Source: an optimization exercise on an open RTL-to-GDS flow (aim: small area). Production flows keep margins and buffers that such runs may drop.
Function was checked by simulation only, so behaviour that the tests miss may differ from the original.
Not every run is shown, and edits may drop behaviour that the tests do not exercise.

==> flow/flow/run.sh <==
#!/bin/bash
# Layout flow: the standard flow, with one extra step after the standard
# synthesis.  The combinational logic of the synthesized netlist is mapped a
# second time with a stronger ABC script (flow/remap.tcl, flow/remap.abc);
# the registers of the standard synthesis are kept as they are (same cells,
# same names).  Then the standard flow continues from that netlist.
# Each tool's output goes to a log file of its own in this folder.
set -euo pipefail
HERE=$PWD
RES=$HERE/orfs/results/$FLOW_PLATFORM/Tetris_top/base

# 1. standard synthesis
bash standard.sh "$RES/1_2_yosys.v" > 1_synth_standard.log 2>&1
cp "$RES/1_2_yosys.v" "$HERE/1_2_yosys_standard.v"

# 2. second mapping of the combinational logic, repeated a few times on its
#    own result; the smallest netlist is kept
export REMAP_LIB=$FLOW_HOME/platforms/$FLOW_PLATFORM/lib/sky130_fd_sc_hd__tt_025C_1v80.lib
export REMAP_SCRIPT=$HERE/flow/remap.abc
export REMAP_CONSTR=$HERE/flow/remap.constr
export REMAP_PERIOD_PS=$(awk "BEGIN{print int($FLOW_PERIOD_NS*1000)}")
prev=$HERE/1_2_yosys_standard.v
best=""; best_area=""
for i in 1 2 3 4 5 6; do
  export REMAP_IN=$prev
  export REMAP_OUT=$HERE/1_2_yosys_remap$i.v
  export REMAP_STAT=$HERE/remap_stat$i.txt
  yosys -c flow/remap.tcl > 2_remap$i.log 2>&1
  area=$(awk '/Chip area for module/ {print $NF}' "$REMAP_STAT")
  echo "pass $i: area $area" >> 2_remap_summary.log
  if [[ -z "$best" ]] || awk "BEGIN{exit !($area < $best_area)}"; then
    best=$REMAP_OUT; best_area=$area
  fi
  prev=$REMAP_OUT
done
echo "kept $best ($best_area)" >> 2_remap_summary.log
cp "$best" "$RES/1_2_yosys.v"
touch "$RES/1_2_yosys.v"

# 3. the rest of the standard flow, from the re-mapped netlist (with the
#    clock tree options of flow/cts_args.txt, if there is one)
if [[ -f flow/cts_args.txt ]]; then
  export CTS_ARGS="$(cat flow/cts_args.txt)"
fi
bash standard.sh > 3_layout_standard.log 2>&1
==> flow/flow/cts_args.txt <==
-sink_clustering_enable -repair_clock_nets -sink_clustering_size 10 -sink_clustering_max_diameter 60 -buf_list sky130_fd_sc_hd__clkbuf_4 -dont_use_dummy_load
==> flow/flow/remap.abc <==
strash
dc2
dch -f
&get -n
&nf -R 1000 -p -F 8 -C 32
&put
mfs -a
strash
dc2
dch -f
&get -n
&nf -R 1000 -p -F 8 -C 32
&put
mfs -a
strash
dc2
dch -f
&get -n
&nf -R 1000 -p -F 8 -C 32
&put
mfs -a
strash
dch -f
&get -n
&nf -R 1000 -p -F 8 -C 32
&put
topo
==> flow/flow/remap.constr <==
set_driving_cell sky130_fd_sc_hd__buf_1
set_load 5
==> flow/flow/remap.tcl <==
# Second mapping of the combinational logic of the standard synthesis netlist
# with a stronger ABC script.  The sequential cells (their instances and
# names) are kept as they are; only the logic between them is re-mapped.
yosys -import
set lib $::env(REMAP_LIB)
read_liberty -ignore_miss_func $lib
read_verilog $::env(REMAP_IN)
hierarchy -top Tetris_top
# keep the sequential cells
foreach m [split [string trim [tee -q -s result.string select -list-mod =sky130_fd_sc_hd__*df* =sky130_fd_sc_hd__*dl*]] "\n"] {
  setattr -mod -set keep_hierarchy 1 $m
}
flatten
opt_clean -purge
techmap
opt -fast -purge
# the platform's don't-use cells (platforms/sky130hd/config.mk)
set dont_use {}
foreach c {sky130_fd_sc_hd__probe_p_8 sky130_fd_sc_hd__probec_p_8 sky130_fd_sc_hd__lpflow_bleeder_1
           sky130_fd_sc_hd__lpflow_clkbufkapwr_1 sky130_fd_sc_hd__lpflow_clkbufkapwr_16 sky130_fd_sc_hd__lpflow_clkbufkapwr_2
           sky130_fd_sc_hd__lpflow_clkbufkapwr_4 sky130_fd_sc_hd__lpflow_clkbufkapwr_8 sky130_fd_sc_hd__lpflow_clkinvkapwr_1
           sky130_fd_sc_hd__lpflow_clkinvkapwr_16 sky130_fd_sc_hd__lpflow_clkinvkapwr_2 sky130_fd_sc_hd__lpflow_clkinvkapwr_4
           sky130_fd_sc_hd__lpflow_clkinvkapwr_8 sky130_fd_sc_hd__lpflow_decapkapwr_12 sky130_fd_sc_hd__lpflow_decapkapwr_3
           sky130_fd_sc_hd__lpflow_decapkapwr_4 sky130_fd_sc_hd__lpflow_decapkapwr_6 sky130_fd_sc_hd__lpflow_decapkapwr_8
           sky130_fd_sc_hd__lpflow_inputiso0n_1 sky130_fd_sc_hd__lpflow_inputiso0p_1 sky130_fd_sc_hd__lpflow_inputiso1n_1
           sky130_fd_sc_hd__lpflow_inputiso1p_1 sky130_fd_sc_hd__lpflow_inputisolatch_1 sky130_fd_sc_hd__lpflow_isobufsrc_1
           sky130_fd_sc_hd__lpflow_isobufsrc_16 sky130_fd_sc_hd__lpflow_isobufsrc_2 sky130_fd_sc_hd__lpflow_isobufsrc_4
           sky130_fd_sc_hd__lpflow_isobufsrc_8 sky130_fd_sc_hd__lpflow_isobufsrckapwr_16 sky130_fd_sc_hd__lpflow_lsbuf_lh_hl_isowell_tap_1
           sky130_fd_sc_hd__lpflow_lsbuf_lh_hl_isowell_tap_2 sky130_fd_sc_hd__lpflow_lsbuf_lh_hl_isowell_tap_4
           sky130_fd_sc_hd__lpflow_lsbuf_lh_isowell_4 sky130_fd_sc_hd__lpflow_lsbuf_lh_isowell_tap_1
           sky130_fd_sc_hd__lpflow_lsbuf_lh_isowell_tap_2 sky130_fd_sc_hd__lpflow_lsbuf_lh_isowell_tap_4} {
  lappend dont_use -dont_use $c
}
abc -script $::env(REMAP_SCRIPT) -liberty $lib {*}$dont_use -constr $::env(REMAP_CONSTR) -D $::env(REMAP_PERIOD_PS)
opt_clean -purge
hilomap -singleton -hicell sky130_fd_sc_hd__conb_1 HI -locell sky130_fd_sc_hd__conb_1 LO
insbuf -buf sky130_fd_sc_hd__buf_4 A X
splitnets
opt_clean -purge
foreach m [split [string trim [tee -q -s result.string select -list-mod =sky130_fd_sc_hd__*]] "\n"] {
  blackbox $m
}
tee -o $::env(REMAP_STAT) stat -liberty $lib
write_verilog -noattr -nohex -nodec $::env(REMAP_OUT)
==> flow/standard.sh <==
#!/bin/bash
# synth_recipe.tcl (not shown) runs the flow's synth.tcl, then flattens the netlist and writes it again
# the make line also repeats each setting of config.mk as NAME=value (left out here)
make -C /OpenROAD-flow-scripts/flow DESIGN_CONFIG=/design/flow/config.mk WORK_HOME=/design/flow/orfs CLKGATE_MAP_FILE= SYNTH_SCRIPT=/design/flow/synth_recipe.tcl "${@:-finish}"
==> flow/config.mk <==
export PLATFORM = sky130hd
export DESIGN_NAME = Tetris_top
export DESIGN_NICKNAME = Tetris_top
export VERILOG_FILES = /design/flow/design.v
export SDC_FILE = /design/flow/constraint.sdc
export NUM_CORES = 8
export LEC_CHECK = 0
export ABC_AREA = 1
export CAP_MARGIN = 20
export CORE_MARGIN = 2
export CORE_UTILIZATION = 55
export CTS_BUF_LIST = sky130_fd_sc_hd__clkbuf_8
export CTS_CLUSTER_DIAMETER = 80
export CTS_CLUSTER_SIZE = 16
export HOLD_SLACK_MARGIN = 0
export PLACE_DENSITY = 0.7
export SLEW_MARGIN = 20
==> flow/constraint.sdc <==
create_clock -name core_clock -period 12.0 [get_ports {clk}]
set_input_delay 2.4000 -clock core_clock [delete_from_list [all_inputs] [get_ports {clk}]]
set_output_delay 2.4000 -clock core_clock [all_outputs]
set_load 0.01 [all_outputs]
==> flow/design.v <==
module tetris_main(clk, rst, c, Btn_Left, Btn_Right, Btn_Down, Btn_Spin,
                   gs_ent, dirty, g_ps, g_q, g_p, g_o, Score);
	input clk, rst;
	input [1:0] c;
	input Btn_Left, Btn_Right, Btn_Down, Btn_Spin;
	output [49:0] gs_ent;      
	output reg dirty;          
	output [4:0] g_ps;         
	output [4:0] g_q;          
	output [3:0] g_p;          
	output [3:0] g_o;          
	output reg [15:0] Score;   
	localparam S_Start = 4'd0, S_Initialize = 4'd1, S_GenerateNewPiece = 4'd2, S_Idle = 4'd3,
	           S_MoveLeft = 4'd4, S_MoveRight = 4'd5, S_Spin = 4'd6, S_SpinCorrection = 4'd7,
	           S_Wait = 4'd8, S_Tick = 4'd9, S_CleanFullRows = 4'd10, S_CleanEmptyRows = 4'd11,
	           S_CheckLoss = 4'd12, S_GameOver = 4'd13;
	localparam OP_NONE = 3'd0, OP_CLR = 3'd1, OP_SETTLE = 3'd2, OP_CLRROW = 3'd3, OP_SHIFT = 3'd4;
	wire ce = (c == 2'd1);
	wire [1:0] ge = c ^ 2'd2;    
	reg [3:0] Game_State;
	reg [6:0] Game_State_Counter;
	reg [2:0] Row_Elim_Counter;
	reg [11:0] Game_Clock_Counter;
	reg [2:0] Random_Counter;
	reg [4:0] PS;
	reg [4:0] SA_q;
	reg [3:0] SA_p;
	reg [2:0] op_r;
	reg [3:0] o;               
	reg [1:0] dl_r;            
	assign g_o = o;
	reg acc1, acc2;
	reg [49:0] gW, gA, gB, gC;
	assign gs_ent = gC;
	assign g_ps = PS;
	assign g_q = SA_q;
	assign g_p = SA_p;
	wire [15:0] psd;
	assign psd[0] = 1'b0;
	assign psd[1] = 1'b0;
	assign psd[2] = (PS == 5'd2);
	assign psd[3] = 1'b0;
	assign psd[4] = 1'b0;
	assign psd[5] = (PS == 5'd5) | (PS == 5'd6) | (PS == 5'd8) | (PS == 5'd10) | (PS == 5'd15);
	assign psd[6] = (PS == 5'd2) | (PS == 5'd4) | (PS == 5'd6) | (PS == 5'd8) | (PS == 5'd12) | (PS == 5'd14) | (PS == 5'd17) | (PS == 5'd18) | (PS == 5'd19);
	assign psd[7] = (PS == 5'd4) | (PS == 5'd7) | (PS == 5'd9) | (PS == 5'd12);
	assign psd[8] = (PS == 5'd3);
	assign psd[9] = (PS == 5'd1) | (PS == 5'd3) | (PS == 5'd4) | (PS == 5'd5) | (PS == 5'd9) | (PS == 5'd10) | (PS == 5'd11) | (PS == 5'd13) | (PS == 5'd15) | (PS == 5'd16) | (PS == 5'd18) | (PS == 5'd19);
	assign psd[10] = (PS == 5'd1) | (PS == 5'd2) | (PS == 5'd3) | (PS == 5'd4) | (PS == 5'd5) | (PS == 5'd6) | (PS == 5'd7) | (PS == 5'd8) | (PS == 5'd9) | (PS == 5'd11) | (PS == 5'd12) | (PS == 5'd13) | (PS == 5'd14) | (PS == 5'd15) | (PS == 5'd16) | (PS == 5'd17) | (PS == 5'd18) | (PS == 5'd19);
	assign psd[11] = (PS == 5'd3) | (PS == 5'd6) | (PS == 5'd7) | (PS == 5'd9) | (PS == 5'd11) | (PS == 5'd13) | (PS == 5'd15) | (PS == 5'd16) | (PS == 5'd17) | (PS == 5'd18);
	assign psd[12] = 1'b0;
	assign psd[13] = (PS == 5'd1) | (PS == 5'd10) | (PS == 5'd11) | (PS == 5'd14);
	assign psd[14] = (PS == 5'd1) | (PS == 5'd2) | (PS == 5'd5) | (PS == 5'd7) | (PS == 5'd8) | (PS == 5'd10) | (PS == 5'd12) | (PS == 5'd14) | (PS == 5'd16) | (PS == 5'd17) | (PS == 5'd19);
	assign psd[15] = (PS == 5'd13);
	wire [4:0] ps_spin;
	assign ps_spin[0] = (PS == 5'd1) | (PS == 5'd2) | (PS == 5'd4) | (PS == 5'd6) | (PS == 5'd8) | (PS == 5'd10) | (PS == 5'd12) | (PS == 5'd14) | (PS == 5'd16) | (PS == 5'd18);
	assign ps_spin[1] = (PS == 5'd2) | (PS == 5'd3) | (PS == 5'd6) | (PS == 5'd7) | (PS == 5'd9) | (PS == 5'd10) | (PS == 5'd13) | (PS == 5'd14) | (PS == 5'd17) | (PS == 5'd18);
	assign ps_spin[2] = (PS == 5'd4) | (PS == 5'd5) | (PS == 5'd6) | (PS == 5'd7) | (PS == 5'd12) | (PS == 5'd13) | (PS == 5'd14) | (PS == 5'd15);
	assign ps_spin[3] = (PS == 5'd8) | (PS == 5'd9) | (PS == 5'd10) | (PS == 5'd11) | (PS == 5'd12) | (PS == 5'd13) | (PS == 5'd14) | (PS == 5'd15);
	assign ps_spin[4] = (PS == 5'd16) | (PS == 5'd17) | (PS == 5'd18) | (PS == 5'd19);
	wire [4:0] ps_new;
	assign ps_new[0] = (Random_Counter == 3'd0);
	assign ps_new[1] = (Random_Counter == 3'd1) || (Random_Counter == 3'd3);
	assign ps_new[2] = (Random_Counter == 3'd2) || (Random_Counter == 3'd3) || (Random_Counter == 3'd5);
	assign ps_new[3] = (Random_Counter == 3'd4) || (Random_Counter == 3'd5);
	assign ps_new[4] = (Random_Counter == 3'd6) || (Random_Counter == 3'd7);
	reg [8:0] tdec;
	always @(*) begin : tdecode
		integer i;
		for (i = -4; i <= 4; i = i + 1)
			tdec[i + 4] = (ge == 2'd0 && SA_q == 3 - i) || (ge == 2'd1 && SA_q == 8 - i) ||
			              (ge == 2'd2 && SA_q == 13 - i) || (ge == 2'd3 && SA_q == 18 - i);
	end
	reg [9:0] pdec;
	always @(*) begin : pdecode
		integer i;
		for (i = 0; i < 10; i = i + 1) pdec[i] = (SA_p == i);
	end
	reg [3:0] N [0:5];
	always @(*) begin : nibsel
		integer w, m;
		for (w = -1; w <= 4; w = w + 1) begin
			N[w + 1] = 4'b0;
			for (m = 0; m < 4; m = m + 1)
				if (tdec[m - w + 4]) N[w + 1] = N[w + 1] | psd[4 * m +: 4];
		end
	end
	wire [3:0] wr = {SA_p >= 4'd7, SA_p >= 4'd8, SA_p >= 4'd9, 1'b0};
	reg [3:0] M [0:4];
	always @(*) begin : geom
		integer w, j;
		for (w = 0; w < 5; w = w + 1)
			for (j = 0; j < 4; j = j + 1)
				M[w][j] = wr[j] ? N[w][j] : N[w + 1][j];
	end
	reg [3:0] ok1, ok2;
	always @(*) begin : colprof
		integer m, j;
		for (j = 0; j < 4; j = j + 1) begin
			ok1[j] = 1'b0; ok2[j] = 1'b0;
			for (m = 0; m < 4; m = m + 1) begin
				if (SA_q <= 22 - m) ok1[j] = ok1[j] | psd[4 * m + j];
				if (SA_q <= 21 - m) ok2[j] = ok2[j] | psd[4 * m + j];
			end
		end
	end
	wire colL  = (ok1[0] & pdec[9]) | (ok1[1] & pdec[8]) | (ok1[2] & pdec[7]) | (ok1[3] & pdec[6]);
	wire colL2 = (ok1[0] & pdec[8]) | (ok1[1] & pdec[7]) | (ok1[2] & pdec[6]) | (ok1[3] & pdec[5]);
	wire colR  = (ok1[0] & pdec[0]) | (ok2[1] & pdec[9]) | (ok2[2] & pdec[8]) | (ok2[3] & pdec[7]);
	wire colR2 = (ok1[0] & pdec[1]) | (ok1[1] & pdec[0]) | (ok2[2] & pdec[9]) | (ok2[3] & pdec[8]);
	reg [4:0] bsel;
	always @(*) begin
		case (Game_State)
			S_CleanFullRows:  bsel = 5'd21 - Game_State_Counter[4:0];
			S_CleanEmptyRows: bsel = 5'd19 - Game_State_Counter[4:0];
			default:          bsel = 5'd0;
		endcase
	end
	reg [1:0] bg; reg [2:0] bw;
	always @(*) begin
		if (bsel >= 20) begin bg = 2'd0; bw = 3'd5; end    
		else if (bsel >= 15) begin bg = 2'd3; bw = bsel - 5'd15; end
		else if (bsel >= 10) begin bg = 2'd2; bw = bsel - 5'd10; end
		else if (bsel >= 5) begin bg = 2'd1; bw = bsel - 5'd5; end
		else begin bg = 2'd0; bw = bsel[2:0]; end
	end
	wire bsel_top = (bsel >= 20);
	reg [4:0] r_eq, r_ge, r_chk;
	always @(*) begin : rowcmp
		integer w;
		for (w = 0; w < 5; w = w + 1) begin
			r_eq[w] = !bsel_top && (ge == bg) && (bw == w);
			r_ge[w] = !bsel_top && ((ge > bg) || ((ge == bg) && (w >= bw)));
			if (w < 4) r_chk[w] = !bsel_top && (ge == bg) && (bw == w + 1);
			else r_chk[w] = (bsel_top && bsel == 5'd20 && ge == 2'd3) || (!bsel_top && (bg == ge + 2'd1) && (ge != 2'd3) && (bw == 3'd0));
		end
	end
	wire clr_all = rst | dirty | (op_r == OP_CLR);
	wire op_set = !clr_all && (op_r == OP_SETTLE);
	wire op_crow = !clr_all && (op_r == OP_CLRROW);
	wire op_shf = !clr_all && (op_r == OP_SHIFT);
	reg [49:0] T;
	always @(*) begin : xform
		integer w;
		reg [9:0] above, cr, rc;
		reg keep, sh;
		for (w = 0; w < 5; w = w + 1) begin
			if (w < 4) above = gC[10 * (w + 1) +: 10];
			else above = (ge == 2'd3) ? 10'b0 : gB[9:0];
			cr = gC[10 * w +: 10];
			case (dl_r)
				2'b01: rc = {cr[0], cr[9:1]};
				2'b10: rc = {cr[8:0], cr[9]};
				default: rc = cr;
			endcase
			sh = op_shf & r_ge[w];
			keep = !clr_all & !(op_crow & r_eq[w]) & !sh;
			T[10 * w +: 10] = (rc & {10{keep}}) | (above & {10{sh}}) | ({6'b0, M[w]} & {10{op_set}});
		end
	end
	reg hitL, hitR, hitT, hitS, hitF, hitE;
	always @(*) begin : checks
		integer w;
		reg [9:0] below, tr;
		reg [3:0] pr;
		hitL = 1'b0; hitR = 1'b0; hitT = 1'b0; hitS = 1'b0; hitF = 1'b0; hitE = 1'b0;
		for (w = 0; w < 5; w = w + 1) begin
			tr = T[10 * w +: 10];
			pr = M[w];
			if (w > 0) below = T[10 * (w - 1) +: 10];
			else below = (ge == 2'd0) ? 10'h3ff : gW[49:40];
			hitS = hitS | (|(tr[3:0] & pr));
			hitT = hitT | (|(below[3:0] & pr));
			hitL = hitL | (|(tr[4:1] & pr));
			hitR = hitR | (|({tr[2:0], tr[9]} & pr));
			hitF = hitF | (r_chk[w] & (&tr));
			hitE = hitE | (r_chk[w] & ~(|tr));
		end
	end
	wire row19_ne = |T[49:40];    
	wire hit1 = (Game_State == S_SpinCorrection) ? hitS : (Game_State == S_Tick) ? hitT :
	            (Game_State == S_CleanFullRows) ? hitF : hitL;
	wire hit2 = (Game_State == S_CleanEmptyRows) ? hitE : hitR;
	wire f1 = acc1 | hit1, f2 = acc2 | hit2;
	wire fL = f1, fS = f1, fT = f1, fF = f1, fR = f2, fE = f2;
	always @(posedge clk) begin
		acc1 <= ((c == 2'd2) ? 1'b0 : acc1) | hit1;
		acc2 <= ((c == 2'd2) ? 1'b0 : acc2) | hit2;
	end
	always @(posedge clk) begin
		gW <= T;
		gA <= gW;
		gB <= gA;
		gC <= gB;
	end
	always @(posedge clk)
		if (rst) dirty <= 1'b1;
		else if (c == 2'd2) dirty <= 1'b0;
	reg [15:0] score_next;
	always @(*) begin : bcd
		reg [3:0] o, t, h, th, o2, t2;
		reg c0, c1, c2, wrap;
		reg [4:0] ts;
		reg [2:0] d;
		o = Score[3:0]; t = Score[7:4]; h = Score[11:8]; th = Score[15:12];
		c0 = 1'b0;
		if (Row_Elim_Counter == 3'd1 || Row_Elim_Counter == 3'd2 || Row_Elim_Counter == 3'd3) begin
			c0 = (o >= 4'd5);
			o = c0 ? o - 4'd5 : o + 4'd5;
		end
		d[0] = (Row_Elim_Counter == 3'd2);
		d[1] = (Row_Elim_Counter == 3'd3);
		d[2] = (Row_Elim_Counter == 3'd4);
		ts = t + d + c0;
		c1 = (ts >= 5'd10);
		t = c1 ? ts - 5'd10 : ts[3:0];
		c2 = c1 && (h == 4'd9);
		h = c1 ? ((h == 4'd9) ? 4'd0 : h + 4'd1) : h;
		th = th + c2;
		wrap = (th == 4'd8) && (h[1] || (h[0] && t == 4'd9 && o >= 4'd2));
		if (wrap) begin
			o2 = (o >= 4'd2) ? o - 4'd2 : o + 4'd8;
			t2 = (o >= 4'd2) ? ((t == 4'd9) ? 4'd0 : t + 4'd1) : t;
			score_next = {8'd0, t2, o2};
		end
		else score_next = {th, h, t, o};
	end
	reg [2:0] sa_op;
	reg [3:0] pn; reg [1:0] qop; reg [4:0] qc;
	always @(*) begin
		pn = SA_p; qop = 2'd0; qc = 5'd0;
		case (sa_op)
			3'd1: begin pn = 4'd3; qop = 2'd3; qc = 5'd21; end
			3'd2: if (SA_p == 4'd9) begin pn = 4'd0; qop = 2'd1; end
			      else if (SA_q == 5'd25 && SA_p == 4'd5) begin pn = 4'd0; qop = 2'd3; qc = 5'd0; end
			      else pn = SA_p + 4'd1;
			3'd3: if (SA_p == 4'd0) begin
			          if (SA_q == 5'd0) begin pn = 4'd5; qop = 2'd3; qc = 5'd25; end
			          else begin pn = 4'd9; qop = 2'd2; end
			      end
			      else pn = SA_p - 4'd1;
			3'd4: if (SA_p >= 4'd8) begin pn = SA_p - 4'd8; qop = 2'd1; end
			      else pn = SA_p + 4'd2;
			3'd5: qop = 2'd1;
			3'd6: if (SA_q == 5'd0) begin
			          qop = 2'd3;
			          if (SA_p <= 4'd3) begin pn = SA_p + 4'd6; qc = 5'd24; end
			          else begin pn = SA_p - 4'd4; qc = 5'd25; end
			      end
			      else qop = 2'd2;
			default: ;
		endcase
	end
	reg [2:0] op_n;
	always @(*) begin
		sa_op = 3'd0;
		case (Game_State)
			S_GenerateNewPiece: if (Game_State_Counter == 0) sa_op = 3'd1;
			S_MoveLeft: sa_op = 3'd2;
			S_MoveRight: sa_op = 3'd3;
			S_SpinCorrection:
				if (Game_State_Counter[0] == 0) begin
					if (colL && colR) begin
						if (colL2 && colR2) sa_op = 3'd4;
						else if (!colL2) sa_op = 3'd2;
						else if (!colR2) sa_op = 3'd3;
					end
					else if (fS) sa_op = 3'd5;
				end
			S_Tick: if (!fT) sa_op = 3'd6;
			default: ;
		endcase
	end
	always @(posedge clk) begin
		if (ce) begin
			SA_p <= pn;
			case (qop)
				2'd1: SA_q <= SA_q + 5'd1;
				2'd2: SA_q <= SA_q - 5'd1;
				2'd3: SA_q <= qc;
				default: ;
			endcase
		end
	end
	always @(posedge clk) begin
		if (rst) begin
			Game_State <= S_Start;
			Score <= 16'd0;
			PS <= 5'd0;
			Random_Counter <= 3'd0;
			Game_Clock_Counter <= 12'd0;
		end
		else if (ce) begin
			Random_Counter <= (Random_Counter == 3'b110) ? 3'b0 : Random_Counter + 1'b1;
			if (Game_State == S_Idle)
				Game_Clock_Counter <= Game_Clock_Counter[10:0] + 12'd5;
			else if (Game_State == S_Spin)
				Game_Clock_Counter <= 12'd0;
			case (Game_State)
				S_Start: begin
					if (Btn_Spin) Game_State <= S_Initialize;
				end
				S_Initialize: begin
					Score <= 16'd0;
					Game_State <= S_GenerateNewPiece;
				end
				S_GenerateNewPiece: begin
					if (Game_State_Counter == 0) PS <= ps_new;
					if (Game_State_Counter >= 2) Game_State <= S_Idle;
				end
				S_Idle: begin
					if (Btn_Spin) Game_State <= S_Spin;
					else if (Btn_Left) begin
						if (!colL && !fL) Game_State <= S_MoveLeft;
					end
					else if (Btn_Right) begin
						if (!colR && !fR) Game_State <= S_MoveRight;
					end
					else if (Game_Clock_Counter[11] || Btn_Down) Game_State <= S_Tick;
				end
				S_MoveLeft: Game_State <= S_Wait;
				S_MoveRight: Game_State <= S_Wait;
				S_Spin: begin
					if (Game_State_Counter == 0) PS <= ps_spin;
					if (Game_State_Counter >= 3) Game_State <= S_SpinCorrection;
				end
				S_SpinCorrection: begin
					if (Game_State_Counter[0] == 0 && !(colL && colR) && !fS) Game_State <= S_Wait;
				end
				S_Wait: begin
					if (Game_State_Counter == 0) Game_State <= S_Idle;
				end
				S_Tick: begin
					if (fT) Game_State <= S_CleanFullRows;
					else Game_State <= S_Wait;
				end
				S_CleanFullRows: begin
					if (Game_State_Counter > 21) begin
						Score <= score_next;
						Game_State <= S_CleanEmptyRows;
					end
				end
				S_CleanEmptyRows: begin
					if (Game_State_Counter >= 18) Game_State <= S_CheckLoss;
				end
				S_CheckLoss: begin
					if (row19_ne) Game_State <= S_GameOver;
					else Game_State <= S_GenerateNewPiece;
				end
				S_GameOver: begin
					if (Btn_Spin) Game_State <= S_Initialize;
				end
				default: Game_State <= S_Start;
			endcase
		end
	end
	always @(posedge clk) begin
		if (ce) begin
			op_n = OP_NONE;
			case (Game_State)
				S_Start: begin
					op_n = OP_CLR;
					if (Btn_Spin) Game_State_Counter <= 7'd0;
				end
				S_Initialize: begin
					op_n = OP_CLR;
					Game_State_Counter <= 7'd0;
				end
				S_GenerateNewPiece: begin
					if (Game_State_Counter < 2) Game_State_Counter <= Game_State_Counter + 1'b1;
					else Game_State_Counter <= 7'd0;
				end
				S_Idle: begin
					if (Btn_Spin || (!Btn_Left && !Btn_Right && (Game_Clock_Counter[11] || Btn_Down)))
						Game_State_Counter <= 7'd0;
				end
				S_MoveLeft, S_MoveRight: Game_State_Counter <= 7'd1;
				S_Spin: begin
					if (Game_State_Counter < 3) Game_State_Counter <= Game_State_Counter + 1'b1;
					else Game_State_Counter <= 7'd0;
				end
				S_SpinCorrection: begin
					if (Game_State_Counter[0] == 0 && !(colL && colR) && !fS) Game_State_Counter <= 7'd1;
					else Game_State_Counter <= Game_State_Counter + 1'b1;
				end
				S_Wait: begin
					if (Game_State_Counter != 0) Game_State_Counter <= Game_State_Counter + 1'b1;
				end
				S_Tick: begin
					if (fT) begin
						op_n = OP_SETTLE;
						Game_State_Counter <= 7'd0;
					end
					else Game_State_Counter <= 7'd1;
				end
				S_CleanFullRows: begin
					if (Game_State_Counter == 0)
						Row_Elim_Counter <= 3'd0;
					else if (Game_State_Counter <= 20 && fF) begin
						op_n = OP_CLRROW;
						Row_Elim_Counter <= Row_Elim_Counter + 1'b1;
					end
					if (Game_State_Counter > 21) Game_State_Counter <= 7'd0;
					else Game_State_Counter <= Game_State_Counter + 1'b1;
				end
				S_CleanEmptyRows: begin
					if (Game_State_Counter <= 18 && fE) op_n = OP_SHIFT;
					if (Game_State_Counter < 18) Game_State_Counter <= Game_State_Counter + 1'b1;
					else Game_State_Counter <= 7'd0;
				end
				S_CheckLoss: begin
					if (!row19_ne) Game_State_Counter <= 7'd0;
				end
				default: ;
			endcase
			op_r <= op_n;
			if (op_n == OP_CLR) begin o <= 4'd3; dl_r <= 2'b00; end
			else if (op_n != OP_NONE) dl_r <= 2'b00;
			else if (sa_op == 3'd3) begin dl_r <= 2'b10; o <= (o == 4'd0) ? 4'd9 : o - 4'd1; end
			else if (sa_op == 3'd2 || sa_op == 3'd4 || rot_t != o) begin dl_r <= 2'b01; o <= (o == 4'd9) ? 4'd0 : o + 4'd1; end
			else dl_r <= 2'b00;
		end
	end
	wire post_settle = (Game_State == S_CleanFullRows) || (Game_State == S_CleanEmptyRows) ||
	                   (Game_State == S_CheckLoss) || (Game_State == S_GameOver) || (Game_State == S_GenerateNewPiece);
	wire [3:0] rot_t = post_settle ? 4'd3 : SA_p;
endmodule
`timescale 1ns / 1ps
module tetris_vga2(
	clk, rst, c, dirty,
	gs_ent, g_ps, g_q, g_p, g_o,
	HSync, VSync,
	R, G, B
    );
	input clk;
	input rst;
	input [1:0] c;
	input dirty;
	input [49:0] gs_ent;
	input [4:0] g_ps;
	input [4:0] g_q;
	input [3:0] g_p;
	input [3:0] g_o;
	output reg HSync;
	output reg VSync;
	output wire [2:0] R;
	output wire [2:0] G;
	output wire [1:0] B;
	reg r2, r1, g2, g0;
	assign R = {r2, r1, r1};
	assign G = {g2, g2, g0};
	assign B = {g0, g0};
	reg [9:0] HorizontalCounter;
	reg [9:0] VerticalCounter;
	wire pxl_ce = (c == 2'd1);
	wire hsync_fall = pxl_ce && (HorizontalCounter < 96) && HSync;
	wire frame_start = hsync_fall && (VerticalCounter == 0);
	always @(posedge clk) begin
		if (rst)
			HorizontalCounter <= 0;
		else if (pxl_ce) begin
			if (HorizontalCounter < 799)
				HorizontalCounter <= HorizontalCounter + 1'b1;
			else
				HorizontalCounter <= 0;
		end
	end
	always @(posedge clk) begin
		if (rst)
			HSync <= 1'b1;
		else if (pxl_ce)
			HSync <= !(HorizontalCounter < 96);
	end
	always @(posedge clk) begin
		if (rst)
			VerticalCounter <= 0;
		else if (hsync_fall) begin
			if (VerticalCounter < 524)
				VerticalCounter <= VerticalCounter + 1'b1;
			else
				VerticalCounter <= 0;
		end
	end
	always @(posedge clk) begin
		if (rst)
			VSync <= 1'b0;
		else if (pxl_ce)
			VSync <= !(VerticalCounter < 2);
	end
	reg [49:0] vW, vA, vB, vC;
	reg ld;
	reg blank;
	reg [4:0] s_ps;
	reg [4:0] s_q;
	reg [3:0] s_p;
	reg [3:0] s_o;
	always @(posedge clk) begin
		vW <= ld ? gs_ent : vC;
		vA <= vW;
		vB <= vA;
		vC <= vB;
	end
	always @(posedge clk)
		if (pxl_ce) ld <= frame_start;
	always @(posedge clk) begin
		if (rst) blank <= 1'b1;
		else if (frame_start && !dirty) blank <= 1'b0;
	end
	wire pre2 = pxl_ce && (VerticalCounter == 10'd0) && (HorizontalCounter == 10'd798);
	wire pre1 = pxl_ce && (VerticalCounter == 10'd0) && (HorizontalCounter == 10'd799);
	always @(posedge clk) begin
		if (pre2) s_ps <= g_ps;
		if (pre1) begin
			s_q <= g_q;
			s_p <= g_p;
		end
		if (frame_start) s_o <= g_o;
	end
	wire [9:0] H = HorizontalCounter;
	wire [9:0] V = VerticalCounter;
	wire [4:0] vq = V[8:4] + (V[3:0] >= 4'd13);
	wire [4:0] drow = (V <= 10'd108) ? 5'd19 : 5'd25 - vq;
	reg [1:0] dgrp; reg [2:0] dw;
	always @(*) begin
		if (drow >= 15) begin dgrp = 2'd3; dw = drow - 5'd15; end
		else if (drow >= 10) begin dgrp = 2'd2; dw = drow - 5'd10; end
		else if (drow >= 5) begin dgrp = 2'd1; dw = drow - 5'd5; end
		else begin dgrp = 2'd0; dw = drow[2:0]; end
	end
	wire [3:0] dcol = ~H[7:4];    
	wire [1:0] wgrp = (c - 2'd1) ^ 2'd2;    
	reg [9:0] vrow;
	always @(*)
		case (dw)
			3'd0: vrow = vW[9:0];
			3'd1: vrow = vW[19:10];
			3'd2: vrow = vW[29:20];
			3'd3: vrow = vW[39:30];
			default: vrow = vW[49:40];
		endcase
	wire [3:0] scol = (dcol >= s_o) ? dcol - s_o : dcol + 4'd10 - s_o;
	wire vbit = vrow[scol];
	reg cap;
	always @(posedge clk)
		if (wgrp == dgrp) cap <= vbit;
	wire abit = ((dgrp == 2'd2) ? vbit : cap) & !blank;
	wire [15:0] sd;
	assign sd[0] = 1'b0;
	assign sd[1] = 1'b0;
	assign sd[2] = (s_ps == 5'd2);
	assign sd[3] = 1'b0;
	assign sd[4] = 1'b0;
	assign sd[5] = (s_ps == 5'd5) | (s_ps == 5'd6) | (s_ps == 5'd8) | (s_ps == 5'd10) | (s_ps == 5'd15);
	assign sd[6] = (s_ps == 5'd2) | (s_ps == 5'd4) | (s_ps == 5'd6) | (s_ps == 5'd8) | (s_ps == 5'd12) | (s_ps == 5'd14) | (s_ps == 5'd17) | (s_ps == 5'd18) | (s_ps == 5'd19);
	assign sd[7] = (s_ps == 5'd4) | (s_ps == 5'd7) | (s_ps == 5'd9) | (s_ps == 5'd12);
	assign sd[8] = (s_ps == 5'd3);
	assign sd[9] = (s_ps == 5'd1) | (s_ps == 5'd3) | (s_ps == 5'd4) | (s_ps == 5'd5) | (s_ps == 5'd9) | (s_ps == 5'd10) | (s_ps == 5'd11) | (s_ps == 5'd13) | (s_ps == 5'd15) | (s_ps == 5'd16) | (s_ps == 5'd18) | (s_ps == 5'd19);
	assign sd[10] = (s_ps == 5'd1) | (s_ps == 5'd2) | (s_ps == 5'd3) | (s_ps == 5'd4) | (s_ps == 5'd5) | (s_ps == 5'd6) | (s_ps == 5'd7) | (s_ps == 5'd8) | (s_ps == 5'd9) | (s_ps == 5'd11) | (s_ps == 5'd12) | (s_ps == 5'd13) | (s_ps == 5'd14) | (s_ps == 5'd15) | (s_ps == 5'd16) | (s_ps == 5'd17) | (s_ps == 5'd18) | (s_ps == 5'd19);
	assign sd[11] = (s_ps == 5'd3) | (s_ps == 5'd6) | (s_ps == 5'd7) | (s_ps == 5'd9) | (s_ps == 5'd11) | (s_ps == 5'd13) | (s_ps == 5'd15) | (s_ps == 5'd16) | (s_ps == 5'd17) | (s_ps == 5'd18);
	assign sd[12] = 1'b0;
	assign sd[13] = (s_ps == 5'd1) | (s_ps == 5'd10) | (s_ps == 5'd11) | (s_ps == 5'd14);
	assign sd[14] = (s_ps == 5'd1) | (s_ps == 5'd2) | (s_ps == 5'd5) | (s_ps == 5'd7) | (s_ps == 5'd8) | (s_ps == 5'd10) | (s_ps == 5'd12) | (s_ps == 5'd14) | (s_ps == 5'd16) | (s_ps == 5'd17) | (s_ps == 5'd19);
	assign sd[15] = (s_ps == 5'd13);
	wire [5:0] k = {1'b0, drow} + 6'd3 - {1'b0, s_q};
	reg [3:0] nmain, nwrap;
	always @(*) begin
		case (k)
			6'd0: begin nmain = sd[3:0]; nwrap = 4'b0; end
			6'd1: begin nmain = sd[7:4]; nwrap = sd[3:0]; end
			6'd2: begin nmain = sd[11:8]; nwrap = sd[7:4]; end
			6'd3: begin nmain = sd[15:12]; nwrap = sd[11:8]; end
			6'd4: begin nmain = 4'b0; nwrap = sd[15:12]; end
			default: begin nmain = 4'b0; nwrap = 4'b0; end
		endcase
	end
	wire [4:0] jd = {1'b0, dcol} - {1'b0, s_p};    
	reg bbit0;
	wire bbit = bbit0 & !blank;
	always @(*) begin
		case (jd)
			5'd0: bbit0 = nmain[0];
			5'd1: bbit0 = nmain[1];
			5'd2: bbit0 = nmain[2];
			5'd3: bbit0 = nmain[3];
			5'd22: bbit0 = nwrap[0];    
			5'd23: bbit0 = nwrap[1];    
			5'd24: bbit0 = nwrap[2];    
			5'd25: bbit0 = nwrap[3];    
			default: bbit0 = 1'b0;
		endcase
	end
	always @(posedge clk) begin
		if (rst) begin
			r2 <= 1'b0; r1 <= 1'b0; g2 <= 1'b0; g0 <= 1'b0;
		end
		else if (pxl_ce) begin
			if (V < 76) begin
				r2 <= 1'b0; r1 <= 1'b0; g2 <= 1'b0; g0 <= 1'b0;
			end
			else if (V < 92 || (V >= 412 && V < 428)) begin
				if (H >= 336 && H < 528) begin
					r2 <= 1'b1; r1 <= 1'b1; g2 <= 1'b1; g0 <= 1'b1;
				end
				else begin
					r2 <= 1'b0; r1 <= 1'b0; g2 <= 1'b0; g0 <= 1'b0;
				end
			end
			else if (V < 412) begin
				if (H < 336 || H >= 528) begin
					r2 <= 1'b0; r1 <= 1'b0; g2 <= 1'b0; g0 <= 1'b0;
				end
				else if (H < 352 || H >= 512) begin
					r2 <= 1'b1; r1 <= 1'b1; g2 <= 1'b1; g0 <= 1'b1;
				end
				else begin
					r2 <= abit & bbit;
					r1 <= bbit;
					g2 <= abit & !bbit;
					g0 <= abit ^ bbit;
				end
			end
			else begin
				r2 <= 1'b0; r1 <= 1'b0; g2 <= 1'b0; g0 <= 1'b0;
			end
		end
	end
endmodule
`timescale 1ns / 1ps
module tetris_seg(clk, rst, num, c, seg, an);
	input clk, rst;
	input [15:0] num;        
	output [1:0] c;          
	output [7:0] seg;
	output reg [3:0] an;
	reg [12:0] divider;
	assign c = divider[1:0];
	wire scan_ce = (divider == 13'h0FFF);
	reg [3:0] dec_bcd;
	reg [3:0] pend;
	always @(posedge clk)
		if (rst) divider <= 13'd0;
		else divider <= divider + 1'b1;
	wire [3:0] an_next = {an[2:0], an[3] & ~(&an[2:0])};
	reg [3:0] digit;
	always @(*)
		case (an_next)
			4'b1110: digit = num[7:4];
			4'b1101: digit = num[11:8];
			4'b1011: digit = num[15:12];
			default: digit = num[3:0];
		endcase
	always @(posedge clk) begin
		if (rst) begin
			an <= 4'b1111;
			dec_bcd <= 4'd0;
			pend <= 4'd0;
		end
		else if (scan_ce) begin
			an <= an_next;
			dec_bcd <= pend;
			pend <= digit;
		end
	end
	assign seg[7] = 1'b1;
	assign seg[0] = !((dec_bcd == 4'd0) | (dec_bcd == 4'd2) | (dec_bcd == 4'd3) | (dec_bcd == 4'd5) | (dec_bcd == 4'd6) | (dec_bcd == 4'd7) | (dec_bcd == 4'd8) | (dec_bcd == 4'd9));
	assign seg[1] = !((dec_bcd == 4'd0) | (dec_bcd == 4'd1) | (dec_bcd == 4'd2) | (dec_bcd == 4'd3) | (dec_bcd == 4'd4) | (dec_bcd == 4'd7) | (dec_bcd == 4'd8) | (dec_bcd == 4'd9));
	assign seg[2] = !((dec_bcd == 4'd0) | (dec_bcd == 4'd1) | (dec_bcd == 4'd3) | (dec_bcd == 4'd4) | (dec_bcd == 4'd5) | (dec_bcd == 4'd6) | (dec_bcd == 4'd7) | (dec_bcd == 4'd8) | (dec_bcd == 4'd9));
	assign seg[3] = !((dec_bcd == 4'd0) | (dec_bcd == 4'd2) | (dec_bcd == 4'd3) | (dec_bcd == 4'd5) | (dec_bcd == 4'd6) | (dec_bcd == 4'd8) | (dec_bcd == 4'd9));
	assign seg[4] = !((dec_bcd == 4'd0) | (dec_bcd == 4'd2) | (dec_bcd == 4'd6) | (dec_bcd == 4'd8));
	assign seg[5] = !((dec_bcd == 4'd0) | (dec_bcd == 4'd4) | (dec_bcd == 4'd5) | (dec_bcd == 4'd6) | (dec_bcd == 4'd8) | (dec_bcd == 4'd9));
	assign seg[6] = !((dec_bcd == 4'd2) | (dec_bcd == 4'd3) | (dec_bcd == 4'd4) | (dec_bcd == 4'd5) | (dec_bcd == 4'd6) | (dec_bcd == 4'd8) | (dec_bcd == 4'd9));
endmodule
`timescale 1ns / 1ps
module Tetris_top(
	clk,
	rst,
	btnL,
	btnR,
	btnD,
	btnS,
	HSync,
	VSync,
	R,
	G,
	B,
	Seg,
	An
    );
	input clk, rst, btnL, btnR, btnD, btnS;
	output HSync, VSync;
	output [2:0] R;
	output [2:0] G;
	output [1:0] B;
	output [7:0] Seg;
	output [3:0] An;
	wire [1:0] c;
	wire dirty;
	wire [49:0] gs_ent;
	wire [4:0] g_ps, g_q;
	wire [3:0] g_p, g_o;
	wire [15:0] score;
	tetris_main M_TET(.clk(clk), .rst(rst), .c(c), .Btn_Left(btnL), .Btn_Right(btnR), .Btn_Down(btnD),
		.Btn_Spin(btnS), .gs_ent(gs_ent), .dirty(dirty), .g_ps(g_ps), .g_q(g_q), .g_p(g_p), .g_o(g_o), .Score(score));
	tetris_vga2 M_VGA(.clk(clk), .rst(rst), .c(c), .dirty(dirty), .gs_ent(gs_ent), .g_ps(g_ps), .g_q(g_q),
		.g_p(g_p), .g_o(g_o), .HSync(HSync), .VSync(VSync), .R(R), .G(G), .B(B));
	tetris_seg  M_SEG(.clk(clk), .rst(rst), .num(score), .c(c), .seg(Seg), .an(An));
endmodule
Run 1, metal 1:
The bar under the picture is 50 um long.
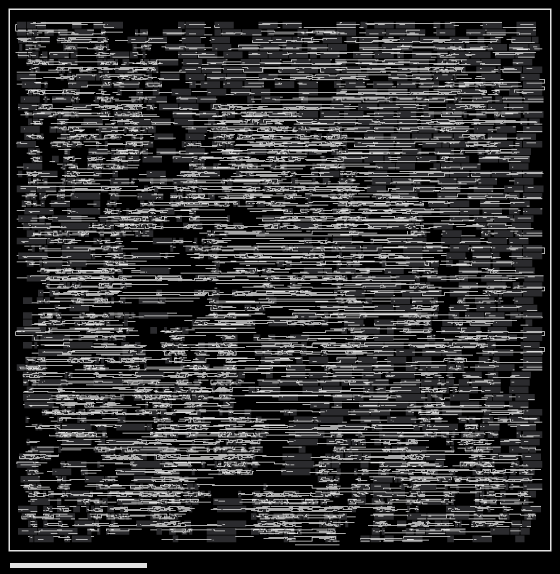
main direction: horizontal
nets with wire on the layer: 2164
wire length on this layer: 25.7 mm
longest straight run: 68.5 um

Run 1, the metal 2 layer:
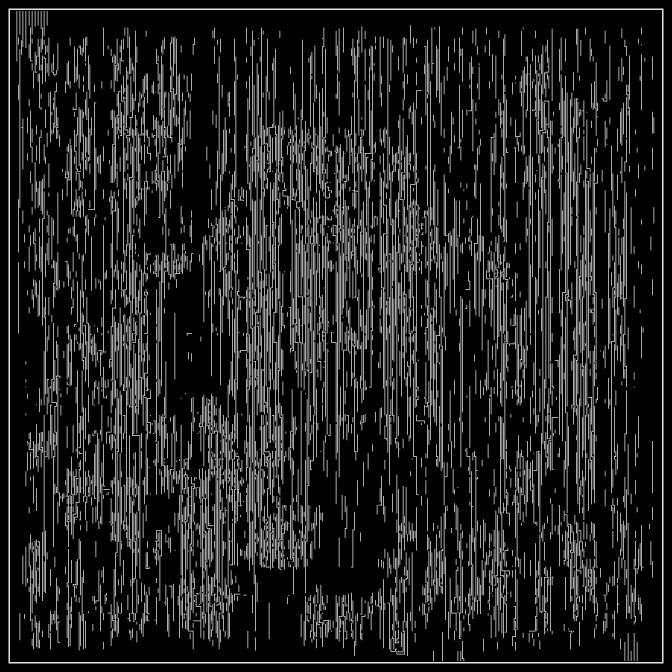
longest straight run: 79.9 um
wire length on this layer: 25.8 mm
nets with wire on the layer: 1870
main direction: vertical

Run 1, the metal 3 layer:
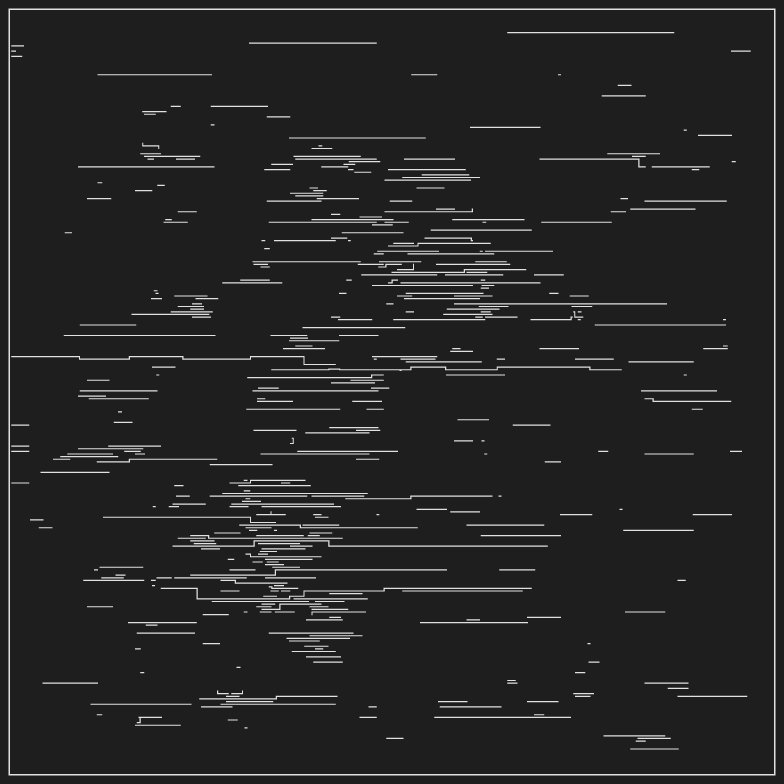
wire length on this layer: 4200 um
longest straight run: 56.4 um
main direction: horizontal

run 1: sequential cells by signal (all words and copies together), names as in the netlist, 5 cells and up:
| register | count |
|---|---|
| M_TET.gA | 50 |
| M_TET.gB | 50 |
| M_TET.gC | 50 |
| M_TET.gW | 50 |
| M_VGA.vA | 50 |
| M_VGA.vB | 50 |
| M_VGA.vC | 50 |
| M_VGA.vW | 50 |
| M_TET.Score | 16 |
| M_SEG.divider | 13 |
| M_TET.Game_Clock_Counter | 12 |
| M_VGA.HorizontalCounter | 10 |
| M_VGA.VerticalCounter | 10 |
| M_TET.Game_State_Counter | 7 |
| M_TET.PS | 5 |
| M_TET.SA_q | 5 |
| M_VGA.s_ps | 5 |
| M_VGA.s_q | 5 |
run 1: worst max-delay path by stage:
stage	startpoint	end	slack, ns	cells after the start
floorplan	rst	M_TET.SA_q[0]$_DFFE_PP_	4.31	27
global placement	rst	M_TET.SA_q[1]$_DFFE_PP_	2.66	28
detailed placement	rst	M_TET.SA_q[3]$_DFFE_PP_	2.47	27
CTS	M_TET.Game_State[3]$_SDFFE_PP0P_	M_TET.SA_q[2]$_DFFE_PP_	3.09	32
global route	M_TET.Game_State[3]$_SDFFE_PP0P_	M_TET.SA_q[4]$_DFFE_PP_	1.97	33
finish	M_TET.Game_State[3]$_SDFFE_PP0P_	M_TET.SA_q[2]$_DFFE_PP_	2.89	32
run 1: metal layers:
metal | GRT usage | wire (um)
met1 | 0.412 | 25700
met2 | 0.467 | 25800
met3 | 0.0478 | 4200
met4 | 0.107 | 1870
met5 | 0 | 13
run 1: stage by stage:
step | hold slack, ns | area (um2) | setup slack (ns)
finish | 0.252 | 22000 | 2.89
global route | 0.278 | 22000 | 1.97
CTS | 0.242 | 22000 | 3.09
detailed placement | 0.312 | 21500 | 2.47
global placement | 0.310 | 21500 | 2.66
floorplan | 0.310 | 20500 | 4.31
run 1: cell type report:
| type | count | area share |
|---|---|---|
| flip-flops and latches | 543 | 0.516 |
| diodes | 2 | 0.000228 |
| inverters | 40 | 0.00683 |
| well taps | 468 | 0.0266 |
| repair buffers | 56 | 0.0217 |
| clock buffers | 61 | 0.0208 |
| multi-input cells | 1520 | 0.408 |
run 1: worst max-delay path: cells and delay by family, from the launching register on:
kind                   cells  cell delay [ns]
AND/OR/NAND/NOR           19             4.24
AO/OA/AOI/OAI             12             3.93
flip-flops                 1             0.56
buffers and inverters      1             0.26
run 1: cells in the final DEF (no fill, tap or decap), types with 48 or more instances in the layout:
cell type,n
mux2_1,54
a22o_1,51
edfxtp_1,48
nand3_1,54
dfxtp_1,495
a21oi_1,175
nor2_1,204
nand2_1,215
o21ai_0,134
clkbuf_4,61
nor3_1,78
==> results.ini, run 1 <==
[run_status]
status=timing/DRC/antenna clean

[drt]
viasPerCell=6.30
wl_per_cell_um=21.4
vias=17000
routed_wl_mm=57.6
drcViolationCount=0
postRouteAntennaNets=0
drt_iter0_markers=1649
dr.pass1.iters=7

[cts]
cts.clk_slew.worst_paths_ns=0.11
post_cts_buffers=0
clock_path_buffers=3
cts_hold_buf=0
clock-sinks=543
htreeDepth=2
cts-root-buf=clkbuf_4
ctsResizeCount=0
cts_tree=done
clock_latency_ns=0.85
cts_buffers=61

[setup_path]
r2r-end=M_TET.SA_q[2]$_DFFE_PP_
cp.required_ns=12.68
cpMostUsedCell=nand2_1
worstRegToRegCells=32
end_kind=flop
cp-start-kind=flop
crit_slowest_cell=a21oi_1
crit_type=reg -> reg
critPathArrivalTime_ns=9.79
path_max_fanout=13
r2r-start=M_TET.Game_State[3]$_SDFFE_PP0P_
slowest_delay_ns=0.85
r2r_setup_slack_ns=2.89

[global_route]
grt_pass1_vias=15600
overflow=0
grt_pass1_wl_mm=89.7
antenna_found_initial=4
grt_max_degree=51
track_usage=0.296

[final_layout]
multi_input_comb_area_um2=8960
nNetsFinal=2228
nFillCells=3270
fin_util=0.599
drive_above_1_share=0.0437
register_area_um2=11400
fin_cells=2690
area_growth_pct=7.05

[floorplan]
ios=28
chipHeight_um=197
fp-row-count=70
die_width_um=197
core_area_um2=36700
start_util=0.560
dieArea_um2=38900

[sta]
slew_viol_final=0
finalHoldViolCount=0
worst_pin_slew_ns=1.09
post-route-min-period_ns=9.11
period_share=0.759
fin_tns_setup_ns=0
setup_violations=0
fmax_mhz=110
rsz0062_at_grt=no
fin_worst_skew_ns=0.0886
relSlewSlack=0.265

[hold_path]
hold_depth=0
hold_start=M_TET.gB[34]$_DFF_P_
holdCritPathClass=reg -> reg
min_to=M_TET.gC[34]$_DFF_P_

[synthesis]
syn-cell-area_um2=20500
ys_warn_count=5
syn_inst=2116
postSynthAreaPerCell_um2=9.71
syn_nets=2122

[placed_design]
hpwl_mm=42.4
io_buffer_count=26
finalWeightedCongestion=0.952
dp.cells=2627

[flow_run]
drv_cap=0

Run 1, CTS result over the die:
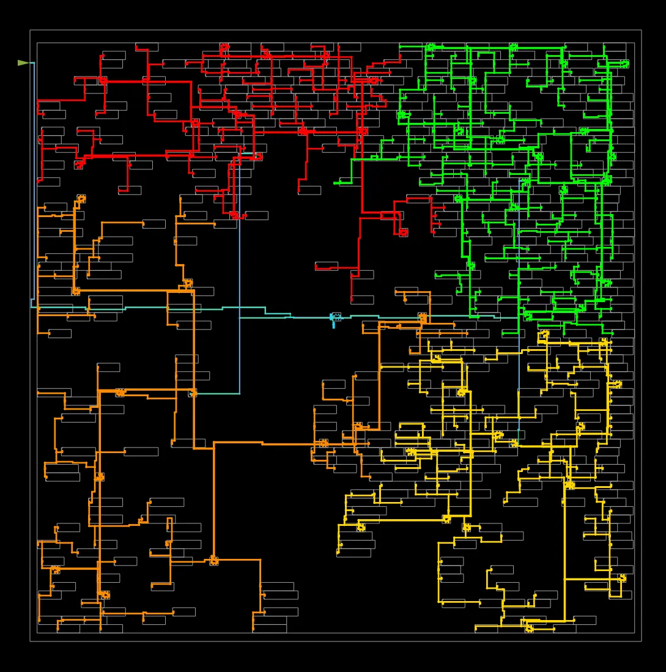

## Run 2: what changed since run 1
==> flow/flow/cts_args.txt (replaced) <==
-sink_clustering_enable -repair_clock_nets -sink_clustering_size 16 -sink_clustering_max_diameter 80 -buf_list sky130_fd_sc_hd__clkbuf_8 -dont_use_dummy_load
Run 2, CTS result over the die:
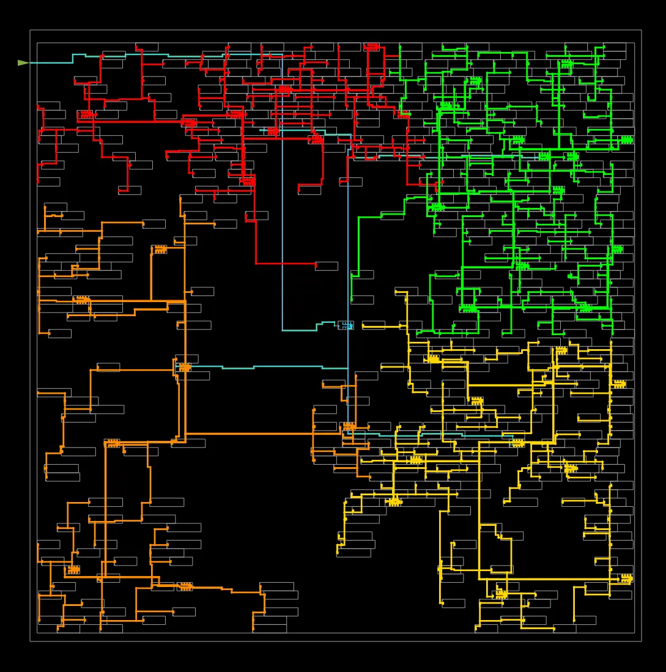
TritonCTS Buffers: 40
Seq cells: 543
root buffer selected by CTS: clkbuf_8
CTS Sinks: 543

Run 2, congestion heat map:
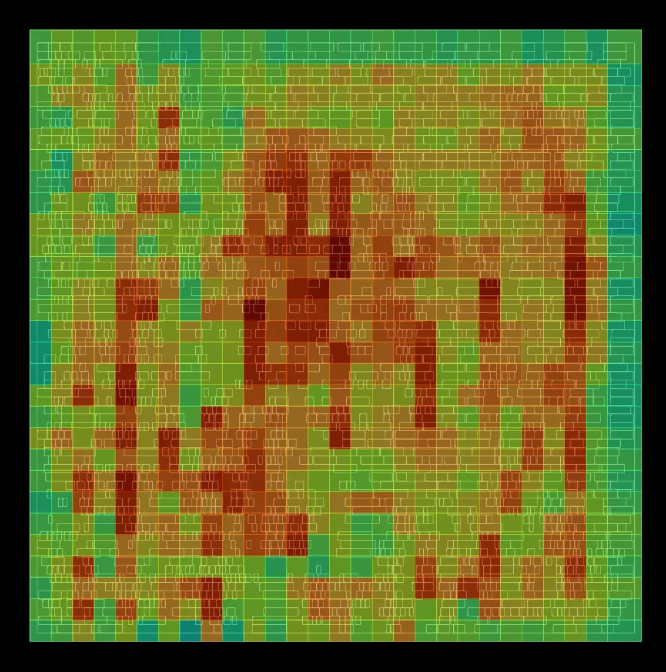
WL/cell: 21.5 um
met1 Use GR: 0.413
met3 GRT Util: 0.0511
GR Layer Usage met2: 0.465
Global Route Usage Sum: 0.295

Run 2, the metal 3 layer:
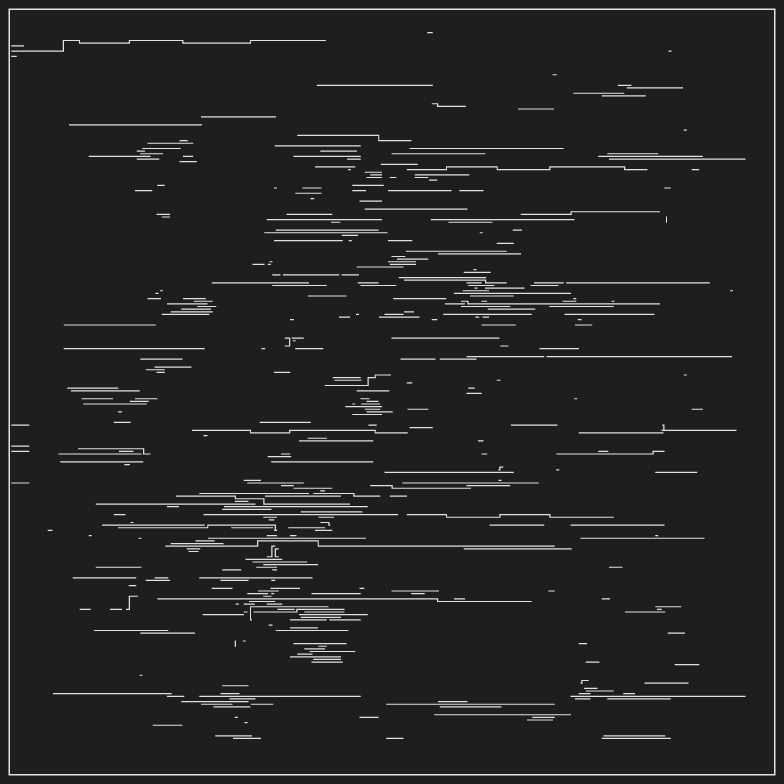
longest straight run: 72.2 um
main direction: horizontal
share of all routed wire: 7.1%

==> results.ini, run 2 <==
[run_status]
status=timing/DRC/antenna clean  ; unchanged

[global_route]
grt_max_degree=51  ; unchanged
grt_pass1_wl_mm=89.2  ; was 89.7 mm
overflow=0  ; unchanged
antenna_found_initial=1  ; was 4
grt_pass1_vias=15500  ; was 15600

[setup_path]
r2r_setup_slack_ns=2.89  ; about the same
r2r-end=M_TET.SA_q[2]$_DFFE_PP_  ; unchanged
cp.required_ns=12.45  ; was 12.68 ns
cp.depth=32  ; unchanged
cp-start-kind=flop  ; unchanged
slowest_delay_ns=0.81  ; was 0.85 ns
cpMostUsedCell=nand2_1  ; unchanged
end_kind=flop  ; unchanged
worstRegToRegCells=32  ; unchanged
crit_type=reg -> reg  ; unchanged
path_buf_inv=1  ; unchanged
path_max_fanout=13  ; unchanged
r2r-start=M_TET.Game_State[3]$_SDFFE_PP0P_  ; unchanged
crit_family=simple AND/OR/NAND/NOR gates  ; unchanged
crit_slowest_cell=a21oi_1  ; unchanged
critPathArrivalTime_ns=9.56  ; was 9.79 ns

[floorplan]
chipHeight_um=197  ; unchanged
fp-row-count=70  ; unchanged
start_util=0.560  ; unchanged
core_area_um2=36700  ; unchanged
die_width_um=197  ; unchanged
ios=28  ; unchanged
dieArea_um2=38900  ; unchanged

[synthesis]
syn-cell-area_um2=20500  ; unchanged
postSynthAreaPerCell_um2=9.71  ; unchanged
syn_inst=2116  ; unchanged
ys_warn_count=5  ; unchanged
syn_nets=2122  ; unchanged

[placed_design]
hpwl_mm=42.4  ; unchanged
finalWeightedCongestion=0.952  ; unchanged
pre_cts_ws_ns=2.47  ; unchanged
dp.cells=2627  ; unchanged
io_buffer_count=26  ; unchanged

[drt]
dr.pass1.iters=6  ; was 7
viasPerCell=6.28  ; was 6.30
drt_iter0_markers=1566  ; was 1649
met2WireLength_mm=25.9  ; was 25.8 mm
drcViolationCount=0  ; unchanged
wl_met3_mm=4.09  ; was 4.20 mm
wl_met1_mm=25.9  ; was 25.7 mm
routed.top_layer=met4  ; was met5
postRouteAntennaNets=0  ; unchanged
vias=16800  ; was 17000
routed_wl_mm=57.4  ; was 57.6 mm

[sta]
fin_tns_setup_ns=0  ; unchanged
relSlewSlack=0.265  ; about the same
rsz0062_at_grt=no  ; unchanged
fin_ws_ns=2.89  ; about the same
slew_viol_final=0  ; unchanged
setup_violations=0  ; unchanged
finalHoldViolCount=0  ; unchanged
period_share=0.759  ; about the same
worst_pin_slew_ns=1.09  ; about the same
fin_worst_skew_ns=0.0881  ; was 0.0886 ns
fmax_mhz=110  ; about the same
post-route-min-period_ns=9.11  ; about the same

[cts]
htreeDepth=2  ; unchanged
clock_path_buffers=3  ; unchanged
cts_tree=done  ; unchanged
clock_latency_ns=0.66  ; was 0.85 ns
cts_hold_buf=0  ; unchanged
post_cts_buffers=0  ; unchanged
ctsResizeCount=0  ; unchanged
cts.clk_slew.worst_paths_ns=0.12  ; was 0.11 ns

[final_layout]
fin_cells=2667  ; was 2690
area_growth_pct=7.47  ; was 7.05%
antennaDiodeCount=0  ; was 2
drive_above_1_share=0.0346  ; was 0.0437
fin_util=0.602  ; was 0.599
layout_commonest_cell=dfxtp_1  ; unchanged
final_cell_mix=dfxtp_1 (495), nand2_1 (215), nor2_1 (204), a21oi_1 (175), o21ai_0 (134)  ; unchanged
nNetsFinal=2207  ; was 2228

[hold_path]
min_to=M_TET.gB[15]$_DFF_P_  ; was M_TET.gC[34]$_DFF_P_
hold_start=M_TET.gA[15]$_DFF_P_  ; was M_TET.gB[34]$_DFF_P_
hold_depth=0  ; unchanged
holdCritPathClass=reg -> reg  ; unchanged

[flow_run]
drv_cap=0  ; unchanged

run 2: cell type report:
class | count | area [um2]
Clock buffer | 40 | 551
Fill cell | 3243 | 14600
Inverter | 40 | 150
Sequential cell | 543 | 11400
Multi-Input combinational cell | 1520 | 8960
Timing Repair Buffer | 56 | 478
Tap cell | 468 | 586
run 2: how the worst max path moves through the flow:
| stage | from | slack (ns) | to |
|---|---|---|---|
| CTS | M_TET.Game_State[3]$_SDFFE_PP0P_ | 3.08 | M_TET.SA_q[2]$_DFFE_PP_ |
| finish | M_TET.Game_State[3]$_SDFFE_PP0P_ | 2.89 | M_TET.SA_q[2]$_DFFE_PP_ |
| global route | M_TET.Game_State[3]$_SDFFE_PP0P_ | 1.96 | M_TET.SA_q[4]$_DFFE_PP_ |
| detailed placement | rst | 2.47 | M_TET.SA_q[3]$_DFFE_PP_ |
| global placement | rst | 2.66 | M_TET.SA_q[1]$_DFFE_PP_ |
| floorplan | rst | 4.31 | M_TET.SA_q[0]$_DFFE_PP_ |
run 2: through the flow:
stage,hold slack [ns],instance area [um2]
after global routing,0.276,22100
final,0.264,22100
after detailed placement,0.312,21500
after global placement,0.310,21500
after floorplan,0.310,20500
after CTS,0.266,22100
run 2: worst reg2reg max path, delay by kind of cell, from the launching register on:
kind / cells / cell delay (ns)
AO/OA/AOI/OAI: 12 / 3.88
flip-flops: 1 / 0.57
buffers and inverters: 1 / 0.25
AND/OR/NAND/NOR: 19 / 4.25
run 2: layer usage:
layer / vias to the layer above / track usage
met5: - / 0
met3: 125 / 0.0511
met4: 0 / 0.0930
met1: 7979 / 0.413
li1: 7965 / -
met2: 682 / 0.465
Run 2, the metal 4 layer:
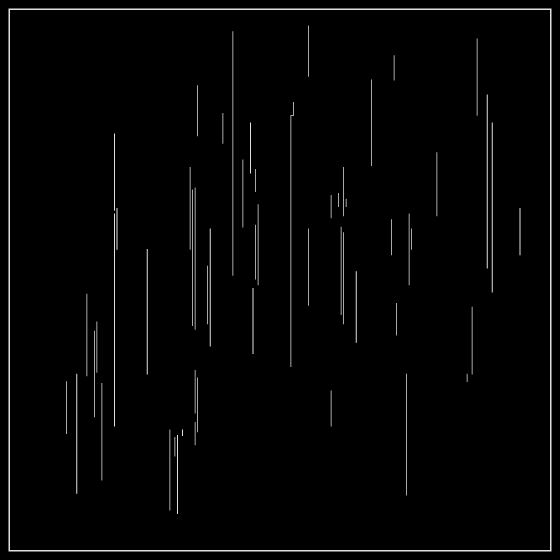

## Run 3: what changed since run 2
--- a/flow/design.v
+++ b/flow/design.v
@@ -14,7 +14,7 @@
 	           S_MoveLeft = 4'd4, S_MoveRight = 4'd5, S_Spin = 4'd6, S_SpinCorrection = 4'd7,
 	           S_Wait = 4'd8, S_Tick = 4'd9, S_CleanFullRows = 4'd10, S_CleanEmptyRows = 4'd11,
 	           S_CheckLoss = 4'd12, S_GameOver = 4'd13;
-	localparam OP_NONE = 3'd0, OP_CLR = 3'd1, OP_SETTLE = 3'd2, OP_CLRROW = 3'd3, OP_SHIFT = 3'd4;
+	localparam OP_NONE = 3'd0, OP_CLR = 3'd1, OP_SETTLE = 3'd2, OP_CLRROW = 3'd3, OP_SHIFT = 3'd4, OP_ROTP = 3'd5, OP_ROTM = 3'd6;
 	wire ce = (c == 2'd1);
 	wire [1:0] ge = c ^ 2'd2;    
 	reg [3:0] Game_State;
@@ -27,7 +27,6 @@
 	reg [3:0] SA_p;
 	reg [2:0] op_r;
 	reg [3:0] o;               
-	reg [1:0] dl_r;            
 	assign g_o = o;
 	reg acc1, acc2;
 	reg [49:0] gW, gA, gB, gC;
@@ -148,9 +147,9 @@
 			if (w < 4) above = gC[10 * (w + 1) +: 10];
 			else above = (ge == 2'd3) ? 10'b0 : gB[9:0];
 			cr = gC[10 * w +: 10];
-			case (dl_r)
-				2'b01: rc = {cr[0], cr[9:1]};
-				2'b10: rc = {cr[8:0], cr[9]};
+			case (op_r)
+				OP_ROTP: rc = {cr[0], cr[9:1]};
+				OP_ROTM: rc = {cr[8:0], cr[9]};
 				default: rc = cr;
 			endcase
 			sh = op_shf & r_ge[w];
@@ -414,11 +413,10 @@
 				default: ;
 			endcase
 			op_r <= op_n;
-			if (op_n == OP_CLR) begin o <= 4'd3; dl_r <= 2'b00; end
-			else if (op_n != OP_NONE) dl_r <= 2'b00;
-			else if (sa_op == 3'd3) begin dl_r <= 2'b10; o <= (o == 4'd0) ? 4'd9 : o - 4'd1; end
-			else if (sa_op == 3'd2 || sa_op == 3'd4 || rot_t != o) begin dl_r <= 2'b01; o <= (o == 4'd9) ? 4'd0 : o + 4'd1; end
-			else dl_r <= 2'b00;
+			if (op_n == OP_CLR) o <= 4'd3;
+			else if (op_n != OP_NONE) ;
+			else if (sa_op == 3'd3) begin op_r <= OP_ROTM; o <= (o == 4'd0) ? 4'd9 : o - 4'd1; end
+			else if (sa_op == 3'd2 || sa_op == 3'd4 || rot_t != o) begin op_r <= OP_ROTP; o <= (o == 4'd9) ? 4'd0 : o + 4'd1; end
 		end
 	end
 	wire post_settle = (Game_State == S_CleanFullRows) || (Game_State == S_CleanEmptyRows) ||
@@ -427,7 +425,7 @@
 endmodule
 `timescale 1ns / 1ps
 module tetris_vga2(
-	clk, rst, c, dirty,
+	clk, rst, c, hlo, dirty,
 	gs_ent, g_ps, g_q, g_p, g_o,
 	HSync, VSync,
 	R, G, B
@@ -435,6 +433,7 @@
 	input clk;
 	input rst;
 	input [1:0] c;
+	input [3:0] hlo;           
 	input dirty;
 	input [49:0] gs_ent;
 	input [4:0] g_ps;
@@ -450,19 +449,20 @@
 	assign R = {r2, r1, r1};
 	assign G = {g2, g2, g0};
 	assign B = {g0, g0};
-	reg [9:0] HorizontalCounter;
+	reg [5:0] HorizontalCounterHi;
+	wire [9:0] HorizontalCounter = {HorizontalCounterHi, hlo};
 	reg [9:0] VerticalCounter;
 	wire pxl_ce = (c == 2'd1);
-	wire hsync_fall = pxl_ce && (HorizontalCounter < 96) && HSync;
+	wire hsync_fall = pxl_ce && (HorizontalCounter == 10'd0);
 	wire frame_start = hsync_fall && (VerticalCounter == 0);
 	always @(posedge clk) begin
 		if (rst)
-			HorizontalCounter <= 0;
-		else if (pxl_ce) begin
-			if (HorizontalCounter < 799)
-				HorizontalCounter <= HorizontalCounter + 1'b1;
+			HorizontalCounterHi <= 0;
+		else if (pxl_ce && hlo == 4'd15) begin
+			if (HorizontalCounterHi < 6'd49)
+				HorizontalCounterHi <= HorizontalCounterHi + 1'b1;
 			else
-				HorizontalCounter <= 0;
+				HorizontalCounterHi <= 0;
 		end
 	end
 	always @(posedge clk) begin
@@ -626,14 +626,16 @@
 	end
 endmodule
 `timescale 1ns / 1ps
-module tetris_seg(clk, rst, num, c, seg, an);
+module tetris_seg(clk, rst, num, c, hlo, seg, an);
 	input clk, rst;
 	input [15:0] num;        
 	output [1:0] c;          
+	output [3:0] hlo;        
 	output [7:0] seg;
 	output reg [3:0] an;
 	reg [12:0] divider;
 	assign c = divider[1:0];
+	assign hlo = divider[5:2];
 	wire scan_ce = (divider == 13'h0FFF);
 	reg [3:0] dec_bcd;
 	reg [3:0] pend;
@@ -694,6 +696,7 @@
 	output [7:0] Seg;
 	output [3:0] An;
 	wire [1:0] c;
+	wire [3:0] hlo;
 	wire dirty;
 	wire [49:0] gs_ent;
 	wire [4:0] g_ps, g_q;
@@ -701,7 +704,7 @@
 	wire [15:0] score;
 	tetris_main M_TET(.clk(clk), .rst(rst), .c(c), .Btn_Left(btnL), .Btn_Right(btnR), .Btn_Down(btnD),
 		.Btn_Spin(btnS), .gs_ent(gs_ent), .dirty(dirty), .g_ps(g_ps), .g_q(g_q), .g_p(g_p), .g_o(g_o), .Score(score));
-	tetris_vga2 M_VGA(.clk(clk), .rst(rst), .c(c), .dirty(dirty), .gs_ent(gs_ent), .g_ps(g_ps), .g_q(g_q),
+	tetris_vga2 M_VGA(.clk(clk), .rst(rst), .c(c), .hlo(hlo), .dirty(dirty), .gs_ent(gs_ent), .g_ps(g_ps), .g_q(g_q),
 		.g_p(g_p), .g_o(g_o), .HSync(HSync), .VSync(VSync), .R(R), .G(G), .B(B));
-	tetris_seg  M_SEG(.clk(clk), .rst(rst), .num(score), .c(c), .seg(Seg), .an(An));
+	tetris_seg  M_SEG(.clk(clk), .rst(rst), .num(score), .c(c), .hlo(hlo), .seg(Seg), .an(An));
 endmodule
==> flow/flow/cts_args.txt (replaced) <==
-sink_clustering_enable -repair_clock_nets -sink_clustering_size 20 -sink_clustering_max_diameter 70 -buf_list sky130_fd_sc_hd__clkbuf_8 -dont_use_dummy_load
Run 3, the metal 4 layer:
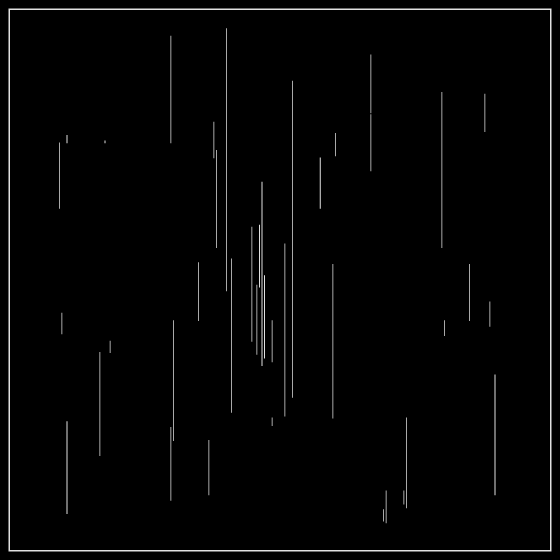
share of all routed wire: 2.1%
wire length on this layer: 1160 um
nets with wire on the layer: 27
main direction: vertical

Run 3, congestion heat map:
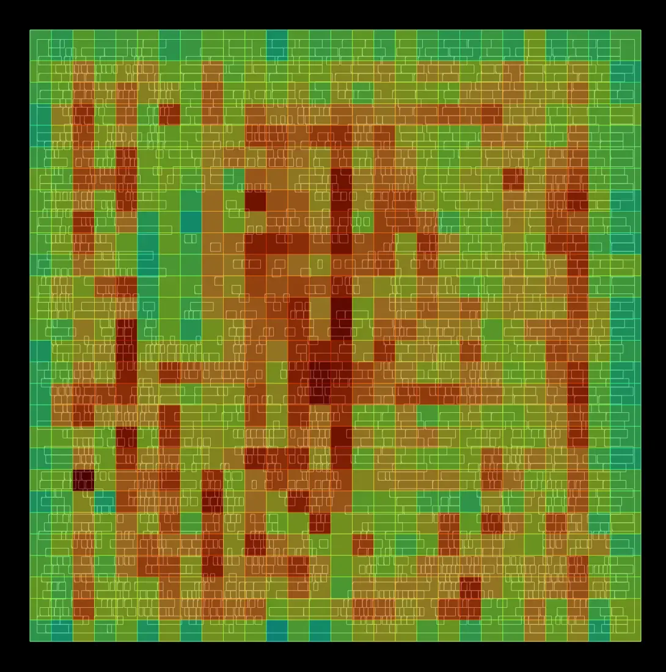
met1 Use GR: 0.400
Layout Utilization: 0.596
met3 GRT Util: 0.0438
Global Route Usage Sum: 0.286
busiest grt layer: met2

==> results.ini, run 3 <==
[run_status]
status=timing/DRC/antenna clean  ; unchanged

[drt]
vias=16400  ; was 16800
routed_wl_mm=55.2  ; was 57.4 mm
drt_iter0_markers=1681  ; was 1566
viasPerCell=6.27  ; was 6.28
dr.pass1.iters=7  ; was 6
postRouteAntennaNets=0  ; unchanged
drcViolationCount=0  ; unchanged
wl_per_cell_um=21.1  ; was 21.5 um

[synthesis]
syn_inst=2072  ; was 2116
ys_warn_count=5  ; unchanged
syn_nets=2078  ; was 2122
postSynthAreaPerCell_um2=9.80  ; was 9.71 um2
syn-cell-area_um2=20300  ; was 20500 um2

[setup_path]
end_kind=flop  ; unchanged
cp-start-kind=flop  ; unchanged
slowest_delay_ns=0.83  ; was 0.81 ns
crit_type=reg -> reg  ; unchanged
crit_slowest_cell=o21ai_0  ; was a21oi_1
critPathArrivalTime_ns=9.91  ; was 9.56 ns
cp.required_ns=12.33  ; was 12.45 ns
path_max_fanout=12  ; was 13
cpMostUsedCell=o21ai_0  ; was nand2_1

[global_route]
grt_pass1_vias=15300  ; was 15500
antenna_found_initial=1  ; unchanged
grt_max_degree=52  ; was 51
grt_use_met2=0.463  ; was 0.465
overflow=0  ; unchanged
grt_pass1_wl_mm=85.9  ; was 89.2 mm

[floorplan]
ios=28  ; unchanged
chipHeight_um=196  ; was 197 um
dieArea_um2=38500  ; was 38900 um2
start_util=0.556  ; was 0.560
die_width_um=196  ; was 197 um
fp-row-count=70  ; unchanged
core_area_um2=36500  ; was 36700 um2

[hold_path]
holdCritPathClass=reg -> reg  ; unchanged

[sta]
setup_violations=0  ; unchanged
finalHoldViolCount=0  ; unchanged
slew_viol_final=0  ; unchanged
period_share=0.799  ; was 0.759
fin_tns_setup_ns=0  ; unchanged
fin_worst_skew_ns=0.0706  ; was 0.0881 ns
rsz0062_at_grt=no  ; unchanged
post-route-min-period_ns=9.59  ; was 9.11 ns
fmax_mhz=104  ; was 110 MHz
relSlewSlack=0.237  ; was 0.265
worst_pin_slew_ns=1.15  ; was 1.09 ns

[cts]
post_cts_buffers=0  ; unchanged
clock-sinks=537  ; was 543
cts_tree=done  ; unchanged
clock_path_buffers=3  ; unchanged
cts-root-buf=clkbuf_8  ; unchanged
cts_hold_buf=0  ; unchanged
clock_latency_ns=0.65  ; was 0.66 ns
ctsResizeCount=0  ; unchanged
cts_buffers=37  ; was 40
cts.clk_slew.worst_paths_ns=0.12  ; about the same
htreeDepth=2  ; unchanged

[final_layout]
final_area_um2=21800  ; was 22100 um2
antennaDiodeCount=0  ; unchanged
nNetsFinal=2152  ; was 2207
layout_commonest_cell=dfxtp_1  ; unchanged
area_growth_pct=7.10  ; was 7.47%
drive_above_1_share=0.0317  ; was 0.0346
final_cell_mix=dfxtp_1 (491), nand2_1 (209), nor2_1 (198), a21oi_1 (173), o21ai_0 (136)  ; was dfxtp_1 (495), nand2_1 (215), nor2_1 (204), a21oi_1 (175), o21ai_0 (134)

[placed_design]
placed_area_um2=21200  ; was 21500 um2
hpwl_mm=41.0  ; was 42.4 mm
finalWeightedCongestion=0.964  ; was 0.952
io_buffer_count=26  ; unchanged

[flow_run]
drv_cap=0  ; unchanged

Run 3, the metal 3 layer:
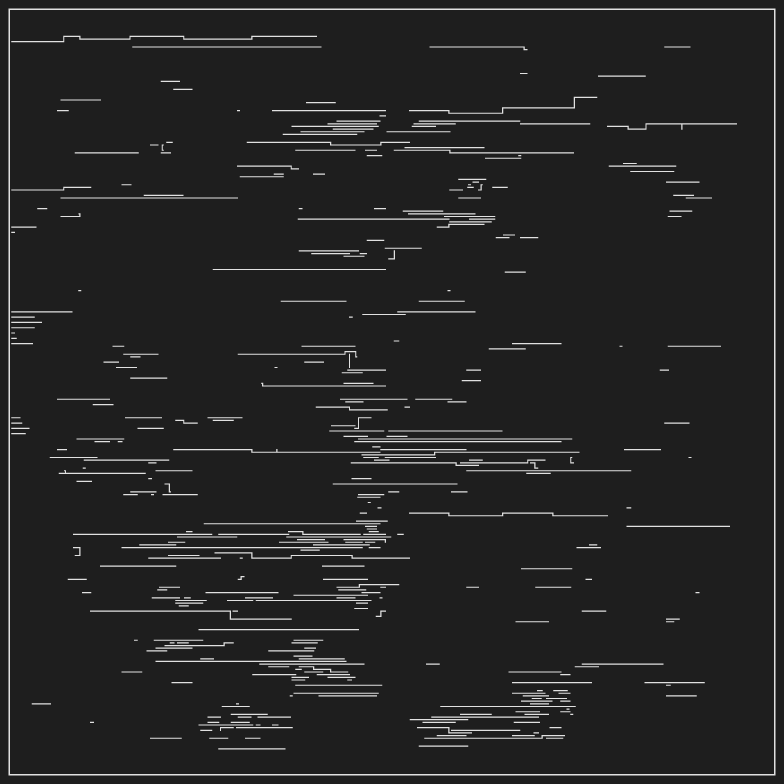
longest straight run: 61.6 um
share of all routed wire: 6.8%
nets with wire on the layer: 249
main direction: horizontal

[run 3: metal layers]
metal / vias up / wire length [um]
met5: - / 13
met4: 2 / 1160
met3: 91 / 3720
met2: 682 / 25000
met1: 7775 / 25200
li1: 7833 / -
[run 3: metrics by stage]
stage | instances | setup WS [ns] | hold WS [ns] | util
finish | 2612 | 2.41 | 0.277 | 0.596
CTS | 2612 | 2.61 | 0.267 | 0.595
floorplan | 2072 | 4.40 | 0.310 | -
detailed placement | 2575 | 2.64 | 0.312 | 0.581
global route | 2612 | 1.49 | 0.267 | 0.596
global placement | 2574 | 2.84 | 0.310 | 0.581
[run 3: critical path, delay by kind of cell, from the launching register on]
kind | cells | cell delay (ns)
AND/OR/NAND/NOR | 14 | 3.80
AO/OA/AOI/OAI | 15 | 4.49
XOR/XNOR | 2 | 0.47
flip-flops | 1 | 0.52
[run 3: cell type report]
| class | instances | area [um2] |
|---|---|---|
| fillers | 3123 | 14800 |
| flip-flops and latches | 537 | 11200 |
| multi-input cells | 1495 | 8930 |
| well taps | 468 | 586 |
| clock buffers | 37 | 509 |
| repair buffers | 48 | 418 |
| inverters | 27 | 101 |
[run 3: final timing paths]
check,start,end,slack (ns),cells past startpoint
setup / recovery,M_TET.Game_State[3]$_SDFFE_PP0P_,M_TET.SA_q[3]$_DFFE_PP_,2.41,31
hold / removal,M_TET.gW[34]$_DFF_P_,M_TET.gA[34]$_DFF_P_,0.28,0
setup reg to reg,M_TET.Game_State[3]$_SDFFE_PP0P_,M_TET.SA_q[3]$_DFFE_PP_,2.41,31
hold reg to reg,M_TET.gW[34]$_DFF_P_,M_TET.gA[34]$_DFF_P_,0.28,0
Run 3, the metal 2 layer:
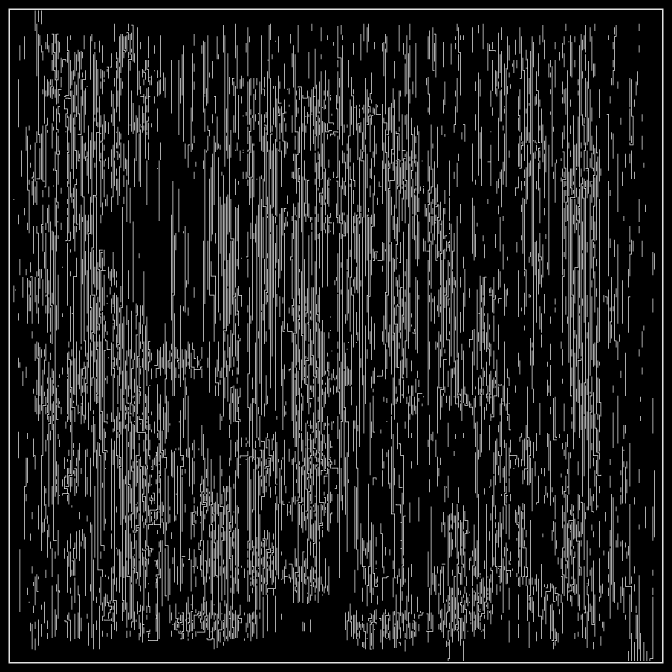

## Run 4: what changed since run 3
==> flow/flow/cts_args.txt (replaced) <==
-sink_clustering_enable -repair_clock_nets -buf_list sky130_fd_sc_hd__clkbuf_8 -dont_use_dummy_load
Run 4, the metal 2 layer:
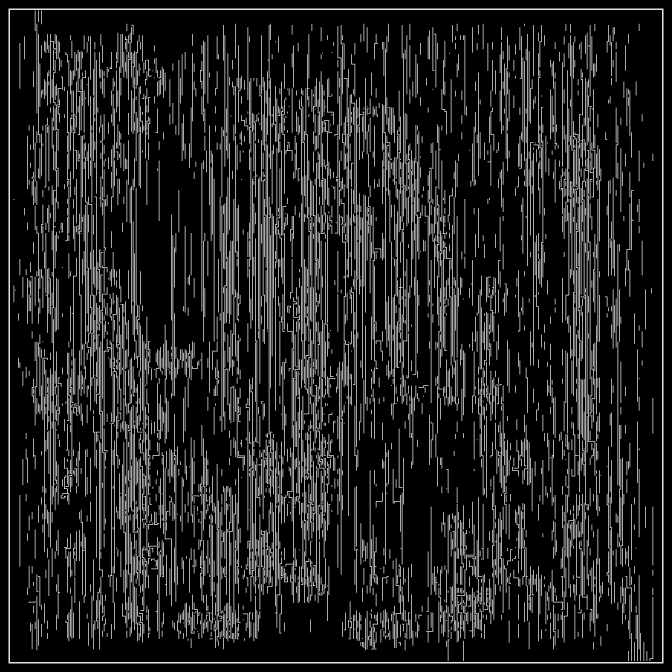
longest straight run: 70.7 um
wire length on this layer: 25.5 mm
main direction: vertical
share of all routed wire: 45%
nets with wire on the layer: 1858

Run 4, metal 1:
The bar under the picture is 50 um long.
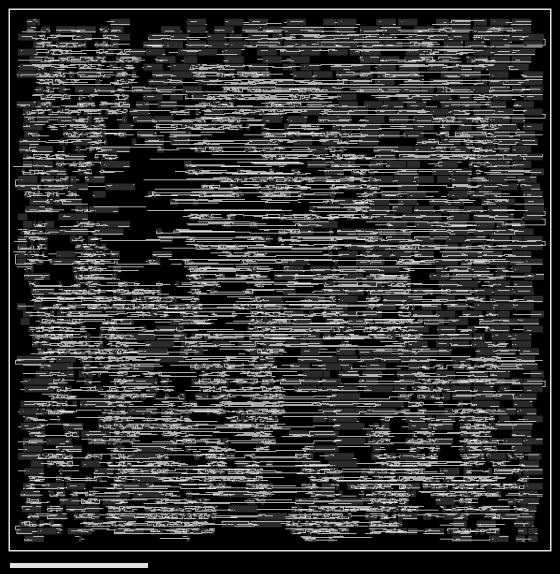
Vias: 16700
met1 Use GR: 0.397
drt total wl: 56.3 mm

==> results.ini, run 4 <==
[run_status]
status=timing/DRC/antenna clean  ; unchanged

[synthesis]
syn_inst=2072  ; unchanged
ys_warn_count=5  ; unchanged
postSynthAreaPerCell_um2=9.80  ; unchanged
syn-cell-area_um2=20300  ; unchanged
syn_nets=2078  ; unchanged

[sta]
fin_ws_ns=2.40  ; was 2.41 ns
setup_violations=0  ; unchanged
period_share=0.800  ; was 0.799
fin_tns_setup_ns=0  ; unchanged
fmax_mhz=104  ; about the same
rsz0062_at_grt=no  ; unchanged
post-route-min-period_ns=9.60  ; was 9.59 ns
slew_viol_final=0  ; unchanged
fin_worst_skew_ns=0.0719  ; was 0.0706 ns
finalHoldViolCount=0  ; unchanged
relSlewSlack=0.285  ; was 0.237
worst_pin_slew_ns=1.07  ; was 1.15 ns

[setup_path]
worstSetupEndpoint=M_TET.SA_q[3]$_DFFE_PP_  ; unchanged
slowest_delay_ns=0.81  ; was 0.83 ns
cpMostUsedCell=o21ai_0  ; unchanged
end_kind=flop  ; unchanged
critPathArrivalTime_ns=9.93  ; was 9.91 ns
r2r_setup_slack_ns=2.40  ; was 2.41 ns
path_max_fanout=12  ; unchanged
startpoint=M_TET.Game_State[3]$_SDFFE_PP0P_  ; unchanged
worstRegToRegCells=31  ; unchanged
cp-start-kind=flop  ; unchanged
r2r-end=M_TET.SA_q[3]$_DFFE_PP_  ; unchanged
r2r-start=M_TET.Game_State[3]$_SDFFE_PP0P_  ; unchanged
crit_type=reg -> reg  ; unchanged
crit_slowest_cell=o21ai_0  ; unchanged
cp.required_ns=12.33  ; about the same

[drt]
postRouteAntennaNets=0  ; unchanged
viasPerCell=6.30  ; was 6.27
dr.pass1.iters=8  ; was 7
drcViolationCount=0  ; unchanged
drt_iter0_markers=1686  ; was 1681
wl_per_cell_um=21.2  ; was 21.1 um

[final_layout]
area_growth_pct=10.2  ; was 7.10%
nFillCells=3079  ; was 3123
layout_commonest_cell=dfxtp_1  ; unchanged
antennaDiodeCount=0  ; unchanged
drive_above_1_share=0.0521  ; was 0.0317
register_area_um2=11200  ; unchanged
final_cell_mix=dfxtp_1 (491), nand2_1 (209), nor2_1 (198), a21oi_1 (173), o21ai_0 (136)  ; unchanged
multi_input_comb_area_um2=8930  ; unchanged
nNetsFinal=2198  ; was 2152

[floorplan]
dieArea_um2=38500  ; unchanged
chipHeight_um=196  ; unchanged
ios=28  ; unchanged
start_util=0.556  ; unchanged
core_area_um2=36500  ; unchanged
fp-row-count=70  ; unchanged
die_width_um=196  ; unchanged

[cts]
htreeDepth=3  ; was 2
cts_buffers=83  ; was 37
cts_tree=done  ; unchanged
clock_path_buffers=3  ; unchanged
cts_hold_buf=0  ; unchanged
cts-root-buf=clkbuf_8  ; unchanged
clock_latency_ns=0.64  ; was 0.65 ns
clock-sinks=537  ; unchanged
cts.clk_slew.worst_paths_ns=0.06  ; was 0.12 ns
ctsResizeCount=0  ; unchanged
post_cts_buffers=0  ; unchanged

[global_route]
antenna_found_initial=2  ; was 1
overflow=0  ; unchanged
track_usage=0.292  ; was 0.286
grt_pass1_vias=15900  ; was 15300
grt_max_degree=52  ; unchanged
grt_pass1_wl_mm=87.9  ; was 85.9 mm

[placed_design]
io_buffer_count=26  ; unchanged
hpwl_mm=41.0  ; unchanged
pre_cts_ws_ns=2.64  ; unchanged
finalWeightedCongestion=0.964  ; unchanged

[hold_path]
holdCritPathClass=reg -> reg  ; unchanged

[flow_run]
drv_cap=0  ; unchanged

Run 4, the metal 3 layer:
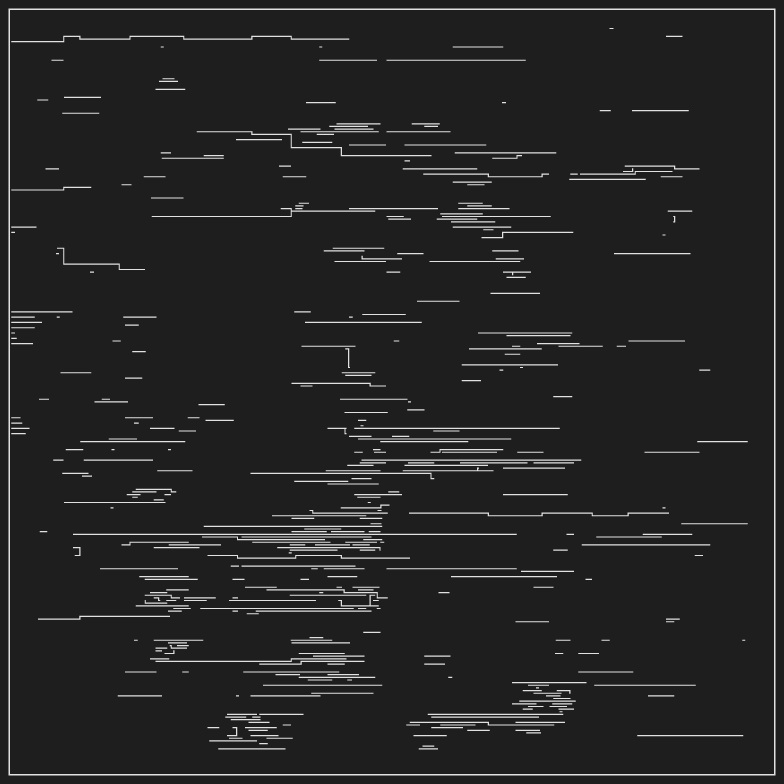
met3 GRT Util: 0.0552

run 4: how the worst min path moves through the flow:
stage	from	endpoint	slack, ns	depth (start not counted)
2_1_floorplan	M_TET.gW[0]$_DFF_P_	M_TET.gA[0]$_DFF_P_	0.31	0
3_3_place_gp	M_TET.gB[20]$_DFF_P_	M_TET.gC[20]$_DFF_P_	0.31	0
3_5_place_dp	M_VGA.vB[48]$_DFF_P_	M_VGA.vC[48]$_DFF_P_	0.31	0
4_1_cts	M_TET.gA[6]$_DFF_P_	M_TET.gB[6]$_DFF_P_	0.27	0
5_1_grt	M_TET.gA[6]$_DFF_P_	M_TET.gB[6]$_DFF_P_	0.28	0
6_report	M_TET.gB[48]$_DFF_P_	M_TET.gC[48]$_DFF_P_	0.27	0
run 4: routing by layer:
metal	share of wire	track usage	vias up
met5	0.00027	0	-
met4	0.026	0.100	2
met3	0.072	0.0552	118
met2	0.45	0.471	727
met1	0.45	0.397	7954
li1	-	-	7938
run 4: metrics by stage:
step	util	cells	cell area, um2	hold slack (ns)
floorplan	-	2072	20300	0.310
global placement	0.581	2574	21200	0.310
detailed placement	0.581	2575	21200	0.312
CTS	0.613	2658	22400	0.270
global route	0.613	2658	22400	0.279
finish	0.613	2658	22400	0.272
run 4: area by class of cell:
type / instances / share of cell area
multi-input combinational: 1495 / 0.399
clock buffer: 83 / 0.0510
inverter: 27 / 0.00453
sequential: 537 / 0.501
tap: 468 / 0.0262
timing repair buffer: 48 / 0.0187
run 4: worst max-delay path: cells and delay by family (launching register included):
family	cells	cell delay [ns]
flops	1	0.49
compound gates	15	4.48
xor+xnor	2	0.49
simple gates	14	3.85
Run 4, congestion heat map:
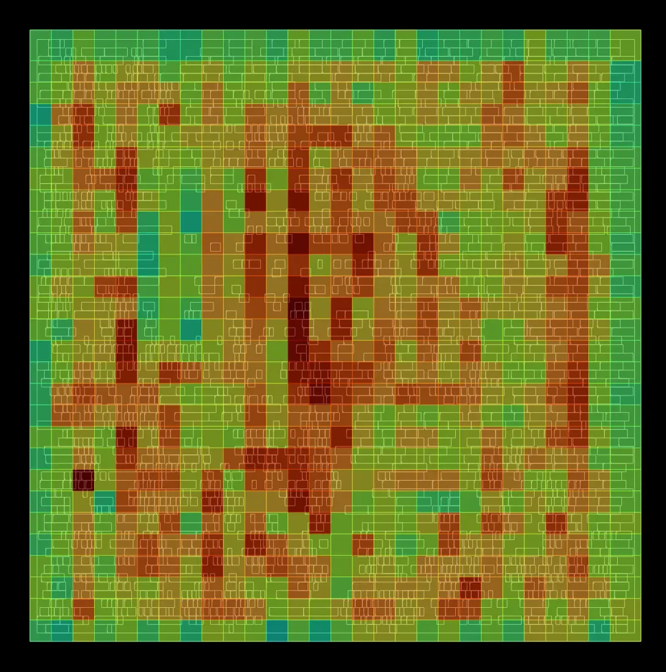

## Run 5: what changed since run 4
==> flow/flow/cts_args.txt (replaced) <==
-sink_clustering_enable -repair_clock_nets -sink_clustering_size 16 -sink_clustering_max_diameter 80 -buf_list sky130_fd_sc_hd__clkbuf_8 -dont_use_dummy_load
Run 5, congestion heat map:
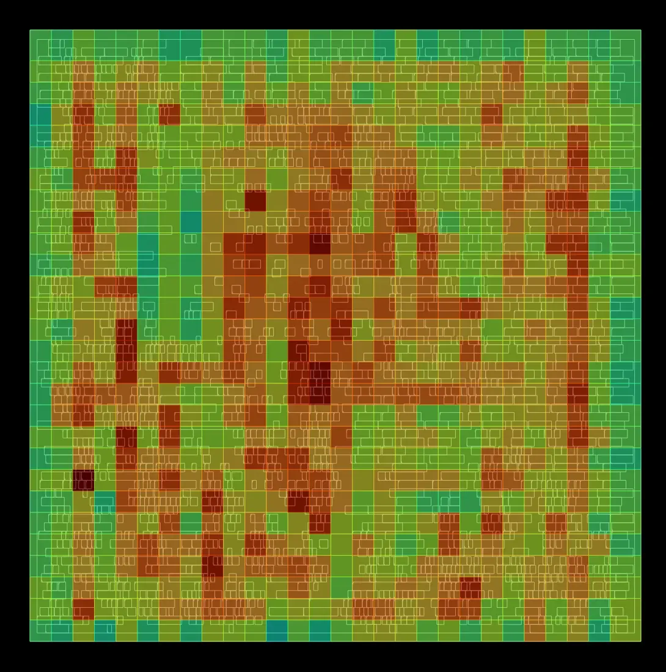
Layout Utilization: 0.597
GR Layer Usage met2: 0.462
met3 GRT Util: 0.0428

Run 5, the metal 2 layer:
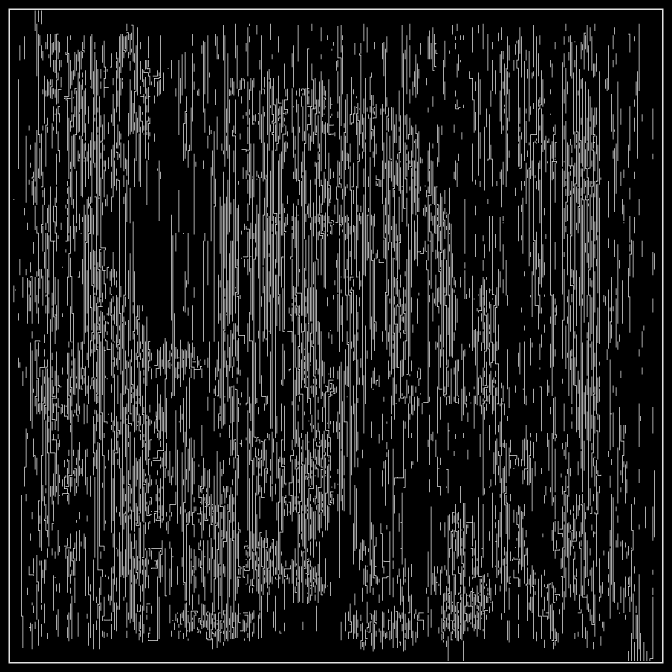
nets with wire on the layer: 1821
main direction: vertical
longest straight run: 75.5 um

Run 5, the metal 4 layer:
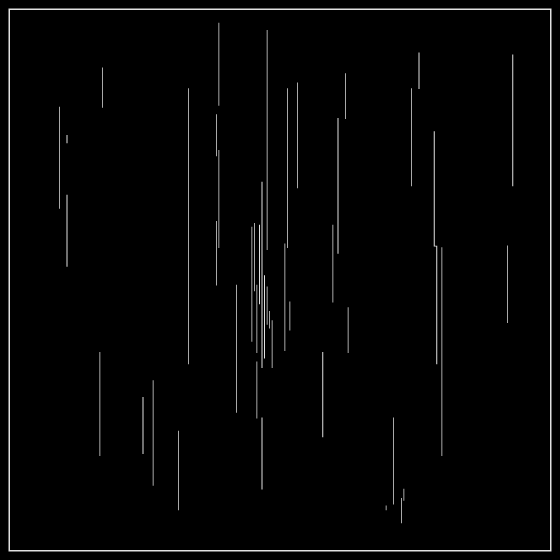
share of all routed wire: 2.6%
longest straight run: 100 um
nets with wire on the layer: 30

==> results.ini, run 5 <==
[run_status]
status=timing/DRC/antenna clean  ; unchanged

[sta]
finalHoldViolCount=0  ; unchanged
relSlewSlack=0.280  ; was 0.285
holdWs_ns=0.289  ; was 0.272 ns
rsz0062_at_grt=no  ; unchanged
worst_pin_slew_ns=1.05  ; was 1.07 ns
slew_viol_final=0  ; unchanged
fin_tns_setup_ns=0  ; unchanged
setup_violations=0  ; unchanged
period_share=0.793  ; was 0.800
fmax_mhz=105  ; was 104 MHz
post-route-min-period_ns=9.52  ; was 9.60 ns
fin_worst_skew_ns=0.0623  ; was 0.0719 ns

[global_route]
grt_pass1_wl_mm=86.5  ; was 87.9 mm
grt_pass1_vias=15500  ; was 15900
track_usage=0.287  ; was 0.292
overflow=0  ; unchanged
antenna_found_initial=1  ; was 2
grt_max_degree=52  ; unchanged

[setup_path]
slowest_delay_ns=0.83  ; was 0.81 ns
crit_slowest_cell=o21ai_0  ; unchanged
path_buf_inv=0  ; unchanged
path_max_fanout=12  ; unchanged
end_kind=flop  ; unchanged
cp-start-kind=flop  ; unchanged
crit_type=reg -> reg  ; unchanged
cp.required_ns=12.37  ; was 12.33 ns
critPathArrivalTime_ns=9.88  ; was 9.93 ns
crit_family=compound AO/OA/AOI/OAI gates  ; unchanged

[placed_design]
hpwl_mm=41.0  ; unchanged
io_buffer_count=26  ; unchanged
finalWeightedCongestion=0.964  ; unchanged

[synthesis]
syn-cell-area_um2=20300  ; unchanged
postSynthAreaPerCell_um2=9.80  ; unchanged
syn_nets=2078  ; unchanged
ys_warn_count=5  ; unchanged
syn_inst=2072  ; unchanged

[floorplan]
chipHeight_um=196  ; unchanged
start_util=0.556  ; unchanged
core_area_um2=36500  ; unchanged
ios=28  ; unchanged
dieArea_um2=38500  ; unchanged
die_width_um=196  ; unchanged
fp-row-count=70  ; unchanged

[final_layout]
register_area_um2=11200  ; unchanged
drive_above_1_share=0.0331  ; was 0.0521
multi_input_comb_area_um2=8930  ; unchanged
area_growth_pct=7.30  ; was 10.2%
nFillCells=3136  ; was 3079
layout_commonest_cell=dfxtp_1  ; unchanged
antennaDiodeCount=0  ; unchanged
final_cell_mix=dfxtp_1 (491), nand2_1 (209), nor2_1 (198), a21oi_1 (173), o21ai_0 (136)  ; unchanged
nNetsFinal=2155  ; was 2198

[drt]
routed_wl_mm=55.3  ; was 56.3 mm
wl_per_cell_um=21.1  ; was 21.2 um
vias=16400  ; was 16700
drt_iter0_markers=1640  ; was 1686
drcViolationCount=0  ; unchanged
viasPerCell=6.28  ; was 6.30
postRouteAntennaNets=0  ; unchanged
dr.pass1.iters=6  ; was 8

[cts]
cts-root-buf=clkbuf_8  ; unchanged
clock_latency_ns=0.64  ; about the same
cts_hold_buf=0  ; unchanged
cts_buffers=40  ; was 83
htreeDepth=2  ; was 3
cts.clk_slew.worst_paths_ns=0.11  ; was 0.06 ns
clock_path_buffers=3  ; unchanged
post_cts_buffers=0  ; unchanged
ctsResizeCount=0  ; unchanged
cts_tree=done  ; unchanged
clock-sinks=537  ; unchanged

[hold_path]
holdCritPathClass=reg -> reg  ; unchanged

[flow_run]
drv_cap=0  ; unchanged

==> run 5: layout make-up <==
| cell class | count | area share |
|---|---|---|
| Multi-Input combinational cell | 1495 | 0.410 |
| Timing Repair Buffer | 48 | 0.0192 |
| Tap cell | 468 | 0.0269 |
| Clock buffer | 40 | 0.0253 |
| Inverter | 27 | 0.00465 |
| Sequential cell | 537 | 0.514 |
==> run 5: final timing paths <==
kind	slack (ns)	start	cells past startpoint	to
max	2.48	M_TET.Game_State[3]$_SDFFE_PP0P_	29	M_TET.SA_q[3]$_DFFE_PP_
min	0.29	M_TET.gA[2]$_DFF_P_	0	M_TET.gB[2]$_DFF_P_
max reg2reg	2.48	M_TET.Game_State[3]$_SDFFE_PP0P_	29	M_TET.SA_q[3]$_DFFE_PP_
min reg2reg	0.29	M_TET.gA[2]$_DFF_P_	0	M_TET.gB[2]$_DFF_P_
==> run 5: worst reg2reg max path: cells and delay by family, from the launching register on <==
kind | cells | cell delay [ns]
DFF | 1 | 0.50
AOI/OAI and AO/OA | 13 | 4.43
and+or+nand+nor | 14 | 3.85
xor gates and xnor gates | 2 | 0.49
==> run 5: layer usage <==
layer  vias to the layer above  global-route usage  routed length (um)
li1                       7832                   -                   -
met1                      7792               0.399               25000
met2                       698               0.462               25000
met3                       107              0.0428                3850
met4                         2              0.0946                1450
met5                         -                   0                  13
==> run 5: stage by stage <==
| stage | worst slack (ns) | cells | util | area (um2) |
|---|---|---|---|---|
| final | 2.48 | 2615 | 0.597 | 21800 |
| after global routing | 1.59 | 2615 | 0.597 | 21800 |
| after CTS | 2.69 | 2615 | 0.596 | 21800 |
| after detailed placement | 2.64 | 2575 | 0.581 | 21200 |
| after global placement | 2.84 | 2574 | 0.581 | 21200 |
| after floorplan | 4.40 | 2072 | - | 20300 |
Run 5, metal 1:
The bar under the picture is 50 um long.
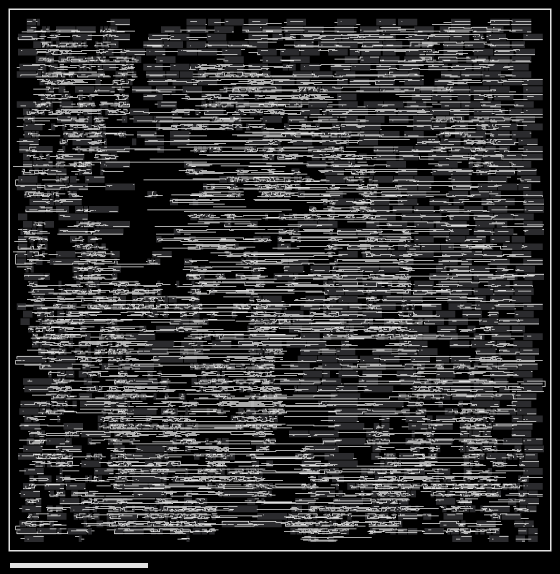

## Run 6: what changed since run 5
--- a/flow/flow/run.sh
+++ b/flow/flow/run.sh
@@ -13,26 +13,42 @@
 bash standard.sh "$RES/1_2_yosys.v" > 1_synth_standard.log 2>&1
 cp "$RES/1_2_yosys.v" "$HERE/1_2_yosys_standard.v"
 
-# 2. second mapping of the combinational logic, repeated a few times on its
-#    own result; the smallest netlist is kept
+# 2. second mapping of the combinational logic, repeated on its own result
+#    (every third pass with a second script, flow/remap_b.abc); the smallest
+#    netlist is kept.  A pass whose result is implausibly small (under 70% of
+#    the standard synthesis) is not kept.
 export REMAP_LIB=$FLOW_HOME/platforms/$FLOW_PLATFORM/lib/sky130_fd_sc_hd__tt_025C_1v80.lib
 export REMAP_SCRIPT=$HERE/flow/remap.abc
 export REMAP_CONSTR=$HERE/flow/remap.constr
 export REMAP_PERIOD_PS=$(awk "BEGIN{print int($FLOW_PERIOD_NS*1000)}")
 prev=$HERE/1_2_yosys_standard.v
 best=""; best_area=""
-for i in 1 2 3 4 5 6; do
+std_area=$(awk '/Chip area for module/ {print $NF}' "$HERE/orfs/reports/$FLOW_PLATFORM/Tetris_top/base/synth_stat.txt" 2>/dev/null || true)
+for i in $(seq 1 12); do
+  if (( i % 3 == 0 )); then export REMAP_SCRIPT=$HERE/flow/remap_b.abc; else export REMAP_SCRIPT=$HERE/flow/remap.abc; fi
   export REMAP_IN=$prev
   export REMAP_OUT=$HERE/1_2_yosys_remap$i.v
   export REMAP_STAT=$HERE/remap_stat$i.txt
-  yosys -c flow/remap.tcl > 2_remap$i.log 2>&1
-  area=$(awk '/Chip area for module/ {print $NF}' "$REMAP_STAT")
+  if ! yosys -c flow/remap.tcl > 2_remap$i.log 2>&1; then
+    echo "pass $i: failed" >> 2_remap_summary.log
+    continue
+  fi
+  area=$(awk '/Chip area for module/ {print $NF}' "$REMAP_STAT" 2>/dev/null || true)
+  if [[ -z "$area" ]]; then
+    echo "pass $i: no area" >> 2_remap_summary.log
+    continue
+  fi
   echo "pass $i: area $area" >> 2_remap_summary.log
+  if [[ -n "$std_area" ]] && awk "BEGIN{exit !($area < 0.7 * $std_area)}"; then
+    echo "pass $i: result rejected (standard synthesis $std_area)" >> 2_remap_summary.log
+    continue
+  fi
   if [[ -z "$best" ]] || awk "BEGIN{exit !($area < $best_area)}"; then
     best=$REMAP_OUT; best_area=$area
   fi
   prev=$REMAP_OUT
 done
+if [[ -z "$best" ]]; then best=$HERE/1_2_yosys_standard.v; best_area=$std_area; fi
 echo "kept $best ($best_area)" >> 2_remap_summary.log
 cp "$best" "$RES/1_2_yosys.v"
 touch "$RES/1_2_yosys.v"
==> flow/flow/remap_b.abc (new file) <==
strash
dc2
dch -f
&get -n
&nf -R 1000
&put
mfs
strash
dch -f
&get -n
&nf -R 1000
&put
mfs
strash
dch -f
&get -n
&nf -R 1000
&put
topo
Run 6, metal 1:
The bar under the picture is 50 um long.
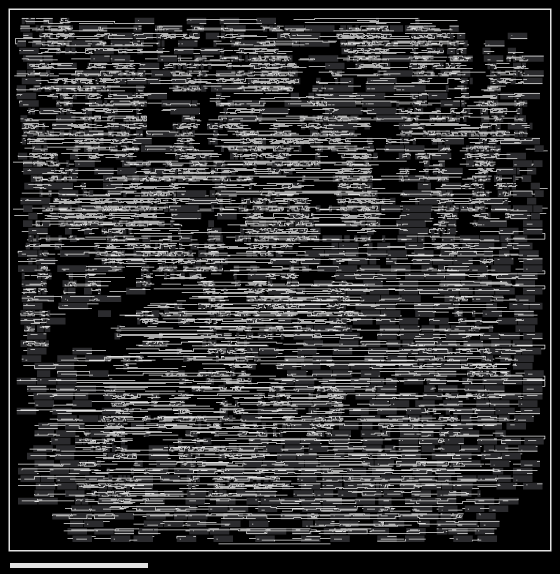
nets with wire on the layer: 2081
wire length on this layer: 25.5 mm
longest straight run: 51.1 um

Run 6, the metal 4 layer:
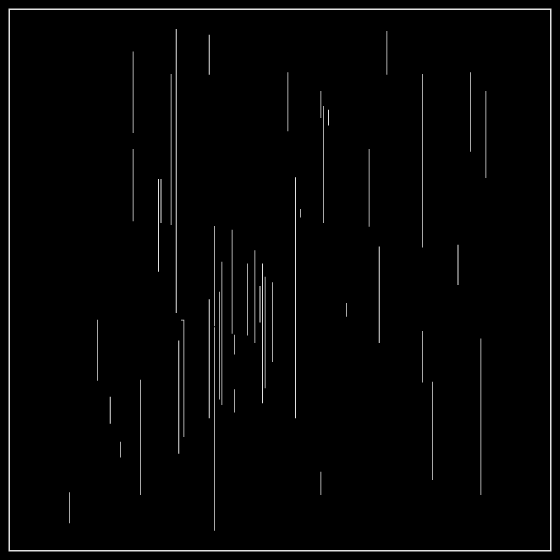
wire length on this layer: 1440 um
share of all routed wire: 2.6%
longest straight run: 103 um
nets with wire on the layer: 38

==> results.ini, run 6 <==
[sta]
setup_violations=0  ; unchanged
slew_viol_final=0  ; unchanged
finalHoldViolCount=0  ; unchanged
post-route-min-period_ns=8.96  ; was 9.52 ns
fmax_mhz=112  ; was 105 MHz
relSlewSlack=0.265  ; was 0.280
fin_tns_setup_ns=0  ; unchanged
period_share=0.747  ; was 0.793
worst_pin_slew_ns=1.09  ; was 1.05 ns

[cts]
post_cts_buffers=0  ; unchanged
clock_path_buffers=3  ; unchanged
ctsResizeCount=0  ; unchanged
cts_hold_buf=0  ; unchanged
cts.clk_slew.worst_paths_ns=0.10  ; was 0.11 ns
cts-root-buf=clkbuf_8  ; unchanged
cts_tree=done  ; unchanged
htreeDepth=2  ; unchanged
clock-sinks=537  ; unchanged
cts_buffers=41  ; was 40
clock_latency_ns=0.64  ; about the same

[drt]
wl_per_cell_um=21.0  ; was 21.1 um
wl_met3_mm=4.57  ; was 3.85 mm
met2WireLength_mm=23.3  ; was 25.0 mm
routed_wl_mm=54.8  ; was 55.3 mm
routed.top_layer=met4  ; was met5
drt_iter0_markers=1852  ; was 1640
wl_met1_mm=25.5  ; was 25.0 mm
vias=16500  ; was 16400
dr.pass1.iters=8  ; was 6

[final_layout]
nNetsFinal=2145  ; was 2155
layout_commonest_cell=dfxtp_1  ; unchanged
final_cell_mix=dfxtp_1 (491), nand2_1 (189), a21oi_1 (188), nor2_1 (188), o21ai_0 (150)  ; was dfxtp_1 (491), nand2_1 (209), nor2_1 (198), a21oi_1 (173), o21ai_0 (136)
drive_above_1_share=0.0299  ; was 0.0331
area_growth_pct=7.26  ; was 7.30%

[setup_path]
critPathArrivalTime_ns=9.23  ; was 9.88 ns
crit_slowest_cell=o21ai_0  ; unchanged
crit_family=compound AO/OA/AOI/OAI gates  ; unchanged
path_max_fanout=12  ; unchanged
cpMostUsedCell=a21oi_1
end_kind=flop  ; unchanged
cp-start-kind=flop  ; unchanged
cp.depth=28  ; was 29

[run_status]
status=timing/DRC/antenna clean  ; unchanged

[floorplan]
chipHeight_um=196  ; about the same
dieArea_um2=38300  ; was 38500 um2
die_width_um=196  ; about the same
core_area_um2=36400  ; was 36500 um2
fp-row-count=70  ; unchanged
ios=28  ; unchanged

[synthesis]
syn-cell-area_um2=20200  ; was 20300 um2
syn_nets=2070  ; was 2078
ys_warn_count=5  ; unchanged
postSynthAreaPerCell_um2=9.80  ; about the same

[hold_path]
holdCritPathClass=reg -> reg  ; unchanged
hold_depth=0  ; unchanged

[global_route]
antenna_found_initial=1  ; unchanged
overflow=0  ; unchanged
grt_max_degree=52  ; unchanged
grt_pass1_vias=15300  ; was 15500
grt_pass1_wl_mm=85.9  ; was 86.5 mm

[placed_design]
hpwl_mm=40.0  ; was 41.0 mm
io_buffer_count=26  ; unchanged
finalWeightedCongestion=1.02  ; was 0.964

Run 6, congestion heat map:
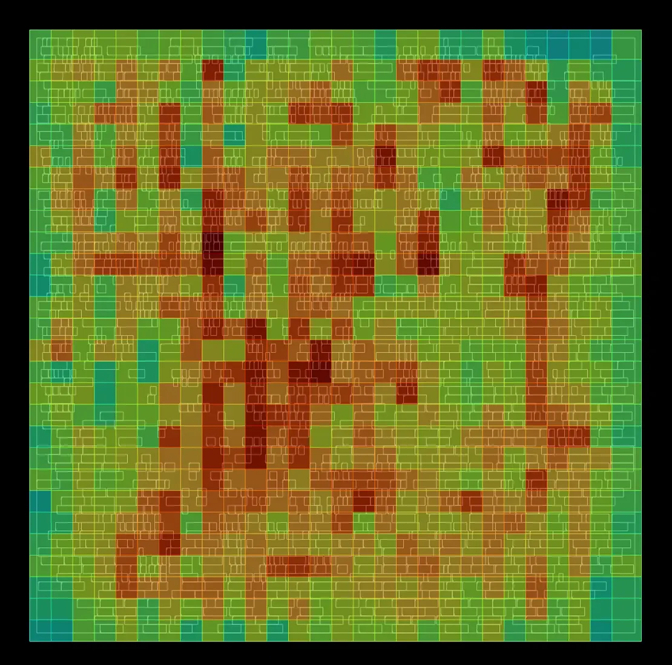
met1 Use GR: 0.416
Layout Utilization: 0.595
met3 GRT Util: 0.0566
GR Layer Usage met2: 0.429
Global Route Usage Sum: 0.284

## run 6: per-stage QoR
step	hold slack [ns]	instance area, um2	worst slack [ns]	instances
2_1_floorplan	0.310	20200	4.93	2064
3_3_place_gp	0.310	21100	3.44	2564
3_5_place_dp	0.312	21100	3.24	2564
4_1_cts	0.259	21700	3.24	2605
5_1_grt	0.271	21700	2.23	2605
6_report	0.274	21700	3.04	2606
## run 6: path summary, 6_finish.rpt
check | startpoint | endpoint | slack, ns
max | M_TET.Game_State[3]$_SDFFE_PP0P_ | M_TET.SA_q[2]$_DFFE_PP_ | 3.04
min | M_TET.gW[43]$_DFF_P_ | M_TET.gA[43]$_DFF_P_ | 0.27
max reg2reg | M_TET.Game_State[3]$_SDFFE_PP0P_ | M_TET.SA_q[2]$_DFFE_PP_ | 3.04
min reg2reg | M_TET.gW[43]$_DFF_P_ | M_TET.gA[43]$_DFF_P_ | 0.27
## run 6: cell type report
| cell class | count | area (um2) |
|---|---|---|
| multi-input cells | 1471 | 8770 |
| inverters | 43 | 161 |
| diodes | 1 | 2.50 |
| well taps | 468 | 586 |
| repair buffers | 45 | 398 |
| fillers | 3155 | 14700 |
| flip-flops and latches | 537 | 11200 |
| clock buffers | 41 | 564 |
## run 6: layer usage
layer | up-vias | global-route usage
met5 | - | 0
li1 | 7809 | -
met4 | 0 | 0.0808
met2 | 712 | 0.429
met3 | 107 | 0.0566
met1 | 7852 | 0.416
Run 6, the metal 2 layer:
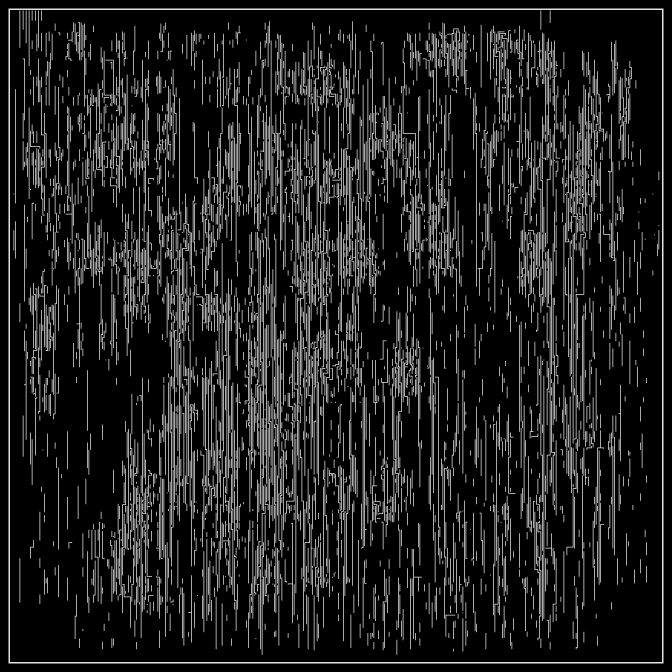

## Run 7: what changed since run 6
--- a/flow/design.v
+++ b/flow/design.v
@@ -70,11 +70,17 @@
 			tdec[i + 4] = (ge == 2'd0 && SA_q == 3 - i) || (ge == 2'd1 && SA_q == 8 - i) ||
 			              (ge == 2'd2 && SA_q == 13 - i) || (ge == 2'd3 && SA_q == 18 - i);
 	end
-	reg [9:0] pdec;
-	always @(*) begin : pdecode
-		integer i;
-		for (i = 0; i < 10; i = i + 1) pdec[i] = (SA_p == i);
-	end
+	wire [9:0] pdec;
+	assign pdec[0] = !SA_p[3] && SA_p[2:0] == 3'd0;
+	assign pdec[1] = !SA_p[3] && SA_p[2:0] == 3'd1;
+	assign pdec[2] = SA_p[2:0] == 3'd2;
+	assign pdec[3] = SA_p[2:0] == 3'd3;
+	assign pdec[4] = SA_p[2:0] == 3'd4;
+	assign pdec[5] = SA_p[2:0] == 3'd5;
+	assign pdec[6] = SA_p[2:0] == 3'd6;
+	assign pdec[7] = SA_p[2:0] == 3'd7;
+	assign pdec[8] = SA_p[3] && !SA_p[0];
+	assign pdec[9] = SA_p[3] && SA_p[0];
 	reg [3:0] N [0:5];
 	always @(*) begin : nibsel
 		integer w, m;
@@ -84,7 +90,7 @@
 				if (tdec[m - w + 4]) N[w + 1] = N[w + 1] | psd[4 * m +: 4];
 		end
 	end
-	wire [3:0] wr = {SA_p >= 4'd7, SA_p >= 4'd8, SA_p >= 4'd9, 1'b0};
+	wire [3:0] wr = {SA_p[3] || SA_p[2:0] == 3'd7, SA_p[3], SA_p[3] && SA_p[0], 1'b0};    
 	reg [3:0] M [0:4];
 	always @(*) begin : geom
 		integer w, j;
@@ -238,8 +244,7 @@
 			          else begin pn = 4'd9; qop = 2'd2; end
 			      end
 			      else pn = SA_p - 4'd1;
-			3'd4: if (SA_p >= 4'd8) begin pn = SA_p - 4'd8; qop = 2'd1; end
-			      else pn = SA_p + 4'd2;
+			3'd4: begin pn = 4'd0; qop = 2'd1; end
 			3'd5: qop = 2'd1;
 			3'd6: if (SA_q == 5'd0) begin
 			          qop = 2'd3;
@@ -416,7 +421,7 @@
 			if (op_n == OP_CLR) o <= 4'd3;
 			else if (op_n != OP_NONE) ;
 			else if (sa_op == 3'd3) begin op_r <= OP_ROTM; o <= (o == 4'd0) ? 4'd9 : o - 4'd1; end
-			else if (sa_op == 3'd2 || sa_op == 3'd4 || rot_t != o) begin op_r <= OP_ROTP; o <= (o == 4'd9) ? 4'd0 : o + 4'd1; end
+			else if (sa_op == 3'd2 || sa_op == 3'd4 || rot_t != o) begin op_r <= OP_ROTP; o <= (o[3] && o[0]) ? 4'd0 : o + 4'd1; end
 		end
 	end
 	wire post_settle = (Game_State == S_CleanFullRows) || (Game_State == S_CleanEmptyRows) ||
Run 7, the metal 2 layer:
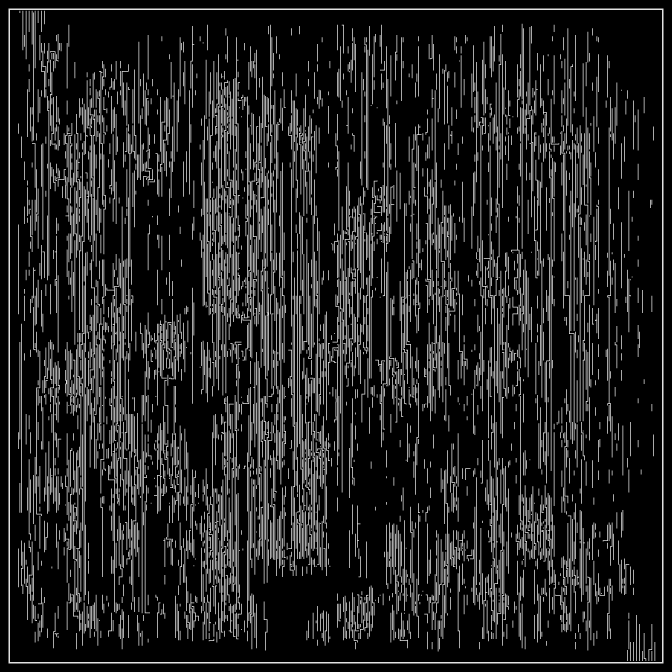
GR Layer Usage met2: 0.454
Vias: 16600
drt total wl: 54.7 mm

Run 7, the metal 4 layer:
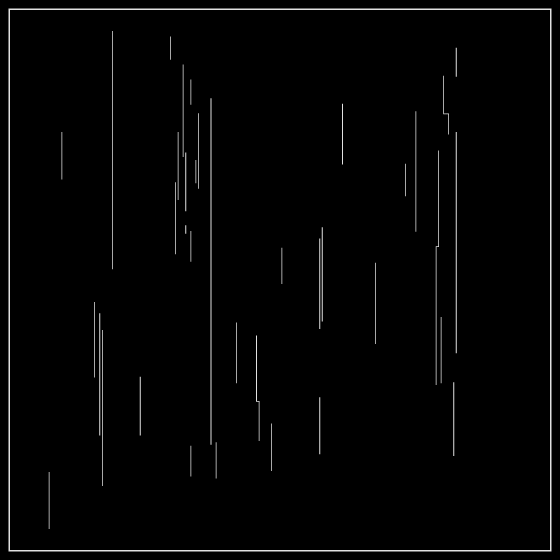

Run 7, the metal 3 layer:
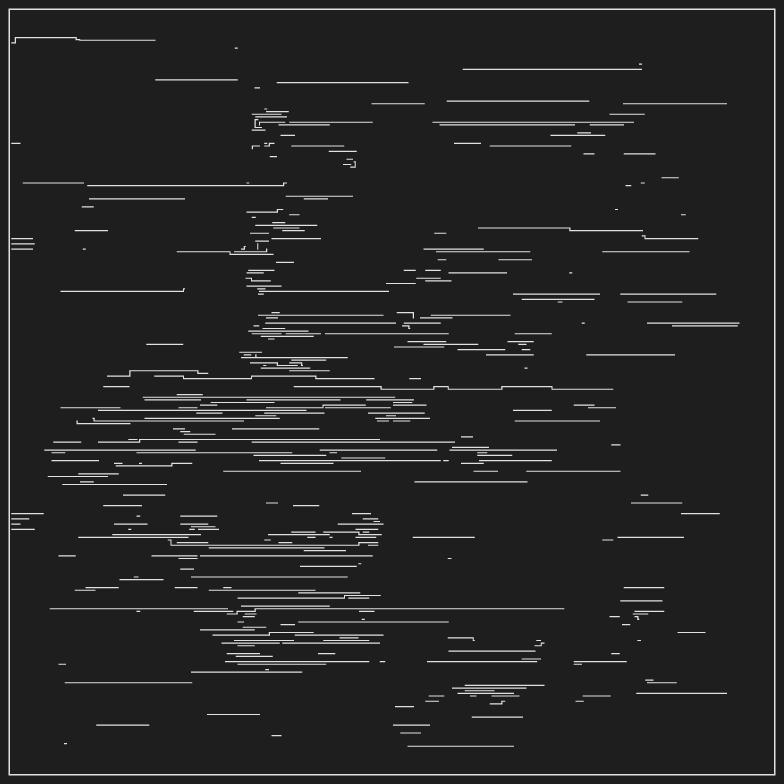
main direction: horizontal
share of all routed wire: 7.8%
longest straight run: 79.4 um
wire length on this layer: 4270 um

==> results.ini, run 7 <==
[sta]
slew_viol_final=0  ; unchanged
holdWs_ns=0.279  ; was 0.274 ns
period_share=0.734  ; was 0.747
relSlewSlack=0.230  ; was 0.265
fmax_mhz=114  ; was 112 MHz
setup_violations=0  ; unchanged
worst_pin_slew_ns=1.15  ; was 1.09 ns
fin_ws_ns=3.19  ; was 3.04 ns
finalHoldViolCount=0  ; unchanged
fin_tns_setup_ns=0  ; unchanged
fin_worst_skew_ns=0.0772  ; was 0.0850 ns
rsz0062_at_grt=no  ; unchanged
post-route-min-period_ns=8.81  ; was 8.96 ns

[setup_path]
cp.required_ns=12.35  ; was 12.27 ns
slowest_delay_ns=0.68  ; was 0.74 ns
path_max_fanout=13  ; was 12
cp-start-kind=flop  ; unchanged
crit_type=reg -> reg  ; unchanged
r2r_setup_slack_ns=3.19  ; was 3.04 ns
worstRegToRegCells=30  ; was 28
startpoint=M_TET.Game_State_Counter[1]$_DFFE_PP_  ; was M_TET.Game_State[3]$_SDFFE_PP0P_
crit_slowest_cell=nor2_1  ; was o21ai_0
r2r-end=M_TET.SA_q[3]$_DFFE_PP_  ; was M_TET.SA_q[2]$_DFFE_PP_

[cts]
ctsResizeCount=0  ; unchanged
clock_latency_ns=0.62  ; was 0.64 ns
clock-sinks=537  ; unchanged
cts.clk_slew.worst_paths_ns=0.10  ; about the same
cts_hold_buf=0  ; unchanged
clock_path_buffers=3  ; unchanged
cts_tree=done  ; unchanged
htreeDepth=2  ; unchanged

[drt]
dr.pass1.iters=8  ; unchanged
drt_iter0_markers=1639  ; was 1852
viasPerCell=6.29  ; was 6.32
postRouteAntennaNets=0  ; unchanged
drcViolationCount=0  ; unchanged
wl_per_cell_um=20.8  ; was 21.0 um

[flow_run]
drv_cap=0  ; unchanged

[floorplan]
chipHeight_um=196  ; about the same
ios=28  ; unchanged
core_area_um2=36500  ; was 36400 um2
dieArea_um2=38600  ; was 38300 um2
die_width_um=196  ; about the same
fp-row-count=70  ; unchanged
start_util=0.558  ; was 0.555

[global_route]
grt_pass1_vias=15600  ; was 15300
track_usage=0.282  ; was 0.284
antenna_found_initial=4  ; was 1
grt_max_degree=51  ; was 52
grt_pass1_wl_mm=85.5  ; was 85.9 mm
overflow=0  ; unchanged

[final_layout]
area_growth_pct=7.20  ; was 7.26%
layout_commonest_cell=dfxtp_1  ; unchanged
final_cell_mix=dfxtp_1 (491), nor2_1 (196), a21oi_1 (194), nand2_1 (192), o21ai_0 (143)  ; was dfxtp_1 (491), nand2_1 (189), a21oi_1 (188), nor2_1 (188), o21ai_0 (150)
drive_above_1_share=0.0309  ; was 0.0299
nNetsFinal=2174  ; was 2145

[run_status]
status=timing/DRC/antenna clean  ; unchanged

[placed_design]
hpwl_mm=40.4  ; was 40.0 mm
pre_cts_ws_ns=3.02  ; was 3.24 ns
finalWeightedCongestion=0.985  ; was 1.02

[synthesis]
ys_warn_count=5  ; unchanged
syn_nets=2098  ; was 2070

-- run 7: final cells by class --
class / count / area, um2
antenna: 1 / 2.50
clock buffer: 40 / 551
fill: 3129 / 14700
inverter: 30 / 113
multi-input combinational: 1512 / 8970
sequential: 537 / 11200
tap: 468 / 586
timing repair buffer: 47 / 413
-- run 7: per-stage QoR --
stage	cell area, um2	instances	util
6_report	21800	2635	0.598
5_1_grt	21800	2634	0.598
4_1_cts	21800	2634	0.598
3_5_place_dp	21300	2594	0.583
3_3_place_gp	21300	2594	0.583
2_1_floorplan	20400	2092	-
-- run 7: layer usage --
metal  wire length (um)  part of all wire  GRT usage
met3               4270             0.078     0.0515
met5                  0                 0          0
met4               1130             0.021     0.0887
met2              25000              0.46      0.454
met1              24300              0.44      0.386
-- run 7: critical path, delay by kind of cell (launching register included) --
kind,cells,cell delay (ns)
mux,1,0.36
compound gates,10,2.74
flops,1,0.59
simple gates,19,4.83
-- run 7: worst min-delay path by stage --
stage               slack [ns]                  from              endpoint  depth (start not counted)
global route              0.29   M_VGA.vB[9]$_DFF_P_   M_VGA.vC[9]$_DFF_P_                          0
floorplan                 0.31   M_TET.gW[0]$_DFF_P_   M_TET.gA[0]$_DFF_P_                          0
global placement          0.31  M_TET.gB[28]$_DFF_P_  M_TET.gC[28]$_DFF_P_                          0
detailed placement        0.31  M_TET.gW[49]$_DFF_P_  M_TET.gA[49]$_DFF_P_                          0
CTS                       0.28   M_VGA.vB[8]$_DFF_P_   M_VGA.vC[8]$_DFF_P_                          0
finish                    0.28   M_VGA.vB[8]$_DFF_P_   M_VGA.vC[8]$_DFF_P_                          0
Run 7, metal 1:
The bar under the picture is 50 um long.
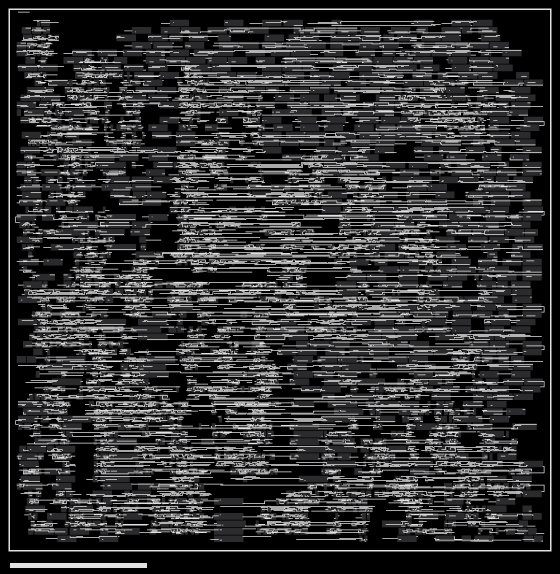

## Run 8: what changed since run 7
--- a/flow/design.v
+++ b/flow/design.v
@@ -14,7 +14,7 @@
 	           S_MoveLeft = 4'd4, S_MoveRight = 4'd5, S_Spin = 4'd6, S_SpinCorrection = 4'd7,
 	           S_Wait = 4'd8, S_Tick = 4'd9, S_CleanFullRows = 4'd10, S_CleanEmptyRows = 4'd11,
 	           S_CheckLoss = 4'd12, S_GameOver = 4'd13;
-	localparam OP_NONE = 3'd0, OP_CLR = 3'd1, OP_SETTLE = 3'd2, OP_CLRROW = 3'd3, OP_SHIFT = 3'd4, OP_ROTP = 3'd5, OP_ROTM = 3'd6;
+	localparam OP_NONE = 3'd0, OP_CLR = 3'd1, OP_SETTLE = 3'd2, OP_CLRROW = 3'd3, OP_SHIFT = 3'd4, OP_ROTP = 3'd5;
 	wire ce = (c == 2'd1);
 	wire [1:0] ge = c ^ 2'd2;    
 	reg [3:0] Game_State;
@@ -155,7 +155,6 @@
 			cr = gC[10 * w +: 10];
 			case (op_r)
 				OP_ROTP: rc = {cr[0], cr[9:1]};
-				OP_ROTM: rc = {cr[8:0], cr[9]};
 				default: rc = cr;
 			endcase
 			sh = op_shf & r_ge[w];
@@ -183,7 +182,8 @@
 		end
 	end
 	wire row19_ne = |T[49:40];    
-	wire hit1 = (Game_State == S_SpinCorrection) ? hitS : (Game_State == S_Tick) ? hitT :
+	wire spin_off = (o != SA_p);
+	wire hit1 = (Game_State == S_SpinCorrection) ? (spin_off ? hitR : hitS) : (Game_State == S_Tick) ? hitT :
 	            (Game_State == S_CleanFullRows) ? hitF : hitL;
 	wire hit2 = (Game_State == S_CleanEmptyRows) ? hitE : hitR;
 	wire f1 = acc1 | hit1, f2 = acc2 | hit2;
@@ -419,11 +419,14 @@
 			endcase
 			op_r <= op_n;
 			if (op_n == OP_CLR) o <= 4'd3;
-			else if (op_n != OP_NONE) ;
-			else if (sa_op == 3'd3) begin op_r <= OP_ROTM; o <= (o == 4'd0) ? 4'd9 : o - 4'd1; end
-			else if (sa_op == 3'd2 || sa_op == 3'd4 || rot_t != o) begin op_r <= OP_ROTP; o <= (o[3] && o[0]) ? 4'd0 : o + 4'd1; end
+			else if (op_n == OP_NONE && (sa_op == 3'd2 || sa_op == 3'd4 ||
+			         (Game_State == S_SpinCorrection ? (SA_p == o_inc) : (rot_t != o)))) begin
+				op_r <= OP_ROTP;
+				o <= o_inc;
+			end
 		end
 	end
+	wire [3:0] o_inc = (o[3] && o[0]) ? 4'd0 : o + 4'd1;
 	wire post_settle = (Game_State == S_CleanFullRows) || (Game_State == S_CleanEmptyRows) ||
 	                   (Game_State == S_CheckLoss) || (Game_State == S_GameOver) || (Game_State == S_GenerateNewPiece);
 	wire [3:0] rot_t = post_settle ? 4'd3 : SA_p;
--- a/flow/flow/remap.tcl
+++ b/flow/flow/remap.tcl
@@ -34,7 +34,7 @@
 abc -script $::env(REMAP_SCRIPT) -liberty $lib {*}$dont_use -constr $::env(REMAP_CONSTR) -D $::env(REMAP_PERIOD_PS)
 opt_clean -purge
 hilomap -singleton -hicell sky130_fd_sc_hd__conb_1 HI -locell sky130_fd_sc_hd__conb_1 LO
-insbuf -buf sky130_fd_sc_hd__buf_4 A X
+# (no insbuf: the floorplan step buffers every port anyway)
 splitnets
 opt_clean -purge
 foreach m [split [string trim [tee -q -s result.string select -list-mod =sky130_fd_sc_hd__*]] "\n"] {
Run 8, metal 1:
The bar under the picture is 50 um long.
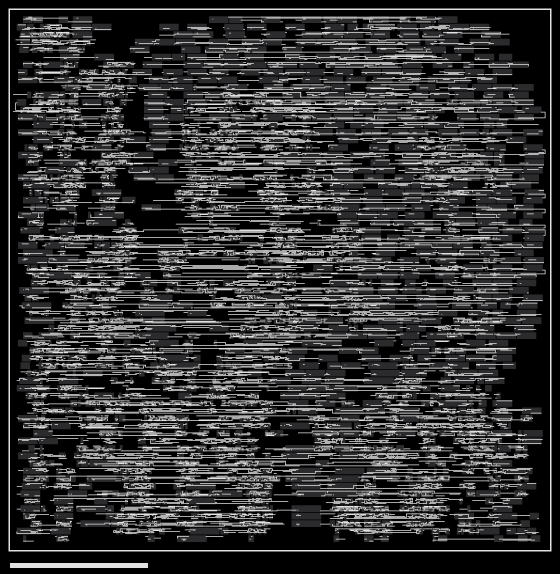
drt total wl: 53.9 mm
met1 Use GR: 0.393

Run 8, the metal 4 layer:
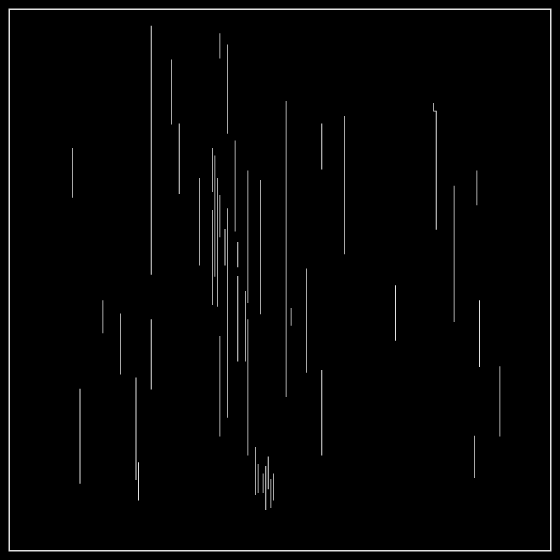
Vias: 16000

==> results.ini, run 8 <==
[sta]
period_share=0.783  ; was 0.734
fin_tns_setup_ns=0  ; unchanged
fin_worst_skew_ns=0.0695  ; was 0.0772 ns
slew_viol_final=0  ; unchanged
finalHoldViolCount=0  ; unchanged
fmax_mhz=106  ; was 114 MHz
holdWs_ns=0.299  ; was 0.279 ns
post-route-min-period_ns=9.40  ; was 8.81 ns
setup_violations=0  ; unchanged
worst_pin_slew_ns=1.06  ; was 1.15 ns
rsz0062_at_grt=no  ; unchanged
relSlewSlack=0.288  ; was 0.230

[synthesis]
ys_warn_count=5  ; unchanged
syn_nets=2036  ; was 2098
syn-cell-area_um2=20100  ; was 20400 um2
syn_inst=2030  ; was 2092
postSynthAreaPerCell_um2=9.91  ; was 9.74 um2

[setup_path]
startpoint=M_TET.Game_State[3]$_SDFFE_PP0P_  ; was M_TET.Game_State_Counter[1]$_DFFE_PP_
slowest_delay_ns=0.75  ; was 0.68 ns
cp.required_ns=12.23  ; was 12.35 ns
critPathArrivalTime_ns=9.63  ; was 9.16 ns
r2r-end=M_TET.SA_q[4]$_DFFE_PP_  ; was M_TET.SA_q[3]$_DFFE_PP_
crit_family=simple AND/OR/NAND/NOR gates  ; unchanged
crit_slowest_cell=o21ai_0  ; was nor2_1
worstSetupEndpoint=M_TET.SA_q[4]$_DFFE_PP_  ; was M_TET.SA_q[3]$_DFFE_PP_
cpMostUsedCell=nor2b_1
cp-start-kind=flop  ; unchanged
cp.depth=33  ; was 30
crit_type=reg -> reg  ; unchanged
end_kind=flop  ; unchanged
worstRegToRegCells=33  ; was 30
path_max_fanout=17  ; was 13
path_buf_inv=0  ; unchanged
r2r_setup_slack_ns=2.60  ; was 3.19 ns
r2r-start=M_TET.Game_State[3]$_SDFFE_PP0P_  ; was M_TET.Game_State_Counter[1]$_DFFE_PP_

[cts]
clock_path_buffers=3  ; unchanged
ctsResizeCount=0  ; unchanged
cts_hold_buf=0  ; unchanged
clock_latency_ns=0.64  ; was 0.62 ns
post_cts_buffers=0  ; unchanged
cts-root-buf=clkbuf_8  ; unchanged
htreeDepth=2  ; unchanged
cts_buffers=41  ; was 40
cts.clk_slew.worst_paths_ns=0.10  ; about the same
cts_tree=done  ; unchanged
clock-sinks=537  ; unchanged

[final_layout]
layout_commonest_cell=dfxtp_1  ; unchanged
nFillCells=3169  ; was 3129
area_growth_pct=7.66  ; was 7.20%
drive_above_1_share=0.0289  ; was 0.0309
fin_cells=2582  ; was 2635
antennaDiodeCount=0  ; was 1
final_cell_mix=dfxtp_1 (491), nand2_1 (230), nor2_1 (200), o21ai_0 (124), a21oi_1 (119)  ; was dfxtp_1 (491), nor2_1 (196), a21oi_1 (194), nand2_1 (192), o21ai_0 (143)
nNetsFinal=2122  ; was 2174

[global_route]
track_usage=0.282  ; about the same
grt_pass1_vias=14900  ; was 15600
antenna_found_initial=3  ; was 4
grt_max_degree=51  ; unchanged
grt_pass1_wl_mm=84.3  ; was 85.5 mm
overflow=0  ; unchanged

[hold_path]
holdCritPathClass=reg -> reg  ; unchanged

[drt]
wl_per_cell_um=20.9  ; was 20.8 um
postRouteAntennaNets=0  ; unchanged
drt_iter0_markers=1696  ; was 1639
drcViolationCount=0  ; unchanged
viasPerCell=6.21  ; was 6.29
dr.pass1.iters=9  ; was 8

[floorplan]
start_util=0.553  ; was 0.558
fp-row-count=70  ; unchanged
chipHeight_um=195  ; was 196 um
die_width_um=195  ; was 196 um
dieArea_um2=38100  ; was 38600 um2
core_area_um2=36300  ; was 36500 um2
ios=28  ; unchanged

[placed_design]
hpwl_mm=39.8  ; was 40.4 mm
io_buffer_count=26  ; unchanged
dp.cells=2541  ; was 2594
finalWeightedCongestion=0.945  ; was 0.985

[flow_run]
drv_cap=0  ; unchanged

[run_status]
status=timing/DRC/antenna clean  ; unchanged

Run 8, the metal 3 layer:
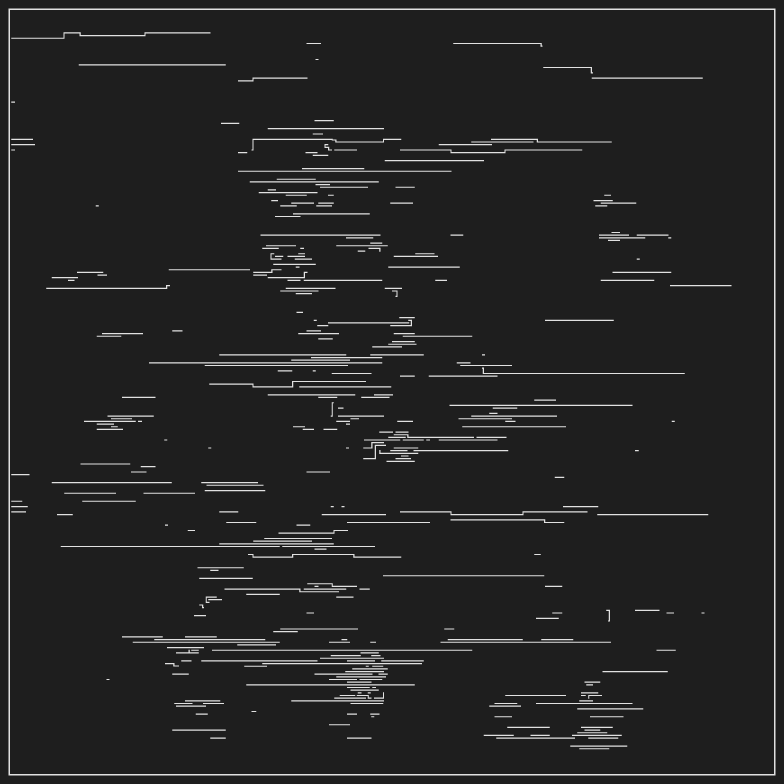
met3 GRT Util: 0.0482

## run 8: layout make-up
type,count,area [um2],area share
sequential,537,11200,0.518
inverter,33,124,0.00572
clock buffer,41,564,0.0261
multi-input combinational,1460,8790,0.406
timing repair buffer,43,383,0.0177
tap,468,586,0.0270
## run 8: how the worst min path moves through the flow
| stage | startpoint | end | slack [ns] | depth (start not counted) |
|---|---|---|---|---|
| floorplan | M_TET.gW[0]$_DFF_P_ | M_TET.gA[0]$_DFF_P_ | 0.31 | 0 |
| global placement | M_TET.gA[9]$_DFF_P_ | M_TET.gB[9]$_DFF_P_ | 0.31 | 0 |
| detailed placement | M_TET.gW[19]$_DFF_P_ | M_TET.gA[19]$_DFF_P_ | 0.31 | 0 |
| CTS | M_TET.gA[42]$_DFF_P_ | M_TET.gB[42]$_DFF_P_ | 0.30 | 0 |
| global route | M_VGA.vB[45]$_DFF_P_ | M_VGA.vC[45]$_DFF_P_ | 0.29 | 0 |
| finish | M_TET.gA[42]$_DFF_P_ | M_TET.gB[42]$_DFF_P_ | 0.30 | 0 |
## run 8: stage by stage
| stage | worst slack (ns) | instance area, um2 | util |
|---|---|---|---|
| after floorplan | 4.70 | 20100 | - |
| after global placement | 3.28 | 21100 | 0.580 |
| after detailed placement | 2.89 | 21100 | 0.580 |
| after CTS | 2.82 | 21600 | 0.596 |
| after global routing | 1.91 | 21700 | 0.596 |
| final | 2.60 | 21700 | 0.596 |
## run 8: worst reg2reg max path, delay by kind of cell (launching register included)
kind,cells,cell delay (ns)
XOR/XNOR,1,0.15
AO/OA/AOI/OAI,12,3.09
flip-flops,1,0.64
AND/OR/NAND/NOR,20,5.15
## run 8: routing by layer
layer  GRT usage  vias up  share of wire
met4      0.0823        0          0.026
li1            -     7679              -
met1       0.393     7627           0.45
met5           0        -              0
met3      0.0482      108          0.064
met2       0.452      627           0.46
Run 8, CTS result over the die:
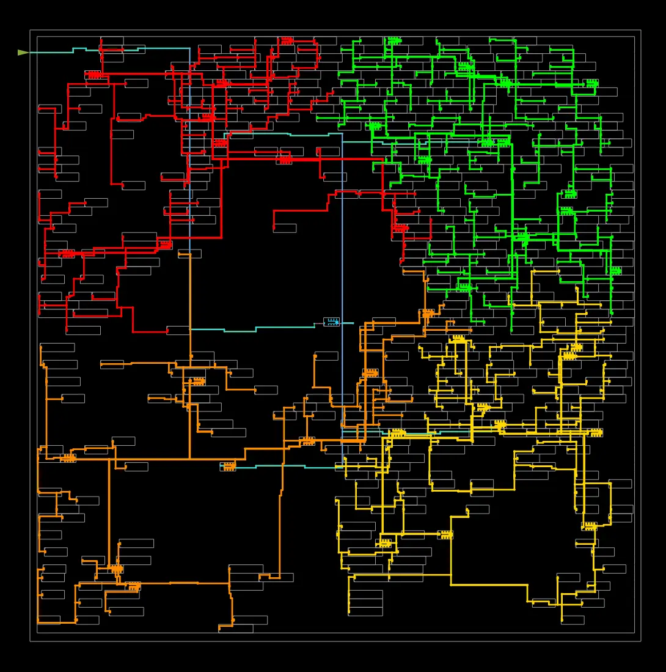

## Run 9: what changed since run 8
--- a/flow/config.mk
+++ b/flow/config.mk
@@ -12,6 +12,7 @@
 export CTS_BUF_LIST = sky130_fd_sc_hd__clkbuf_8
 export CTS_CLUSTER_DIAMETER = 80
 export CTS_CLUSTER_SIZE = 16
+export GPL_TIMING_DRIVEN = 0
 export HOLD_SLACK_MARGIN = 0
 export PLACE_DENSITY = 0.7
 export SLEW_MARGIN = 20
Run 9, CTS result over the die:
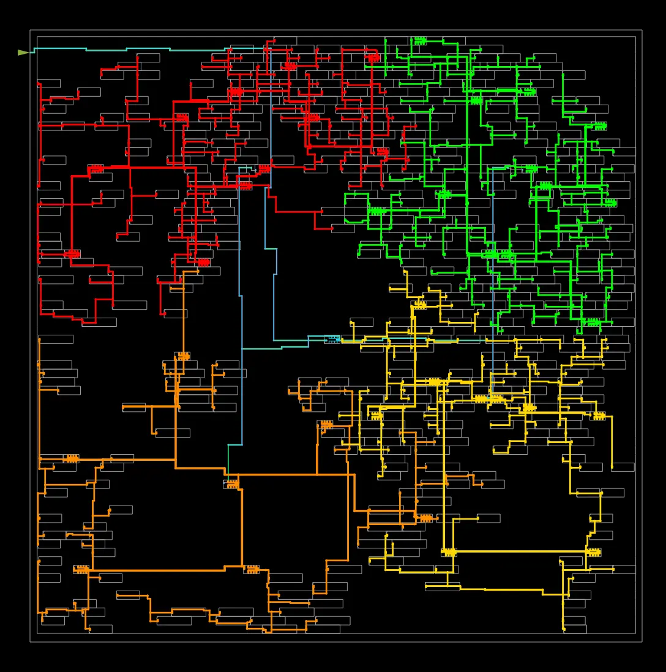
Seq cells: 537
CTS H-Tree Depth: 2
CTS Sinks: 537

Run 9, metal 1:
The bar under the picture is 50 um long.
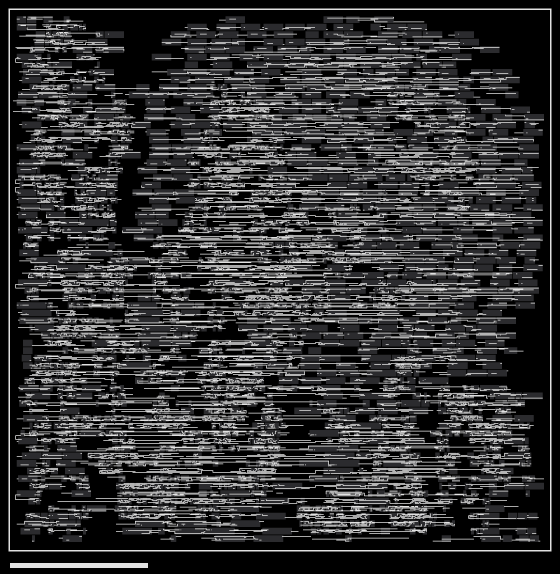
Vias: 16100
met1 Use GR: 0.378

Run 9, the metal 4 layer:
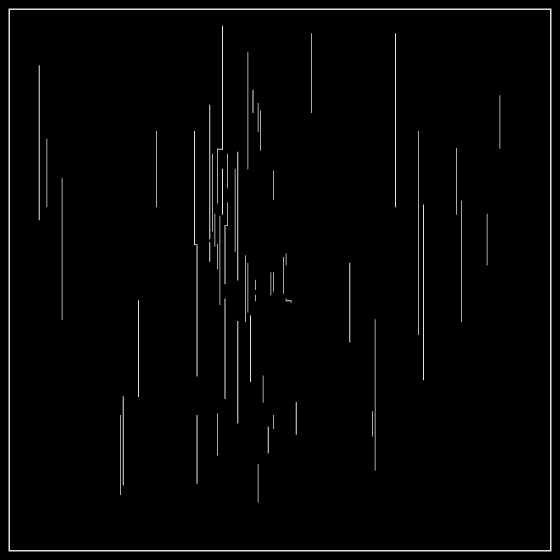
drt total wl: 52.0 mm

==> results.ini, run 9 <==
[floorplan]
fp-row-count=70  ; unchanged
ios=28  ; unchanged
core_area_um2=36300  ; unchanged
chipHeight_um=195  ; unchanged
start_util=0.553  ; unchanged
dieArea_um2=38100  ; unchanged
die_width_um=195  ; unchanged

[final_layout]
final_cell_mix=dfxtp_1 (491), nand2_1 (229), nor2_1 (200), o21ai_0 (122), a21oi_1 (119)  ; was dfxtp_1 (491), nand2_1 (230), nor2_1 (200), o21ai_0 (124), a21oi_1 (119)
area_growth_pct=7.65  ; was 7.66%
drive_above_1_share=0.0247  ; was 0.0289
layout_commonest_cell=dfxtp_1  ; unchanged
nNetsFinal=2111  ; was 2122
fin_cells=2572  ; was 2582

[global_route]
grt_pass1_vias=14900  ; about the same
grt_pass1_wl_mm=80.8  ; was 84.3 mm
track_usage=0.267  ; was 0.282
overflow=0  ; unchanged
grt_max_degree=36  ; was 51
antenna_found_initial=1  ; was 3

[setup_path]
r2r_setup_slack_ns=2.15  ; was 2.60 ns
slowest_delay_ns=0.90  ; was 0.75 ns
startpoint=M_TET.Game_State[3]$_SDFFE_PP0P_  ; unchanged
cp.depth=31  ; was 33
r2r-start=M_TET.Game_State[3]$_SDFFE_PP0P_  ; unchanged
cp.required_ns=12.25  ; was 12.23 ns
cp-start-kind=flop  ; unchanged
crit_slowest_cell=o21ai_0  ; unchanged
worstRegToRegCells=31  ; was 33
end_kind=flop  ; unchanged
path_max_fanout=17  ; unchanged
crit_type=reg -> reg  ; unchanged
cpMostUsedCell=nor2b_1  ; unchanged
path_buf_inv=0  ; unchanged
critPathArrivalTime_ns=10.10  ; was 9.63 ns
crit_family=simple AND/OR/NAND/NOR gates  ; unchanged

[sta]
fmax_mhz=102  ; was 106 MHz
fin_tns_setup_ns=0  ; unchanged
worst_pin_slew_ns=1.11  ; was 1.06 ns
finalHoldViolCount=0  ; unchanged
setup_violations=0  ; unchanged
holdWs_ns=0.293  ; was 0.299 ns
fin_worst_skew_ns=0.0599  ; was 0.0695 ns
post-route-min-period_ns=9.85  ; was 9.40 ns
period_share=0.821  ; was 0.783
rsz0062_at_grt=no  ; unchanged
relSlewSlack=0.254  ; was 0.288
slew_viol_final=0  ; unchanged

[drt]
postRouteAntennaNets=0  ; unchanged
viasPerCell=6.26  ; was 6.21
met2WireLength_mm=23.2  ; was 24.6 mm
dr.pass1.iters=8  ; was 9
drcViolationCount=0  ; unchanged
wl_met3_mm=3.56  ; was 3.44 mm
wl_per_cell_um=20.2  ; was 20.9 um
wl_met1_mm=23.8  ; was 24.5 mm
drt_iter0_markers=1665  ; was 1696
routed.top_layer=met4  ; unchanged

[cts]
post_cts_buffers=0  ; unchanged
cts.clk_slew.worst_paths_ns=0.10  ; about the same
cts-root-buf=clkbuf_8  ; unchanged
ctsResizeCount=0  ; unchanged
cts_buffers=40  ; was 41
clock_path_buffers=3  ; unchanged
cts_hold_buf=0  ; unchanged
cts_tree=done  ; unchanged
clock_latency_ns=0.64  ; about the same

[synthesis]
postSynthAreaPerCell_um2=9.91  ; unchanged
ys_warn_count=5  ; unchanged
syn_inst=2030  ; unchanged
syn_nets=2036  ; unchanged
syn-cell-area_um2=20100  ; unchanged

[run_status]
status=timing/DRC/antenna clean  ; unchanged

[hold_path]
hold_start=M_TET.gA[6]$_DFF_P_  ; was M_TET.gA[42]$_DFF_P_
hold_depth=0  ; unchanged
holdCritPathClass=reg -> reg  ; unchanged

[placed_design]
io_buffer_count=26  ; unchanged
hpwl_mm=37.8  ; was 39.8 mm
finalWeightedCongestion=0.934  ; was 0.945
dp.cells=2531  ; was 2541

[flow_run]
drv_cap=0  ; unchanged

run 9: changes by cell type in the layout (fill, tap and decap cells not counted), sizes merged:
cell | before | now
buf | 18 | 8
clkbuf | 41 | 40
diode | 0 | 1
run 9: path summary, 6_finish.rpt:
path / end
min reg2reg: M_TET.gB[6]$_DFF_P_
max reg2reg: M_TET.SA_q[3]$_DFFE_PP_
max: M_TET.SA_q[3]$_DFFE_PP_
min: M_TET.gB[6]$_DFF_P_
run 9: layout make-up:
cell class	count	area [um2]
Tap cell	468	586
Antenna cell	1	2.50
Sequential cell	537	11200
Multi-Input combinational cell	1460	8790
Inverter	33	124
Timing Repair Buffer	33	383
Fill cell	3107	14700
Clock buffer	40	551
run 9: per-stage QoR:
step	setup WS (ns)	util	cell area, um2
after floorplan	4.70	-	20100
after global placement	1.05	0.577	21000
after detailed placement	2.42	0.580	21100
after CTS	2.45	0.596	21600
after global routing	1.70	0.596	21600
final	2.15	0.596	21700
run 9: routing by layer:
layer	GRT usage	vias to the layer above
met3	0.0364	125
met1	0.378	7682
met5	0	-
met4	0.0891	0
met2	0.422	671
li1	-	7628
Run 9, the metal 3 layer:
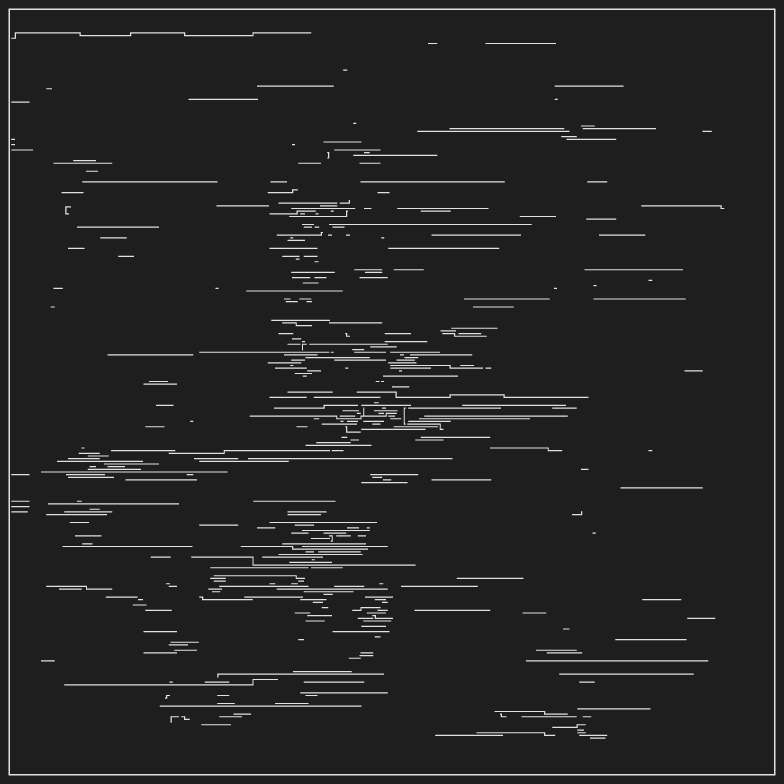

## Run 10: what changed since run 9
--- a/flow/flow/run.sh
+++ b/flow/flow/run.sh
@@ -14,8 +14,8 @@
 cp "$RES/1_2_yosys.v" "$HERE/1_2_yosys_standard.v"
 
 # 2. second mapping of the combinational logic, repeated on its own result
-#    (every third pass with a second script, flow/remap_b.abc); the smallest
-#    netlist is kept.  A pass whose result is implausibly small (under 70% of
+#    (passes cycle through flow/remap.abc, remap_c.abc and remap_b.abc); the
+#    smallest netlist is kept.  A pass whose result is implausibly small (under 70% of
 #    the standard synthesis) is not kept.
 export REMAP_LIB=$FLOW_HOME/platforms/$FLOW_PLATFORM/lib/sky130_fd_sc_hd__tt_025C_1v80.lib
 export REMAP_SCRIPT=$HERE/flow/remap.abc
@@ -24,8 +24,12 @@
 prev=$HERE/1_2_yosys_standard.v
 best=""; best_area=""
 std_area=$(awk '/Chip area for module/ {print $NF}' "$HERE/orfs/reports/$FLOW_PLATFORM/Tetris_top/base/synth_stat.txt" 2>/dev/null || true)
-for i in $(seq 1 12); do
-  if (( i % 3 == 0 )); then export REMAP_SCRIPT=$HERE/flow/remap_b.abc; else export REMAP_SCRIPT=$HERE/flow/remap.abc; fi
+for i in $(seq 1 20); do
+  case $(( i % 4 )) in
+    0) export REMAP_SCRIPT=$HERE/flow/remap_b.abc ;;
+    2) export REMAP_SCRIPT=$HERE/flow/remap_c.abc ;;
+    *) export REMAP_SCRIPT=$HERE/flow/remap.abc ;;
+  esac
   export REMAP_IN=$prev
   export REMAP_OUT=$HERE/1_2_yosys_remap$i.v
   export REMAP_STAT=$HERE/remap_stat$i.txt
==> flow/flow/remap_c.abc (new file) <==
strash
dc2
dch -f
&get -n
&nf -R 1000 -p -F 8 -C 32
&put
mfs -a
strash
dc2
dch -f
&get -n
&nf -R 1000 -p -F 8 -C 32
&put
mfs -a
strash
dch -f
&get -n
&nf -R 1000 -p -F 8 -C 32
&put
topo
--- a/flow/config.mk
+++ b/flow/config.mk
@@ -12,7 +12,6 @@
 export CTS_BUF_LIST = sky130_fd_sc_hd__clkbuf_8
 export CTS_CLUSTER_DIAMETER = 80
 export CTS_CLUSTER_SIZE = 16
-export GPL_TIMING_DRIVEN = 0
 export HOLD_SLACK_MARGIN = 0
 export PLACE_DENSITY = 0.7
 export SLEW_MARGIN = 20
Run 10, the metal 3 layer:
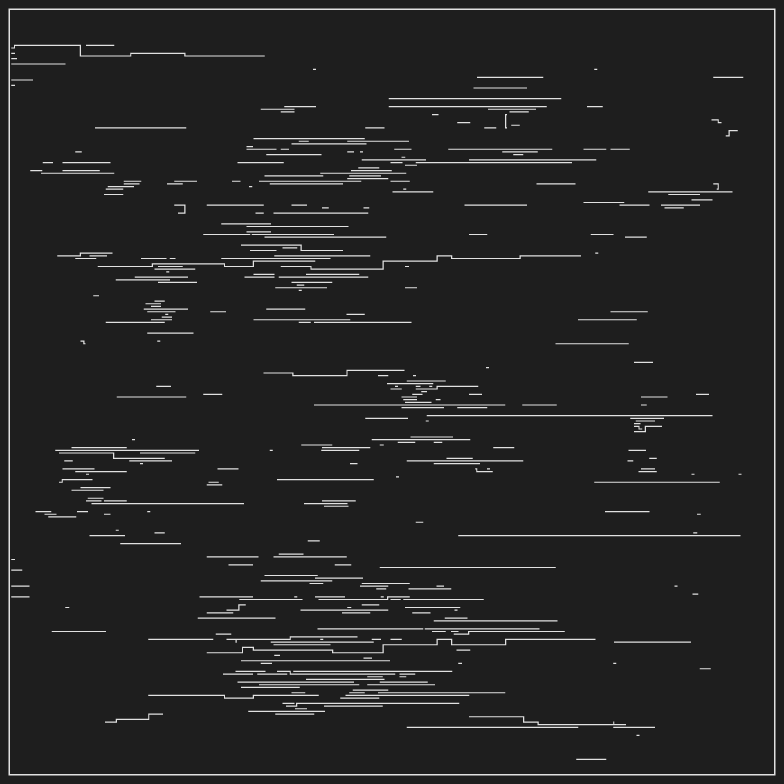
wire length on this layer: 3830 um
share of all routed wire: 6.9%
main direction: horizontal

Run 10, the metal 2 layer:
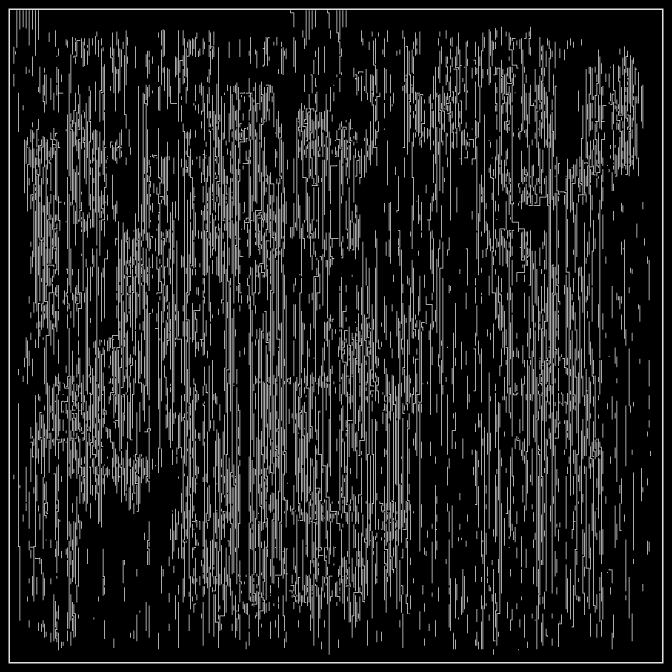
share of all routed wire: 44%
wire length on this layer: 24.6 mm

==> results.ini, run 10 <==
[run_status]
status=timing/DRC/antenna clean  ; unchanged

[sta]
fin_worst_skew_ns=0.0748  ; was 0.0599 ns
worst_pin_slew_ns=1.19  ; was 1.11 ns
rsz0062_at_grt=no  ; unchanged
relSlewSlack=0.196  ; was 0.254
holdWs_ns=0.250  ; was 0.293 ns
post-route-min-period_ns=8.73  ; was 9.85 ns
finalHoldViolCount=0  ; unchanged
fin_tns_setup_ns=0  ; unchanged

[global_route]
met3_usage=0.0477  ; was 0.0364
grt_pass1_vias=15300  ; was 14900
grt_use_met2=0.451  ; was 0.422
grt_pass1_wl_mm=86.0  ; was 80.8 mm
overflow=0  ; unchanged
antenna_found_initial=3  ; was 1
track_usage=0.289  ; was 0.267
use_met1=0.400  ; was 0.378
grt_max_degree=51  ; was 36
busiest_layer=met2  ; unchanged

[cts]
cts_hold_buf=0  ; unchanged
clock-sinks=537  ; unchanged
ctsResizeCount=0  ; unchanged
post_cts_buffers=0  ; unchanged
clock_path_buffers=3  ; unchanged
cts_buffers=40  ; unchanged
htreeDepth=2  ; unchanged
cts_tree=done  ; unchanged
cts.clk_slew.worst_paths_ns=0.09  ; was 0.10 ns

[drt]
drt_iter0_markers=1497  ; was 1665
postRouteAntennaNets=0  ; unchanged
drcViolationCount=0  ; unchanged
vias=16400  ; was 16100
wl_per_cell_um=21.4  ; was 20.2 um

[placed_design]
finalWeightedCongestion=0.956  ; was 0.934
dp.cells=2549  ; was 2531
io_buffer_count=26  ; unchanged
hpwl_mm=41.2  ; was 37.8 mm

[synthesis]
syn_nets=2056  ; was 2036
syn-cell-area_um2=20100  ; about the same
ys_warn_count=5  ; unchanged
syn_inst=2050  ; was 2030
postSynthAreaPerCell_um2=9.79  ; was 9.91 um2

[final_layout]
register_area_um2=11200  ; unchanged
drive_above_1_share=0.0254  ; was 0.0247
multi_input_comb_area_um2=8710  ; was 8790 um2
area_growth_pct=7.38  ; was 7.65%
final_cell_mix=dfxtp_1 (491), nand2_1 (226), nor2_1 (203), a21oi_1 (144), o21ai_0 (139)  ; was dfxtp_1 (491), nand2_1 (229), nor2_1 (200), o21ai_0 (122), a21oi_1 (119)
layout_commonest_cell=dfxtp_1  ; unchanged
fin_cells=2590  ; was 2572
fin_util=0.603  ; was 0.596
nNetsFinal=2136  ; was 2111
nFillCells=3075  ; was 3107

[setup_path]
critPathArrivalTime_ns=9.17  ; was 10.10 ns
slowest_delay_ns=0.67  ; was 0.90 ns
crit_slowest_cell=nor2_1  ; was o21ai_0
cp.required_ns=12.45  ; was 12.25 ns
cp-start-kind=flop  ; unchanged
path_max_fanout=11  ; was 17
crit_type=reg -> reg  ; unchanged
end_kind=flop  ; unchanged

[floorplan]
ios=28  ; unchanged
core_area_um2=35700  ; was 36300 um2
dieArea_um2=38000  ; was 38100 um2
start_util=0.561  ; was 0.553
chipHeight_um=195  ; about the same
fp-row-count=69  ; was 70

[hold_path]
holdCritPathClass=reg -> reg  ; unchanged

Run 10, the metal 4 layer:
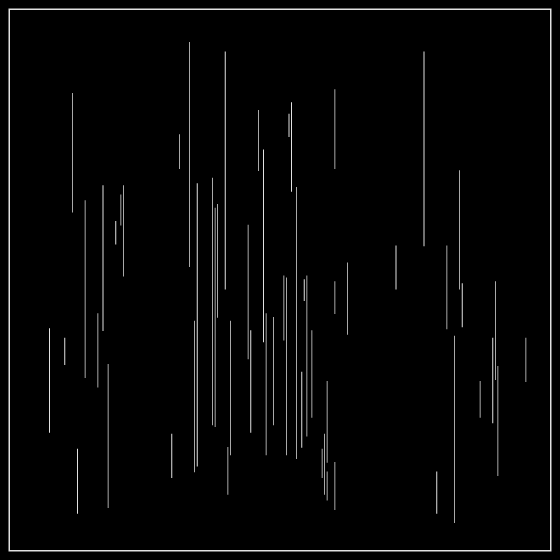
longest straight run: 102 um
nets with wire on the layer: 43
wire length on this layer: 2140 um
main direction: vertical

==> run 10: cell type report <==
class,instances,area share
flip-flops and latches,537,0.520
multi-input cells,1472,0.404
well taps,461,0.0268
clock buffers,40,0.0256
repair buffers,38,0.0160
inverters,41,0.00714
diodes,1,0.000116
==> run 10: metrics by stage <==
stage / instance area [um2] / setup slack [ns]
global route: 21500 / 2.21
CTS: 21500 / 3.47
floorplan: 20100 / 4.64
global placement: 21000 / 3.18
finish: 21500 / 3.27
detailed placement: 21000 / 3.01
==> run 10: metal layers <==
| metal | up-vias | routed length (um) |
|---|---|---|
| li1 | 7715 | - |
| met1 | 7896 | 24900 |
| met2 | 652 | 24600 |
| met3 | 128 | 3830 |
| met4 | 2 | 2140 |
| met5 | - | 9 |
==> run 10: final timing paths <==
kind / startpoint / end / slack, ns / cells after the start
max: M_TET.Game_State_Counter[1]$_DFFE_PP_ / M_TET.SA_q[2]$_DFFE_PP_ / 3.27 / 31
max reg2reg: M_TET.Game_State_Counter[1]$_DFFE_PP_ / M_TET.SA_q[2]$_DFFE_PP_ / 3.27 / 31
min: M_TET.gW[3]$_DFF_P_ / M_TET.gA[3]$_DFF_P_ / 0.25 / 0
min reg2reg: M_TET.gW[3]$_DFF_P_ / M_TET.gA[3]$_DFF_P_ / 0.25 / 0
==> run 10: worst max-delay path: cells and delay by family (launching register included) <==
family	cells	cell delay, ns
XOR/XNOR	2	0.56
flip-flops	1	0.51
AO/OA/AOI/OAI	15	4.32
AND/OR/NAND/NOR	12	2.71
buffers and inverters	2	0.44
Run 10, metal 1:
The bar under the picture is 50 um long.
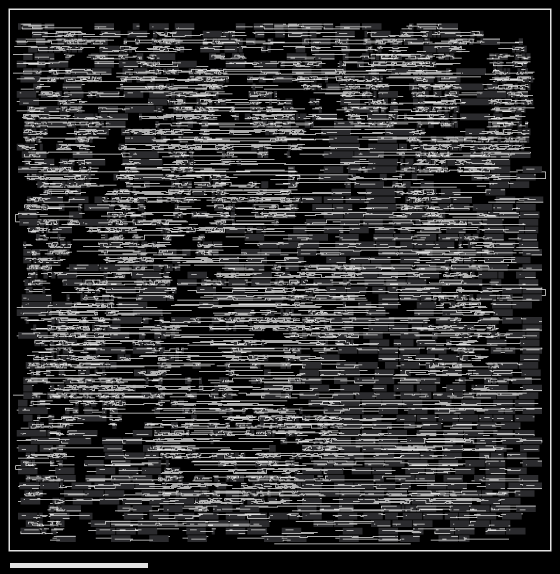

## Run 11: what changed since run 10
--- a/flow/flow/run.sh
+++ b/flow/flow/run.sh
@@ -52,6 +52,36 @@
   fi
   prev=$REMAP_OUT
 done
+# 2b. from the smallest netlist so far, a few passes of ABC's &deepsyn
+#     (flow/remap_ds.abc.in) with different random seeds; again the smallest
+#     netlist is kept
+if [[ -n "$best" ]]; then
+  base=$best
+  for seed in 3 11 5 0 7 13 19 23; do
+    sed "s/SEED/$seed/" flow/remap_ds.abc.in > remap_ds_$seed.abc
+    export REMAP_SCRIPT=$HERE/remap_ds_$seed.abc
+    export REMAP_IN=$base
+    export REMAP_OUT=$HERE/1_2_yosys_remap_ds$seed.v
+    export REMAP_STAT=$HERE/remap_stat_ds$seed.txt
+    if ! timeout 600 yosys -c flow/remap.tcl > 2_remap_ds$seed.log 2>&1; then
+      echo "deepsyn seed $seed: failed" >> 2_remap_summary.log
+      continue
+    fi
+    area=$(awk '/Chip area for module/ {print $NF}' "$REMAP_STAT" 2>/dev/null || true)
+    if [[ -z "$area" ]]; then
+      echo "deepsyn seed $seed: no area" >> 2_remap_summary.log
+      continue
+    fi
+    echo "deepsyn seed $seed: area $area" >> 2_remap_summary.log
+    if [[ -n "$std_area" ]] && awk "BEGIN{exit !($area < 0.7 * $std_area)}"; then
+      echo "deepsyn seed $seed: result rejected (standard synthesis $std_area)" >> 2_remap_summary.log
+      continue
+    fi
+    if awk "BEGIN{exit !($area < $best_area)}"; then
+      best=$REMAP_OUT; best_area=$area
+    fi
+  done
+fi
 if [[ -z "$best" ]]; then best=$HERE/1_2_yosys_standard.v; best_area=$std_area; fi
 echo "kept $best ($best_area)" >> 2_remap_summary.log
 cp "$best" "$RES/1_2_yosys.v"
==> flow/flow/remap_ds.abc.in (new file) <==
strash
&get -n
&deepsyn -T 30 -S SEED
&put
strash
dch -f
&get -n
&nf -R 1000 -p -F 8 -C 32
&put
topo
Run 11, metal 1:
The bar under the picture is 50 um long.
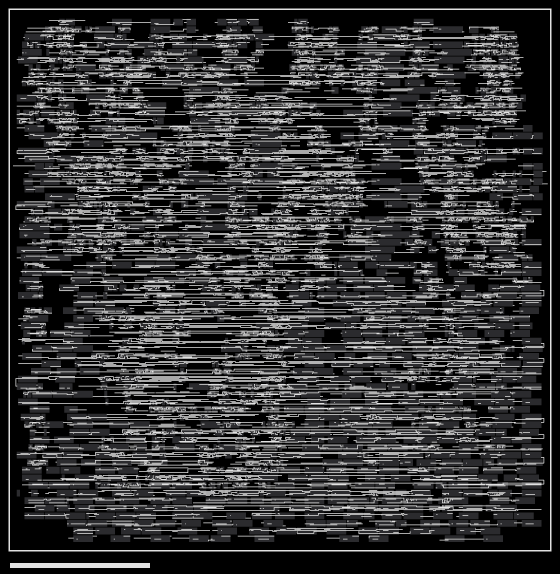
nets with wire on the layer: 2004
share of all routed wire: 46%
longest straight run: 66.7 um
main direction: horizontal
wire length on this layer: 25.0 mm

Run 11, CTS result over the die:
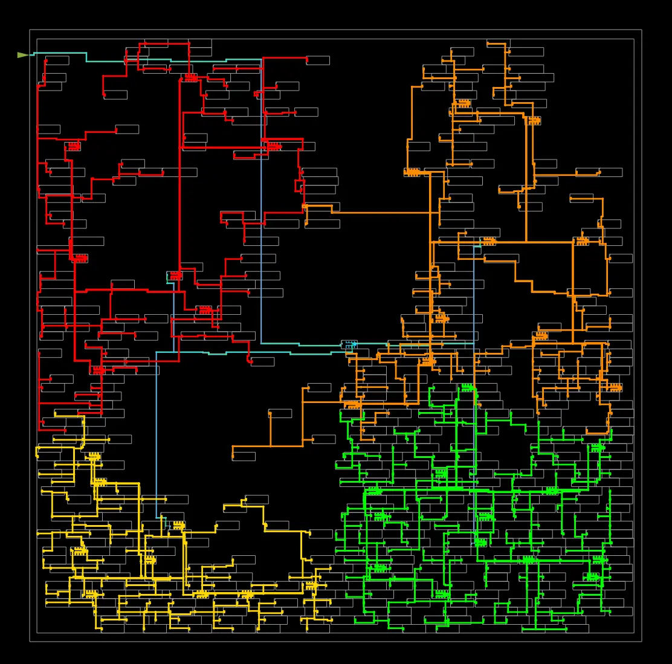

Run 11, congestion heat map:
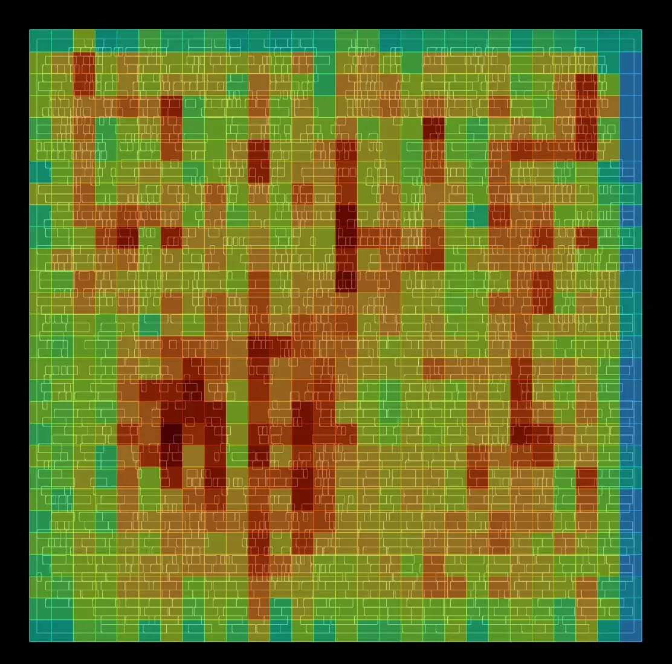
Layout Utilization: 0.602
met3 GRT Util: 0.0446
busiest grt layer: met1
met1 Use GR: 0.419
Global Route Usage Sum: 0.282

==> results.ini, run 11 <==
[run_status]
status=timing/DRC/antenna clean  ; unchanged

[final_layout]
nFillCells=3032  ; was 3075
drive_above_1_share=0.0349  ; was 0.0254
nNetsFinal=2069  ; was 2136
area_growth_pct=8.14  ; was 7.38%
antennaDiodeCount=0  ; was 1
layout_commonest_cell=dfxtp_1  ; unchanged
final_cell_mix=dfxtp_1 (491), nand2_1 (253), nor2_1 (151), a21oi_1 (133), o21ai_0 (94)  ; was dfxtp_1 (491), nand2_1 (226), nor2_1 (203), a21oi_1 (144), o21ai_0 (139)

[floorplan]
die_width_um=193  ; was 195 um
dieArea_um2=37400  ; was 38000 um2
chipHeight_um=193  ; was 195 um
fp-row-count=69  ; unchanged
ios=28  ; unchanged
core_area_um2=35400  ; was 35700 um2
start_util=0.557  ; was 0.561

[cts]
clock_latency_ns=0.61  ; was 0.63 ns
htreeDepth=2  ; unchanged
cts_buffers=40  ; unchanged
cts.clk_slew.worst_paths_ns=0.12  ; was 0.09 ns
cts_hold_buf=0  ; unchanged
clock-sinks=537  ; unchanged
post_cts_buffers=0  ; unchanged
clock_path_buffers=3  ; unchanged
cts_tree=done  ; unchanged
cts-root-buf=clkbuf_8  ; unchanged
ctsResizeCount=0  ; unchanged

[sta]
relSlewSlack=0.252  ; was 0.196
setup_violations=0  ; unchanged
fin_tns_setup_ns=0  ; unchanged
fmax_mhz=107  ; was 115 MHz
fin_worst_skew_ns=0.0989  ; was 0.0748 ns
rsz0062_at_grt=no  ; unchanged
slew_viol_final=0  ; unchanged
period_share=0.782  ; was 0.727
post-route-min-period_ns=9.39  ; was 8.73 ns
finalHoldViolCount=0  ; unchanged
worst_pin_slew_ns=1.11  ; was 1.19 ns
holdWs_ns=0.255  ; was 0.250 ns

[setup_path]
end_kind=flop  ; unchanged
slowest_delay_ns=0.72  ; was 0.67 ns
crit_type=in -> reg  ; was reg -> reg
path_max_fanout=15  ; was 11
cp-start-kind=input pin  ; was flop
cp.required_ns=12.35  ; was 12.45 ns
crit_slowest_cell=nor2b_1  ; was nor2_1
critPathArrivalTime_ns=9.74  ; was 9.17 ns

[drt]
postRouteAntennaNets=0  ; unchanged
routed_wl_mm=53.8  ; was 55.5 mm
dr.pass1.iters=8  ; unchanged
drt_iter0_markers=1718  ; was 1497
drcViolationCount=0  ; unchanged
wl_per_cell_um=21.3  ; was 21.4 um
viasPerCell=6.31  ; was 6.33
vias=15900  ; was 16400

[synthesis]
syn_nets=1979  ; was 2056
syn-cell-area_um2=19700  ; was 20100 um2
ys_warn_count=5  ; unchanged
postSynthAreaPerCell_um2=9.99  ; was 9.79 um2
syn_inst=1973  ; was 2050

[global_route]
overflow=0  ; unchanged
grt_pass1_vias=14600  ; was 15300
grt_pass1_wl_mm=83.6  ; was 86.0 mm
grt_max_degree=51  ; unchanged
antenna_found_initial=1  ; was 3
grt_use_met2=0.417  ; was 0.451

[placed_design]
io_buffer_count=26  ; unchanged
finalWeightedCongestion=0.943  ; was 0.956
hpwl_mm=39.3  ; was 41.2 mm

[hold_path]
holdCritPathClass=reg -> reg  ; unchanged

[flow_run]
drv_cap=0  ; unchanged

[run 11: changes by cell type in the layout (fill, tap and decap cells not counted), moves of 21 or more]
cell,change
a22oi_1,+22
nor2_1,-52
a222oi_1,+33
nand2_1,+27
a221o_1,-21
o21ai_0,-45
mux2i_1,-30
[run 11: through the flow]
step	area (um2)	setup slack (ns)	instances
after floorplan	19700	2.32	1973
after global placement	20700	2.52	2482
after detailed placement	20700	2.32	2482
after CTS	21300	2.88	2522
after global routing	21300	1.90	2522
final	21300	2.61	2522
[run 11: final cells by class]
cell class / count / area [um2] / area share
multi-input cells: 1383 / 8360 / 0.392
repair buffers: 48 / 425 / 0.0199
clock buffers: 40 / 551 / 0.0258
inverters: 53 / 199 / 0.00933
flip-flops and latches: 537 / 11200 / 0.526
well taps: 461 / 577 / 0.0270
[run 11: critical path: cells and delay by family]
family / cells / cell delay (ns)
AND/OR/NAND/NOR: 12 / 3.35
AO/OA/AOI/OAI: 11 / 2.76
buffers and inverters: 4 / 1.21
[run 11: per-layer routing]
| metal | wire (um) | vias to the layer above |
|---|---|---|
| met3 | 4250 | 101 |
| li1 | - | 7514 |
| met5 | 0 | - |
| met4 | 1520 | 0 |
| met1 | 25000 | 7582 |
| met2 | 23000 | 709 |
[run 11: path summary, 6_finish.rpt]
path / startpoint / to / slack (ns) / cells past startpoint
min reg2reg: M_TET.gA[44]$_DFF_P_ / M_TET.gB[44]$_DFF_P_ / 0.25 / 0
min: M_TET.gA[44]$_DFF_P_ / M_TET.gB[44]$_DFF_P_ / 0.25 / 0
max: rst / M_TET.SA_p[2]$_DFFE_PP_ / 2.61 / 27
max reg2reg: M_TET.Game_State[0]$_SDFFE_PP0P_ / M_TET.SA_p[2]$_DFFE_PP_ / 3.03 / 32
Run 11, the metal 4 layer:
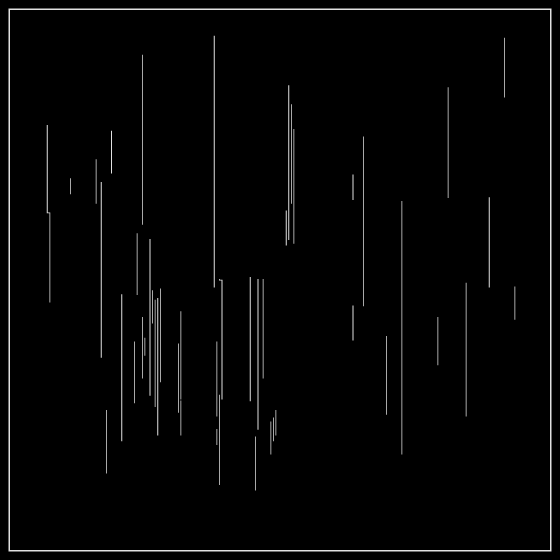

## Run 12: what changed since run 11
--- a/flow/flow/run.sh
+++ b/flow/flow/run.sh
@@ -57,7 +57,7 @@
 #     netlist is kept
 if [[ -n "$best" ]]; then
   base=$best
-  for seed in 3 11 5 0 7 13 19 23; do
+  for seed in 3 11 5 0 7 13 19 23 29 31 37 41 43 47 53 59; do
     sed "s/SEED/$seed/" flow/remap_ds.abc.in > remap_ds_$seed.abc
     export REMAP_SCRIPT=$HERE/remap_ds_$seed.abc
     export REMAP_IN=$base
Run 12, the metal 4 layer:
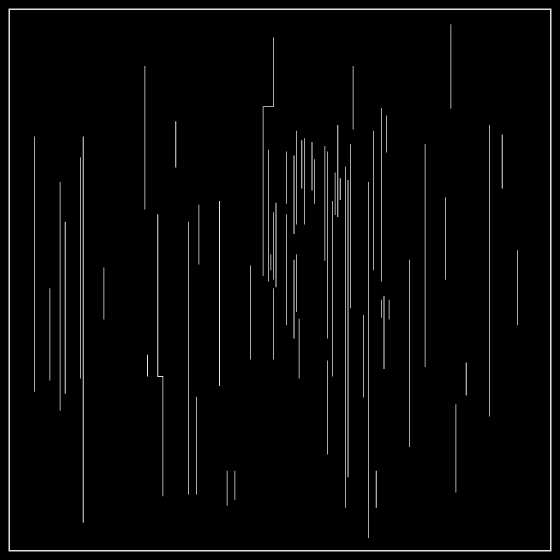
share of all routed wire: 5.1%
nets with wire on the layer: 48
wire length on this layer: 2740 um
main direction: vertical

Run 12, the metal 3 layer:
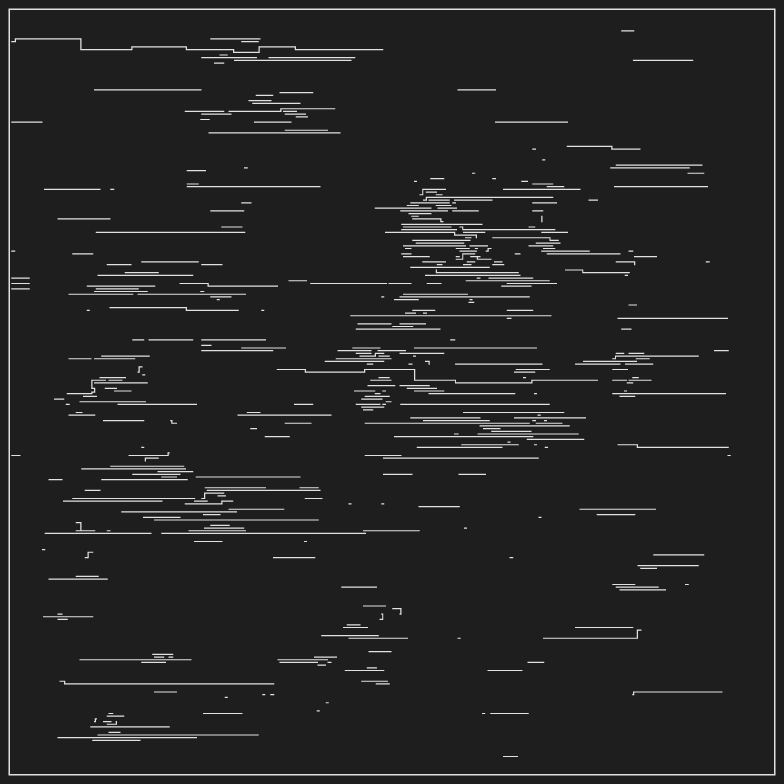
met3 GRT Util: 0.0415
drt total wl: 54.2 mm
Vias: 15900

Run 12, metal 1:
The bar under the picture is 50 um long.
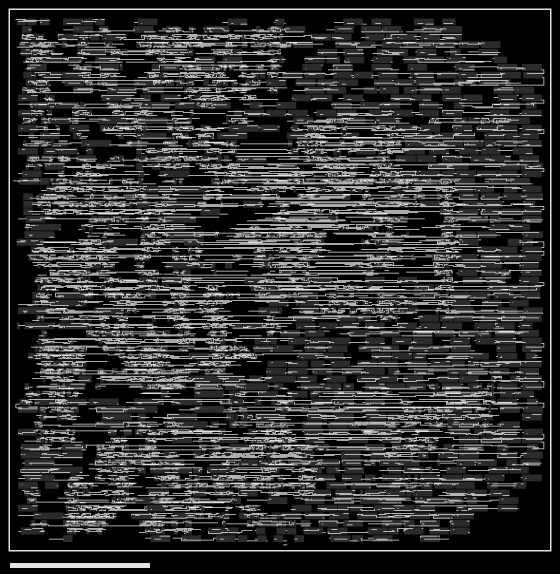
wire length on this layer: 23.4 mm
nets with wire on the layer: 2025
share of all routed wire: 43%

==> results.ini, run 12 <==
[placed_design]
io_buffer_count=26  ; unchanged
hpwl_mm=40.0  ; was 39.3 mm
finalWeightedCongestion=1.04  ; was 0.943
pre_cts_ws_ns=2.70  ; was 2.32 ns
placed_area_um2=20700  ; about the same

[sta]
post-route-min-period_ns=9.27  ; was 9.39 ns
fin_worst_skew_ns=0.0275  ; was 0.0989 ns
fin_ws_ns=2.73  ; was 2.61 ns
finalHoldViolCount=0  ; unchanged
holdWs_ns=0.313  ; was 0.255 ns
worst_pin_slew_ns=1.22  ; was 1.11 ns
fin_tns_setup_ns=0  ; unchanged
period_share=0.773  ; was 0.782
setup_violations=0  ; unchanged
relSlewSlack=0.179  ; was 0.252
fmax_mhz=108  ; was 107 MHz
rsz0062_at_grt=no  ; unchanged
slew_viol_final=0  ; unchanged

[cts]
cts.clk_slew.worst_paths_ns=0.11  ; was 0.12 ns
clock_latency_ns=0.61  ; about the same
clock_path_buffers=3  ; unchanged
clock-sinks=537  ; unchanged
htreeDepth=2  ; unchanged
post_cts_buffers=0  ; unchanged
ctsResizeCount=0  ; unchanged
cts_buffers=39  ; was 40
cts_hold_buf=0  ; unchanged
cts_tree=done  ; unchanged
cts-root-buf=clkbuf_8  ; unchanged

[synthesis]
syn-cell-area_um2=19700  ; about the same
postSynthAreaPerCell_um2=9.89  ; was 9.99 um2
syn_nets=1998  ; was 1979
syn_inst=1992  ; was 1973
ys_warn_count=5  ; unchanged

[setup_path]
critPathArrivalTime_ns=9.64  ; was 9.74 ns
r2r_setup_slack_ns=2.73  ; was 3.03 ns
crit_slowest_cell=nor3_1  ; was nor2b_1
crit_type=reg -> reg  ; was in -> reg
r2r-start=M_TET.Game_State[1]$_SDFFE_PP0P_  ; was M_TET.Game_State[0]$_SDFFE_PP0P_
worstRegToRegCells=34  ; was 32
end_kind=flop  ; unchanged
cp.required_ns=12.37  ; was 12.35 ns
r2r-end=M_TET.SA_q[2]$_DFFE_PP_  ; was M_TET.SA_p[2]$_DFFE_PP_
cp-start-kind=flop  ; was input pin
path_max_fanout=16  ; was 15
cpMostUsedCell=nand2_1
slowest_delay_ns=0.89  ; was 0.72 ns

[global_route]
track_usage=0.284  ; was 0.282
overflow=0  ; unchanged
grt_max_degree=51  ; unchanged
grt_pass1_vias=15000  ; was 14600
grt_pass1_wl_mm=83.9  ; was 83.6 mm
antenna_found_initial=0  ; was 1

[drt]
drcViolationCount=0  ; unchanged
viasPerCell=6.26  ; was 6.31
postRouteAntennaNets=0  ; unchanged
wl_per_cell_um=21.3  ; about the same
dr.pass1.iters=10  ; was 8
drt_iter0_markers=1715  ; was 1718

[run_status]
status=timing/DRC/antenna clean  ; unchanged

[hold_path]
hold_depth=0  ; unchanged
hold_start=M_TET.gA[22]$_DFF_P_  ; was M_TET.gA[44]$_DFF_P_
holdCritPathClass=reg -> reg  ; unchanged
min_to=M_TET.gB[22]$_DFF_P_  ; was M_TET.gB[44]$_DFF_P_

[floorplan]
start_util=0.557  ; about the same
die_width_um=193  ; about the same
chipHeight_um=193  ; about the same
fp-row-count=69  ; unchanged
core_area_um2=35400  ; unchanged
dieArea_um2=37400  ; about the same
ios=28  ; unchanged

[final_layout]
final_cell_mix=dfxtp_1 (491), nand2_1 (232), nor2_1 (198), a21oi_1 (138), o21ai_0 (98)  ; was dfxtp_1 (491), nand2_1 (253), nor2_1 (151), a21oi_1 (133), o21ai_0 (94)
layout_commonest_cell=dfxtp_1  ; unchanged
nFillCells=3061  ; was 3032
fin_util=0.601  ; was 0.602
area_growth_pct=8.02  ; was 8.14%
drive_above_1_share=0.0327  ; was 0.0349
final_area_um2=21300  ; about the same
antennaDiodeCount=0  ; unchanged
nNetsFinal=2090  ; was 2069

[flow_run]
drv_cap=0  ; unchanged

## run 12: stage by stage
| stage | instances |
|---|---|
| 2_1_floorplan | 1992 |
| 3_3_place_gp | 2504 |
| 3_5_place_dp | 2504 |
| 4_1_cts | 2543 |
| 5_1_grt | 2543 |
| 6_report | 2543 |
## run 12: worst max-delay path by stage
stage | startpoint | end | slack [ns]
floorplan | rst | M_TET.SA_q[2]$_DFFE_PP_ | 4.12
global placement | rst | M_TET.SA_q[1]$_DFFE_PP_ | 2.88
detailed placement | rst | M_TET.SA_q[1]$_DFFE_PP_ | 2.70
CTS | M_TET.Game_State[1]$_SDFFE_PP0P_ | M_TET.SA_q[2]$_DFFE_PP_ | 3.02
global route | M_TET.Game_State[1]$_SDFFE_PP0P_ | M_TET.SA_q[2]$_DFFE_PP_ | 1.85
finish | M_TET.Game_State[1]$_SDFFE_PP0P_ | M_TET.SA_q[2]$_DFFE_PP_ | 2.73
## run 12: final cells by class
class                   count  area (um2)  area share
flip-flops and latches    537       11200       0.527
multi-input cells        1395        8290       0.389
well taps                 461         577      0.0271
clock buffers              39         537      0.0252
repair buffers             51         448      0.0210
inverters                  60         225      0.0106
## run 12: metal layers
| metal | GRT usage | part of all wire |
|---|---|---|
| met1 | 0.380 | 0.43 |
| met2 | 0.450 | 0.45 |
| met4 | 0.151 | 0.051 |
| met5 | 0 | 0 |
| met3 | 0.0415 | 0.071 |
## run 12: worst max-delay path, delay by kind of cell, from the launching register on
| kind | cells | cell delay [ns] |
|---|---|---|
| flops | 1 | 0.64 |
| xor+xnor | 1 | 0.10 |
| buf+inv | 1 | 0.18 |
| simple gates | 21 | 5.71 |
| compound gates | 11 | 2.41 |
Run 12, CTS result over the die:
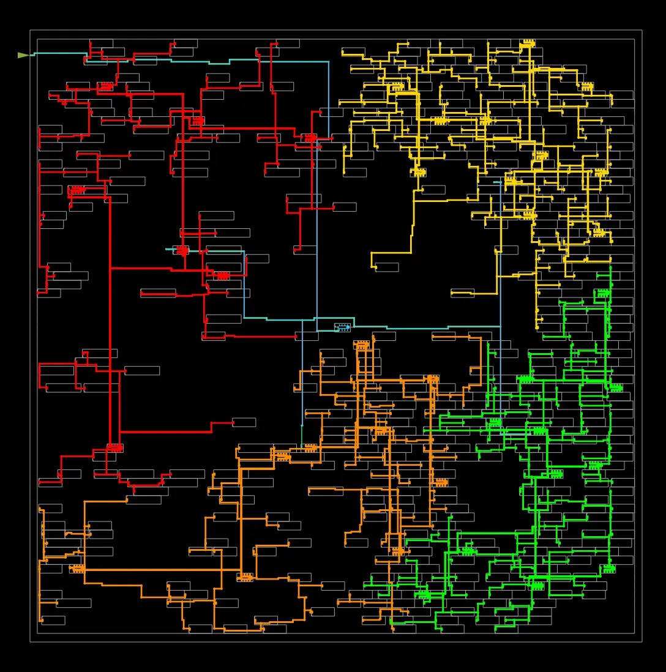

## Run 13: what changed since run 12
==> flow/flow/cts_args.txt (replaced) <==
-sink_clustering_enable -repair_clock_nets -sink_clustering_size 18 -sink_clustering_max_diameter 80 -buf_list sky130_fd_sc_hd__clkbuf_8 -dont_use_dummy_load
Run 13, CTS result over the die:
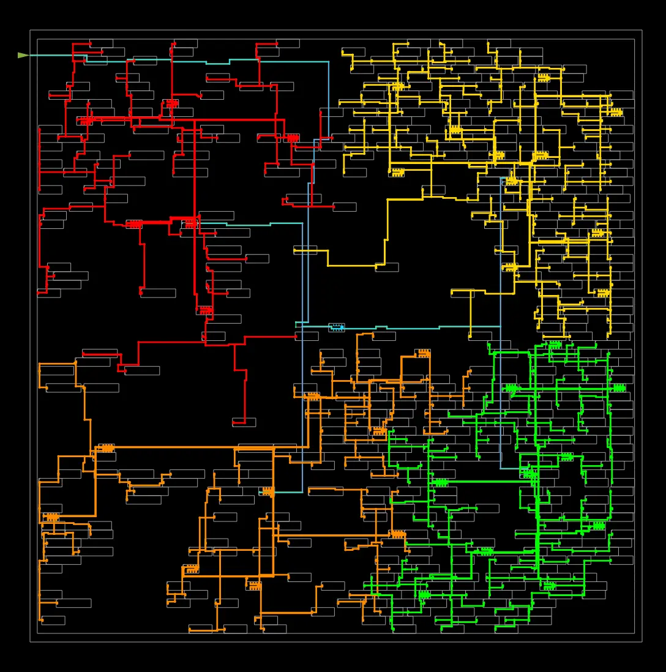
TritonCTS Buffers: 37

Run 13, metal 1:
The bar under the picture is 50 um long.
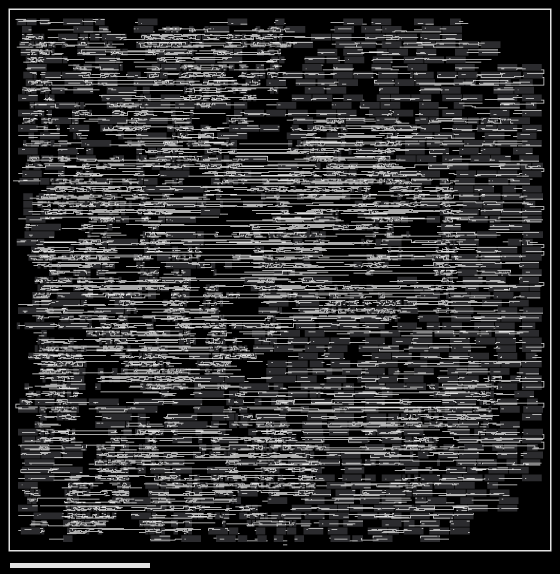
met1 Use GR: 0.376
drt total wl: 54.2 mm
Vias: 15900

==> results.ini, run 13 <==
[run_status]
status=timing/DRC/antenna clean  ; unchanged

[sta]
fin_tns_setup_ns=0  ; unchanged
fin_worst_skew_ns=0.0946  ; was 0.0275 ns
rsz0062_at_grt=no  ; unchanged
post-route-min-period_ns=9.20  ; was 9.27 ns
fmax_mhz=109  ; was 108 MHz
period_share=0.767  ; was 0.773
slew_viol_final=0  ; unchanged
setup_violations=0  ; unchanged
finalHoldViolCount=0  ; unchanged
fin_ws_ns=2.80  ; was 2.73 ns
relSlewSlack=0.251  ; was 0.179
worst_pin_slew_ns=1.11  ; was 1.22 ns

[synthesis]
postSynthAreaPerCell_um2=9.89  ; unchanged
syn_inst=1992  ; unchanged
syn_nets=1998  ; unchanged
syn-cell-area_um2=19700  ; unchanged
ys_warn_count=5  ; unchanged

[hold_path]
hold_start=M_TET.gA[22]$_DFF_P_  ; unchanged
hold_depth=0  ; unchanged
min_to=M_TET.gB[22]$_DFF_P_  ; unchanged
holdCritPathClass=reg -> reg  ; unchanged

[placed_design]
io_buffer_count=26  ; unchanged
pre_cts_ws_ns=2.70  ; unchanged
finalWeightedCongestion=1.04  ; unchanged
placed_area_um2=20700  ; unchanged
hpwl_mm=40.0  ; unchanged

[setup_path]
crit_slowest_cell=nor3_1  ; unchanged
r2r-end=M_TET.SA_q[2]$_DFFE_PP_  ; unchanged
cp-start-kind=flop  ; unchanged
cp.required_ns=12.40  ; was 12.37 ns
cpMostUsedCell=nand2_1  ; unchanged
r2r_setup_slack_ns=2.80  ; was 2.73 ns
path_buf_inv=1  ; unchanged
critPathArrivalTime_ns=9.60  ; was 9.64 ns
path_max_fanout=16  ; unchanged
worstRegToRegCells=34  ; unchanged
r2r-start=M_TET.Game_State[1]$_SDFFE_PP0P_  ; unchanged
crit_type=reg -> reg  ; unchanged
end_kind=flop  ; unchanged
slowest_delay_ns=0.88  ; was 0.89 ns
crit_family=simple AND/OR/NAND/NOR gates  ; unchanged

[cts]
cts-root-buf=clkbuf_8  ; unchanged
ctsResizeCount=0  ; unchanged
clock_latency_ns=0.65  ; was 0.61 ns
clock-sinks=537  ; unchanged
htreeDepth=2  ; unchanged
cts_hold_buf=0  ; unchanged
post_cts_buffers=0  ; unchanged
clock_path_buffers=3  ; unchanged
cts.clk_slew.worst_paths_ns=0.12  ; was 0.11 ns
cts_tree=done  ; unchanged

[final_layout]
nNetsFinal=2088  ; was 2090
drive_above_1_share=0.0317  ; was 0.0327
fin_util=0.601  ; about the same
final_cell_mix=dfxtp_1 (491), nand2_1 (232), nor2_1 (198), a21oi_1 (138), o21ai_0 (98)  ; unchanged
antennaDiodeCount=0  ; unchanged
nFillCells=3064  ; was 3061
final_area_um2=21300  ; about the same
area_growth_pct=7.88  ; was 8.02%
multi_input_comb_area_um2=8290  ; unchanged
register_area_um2=11200  ; unchanged
layout_commonest_cell=dfxtp_1  ; unchanged

[floorplan]
chipHeight_um=193  ; unchanged
start_util=0.557  ; unchanged
ios=28  ; unchanged
core_area_um2=35400  ; unchanged
die_width_um=193  ; unchanged
dieArea_um2=37400  ; unchanged
fp-row-count=69  ; unchanged

[drt]
drcViolationCount=0  ; unchanged
dr.pass1.iters=12  ; was 10
drt_iter0_markers=1745  ; was 1715
wl_per_cell_um=21.3  ; about the same
postRouteAntennaNets=0  ; unchanged
viasPerCell=6.27  ; was 6.26

[flow_run]
drv_cap=0  ; unchanged

[global_route]
antenna_found_initial=0  ; unchanged
overflow=0  ; unchanged
grt_pass1_vias=14900  ; was 15000
track_usage=0.285  ; was 0.284
grt_pass1_wl_mm=84.0  ; was 83.9 mm
grt_max_degree=51  ; unchanged

Run 13, the metal 3 layer:
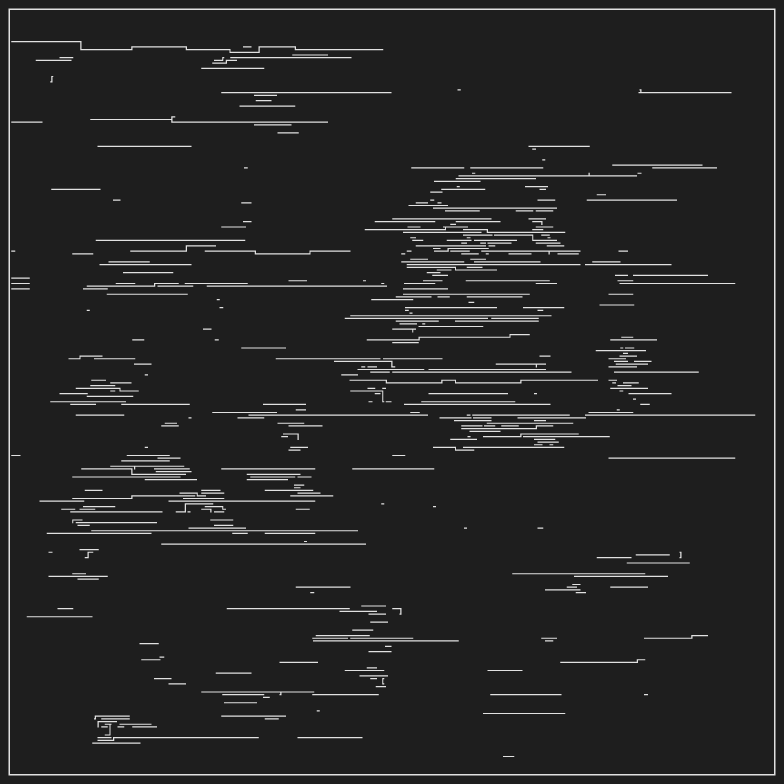
wire length on this layer: 4190 um
nets with wire on the layer: 252
share of all routed wire: 7.7%

-- run 13: worst max-delay path by stage --
stage / depth (start not counted) / to / startpoint / slack (ns)
after floorplan: 25 / M_TET.SA_q[2]$_DFFE_PP_ / rst / 4.12
after global placement: 26 / M_TET.SA_q[1]$_DFFE_PP_ / rst / 2.88
after detailed placement: 25 / M_TET.SA_q[1]$_DFFE_PP_ / rst / 2.70
after CTS: 34 / M_TET.SA_q[2]$_DFFE_PP_ / M_TET.Game_State[1]$_SDFFE_PP0P_ / 3.08
after global routing: 33 / M_TET.SA_q[2]$_DFFE_PP_ / M_TET.Game_State[1]$_SDFFE_PP0P_ / 1.91
final: 34 / M_TET.SA_q[2]$_DFFE_PP_ / M_TET.Game_State[1]$_SDFFE_PP0P_ / 2.80
-- run 13: per-stage QoR --
| step | cells | hold WS (ns) |
|---|---|---|
| after global placement | 2504 | 0.310 |
| after floorplan | 1992 | 0.310 |
| after detailed placement | 2504 | 0.312 |
| final | 2541 | 0.256 |
| after CTS | 2541 | 0.259 |
| after global routing | 2541 | 0.265 |
-- run 13: final cells by class --
cell class | count | area share
Clock buffer | 37 | 0.0240
Inverter | 60 | 0.0106
Multi-Input combinational cell | 1395 | 0.390
Sequential cell | 537 | 0.527
Tap cell | 461 | 0.0271
Timing Repair Buffer | 51 | 0.0211
-- run 13: metal layers --
| layer | global-route usage | part of all wire | vias to the layer above | wire length, um |
|---|---|---|---|---|
| li1 | - | - | 7524 | - |
| met1 | 0.376 | 0.43 | 7503 | 23100 |
| met2 | 0.455 | 0.45 | 747 | 24300 |
| met3 | 0.0479 | 0.077 | 152 | 4190 |
| met4 | 0.140 | 0.048 | 0 | 2610 |
| met5 | 0 | 0 | - | 0 |
Run 13, the metal 2 layer:
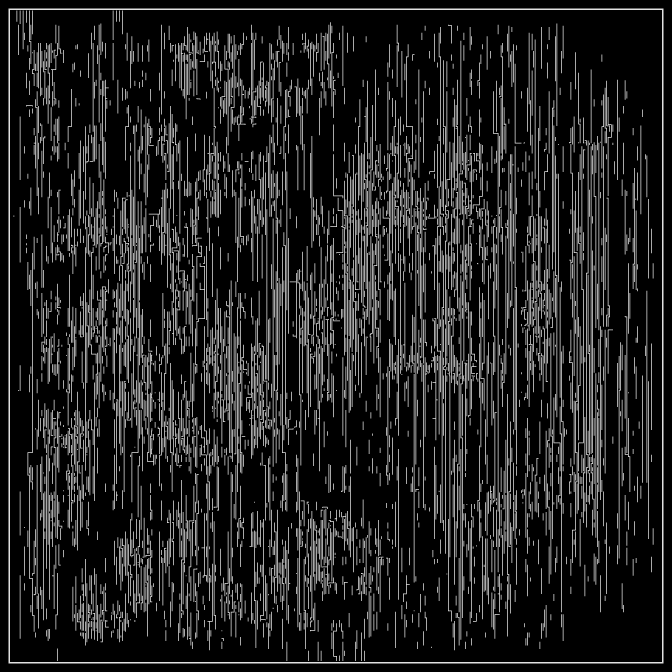

## Run 14: what changed since run 13
--- a/flow/flow/run.sh
+++ b/flow/flow/run.sh
@@ -88,8 +88,13 @@
 touch "$RES/1_2_yosys.v"
 
 # 3. the rest of the standard flow, from the re-mapped netlist (with the
-#    clock tree options of flow/cts_args.txt, if there is one)
+#    clock tree options of flow/cts_args.txt and the port buffer options of
+#    flow/buffer_ports_args.txt, if there are)
 if [[ -f flow/cts_args.txt ]]; then
   export CTS_ARGS="$(cat flow/cts_args.txt)"
 fi
+# every port still gets its buffer (buffer_ports), of the smallest buffer cell
+if [[ -f flow/buffer_ports_args.txt ]]; then
+  export BUFFER_PORTS_ARGS="$(cat flow/buffer_ports_args.txt)"
+fi
 bash standard.sh > 3_layout_standard.log 2>&1
==> flow/flow/buffer_ports_args.txt (new file) <==
-buffer_cell sky130_fd_sc_hd__buf_1
==> flow/flow/cts_args.txt (replaced) <==
-sink_clustering_enable -repair_clock_nets -sink_clustering_size 16 -sink_clustering_max_diameter 80 -buf_list sky130_fd_sc_hd__clkbuf_8 -dont_use_dummy_load
--- a/flow/config.mk
+++ b/flow/config.mk
@@ -6,7 +6,7 @@
 export NUM_CORES = 8
 export LEC_CHECK = 0
 export ABC_AREA = 1
-export CAP_MARGIN = 20
+export CAP_MARGIN = 10
 export CORE_MARGIN = 2
 export CORE_UTILIZATION = 55
 export CTS_BUF_LIST = sky130_fd_sc_hd__clkbuf_8
@@ -14,4 +14,4 @@
 export CTS_CLUSTER_SIZE = 16
 export HOLD_SLACK_MARGIN = 0
 export PLACE_DENSITY = 0.7
-export SLEW_MARGIN = 20
+export SLEW_MARGIN = 10
Run 14, the metal 2 layer:
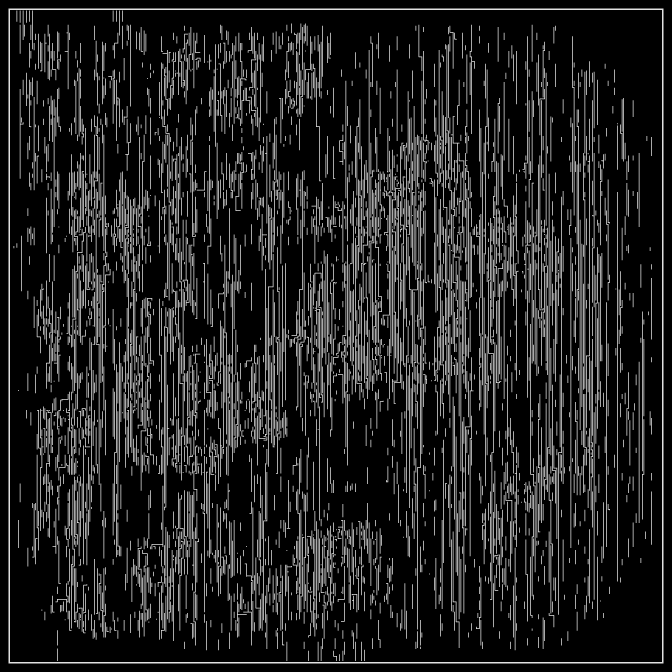
longest straight run: 115 um
wire length on this layer: 24.1 mm

Run 14, metal 1:
The bar under the picture is 50 um long.
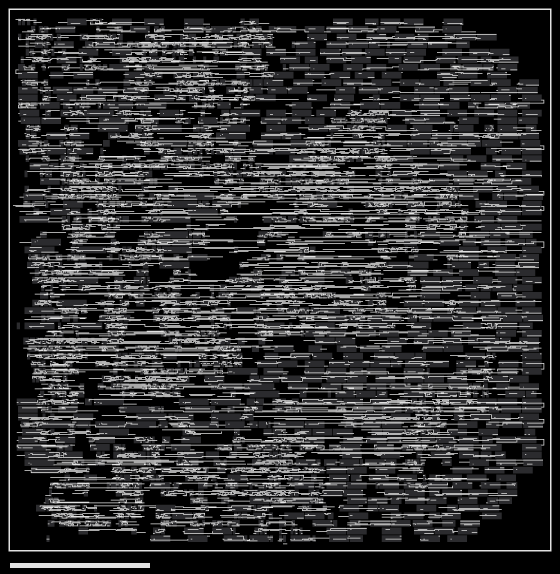
nets with wire on the layer: 2020
share of all routed wire: 43%

==> results.ini, run 14 <==
[setup_path]
slowest_delay_ns=0.73  ; was 0.88 ns
end_kind=flop  ; unchanged
path_max_fanout=16  ; unchanged
crit_family=simple AND/OR/NAND/NOR gates  ; unchanged
crit_type=reg -> reg  ; unchanged
critPathArrivalTime_ns=9.42  ; was 9.60 ns
cp-start-kind=flop  ; unchanged
crit_slowest_cell=nor3_1  ; unchanged
cp.required_ns=12.36  ; was 12.40 ns
path_buf_inv=2  ; was 1
cpMostUsedCell=nand2_1  ; unchanged

[synthesis]
ys_warn_count=5  ; unchanged
syn_inst=1992  ; unchanged
syn_nets=1998  ; unchanged
syn-cell-area_um2=19700  ; unchanged
postSynthAreaPerCell_um2=9.89  ; unchanged

[sta]
setup_violations=0  ; unchanged
rsz0062_at_grt=no  ; unchanged
worst_pin_slew_ns=1.27  ; was 1.11 ns
fin_worst_skew_ns=0.0831  ; was 0.0946 ns
period_share=0.755  ; was 0.767
fin_tns_setup_ns=0  ; unchanged
slew_viol_final=0  ; unchanged
relSlewSlack=0.141  ; was 0.251
fin_ws_ns=2.94  ; was 2.80 ns
post-route-min-period_ns=9.06  ; was 9.20 ns
finalHoldViolCount=0  ; unchanged
fmax_mhz=110  ; was 109 MHz

[floorplan]
ios=28  ; unchanged
fp-row-count=69  ; unchanged
die_width_um=193  ; unchanged
core_area_um2=35400  ; unchanged
dieArea_um2=37400  ; unchanged
chipHeight_um=193  ; unchanged
start_util=0.557  ; unchanged

[cts]
cts_hold_buf=0  ; unchanged
clock-sinks=537  ; unchanged
cts_buffers=41  ; was 37
htreeDepth=2  ; unchanged
clock_path_buffers=3  ; unchanged
cts_tree=done  ; unchanged
cts-root-buf=clkbuf_8  ; unchanged
clock_latency_ns=0.64  ; was 0.65 ns
post_cts_buffers=0  ; unchanged
cts.clk_slew.worst_paths_ns=0.10  ; was 0.12 ns
ctsResizeCount=0  ; unchanged

[placed_design]
pre_cts_ws_ns=3.05  ; was 2.70 ns
finalWeightedCongestion=0.957  ; was 1.04
io_buffer_count=26  ; unchanged
dp.cells=2500  ; was 2504
hpwl_mm=39.3  ; was 40.0 mm

[final_layout]
nNetsFinal=2089  ; was 2088
final_cell_mix=dfxtp_1 (491), nand2_1 (232), nor2_1 (198), a21oi_1 (138), o21ai_0 (98)  ; unchanged
antennaDiodeCount=0  ; unchanged
drive_above_1_share=0.0317  ; about the same
fin_cells=2542  ; was 2541
area_growth_pct=7.17  ; was 7.88%
layout_commonest_cell=dfxtp_1  ; unchanged

[drt]
postRouteAntennaNets=0  ; unchanged
viasPerCell=6.28  ; was 6.27
dr.pass1.iters=8  ; was 12
drcViolationCount=0  ; unchanged
wl_per_cell_um=21.0  ; was 21.3 um
drt_iter0_markers=1761  ; was 1745
vias=16000  ; was 15900
routed_wl_mm=53.4  ; was 54.2 mm

[global_route]
track_usage=0.281  ; was 0.285
overflow=0  ; unchanged
grt_pass1_vias=14800  ; was 14900
antenna_found_initial=1  ; was 0
grt_max_degree=51  ; unchanged
grt_pass1_wl_mm=83.3  ; was 84.0 mm

[flow_run]
drv_cap=0  ; unchanged

[run_status]
status=timing/DRC/antenna clean  ; unchanged

[hold_path]
holdCritPathClass=reg -> reg  ; unchanged

Run 14, the metal 4 layer:
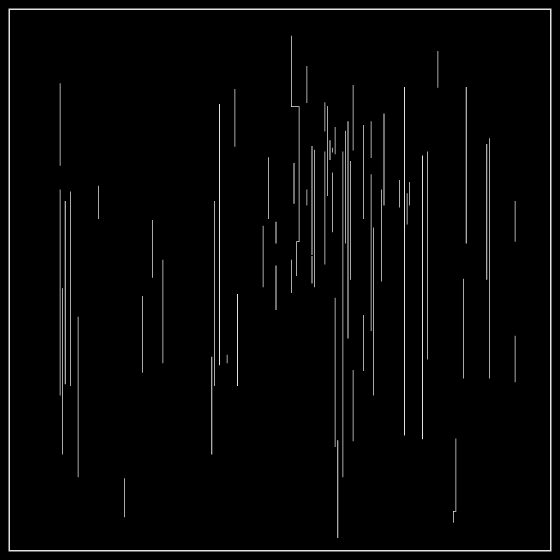
nets with wire on the layer: 47
share of all routed wire: 4.5%
longest straight run: 124 um
main direction: vertical
wire length on this layer: 2420 um

[run 14: area by class of cell]
cell class / instances / area, um2
clock buffers: 41 / 564
fillers: 3098 / 14300
inverters: 60 / 225
multi-input cells: 1395 / 8280
flip-flops and latches: 537 / 11200
well taps: 461 / 577
repair buffers: 48 / 260
[run 14: worst register-to-register path: cells and delay by family (launching register included)]
family	cells	cell delay [ns]
AO/OA/AOI/OAI	11	2.30
buffers and inverters	2	0.39
XOR/XNOR	1	0.10
AND/OR/NAND/NOR	21	5.42
flip-flops	1	0.61
[run 14: through the flow]
stage               hold WS, ns  cell area, um2   util
finish                    0.308           21100  0.597
global route              0.303           21100  0.597
CTS                       0.291           21100  0.597
detailed placement        0.312           20600  0.581
global placement          0.309           20600  0.581
floorplan                 0.310           19700      -
[run 14: path summary, 6_finish.rpt]
kind                                                  startpoint                       to  slack [ns]  depth (start not counted)
worst max-delay path            M_TET.Game_State[1]$_SDFFE_PP0P_  M_TET.SA_q[2]$_DFFE_PP_        2.94                         35
worst min-delay path                        M_TET.gA[42]$_DFF_P_     M_TET.gB[42]$_DFF_P_        0.31                          0
worst max register to register  M_TET.Game_State[1]$_SDFFE_PP0P_  M_TET.SA_q[2]$_DFFE_PP_        2.94                         35
worst min register to register              M_TET.gA[42]$_DFF_P_     M_TET.gB[42]$_DFF_P_        0.31                          0
[run 14: per-layer routing]
| layer | GRT usage | vias up | routed length, um |
|---|---|---|---|
| met3 | 0.0448 | 150 | 3870 |
| li1 | - | 7536 | - |
| met5 | 0 | - | 0 |
| met4 | 0.128 | 0 | 2420 |
| met2 | 0.447 | 696 | 24100 |
| met1 | 0.380 | 7571 | 23100 |
Run 14, CTS result over the die:
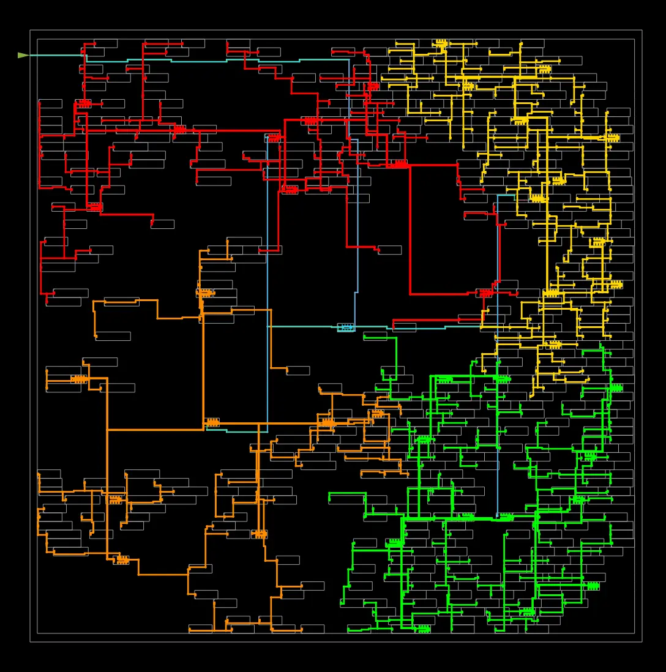

## Run 15: what changed since run 14
--- a/flow/config.mk
+++ b/flow/config.mk
@@ -6,7 +6,7 @@
 export NUM_CORES = 8
 export LEC_CHECK = 0
 export ABC_AREA = 1
-export CAP_MARGIN = 10
+export CAP_MARGIN = 20
 export CORE_MARGIN = 2
 export CORE_UTILIZATION = 55
 export CTS_BUF_LIST = sky130_fd_sc_hd__clkbuf_8
@@ -14,4 +14,4 @@
 export CTS_CLUSTER_SIZE = 16
 export HOLD_SLACK_MARGIN = 0
 export PLACE_DENSITY = 0.7
-export SLEW_MARGIN = 10
+export SLEW_MARGIN = 20
Run 15, CTS result over the die:
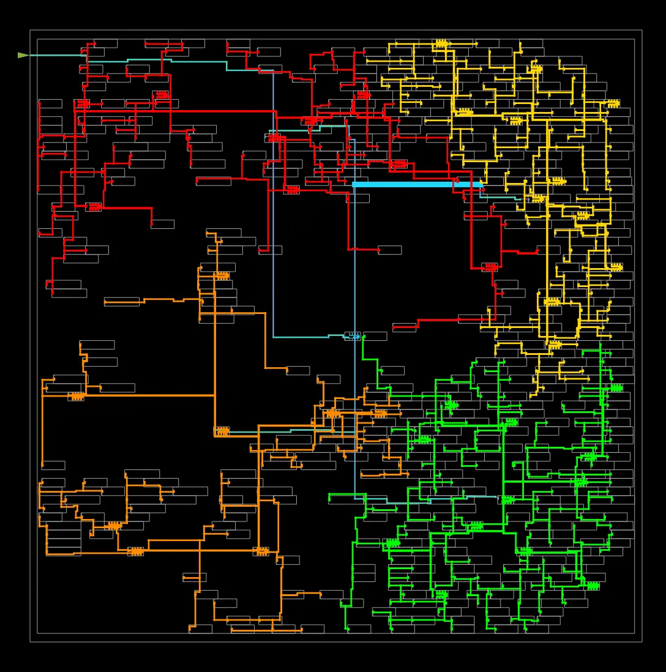
TritonCTS Buffers: 41

Run 15, metal 1:
The bar under the picture is 50 um long.
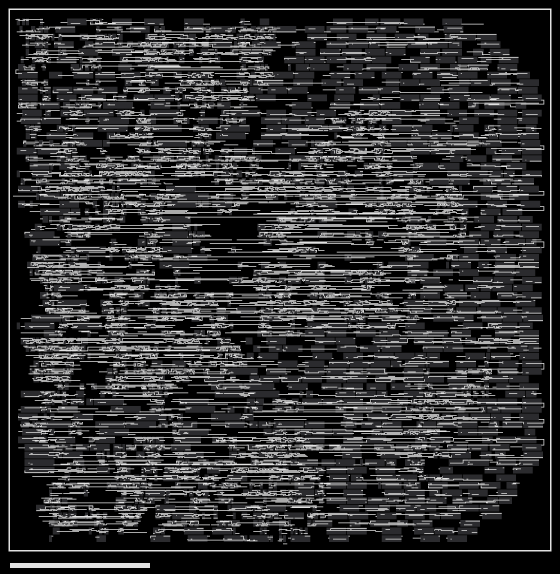
met1 Use GR: 0.382
drt total wl: 53.4 mm

Run 15, the metal 4 layer:
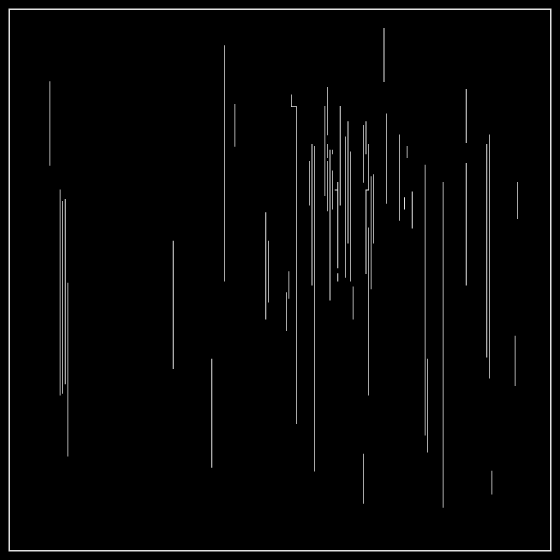
nets with wire on the layer: 40
wire length on this layer: 2060 um

==> results.ini, run 15 <==
[sta]
post-route-min-period_ns=9.07  ; was 9.06 ns
period_share=0.756  ; was 0.755
relSlewSlack=0.228  ; was 0.141
rsz0062_at_grt=no  ; unchanged
finalHoldViolCount=0  ; unchanged
setup_violations=0  ; unchanged
fin_tns_setup_ns=0  ; unchanged
slew_viol_final=0  ; unchanged
fin_ws_ns=2.93  ; was 2.94 ns
fmax_mhz=110  ; about the same
fin_worst_skew_ns=0.0582  ; was 0.0831 ns
holdWs_ns=0.313  ; was 0.308 ns
worst_pin_slew_ns=1.16  ; was 1.27 ns

[setup_path]
crit_family=simple AND/OR/NAND/NOR gates  ; unchanged
r2r_setup_slack_ns=2.93  ; was 2.94 ns
worstRegToRegCells=35  ; unchanged
slowest_delay_ns=0.71  ; was 0.73 ns
cpMostUsedCell=nand2_1  ; unchanged
crit_slowest_cell=nor3_1  ; unchanged
cp-start-kind=flop  ; unchanged
critPathArrivalTime_ns=9.38  ; was 9.42 ns
crit_type=reg -> reg  ; unchanged
cp.required_ns=12.31  ; was 12.36 ns
r2r-start=M_TET.Game_State[1]$_SDFFE_PP0P_  ; unchanged
r2r-end=M_TET.SA_q[2]$_DFFE_PP_  ; unchanged
path_max_fanout=16  ; unchanged
end_kind=flop  ; unchanged
path_buf_inv=2  ; unchanged

[final_layout]
area_growth_pct=7.22  ; was 7.17%
drive_above_1_share=0.0322  ; was 0.0317
nFillCells=3094  ; was 3098
register_area_um2=11200  ; unchanged
multi_input_comb_area_um2=8290  ; was 8280 um2
layout_commonest_cell=dfxtp_1  ; unchanged
nNetsFinal=2088  ; was 2089
final_cell_mix=dfxtp_1 (491), nand2_1 (232), nor2_1 (198), a21oi_1 (138), o21ai_0 (98)  ; unchanged
fin_cells=2542  ; unchanged

[drt]
vias=15900  ; was 16000
drt_iter0_markers=1864  ; was 1761
viasPerCell=6.26  ; was 6.28
wl_per_cell_um=21.0  ; about the same
drcViolationCount=0  ; unchanged
postRouteAntennaNets=0  ; unchanged
dr.pass1.iters=7  ; was 8

[placed_design]
io_buffer_count=26  ; unchanged
dp.cells=2500  ; unchanged
finalWeightedCongestion=0.957  ; unchanged
pre_cts_ws_ns=3.08  ; was 3.05 ns
hpwl_mm=39.3  ; about the same

[floorplan]
chipHeight_um=193  ; unchanged
ios=28  ; unchanged
dieArea_um2=37400  ; unchanged
start_util=0.557  ; unchanged
core_area_um2=35400  ; unchanged
die_width_um=193  ; unchanged
fp-row-count=69  ; unchanged

[cts]
clock_latency_ns=0.62  ; was 0.64 ns
cts_tree=done  ; unchanged
cts.clk_slew.worst_paths_ns=0.10  ; about the same
clock_path_buffers=3  ; unchanged
htreeDepth=2  ; unchanged
post_cts_buffers=0  ; unchanged
ctsResizeCount=0  ; unchanged
cts-root-buf=clkbuf_8  ; unchanged
clock-sinks=537  ; unchanged
cts_hold_buf=0  ; unchanged

[run_status]
status=timing/DRC/antenna clean  ; unchanged

[flow_run]
drv_cap=0  ; unchanged

[hold_path]
holdCritPathClass=reg -> reg  ; unchanged
hold_depth=0  ; unchanged
hold_start=M_VGA.vA[31]$_DFF_P_  ; was M_TET.gA[42]$_DFF_P_
min_to=M_VGA.vB[31]$_DFF_P_  ; was M_TET.gB[42]$_DFF_P_

[global_route]
antenna_found_initial=2  ; was 1
overflow=0  ; unchanged
grt_pass1_vias=14800  ; about the same
grt_max_degree=51  ; unchanged
track_usage=0.281  ; about the same
grt_pass1_wl_mm=83.4  ; was 83.3 mm

[synthesis]
ys_warn_count=5  ; unchanged
syn_nets=1998  ; unchanged
syn_inst=1992  ; unchanged
syn-cell-area_um2=19700  ; unchanged
postSynthAreaPerCell_um2=9.89  ; unchanged

-- run 15: how the worst max path moves through the flow --
| stage | start | to | slack, ns | cells past startpoint |
|---|---|---|---|---|
| floorplan | rst | M_TET.SA_q[2]$_DFFE_PP_ | 4.12 | 25 |
| global placement | rst | M_TET.SA_q[1]$_DFFE_PP_ | 3.31 | 26 |
| detailed placement | rst | M_TET.SA_q[1]$_DFFE_PP_ | 3.08 | 26 |
| CTS | M_TET.Game_State[1]$_SDFFE_PP0P_ | M_TET.SA_q[2]$_DFFE_PP_ | 3.19 | 35 |
| global route | M_TET.Game_State[1]$_SDFFE_PP0P_ | M_TET.SA_q[2]$_DFFE_PP_ | 2.01 | 36 |
| finish | M_TET.Game_State[1]$_SDFFE_PP0P_ | M_TET.SA_q[2]$_DFFE_PP_ | 2.93 | 35 |
-- run 15: stage by stage --
stage / area (um2) / util
after floorplan: 19700 / -
after global placement: 20600 / 0.581
after detailed placement: 20600 / 0.581
after CTS: 21100 / 0.597
after global routing: 21100 / 0.597
final: 21100 / 0.597
-- run 15: cell type report --
class	count	share of cell area
Clock buffer	41	0.0267
Sequential cell	537	0.531
Multi-Input combinational cell	1395	0.393
Inverter	60	0.0107
Antenna cell	1	0.000118
Tap cell	461	0.0273
Timing Repair Buffer	47	0.0121
-- run 15: per-layer routing --
metal | vias to the layer above | share of wire | GRT usage
met5 | - | 0.00073 | 0
met4 | 2 | 0.039 | 0.112
met3 | 122 | 0.075 | 0.0474
met2 | 673 | 0.46 | 0.449
met1 | 7576 | 0.43 | 0.382
li1 | 7550 | - | -
Run 15, the metal 3 layer:
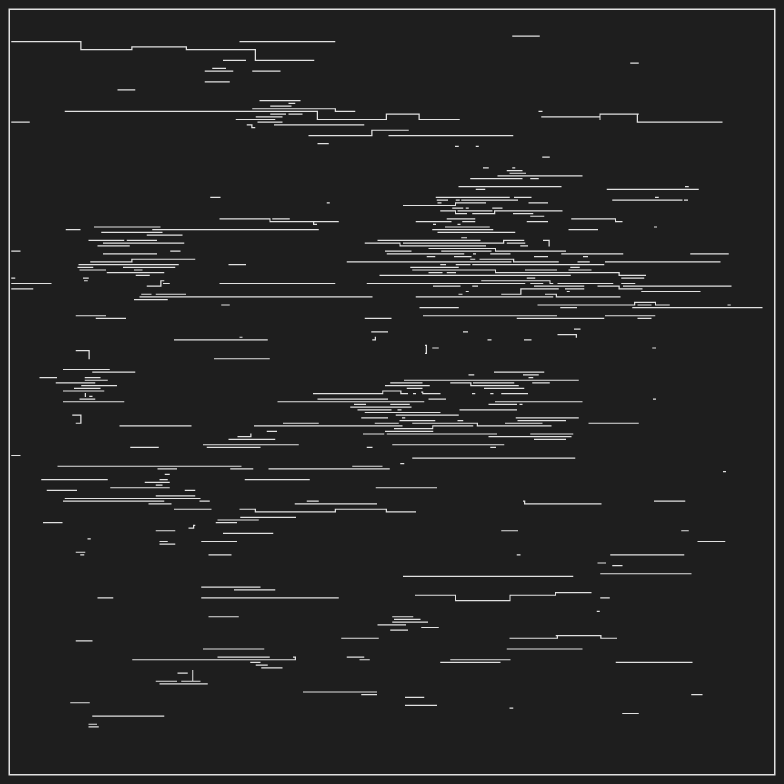

## Run 16: what changed since run 15
--- a/flow/config.mk
+++ b/flow/config.mk
@@ -8,10 +8,10 @@
 export ABC_AREA = 1
 export CAP_MARGIN = 20
 export CORE_MARGIN = 2
-export CORE_UTILIZATION = 55
+export CORE_UTILIZATION = 80
 export CTS_BUF_LIST = sky130_fd_sc_hd__clkbuf_8
 export CTS_CLUSTER_DIAMETER = 80
 export CTS_CLUSTER_SIZE = 16
 export HOLD_SLACK_MARGIN = 0
-export PLACE_DENSITY = 0.7
+export PLACE_DENSITY = 0.92
 export SLEW_MARGIN = 20
Run 16, the metal 3 layer:
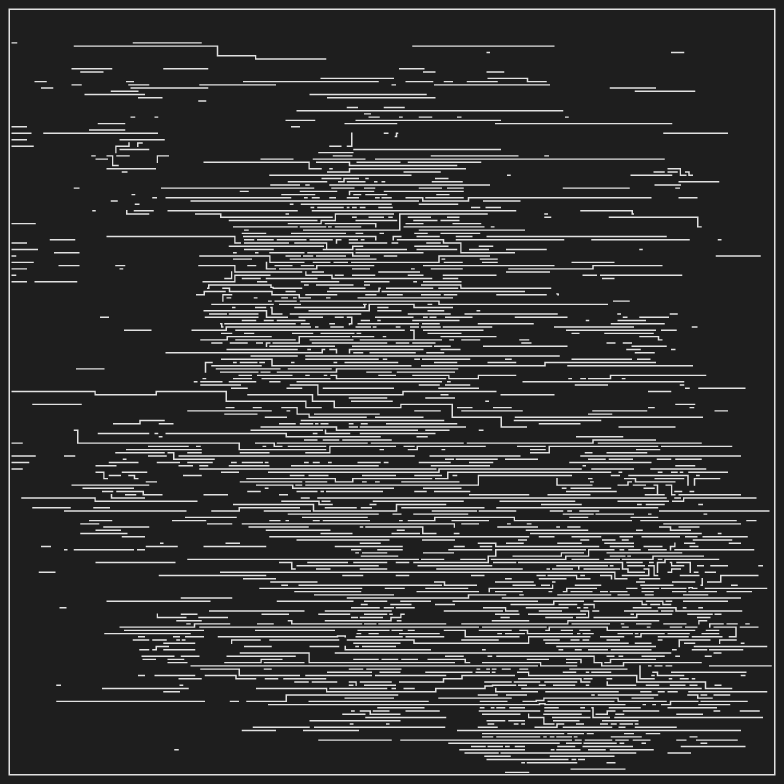
met3 GRT Util: 0.264
Vias: 18700

Run 16, congestion heat map:
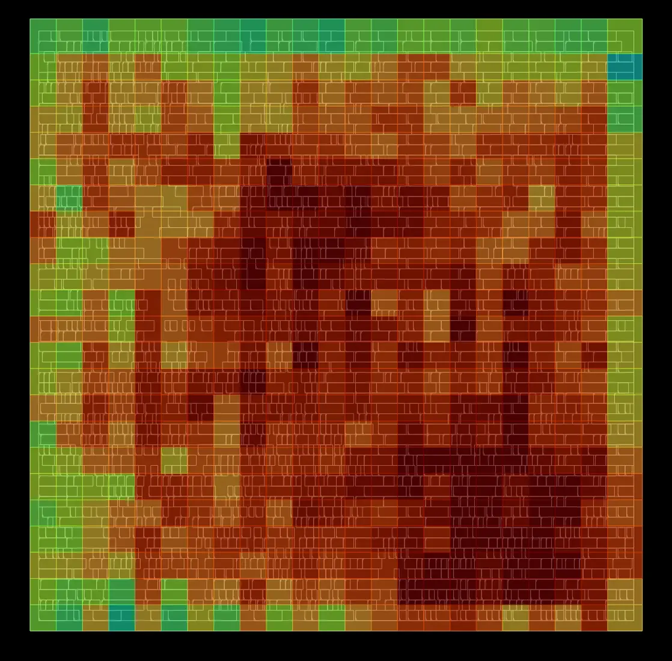
met1 Use GR: 0.607
busiest grt layer: met2
WL/cell: 28.7 um
Global Route Usage Sum: 0.529

Run 16, metal 1:
The bar under the picture is 50 um long.
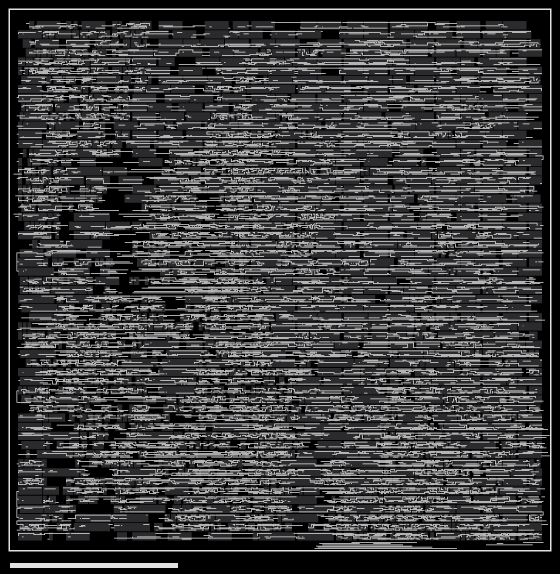
nets with wire on the layer: 2014
share of all routed wire: 32%

==> results.ini, run 16 <==
[setup_path]
end_kind=flop  ; unchanged
cpMostUsedCell=nand2_1  ; unchanged
worstRegToRegCells=34  ; was 35
slowest_delay_ns=1.01  ; was 0.71 ns
critPathArrivalTime_ns=10.17  ; was 9.38 ns
crit_slowest_cell=nor3_1  ; unchanged
cp.required_ns=12.40  ; was 12.31 ns
path_max_fanout=16  ; unchanged
crit_type=reg -> reg  ; unchanged

[final_layout]
layout_commonest_cell=dfxtp_1  ; unchanged
nNetsFinal=2080  ; was 2088
area_growth_pct=6.08  ; was 7.22%
nFillCells=1150  ; was 3094
fin_cells=2407  ; was 2542
final_area_um2=20900  ; was 21100 um2
final_cell_mix=dfxtp_1 (491), nand2_1 (232), nor2_1 (198), a21oi_1 (138), o21ai_0 (98)  ; unchanged
drive_above_1_share=0.0280  ; was 0.0322

[cts]
clock-sinks=537  ; unchanged
clock_path_buffers=3  ; unchanged
cts_tree=done  ; unchanged
cts-root-buf=clkbuf_8  ; unchanged
cts_buffers=39  ; was 41
htreeDepth=2  ; unchanged
ctsResizeCount=0  ; unchanged
post_cts_buffers=0  ; unchanged
cts.clk_slew.worst_paths_ns=0.11  ; was 0.10 ns
cts_hold_buf=0  ; unchanged

[floorplan]
core_area_um2=24200  ; was 35400 um2
die_width_um=161  ; was 193 um
fp-row-count=57  ; was 69
ios=28  ; unchanged
dieArea_um2=25900  ; was 37400 um2
start_util=0.813  ; was 0.557
chipHeight_um=161  ; was 193 um

[placed_design]
placed_area_um2=20300  ; was 20600 um2
hpwl_mm=43.1  ; was 39.3 mm
io_buffer_count=26  ; unchanged
finalWeightedCongestion=1.06  ; was 0.957
dp.cells=2357  ; was 2500

[synthesis]
syn_nets=1998  ; unchanged
ys_warn_count=5  ; unchanged
syn-cell-area_um2=19700  ; unchanged
postSynthAreaPerCell_um2=9.89  ; unchanged
syn_inst=1992  ; unchanged

[drt]
drcViolationCount=0  ; unchanged
viasPerCell=7.76  ; was 6.26
drt_iter0_markers=4581  ; was 1864
dr.pass1.iters=31  ; was 7
routed_wl_mm=69.2  ; was 53.4 mm
postRouteAntennaNets=0  ; unchanged

[sta]
finalHoldViolCount=0  ; unchanged
post-route-min-period_ns=9.77  ; was 9.07 ns
slew_viol_final=0  ; unchanged
fmax_mhz=102  ; was 110 MHz
period_share=0.814  ; was 0.756
fin_tns_setup_ns=0  ; unchanged
holdWs_ns=0.278  ; was 0.313 ns
worst_pin_slew_ns=1.24  ; was 1.16 ns
fin_worst_skew_ns=0.117  ; was 0.0582 ns
rsz0062_at_grt=no  ; unchanged
setup_violations=0  ; unchanged

[global_route]
overflow=0  ; unchanged
grt_pass1_wl_mm=104  ; was 83.4 mm
grt_pass1_vias=17500  ; was 14800
antenna_found_initial=15  ; was 2
grt_max_degree=51  ; unchanged

[hold_path]
hold_depth=0  ; unchanged
holdCritPathClass=reg -> reg  ; unchanged

[run_status]
status=timing/DRC/antenna clean  ; unchanged

[flow_run]
drv_cap=0  ; unchanged

[run 16: final cells by class]
class / count / area (um2) / area share
clock buffer: 39 / 537 / 0.0257
inverter: 60 / 225 / 0.0108
multi-input combinational: 1395 / 8290 / 0.396
timing repair buffer: 41 / 210 / 0.0101
tap: 324 / 405 / 0.0194
sequential: 537 / 11200 / 0.536
antenna: 11 / 27.5 / 0.00132
[run 16: metal layers]
metal,global-route usage,part of all wire
met5,0.0758,0.0044
met4,0.361,0.10
met2,0.768,0.41
met3,0.264,0.16
met1,0.607,0.32
[run 16: through the flow]
step / utilization / setup WS, ns
floorplan: - / 4.12
global placement: 0.838 / 3.52
detailed placement: 0.838 / 3.02
CTS: 0.861 / 2.89
global route: 0.861 / 2.04
finish: 0.862 / 2.23
[run 16: worst max-delay path, delay by kind of cell (launching register included)]
family / cells / cell delay, ns
simple gates: 21 / 6.16
compound gates: 11 / 2.45
flops: 1 / 0.60
xor+xnor: 1 / 0.22
buf+inv: 1 / 0.18
[run 16: worst paths after layout]
kind              slack (ns)                        startpoint                      end
setup / recovery        2.23  M_TET.Game_State[1]$_SDFFE_PP0P_  M_TET.SA_q[2]$_DFFE_PP_
hold / removal          0.28              M_TET.gB[42]$_DFF_P_     M_TET.gC[42]$_DFF_P_
setup reg to reg        2.23  M_TET.Game_State[1]$_SDFFE_PP0P_  M_TET.SA_q[2]$_DFFE_PP_
hold reg to reg         0.28              M_TET.gB[42]$_DFF_P_     M_TET.gC[42]$_DFF_P_
Run 16, the metal 4 layer:
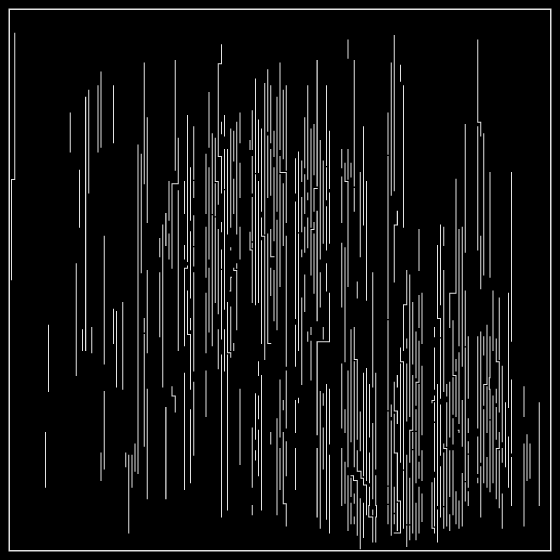

## Run 17: what changed since run 16
--- a/flow/config.mk
+++ b/flow/config.mk
@@ -8,10 +8,10 @@
 export ABC_AREA = 1
 export CAP_MARGIN = 20
 export CORE_MARGIN = 2
-export CORE_UTILIZATION = 80
+export CORE_UTILIZATION = 70
 export CTS_BUF_LIST = sky130_fd_sc_hd__clkbuf_8
 export CTS_CLUSTER_DIAMETER = 80
 export CTS_CLUSTER_SIZE = 16
 export HOLD_SLACK_MARGIN = 0
-export PLACE_DENSITY = 0.92
+export PLACE_DENSITY = 0.85
 export SLEW_MARGIN = 20
Run 17, the metal 4 layer:
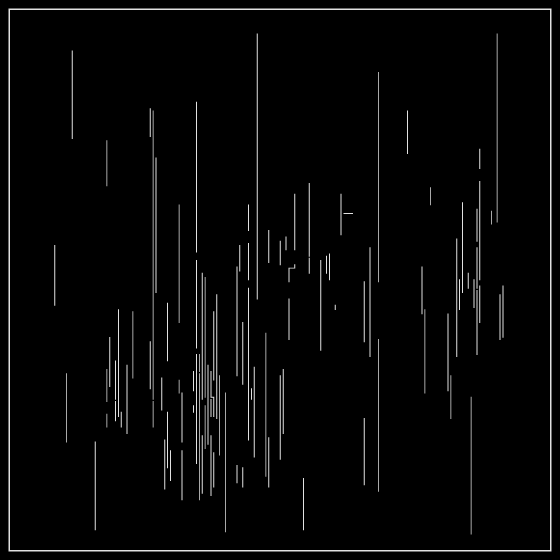
drt total wl: 54.3 mm
Vias: 16600

Run 17, metal 1:
The bar under the picture is 50 um long.
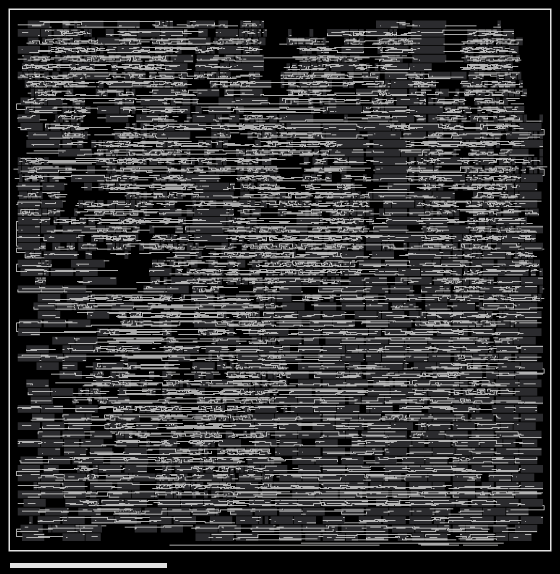
met1 Use GR: 0.500

==> results.ini, run 17 <==
[run_status]
status=timing/DRC/antenna clean  ; unchanged

[floorplan]
start_util=0.710  ; was 0.813
core_area_um2=27800  ; was 24200 um2
dieArea_um2=29500  ; was 25900 um2
chipHeight_um=172  ; was 161 um
die_width_um=172  ; was 161 um
fp-row-count=61  ; was 57
ios=28  ; unchanged

[final_layout]
final_cell_mix=dfxtp_1 (491), nand2_1 (253), nor2_1 (151), a21oi_1 (133), o21ai_0 (93)  ; was dfxtp_1 (491), nand2_1 (232), nor2_1 (198), a21oi_1 (138), o21ai_0 (98)
nNetsFinal=2065  ; was 2080
area_growth_pct=6.50  ; was 6.08%
drive_above_1_share=0.0306  ; was 0.0280
layout_commonest_cell=dfxtp_1  ; unchanged
fin_cells=2438  ; was 2407

[placed_design]
dp.cells=2396  ; was 2357
hpwl_mm=39.1  ; was 43.1 mm
finalWeightedCongestion=0.972  ; was 1.06
io_buffer_count=26  ; unchanged

[global_route]
grt_max_degree=51  ; unchanged
grt_pass1_wl_mm=83.6  ; was 104 mm
track_usage=0.366  ; was 0.529
antenna_found_initial=2  ; was 15
grt_pass1_vias=15300  ; was 17500
overflow=0  ; unchanged

[setup_path]
r2r-start=M_TET.Game_State[0]$_SDFFE_PP0P_  ; was M_TET.Game_State[1]$_SDFFE_PP0P_
crit_type=in -> reg  ; was reg -> reg
cp-start-kind=input pin  ; was flop
r2r-end=M_TET.SA_p[2]$_DFFE_PP_  ; was M_TET.SA_q[2]$_DFFE_PP_
critPathArrivalTime_ns=9.42  ; was 10.17 ns
worstRegToRegCells=32  ; was 34
r2r_setup_slack_ns=3.13  ; was 2.23 ns
path_max_fanout=25  ; was 16
cp.required_ns=12.29  ; was 12.40 ns
end_kind=flop  ; unchanged

[sta]
period_share=0.760  ; was 0.814
fmax_mhz=110  ; was 102 MHz
fin_worst_skew_ns=0.0768  ; was 0.117 ns
fin_tns_setup_ns=0  ; unchanged
relSlewSlack=0.219  ; was 0.163
worst_pin_slew_ns=1.16  ; was 1.24 ns
setup_violations=0  ; unchanged
finalHoldViolCount=0  ; unchanged
post-route-min-period_ns=9.12  ; was 9.77 ns
slew_viol_final=0  ; unchanged
rsz0062_at_grt=no  ; unchanged

[cts]
clock-sinks=537  ; unchanged
clock_path_buffers=3  ; unchanged
cts_hold_buf=0  ; unchanged
cts.clk_slew.worst_paths_ns=0.10  ; was 0.11 ns
cts_tree=done  ; unchanged
ctsResizeCount=0  ; unchanged
cts-root-buf=clkbuf_8  ; unchanged
post_cts_buffers=0  ; unchanged
clock_latency_ns=0.61  ; was 0.64 ns
htreeDepth=2  ; unchanged
cts_buffers=39  ; unchanged

[synthesis]
syn_inst=1973  ; was 1992
syn-cell-area_um2=19700  ; about the same
syn_nets=1979  ; was 1998
ys_warn_count=5  ; unchanged
postSynthAreaPerCell_um2=9.99  ; was 9.89 um2

[drt]
dr.pass1.iters=10  ; was 31
drt_iter0_markers=2875  ; was 4581
postRouteAntennaNets=0  ; unchanged
viasPerCell=6.81  ; was 7.76
drcViolationCount=0  ; unchanged
wl_per_cell_um=22.3  ; was 28.7 um

[hold_path]
hold_depth=0  ; unchanged
holdCritPathClass=reg -> reg  ; unchanged
hold_start=M_VGA.vA[21]$_DFF_P_  ; was M_TET.gB[42]$_DFF_P_
min_to=M_VGA.vB[21]$_DFF_P_  ; was M_TET.gC[42]$_DFF_P_

[flow_run]
drv_cap=0  ; unchanged

Run 17, the metal 2 layer:
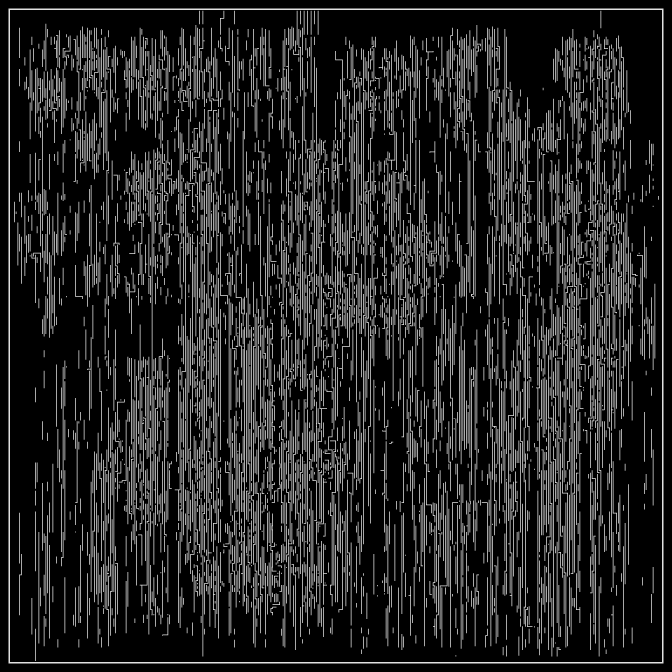
GR Layer Usage met2: 0.581

run 17: cell types whose count changed in the layout (fill, tap and decap cells not counted), sizes merged, moves of 8 or more:
cell    previous run  this run
a222oi            34        50
a22oi             31        49
nand2            232       253
nand2b            29        39
diode             11         3
o22ai             24        10
nor2             199       151
a31oi              9        19
nand3b            13         5
run 17: worst max-delay path, stage by stage:
cell and delay [ns]:
buf_1 0.07, buf_4 0.25, nor3_1 0.31, nand4_1 0.21
a21oi_1 0.18, buf_4 0.24, and2_0 0.54, nor2b_1 0.67
a311oi_1 0.12, buf_4 0.22, a222oi_1 0.23, clkinv_1 0.19
a222oi_1 0.48, nand3_1 0.13, a2111oi_0 0.50, a21oi_1 0.26
nor2_1 0.15, nand2_1 0.13, a31oi_1 0.42, nor2b_1 0.14
a21oi_1 0.22, o21ai_0 0.17, nor3b_1 0.28, nor2b_1 0.32
nor4_1 0.10, nand2b_1 0.19, a22oi_1 0.18, o21ai_0 0.10
run 17: area by class of cell:
| class | instances | area, um2 |
|---|---|---|
| clock buffers | 39 | 537 |
| repair buffers | 45 | 240 |
| flip-flops and latches | 537 | 11200 |
| fillers | 1845 | 6780 |
| inverters | 53 | 199 |
| diodes | 3 | 7.51 |
| multi-input cells | 1383 | 8330 |
| well taps | 378 | 473 |
run 17: through the flow:
| stage | hold slack [ns] | util | setup WS, ns | area [um2] |
|---|---|---|---|---|
| floorplan | 0.310 | - | 2.32 | 19700 |
| global placement | 0.310 | 0.736 | 2.97 | 20400 |
| detailed placement | 0.312 | 0.736 | 2.68 | 20400 |
| CTS | 0.284 | 0.755 | 3.21 | 21000 |
| global route | 0.290 | 0.756 | 2.23 | 21000 |
| finish | 0.283 | 0.756 | 2.88 | 21000 |
run 17: how the worst max path moves through the flow:
stage,startpoint,endpoint,slack [ns],depth (start not counted)
2_1_floorplan,rst,M_TET.SA_p[2]$_DFFE_PP_,2.32,22
3_5_place_dp,rst,M_TET.SA_p[2]$_DFFE_PP_,2.68,28
5_1_grt,rst,M_TET.SA_p[2]$_DFFE_PP_,2.23,28
4_1_cts,rst,M_TET.SA_p[2]$_DFFE_PP_,3.21,28
3_3_place_gp,rst,M_TET.SA_p[2]$_DFFE_PP_,2.97,28
6_report,rst,M_TET.SA_p[2]$_DFFE_PP_,2.88,28
run 17: routing by layer:
layer / share of wire / GRT usage / up-vias
met2: 0.45 / 0.581 / 1112
li1: - / - / 7501
met4: 0.040 / 0.138 / 2
met5: 0.00024 / 0 / -
met3: 0.11 / 0.0693 / 235
met1: 0.40 / 0.500 / 7753
Run 17, congestion heat map:
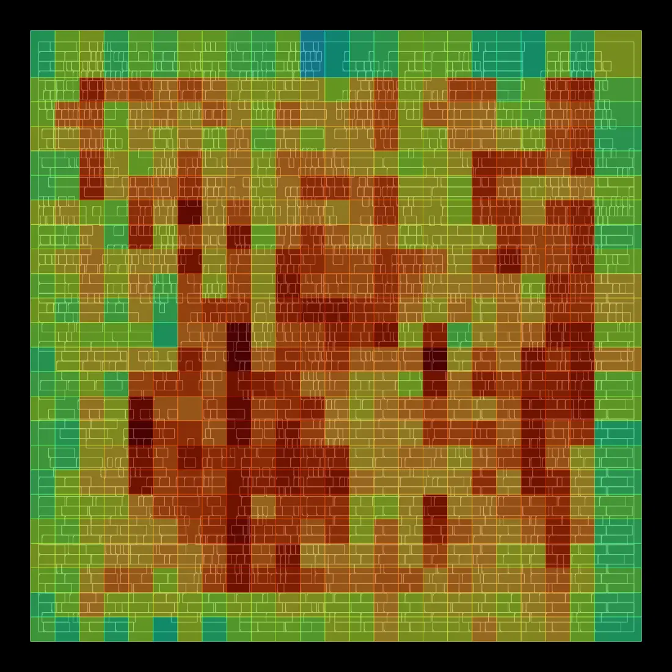

## Run 18: what changed since run 17
--- a/flow/flow/run.sh
+++ b/flow/flow/run.sh
@@ -57,7 +57,7 @@
 #     netlist is kept
 if [[ -n "$best" ]]; then
   base=$best
-  for seed in 3 11 5 0 7 13 19 23 29 31 37 41 43 47 53 59; do
+  for seed in 3 11 5 0 7 13 19 23 29 31 37 41 43 47 53 59 61 67 71 73 79 83 89 97; do
     sed "s/SEED/$seed/" flow/remap_ds.abc.in > remap_ds_$seed.abc
     export REMAP_SCRIPT=$HERE/remap_ds_$seed.abc
     export REMAP_IN=$base
==> flow/flow/cts_args.txt (replaced) <==
-sink_clustering_enable -repair_clock_nets -sink_clustering_size 18 -sink_clustering_max_diameter 80 -buf_list sky130_fd_sc_hd__clkbuf_8 -dont_use_dummy_load
Run 18, congestion heat map:
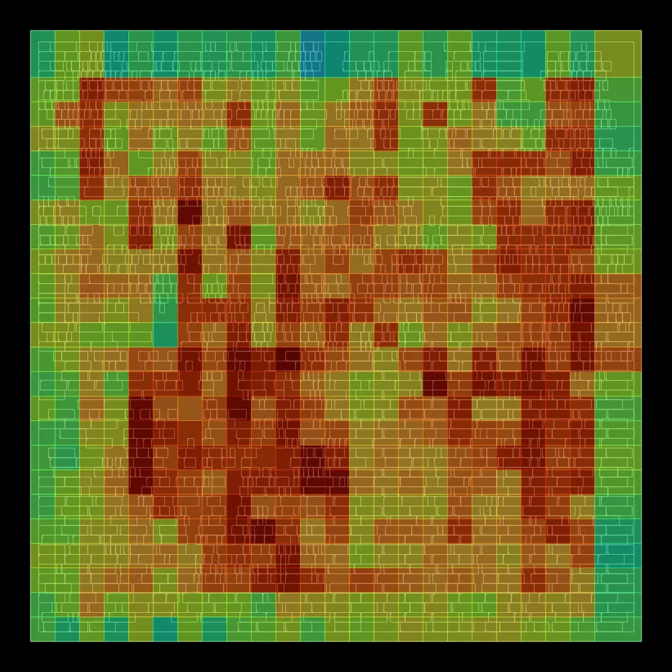
Global Route Usage Sum: 0.368
met1 Use GR: 0.504

Run 18, the metal 4 layer:
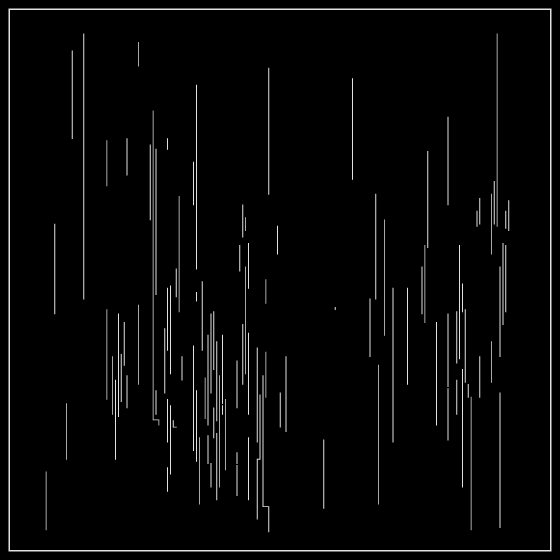
main direction: vertical
longest straight run: 98.3 um
wire length on this layer: 2410 um
nets with wire on the layer: 90

==> results.ini, run 18 <==
[run_status]
status=timing/DRC/antenna clean  ; unchanged

[synthesis]
postSynthAreaPerCell_um2=9.99  ; unchanged
syn_nets=1979  ; unchanged
syn-cell-area_um2=19700  ; unchanged
syn_inst=1973  ; unchanged
ys_warn_count=5  ; unchanged

[placed_design]
hpwl_mm=39.1  ; unchanged
io_buffer_count=26  ; unchanged
dp.cells=2396  ; unchanged
finalWeightedCongestion=0.972  ; unchanged
placed_area_um2=20400  ; unchanged

[cts]
ctsResizeCount=0  ; unchanged
cts_tree=done  ; unchanged
cts-root-buf=clkbuf_8  ; unchanged
cts_buffers=35  ; was 39
post_cts_buffers=0  ; unchanged
clock_path_buffers=3  ; unchanged
clock-sinks=537  ; unchanged
htreeDepth=2  ; unchanged
clock_latency_ns=0.59  ; was 0.61 ns
cts.clk_slew.worst_paths_ns=0.12  ; was 0.10 ns
cts_hold_buf=0  ; unchanged

[sta]
relSlewSlack=0.236  ; was 0.219
slew_viol_final=0  ; unchanged
holdWs_ns=0.301  ; was 0.283 ns
fmax_mhz=111  ; was 110 MHz
fin_tns_setup_ns=0  ; unchanged
worst_pin_slew_ns=1.14  ; was 1.16 ns
finalHoldViolCount=0  ; unchanged
setup_violations=0  ; unchanged
fin_worst_skew_ns=0.0570  ; was 0.0768 ns
period_share=0.753  ; was 0.760
rsz0062_at_grt=no  ; unchanged
post-route-min-period_ns=9.03  ; was 9.12 ns

[drt]
postRouteAntennaNets=0  ; unchanged
dr.pass1.iters=10  ; unchanged
viasPerCell=6.80  ; was 6.81
routed_wl_mm=54.8  ; was 54.3 mm
wl_per_cell_um=22.5  ; was 22.3 um
drcViolationCount=0  ; unchanged
vias=16600  ; about the same
drt_iter0_markers=2698  ; was 2875

[setup_path]
cp-start-kind=input pin  ; unchanged
end_kind=flop  ; unchanged
r2r_setup_slack_ns=3.22  ; was 3.13 ns
path_max_fanout=25  ; unchanged
crit_type=in -> reg  ; unchanged
cp.required_ns=12.35  ; was 12.29 ns
critPathArrivalTime_ns=9.38  ; was 9.42 ns

[hold_path]
holdCritPathClass=reg -> reg  ; unchanged

[floorplan]
core_area_um2=27800  ; unchanged
start_util=0.710  ; unchanged
die_width_um=172  ; unchanged
chipHeight_um=172  ; unchanged
ios=28  ; unchanged
dieArea_um2=29500  ; unchanged
fp-row-count=61  ; unchanged

[final_layout]
fin_cells=2435  ; was 2438
fin_util=0.754  ; was 0.756
final_area_um2=21000  ; about the same
drive_above_1_share=0.0292  ; was 0.0306
layout_commonest_cell=dfxtp_1  ; unchanged
final_cell_mix=dfxtp_1 (491), nand2_1 (253), nor2_1 (151), a21oi_1 (133), o21ai_0 (93)  ; unchanged
nNetsFinal=2061  ; was 2065
area_growth_pct=6.26  ; was 6.50%

[global_route]
grt_pass1_wl_mm=83.9  ; was 83.6 mm
grt_pass1_vias=15300  ; about the same
grt_max_degree=51  ; unchanged
antenna_found_initial=3  ; was 2
overflow=0  ; unchanged

[flow_run]
drv_cap=0  ; unchanged

Run 18, the metal 2 layer:
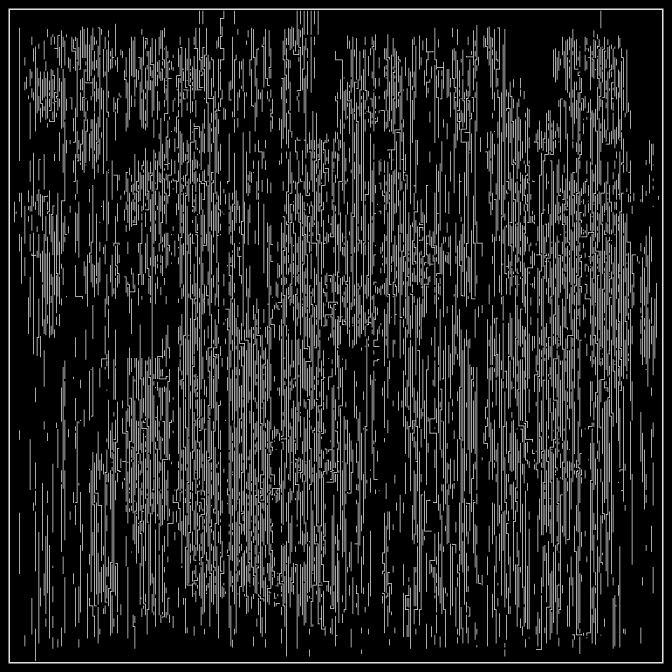
nets with wire on the layer: 1812
longest straight run: 65.1 um
wire length on this layer: 24.2 mm
main direction: vertical
share of all routed wire: 44%

[run 18: worst max-delay path: stages]
cell       delay (ns)
buf_1            0.07
buf_4            0.24
nor3_1           0.31
nand4_1          0.20
a21oi_1          0.17
buf_4            0.24
and2_0           0.55
nor2b_1          0.68
a311oi_1         0.11
buf_4            0.21
a222oi_1         0.23
clkinv_1         0.19
a222oi_1         0.45
nand3_1          0.12
a2111oi_0        0.51
a21oi_1          0.27
nor2_1           0.15
nand2_1          0.13
a31oi_1          0.41
nor2b_1          0.14
a21oi_1          0.22
o21ai_0          0.17
nor3b_1          0.28
nor2b_1          0.31
nor4_1           0.10
nand2b_1         0.19
a22oi_1          0.18
o21ai_0          0.10
[run 18: path summary, 6_finish.rpt]
check / endpoint / startpoint / cells after the start
hold / removal: M_TET.gB[33]$_DFF_P_ / M_TET.gA[33]$_DFF_P_ / 0
setup / recovery: M_TET.SA_p[2]$_DFFE_PP_ / rst / 28
hold reg to reg: M_TET.gB[33]$_DFF_P_ / M_TET.gA[33]$_DFF_P_ / 0
setup reg to reg: M_TET.SA_p[2]$_DFFE_PP_ / M_TET.Game_State[0]$_SDFFE_PP0P_ / 32
[run 18: layer usage]
metal  track usage  wire length (um)  up-vias
li1              -                 -     7493
met1         0.504             22500     7738
met2         0.577             24200     1086
met3        0.0688              5620      240
met4         0.156              2410        4
met5             0                35        -
[run 18: per-stage QoR]
step	setup slack, ns
detailed placement	2.68
global placement	2.97
CTS	3.26
floorplan	2.32
global route	2.28
finish	2.97
[run 18: cell type report]
class                      instances  area [um2]
fill                            1849        6830
timing repair buffer              45         240
antenna                            4        10.0
multi-input combinational       1383        8340
sequential                       537       11200
clock buffer                      35         482
tap                              378         473
inverter                          53         199

[afterwards: timing with drivers on the ports]
No port has a modelled driver above. Below, the same layouts with a new extraction and two added sets of constraints. Step 1 sets driving cells, clkbuf_16 on the clock port and buf_2 on the other inputs (assumed; they add their load-dependent delay and slew). Step 2 also shifts input and output timing later by t, the mid clock arrival at the registers, as if the neighbouring blocks saw the same clock. Slacks: ideal ports / drivers / drivers and shift; pairs: ideal ports / drivers.
run	t (ns)	setup WS [ns]	slew at the worst register clock pin (ns)	worst slew at a driven data input, ns
run 1	0.855	2.886 / 2.886 / 2.267	0.12 / 0.12	0.05
run 2	0.665	2.893 / 2.893 / 2.311	0.12 / 0.12	0.04
run 3	0.665	2.411 / 2.411 / 2.411	0.12 / 0.12	0.06
run 4	0.658	2.397 / 2.397 / 2.397	0.06 / 0.06	0.05
run 5	0.660	2.482 / 2.482 / 2.476	0.12 / 0.12	0.05
run 6	0.656	3.042 / 3.042 / 3.042	0.11 / 0.11	0.03
run 7	0.648	3.191 / 3.191 / 2.845	0.11 / 0.11	0.03
run 8	0.645	2.598 / 2.598 / 2.598	0.10 / 0.10	0.03
run 9	0.660	2.151 / 2.151 / 2.151	0.10 / 0.10	0.03
run 10	0.651	3.275 / 3.275 / 2.798	0.11 / 0.11	0.03
run 11	0.625	2.614 / 2.637 / 2.012	0.12 / 0.12	0.04
run 12	0.652	2.727 / 2.727 / 2.477	0.11 / 0.11	0.03
run 13	0.653	2.800 / 2.800 / 2.516	0.12 / 0.12	0.03
run 14	0.652	2.941 / 2.941 / 2.941	0.10 / 0.10	0.04
run 15	0.651	2.927 / 2.927 / 2.927	0.10 / 0.10	0.03
run 16	0.629	2.229 / 2.229 / 2.229	0.12 / 0.12	0.03
run 17	0.621	2.876 / 2.908 / 2.287	0.11 / 0.11	0.03
run 18	0.621	2.969 / 3.003 / 2.382	0.12 / 0.12	0.03
After both steps every run listed still meets setup and hold. The setup slack of run 1, which loses most, moves by 0.000 ns with the drivers and by -0.619 ns with both steps.
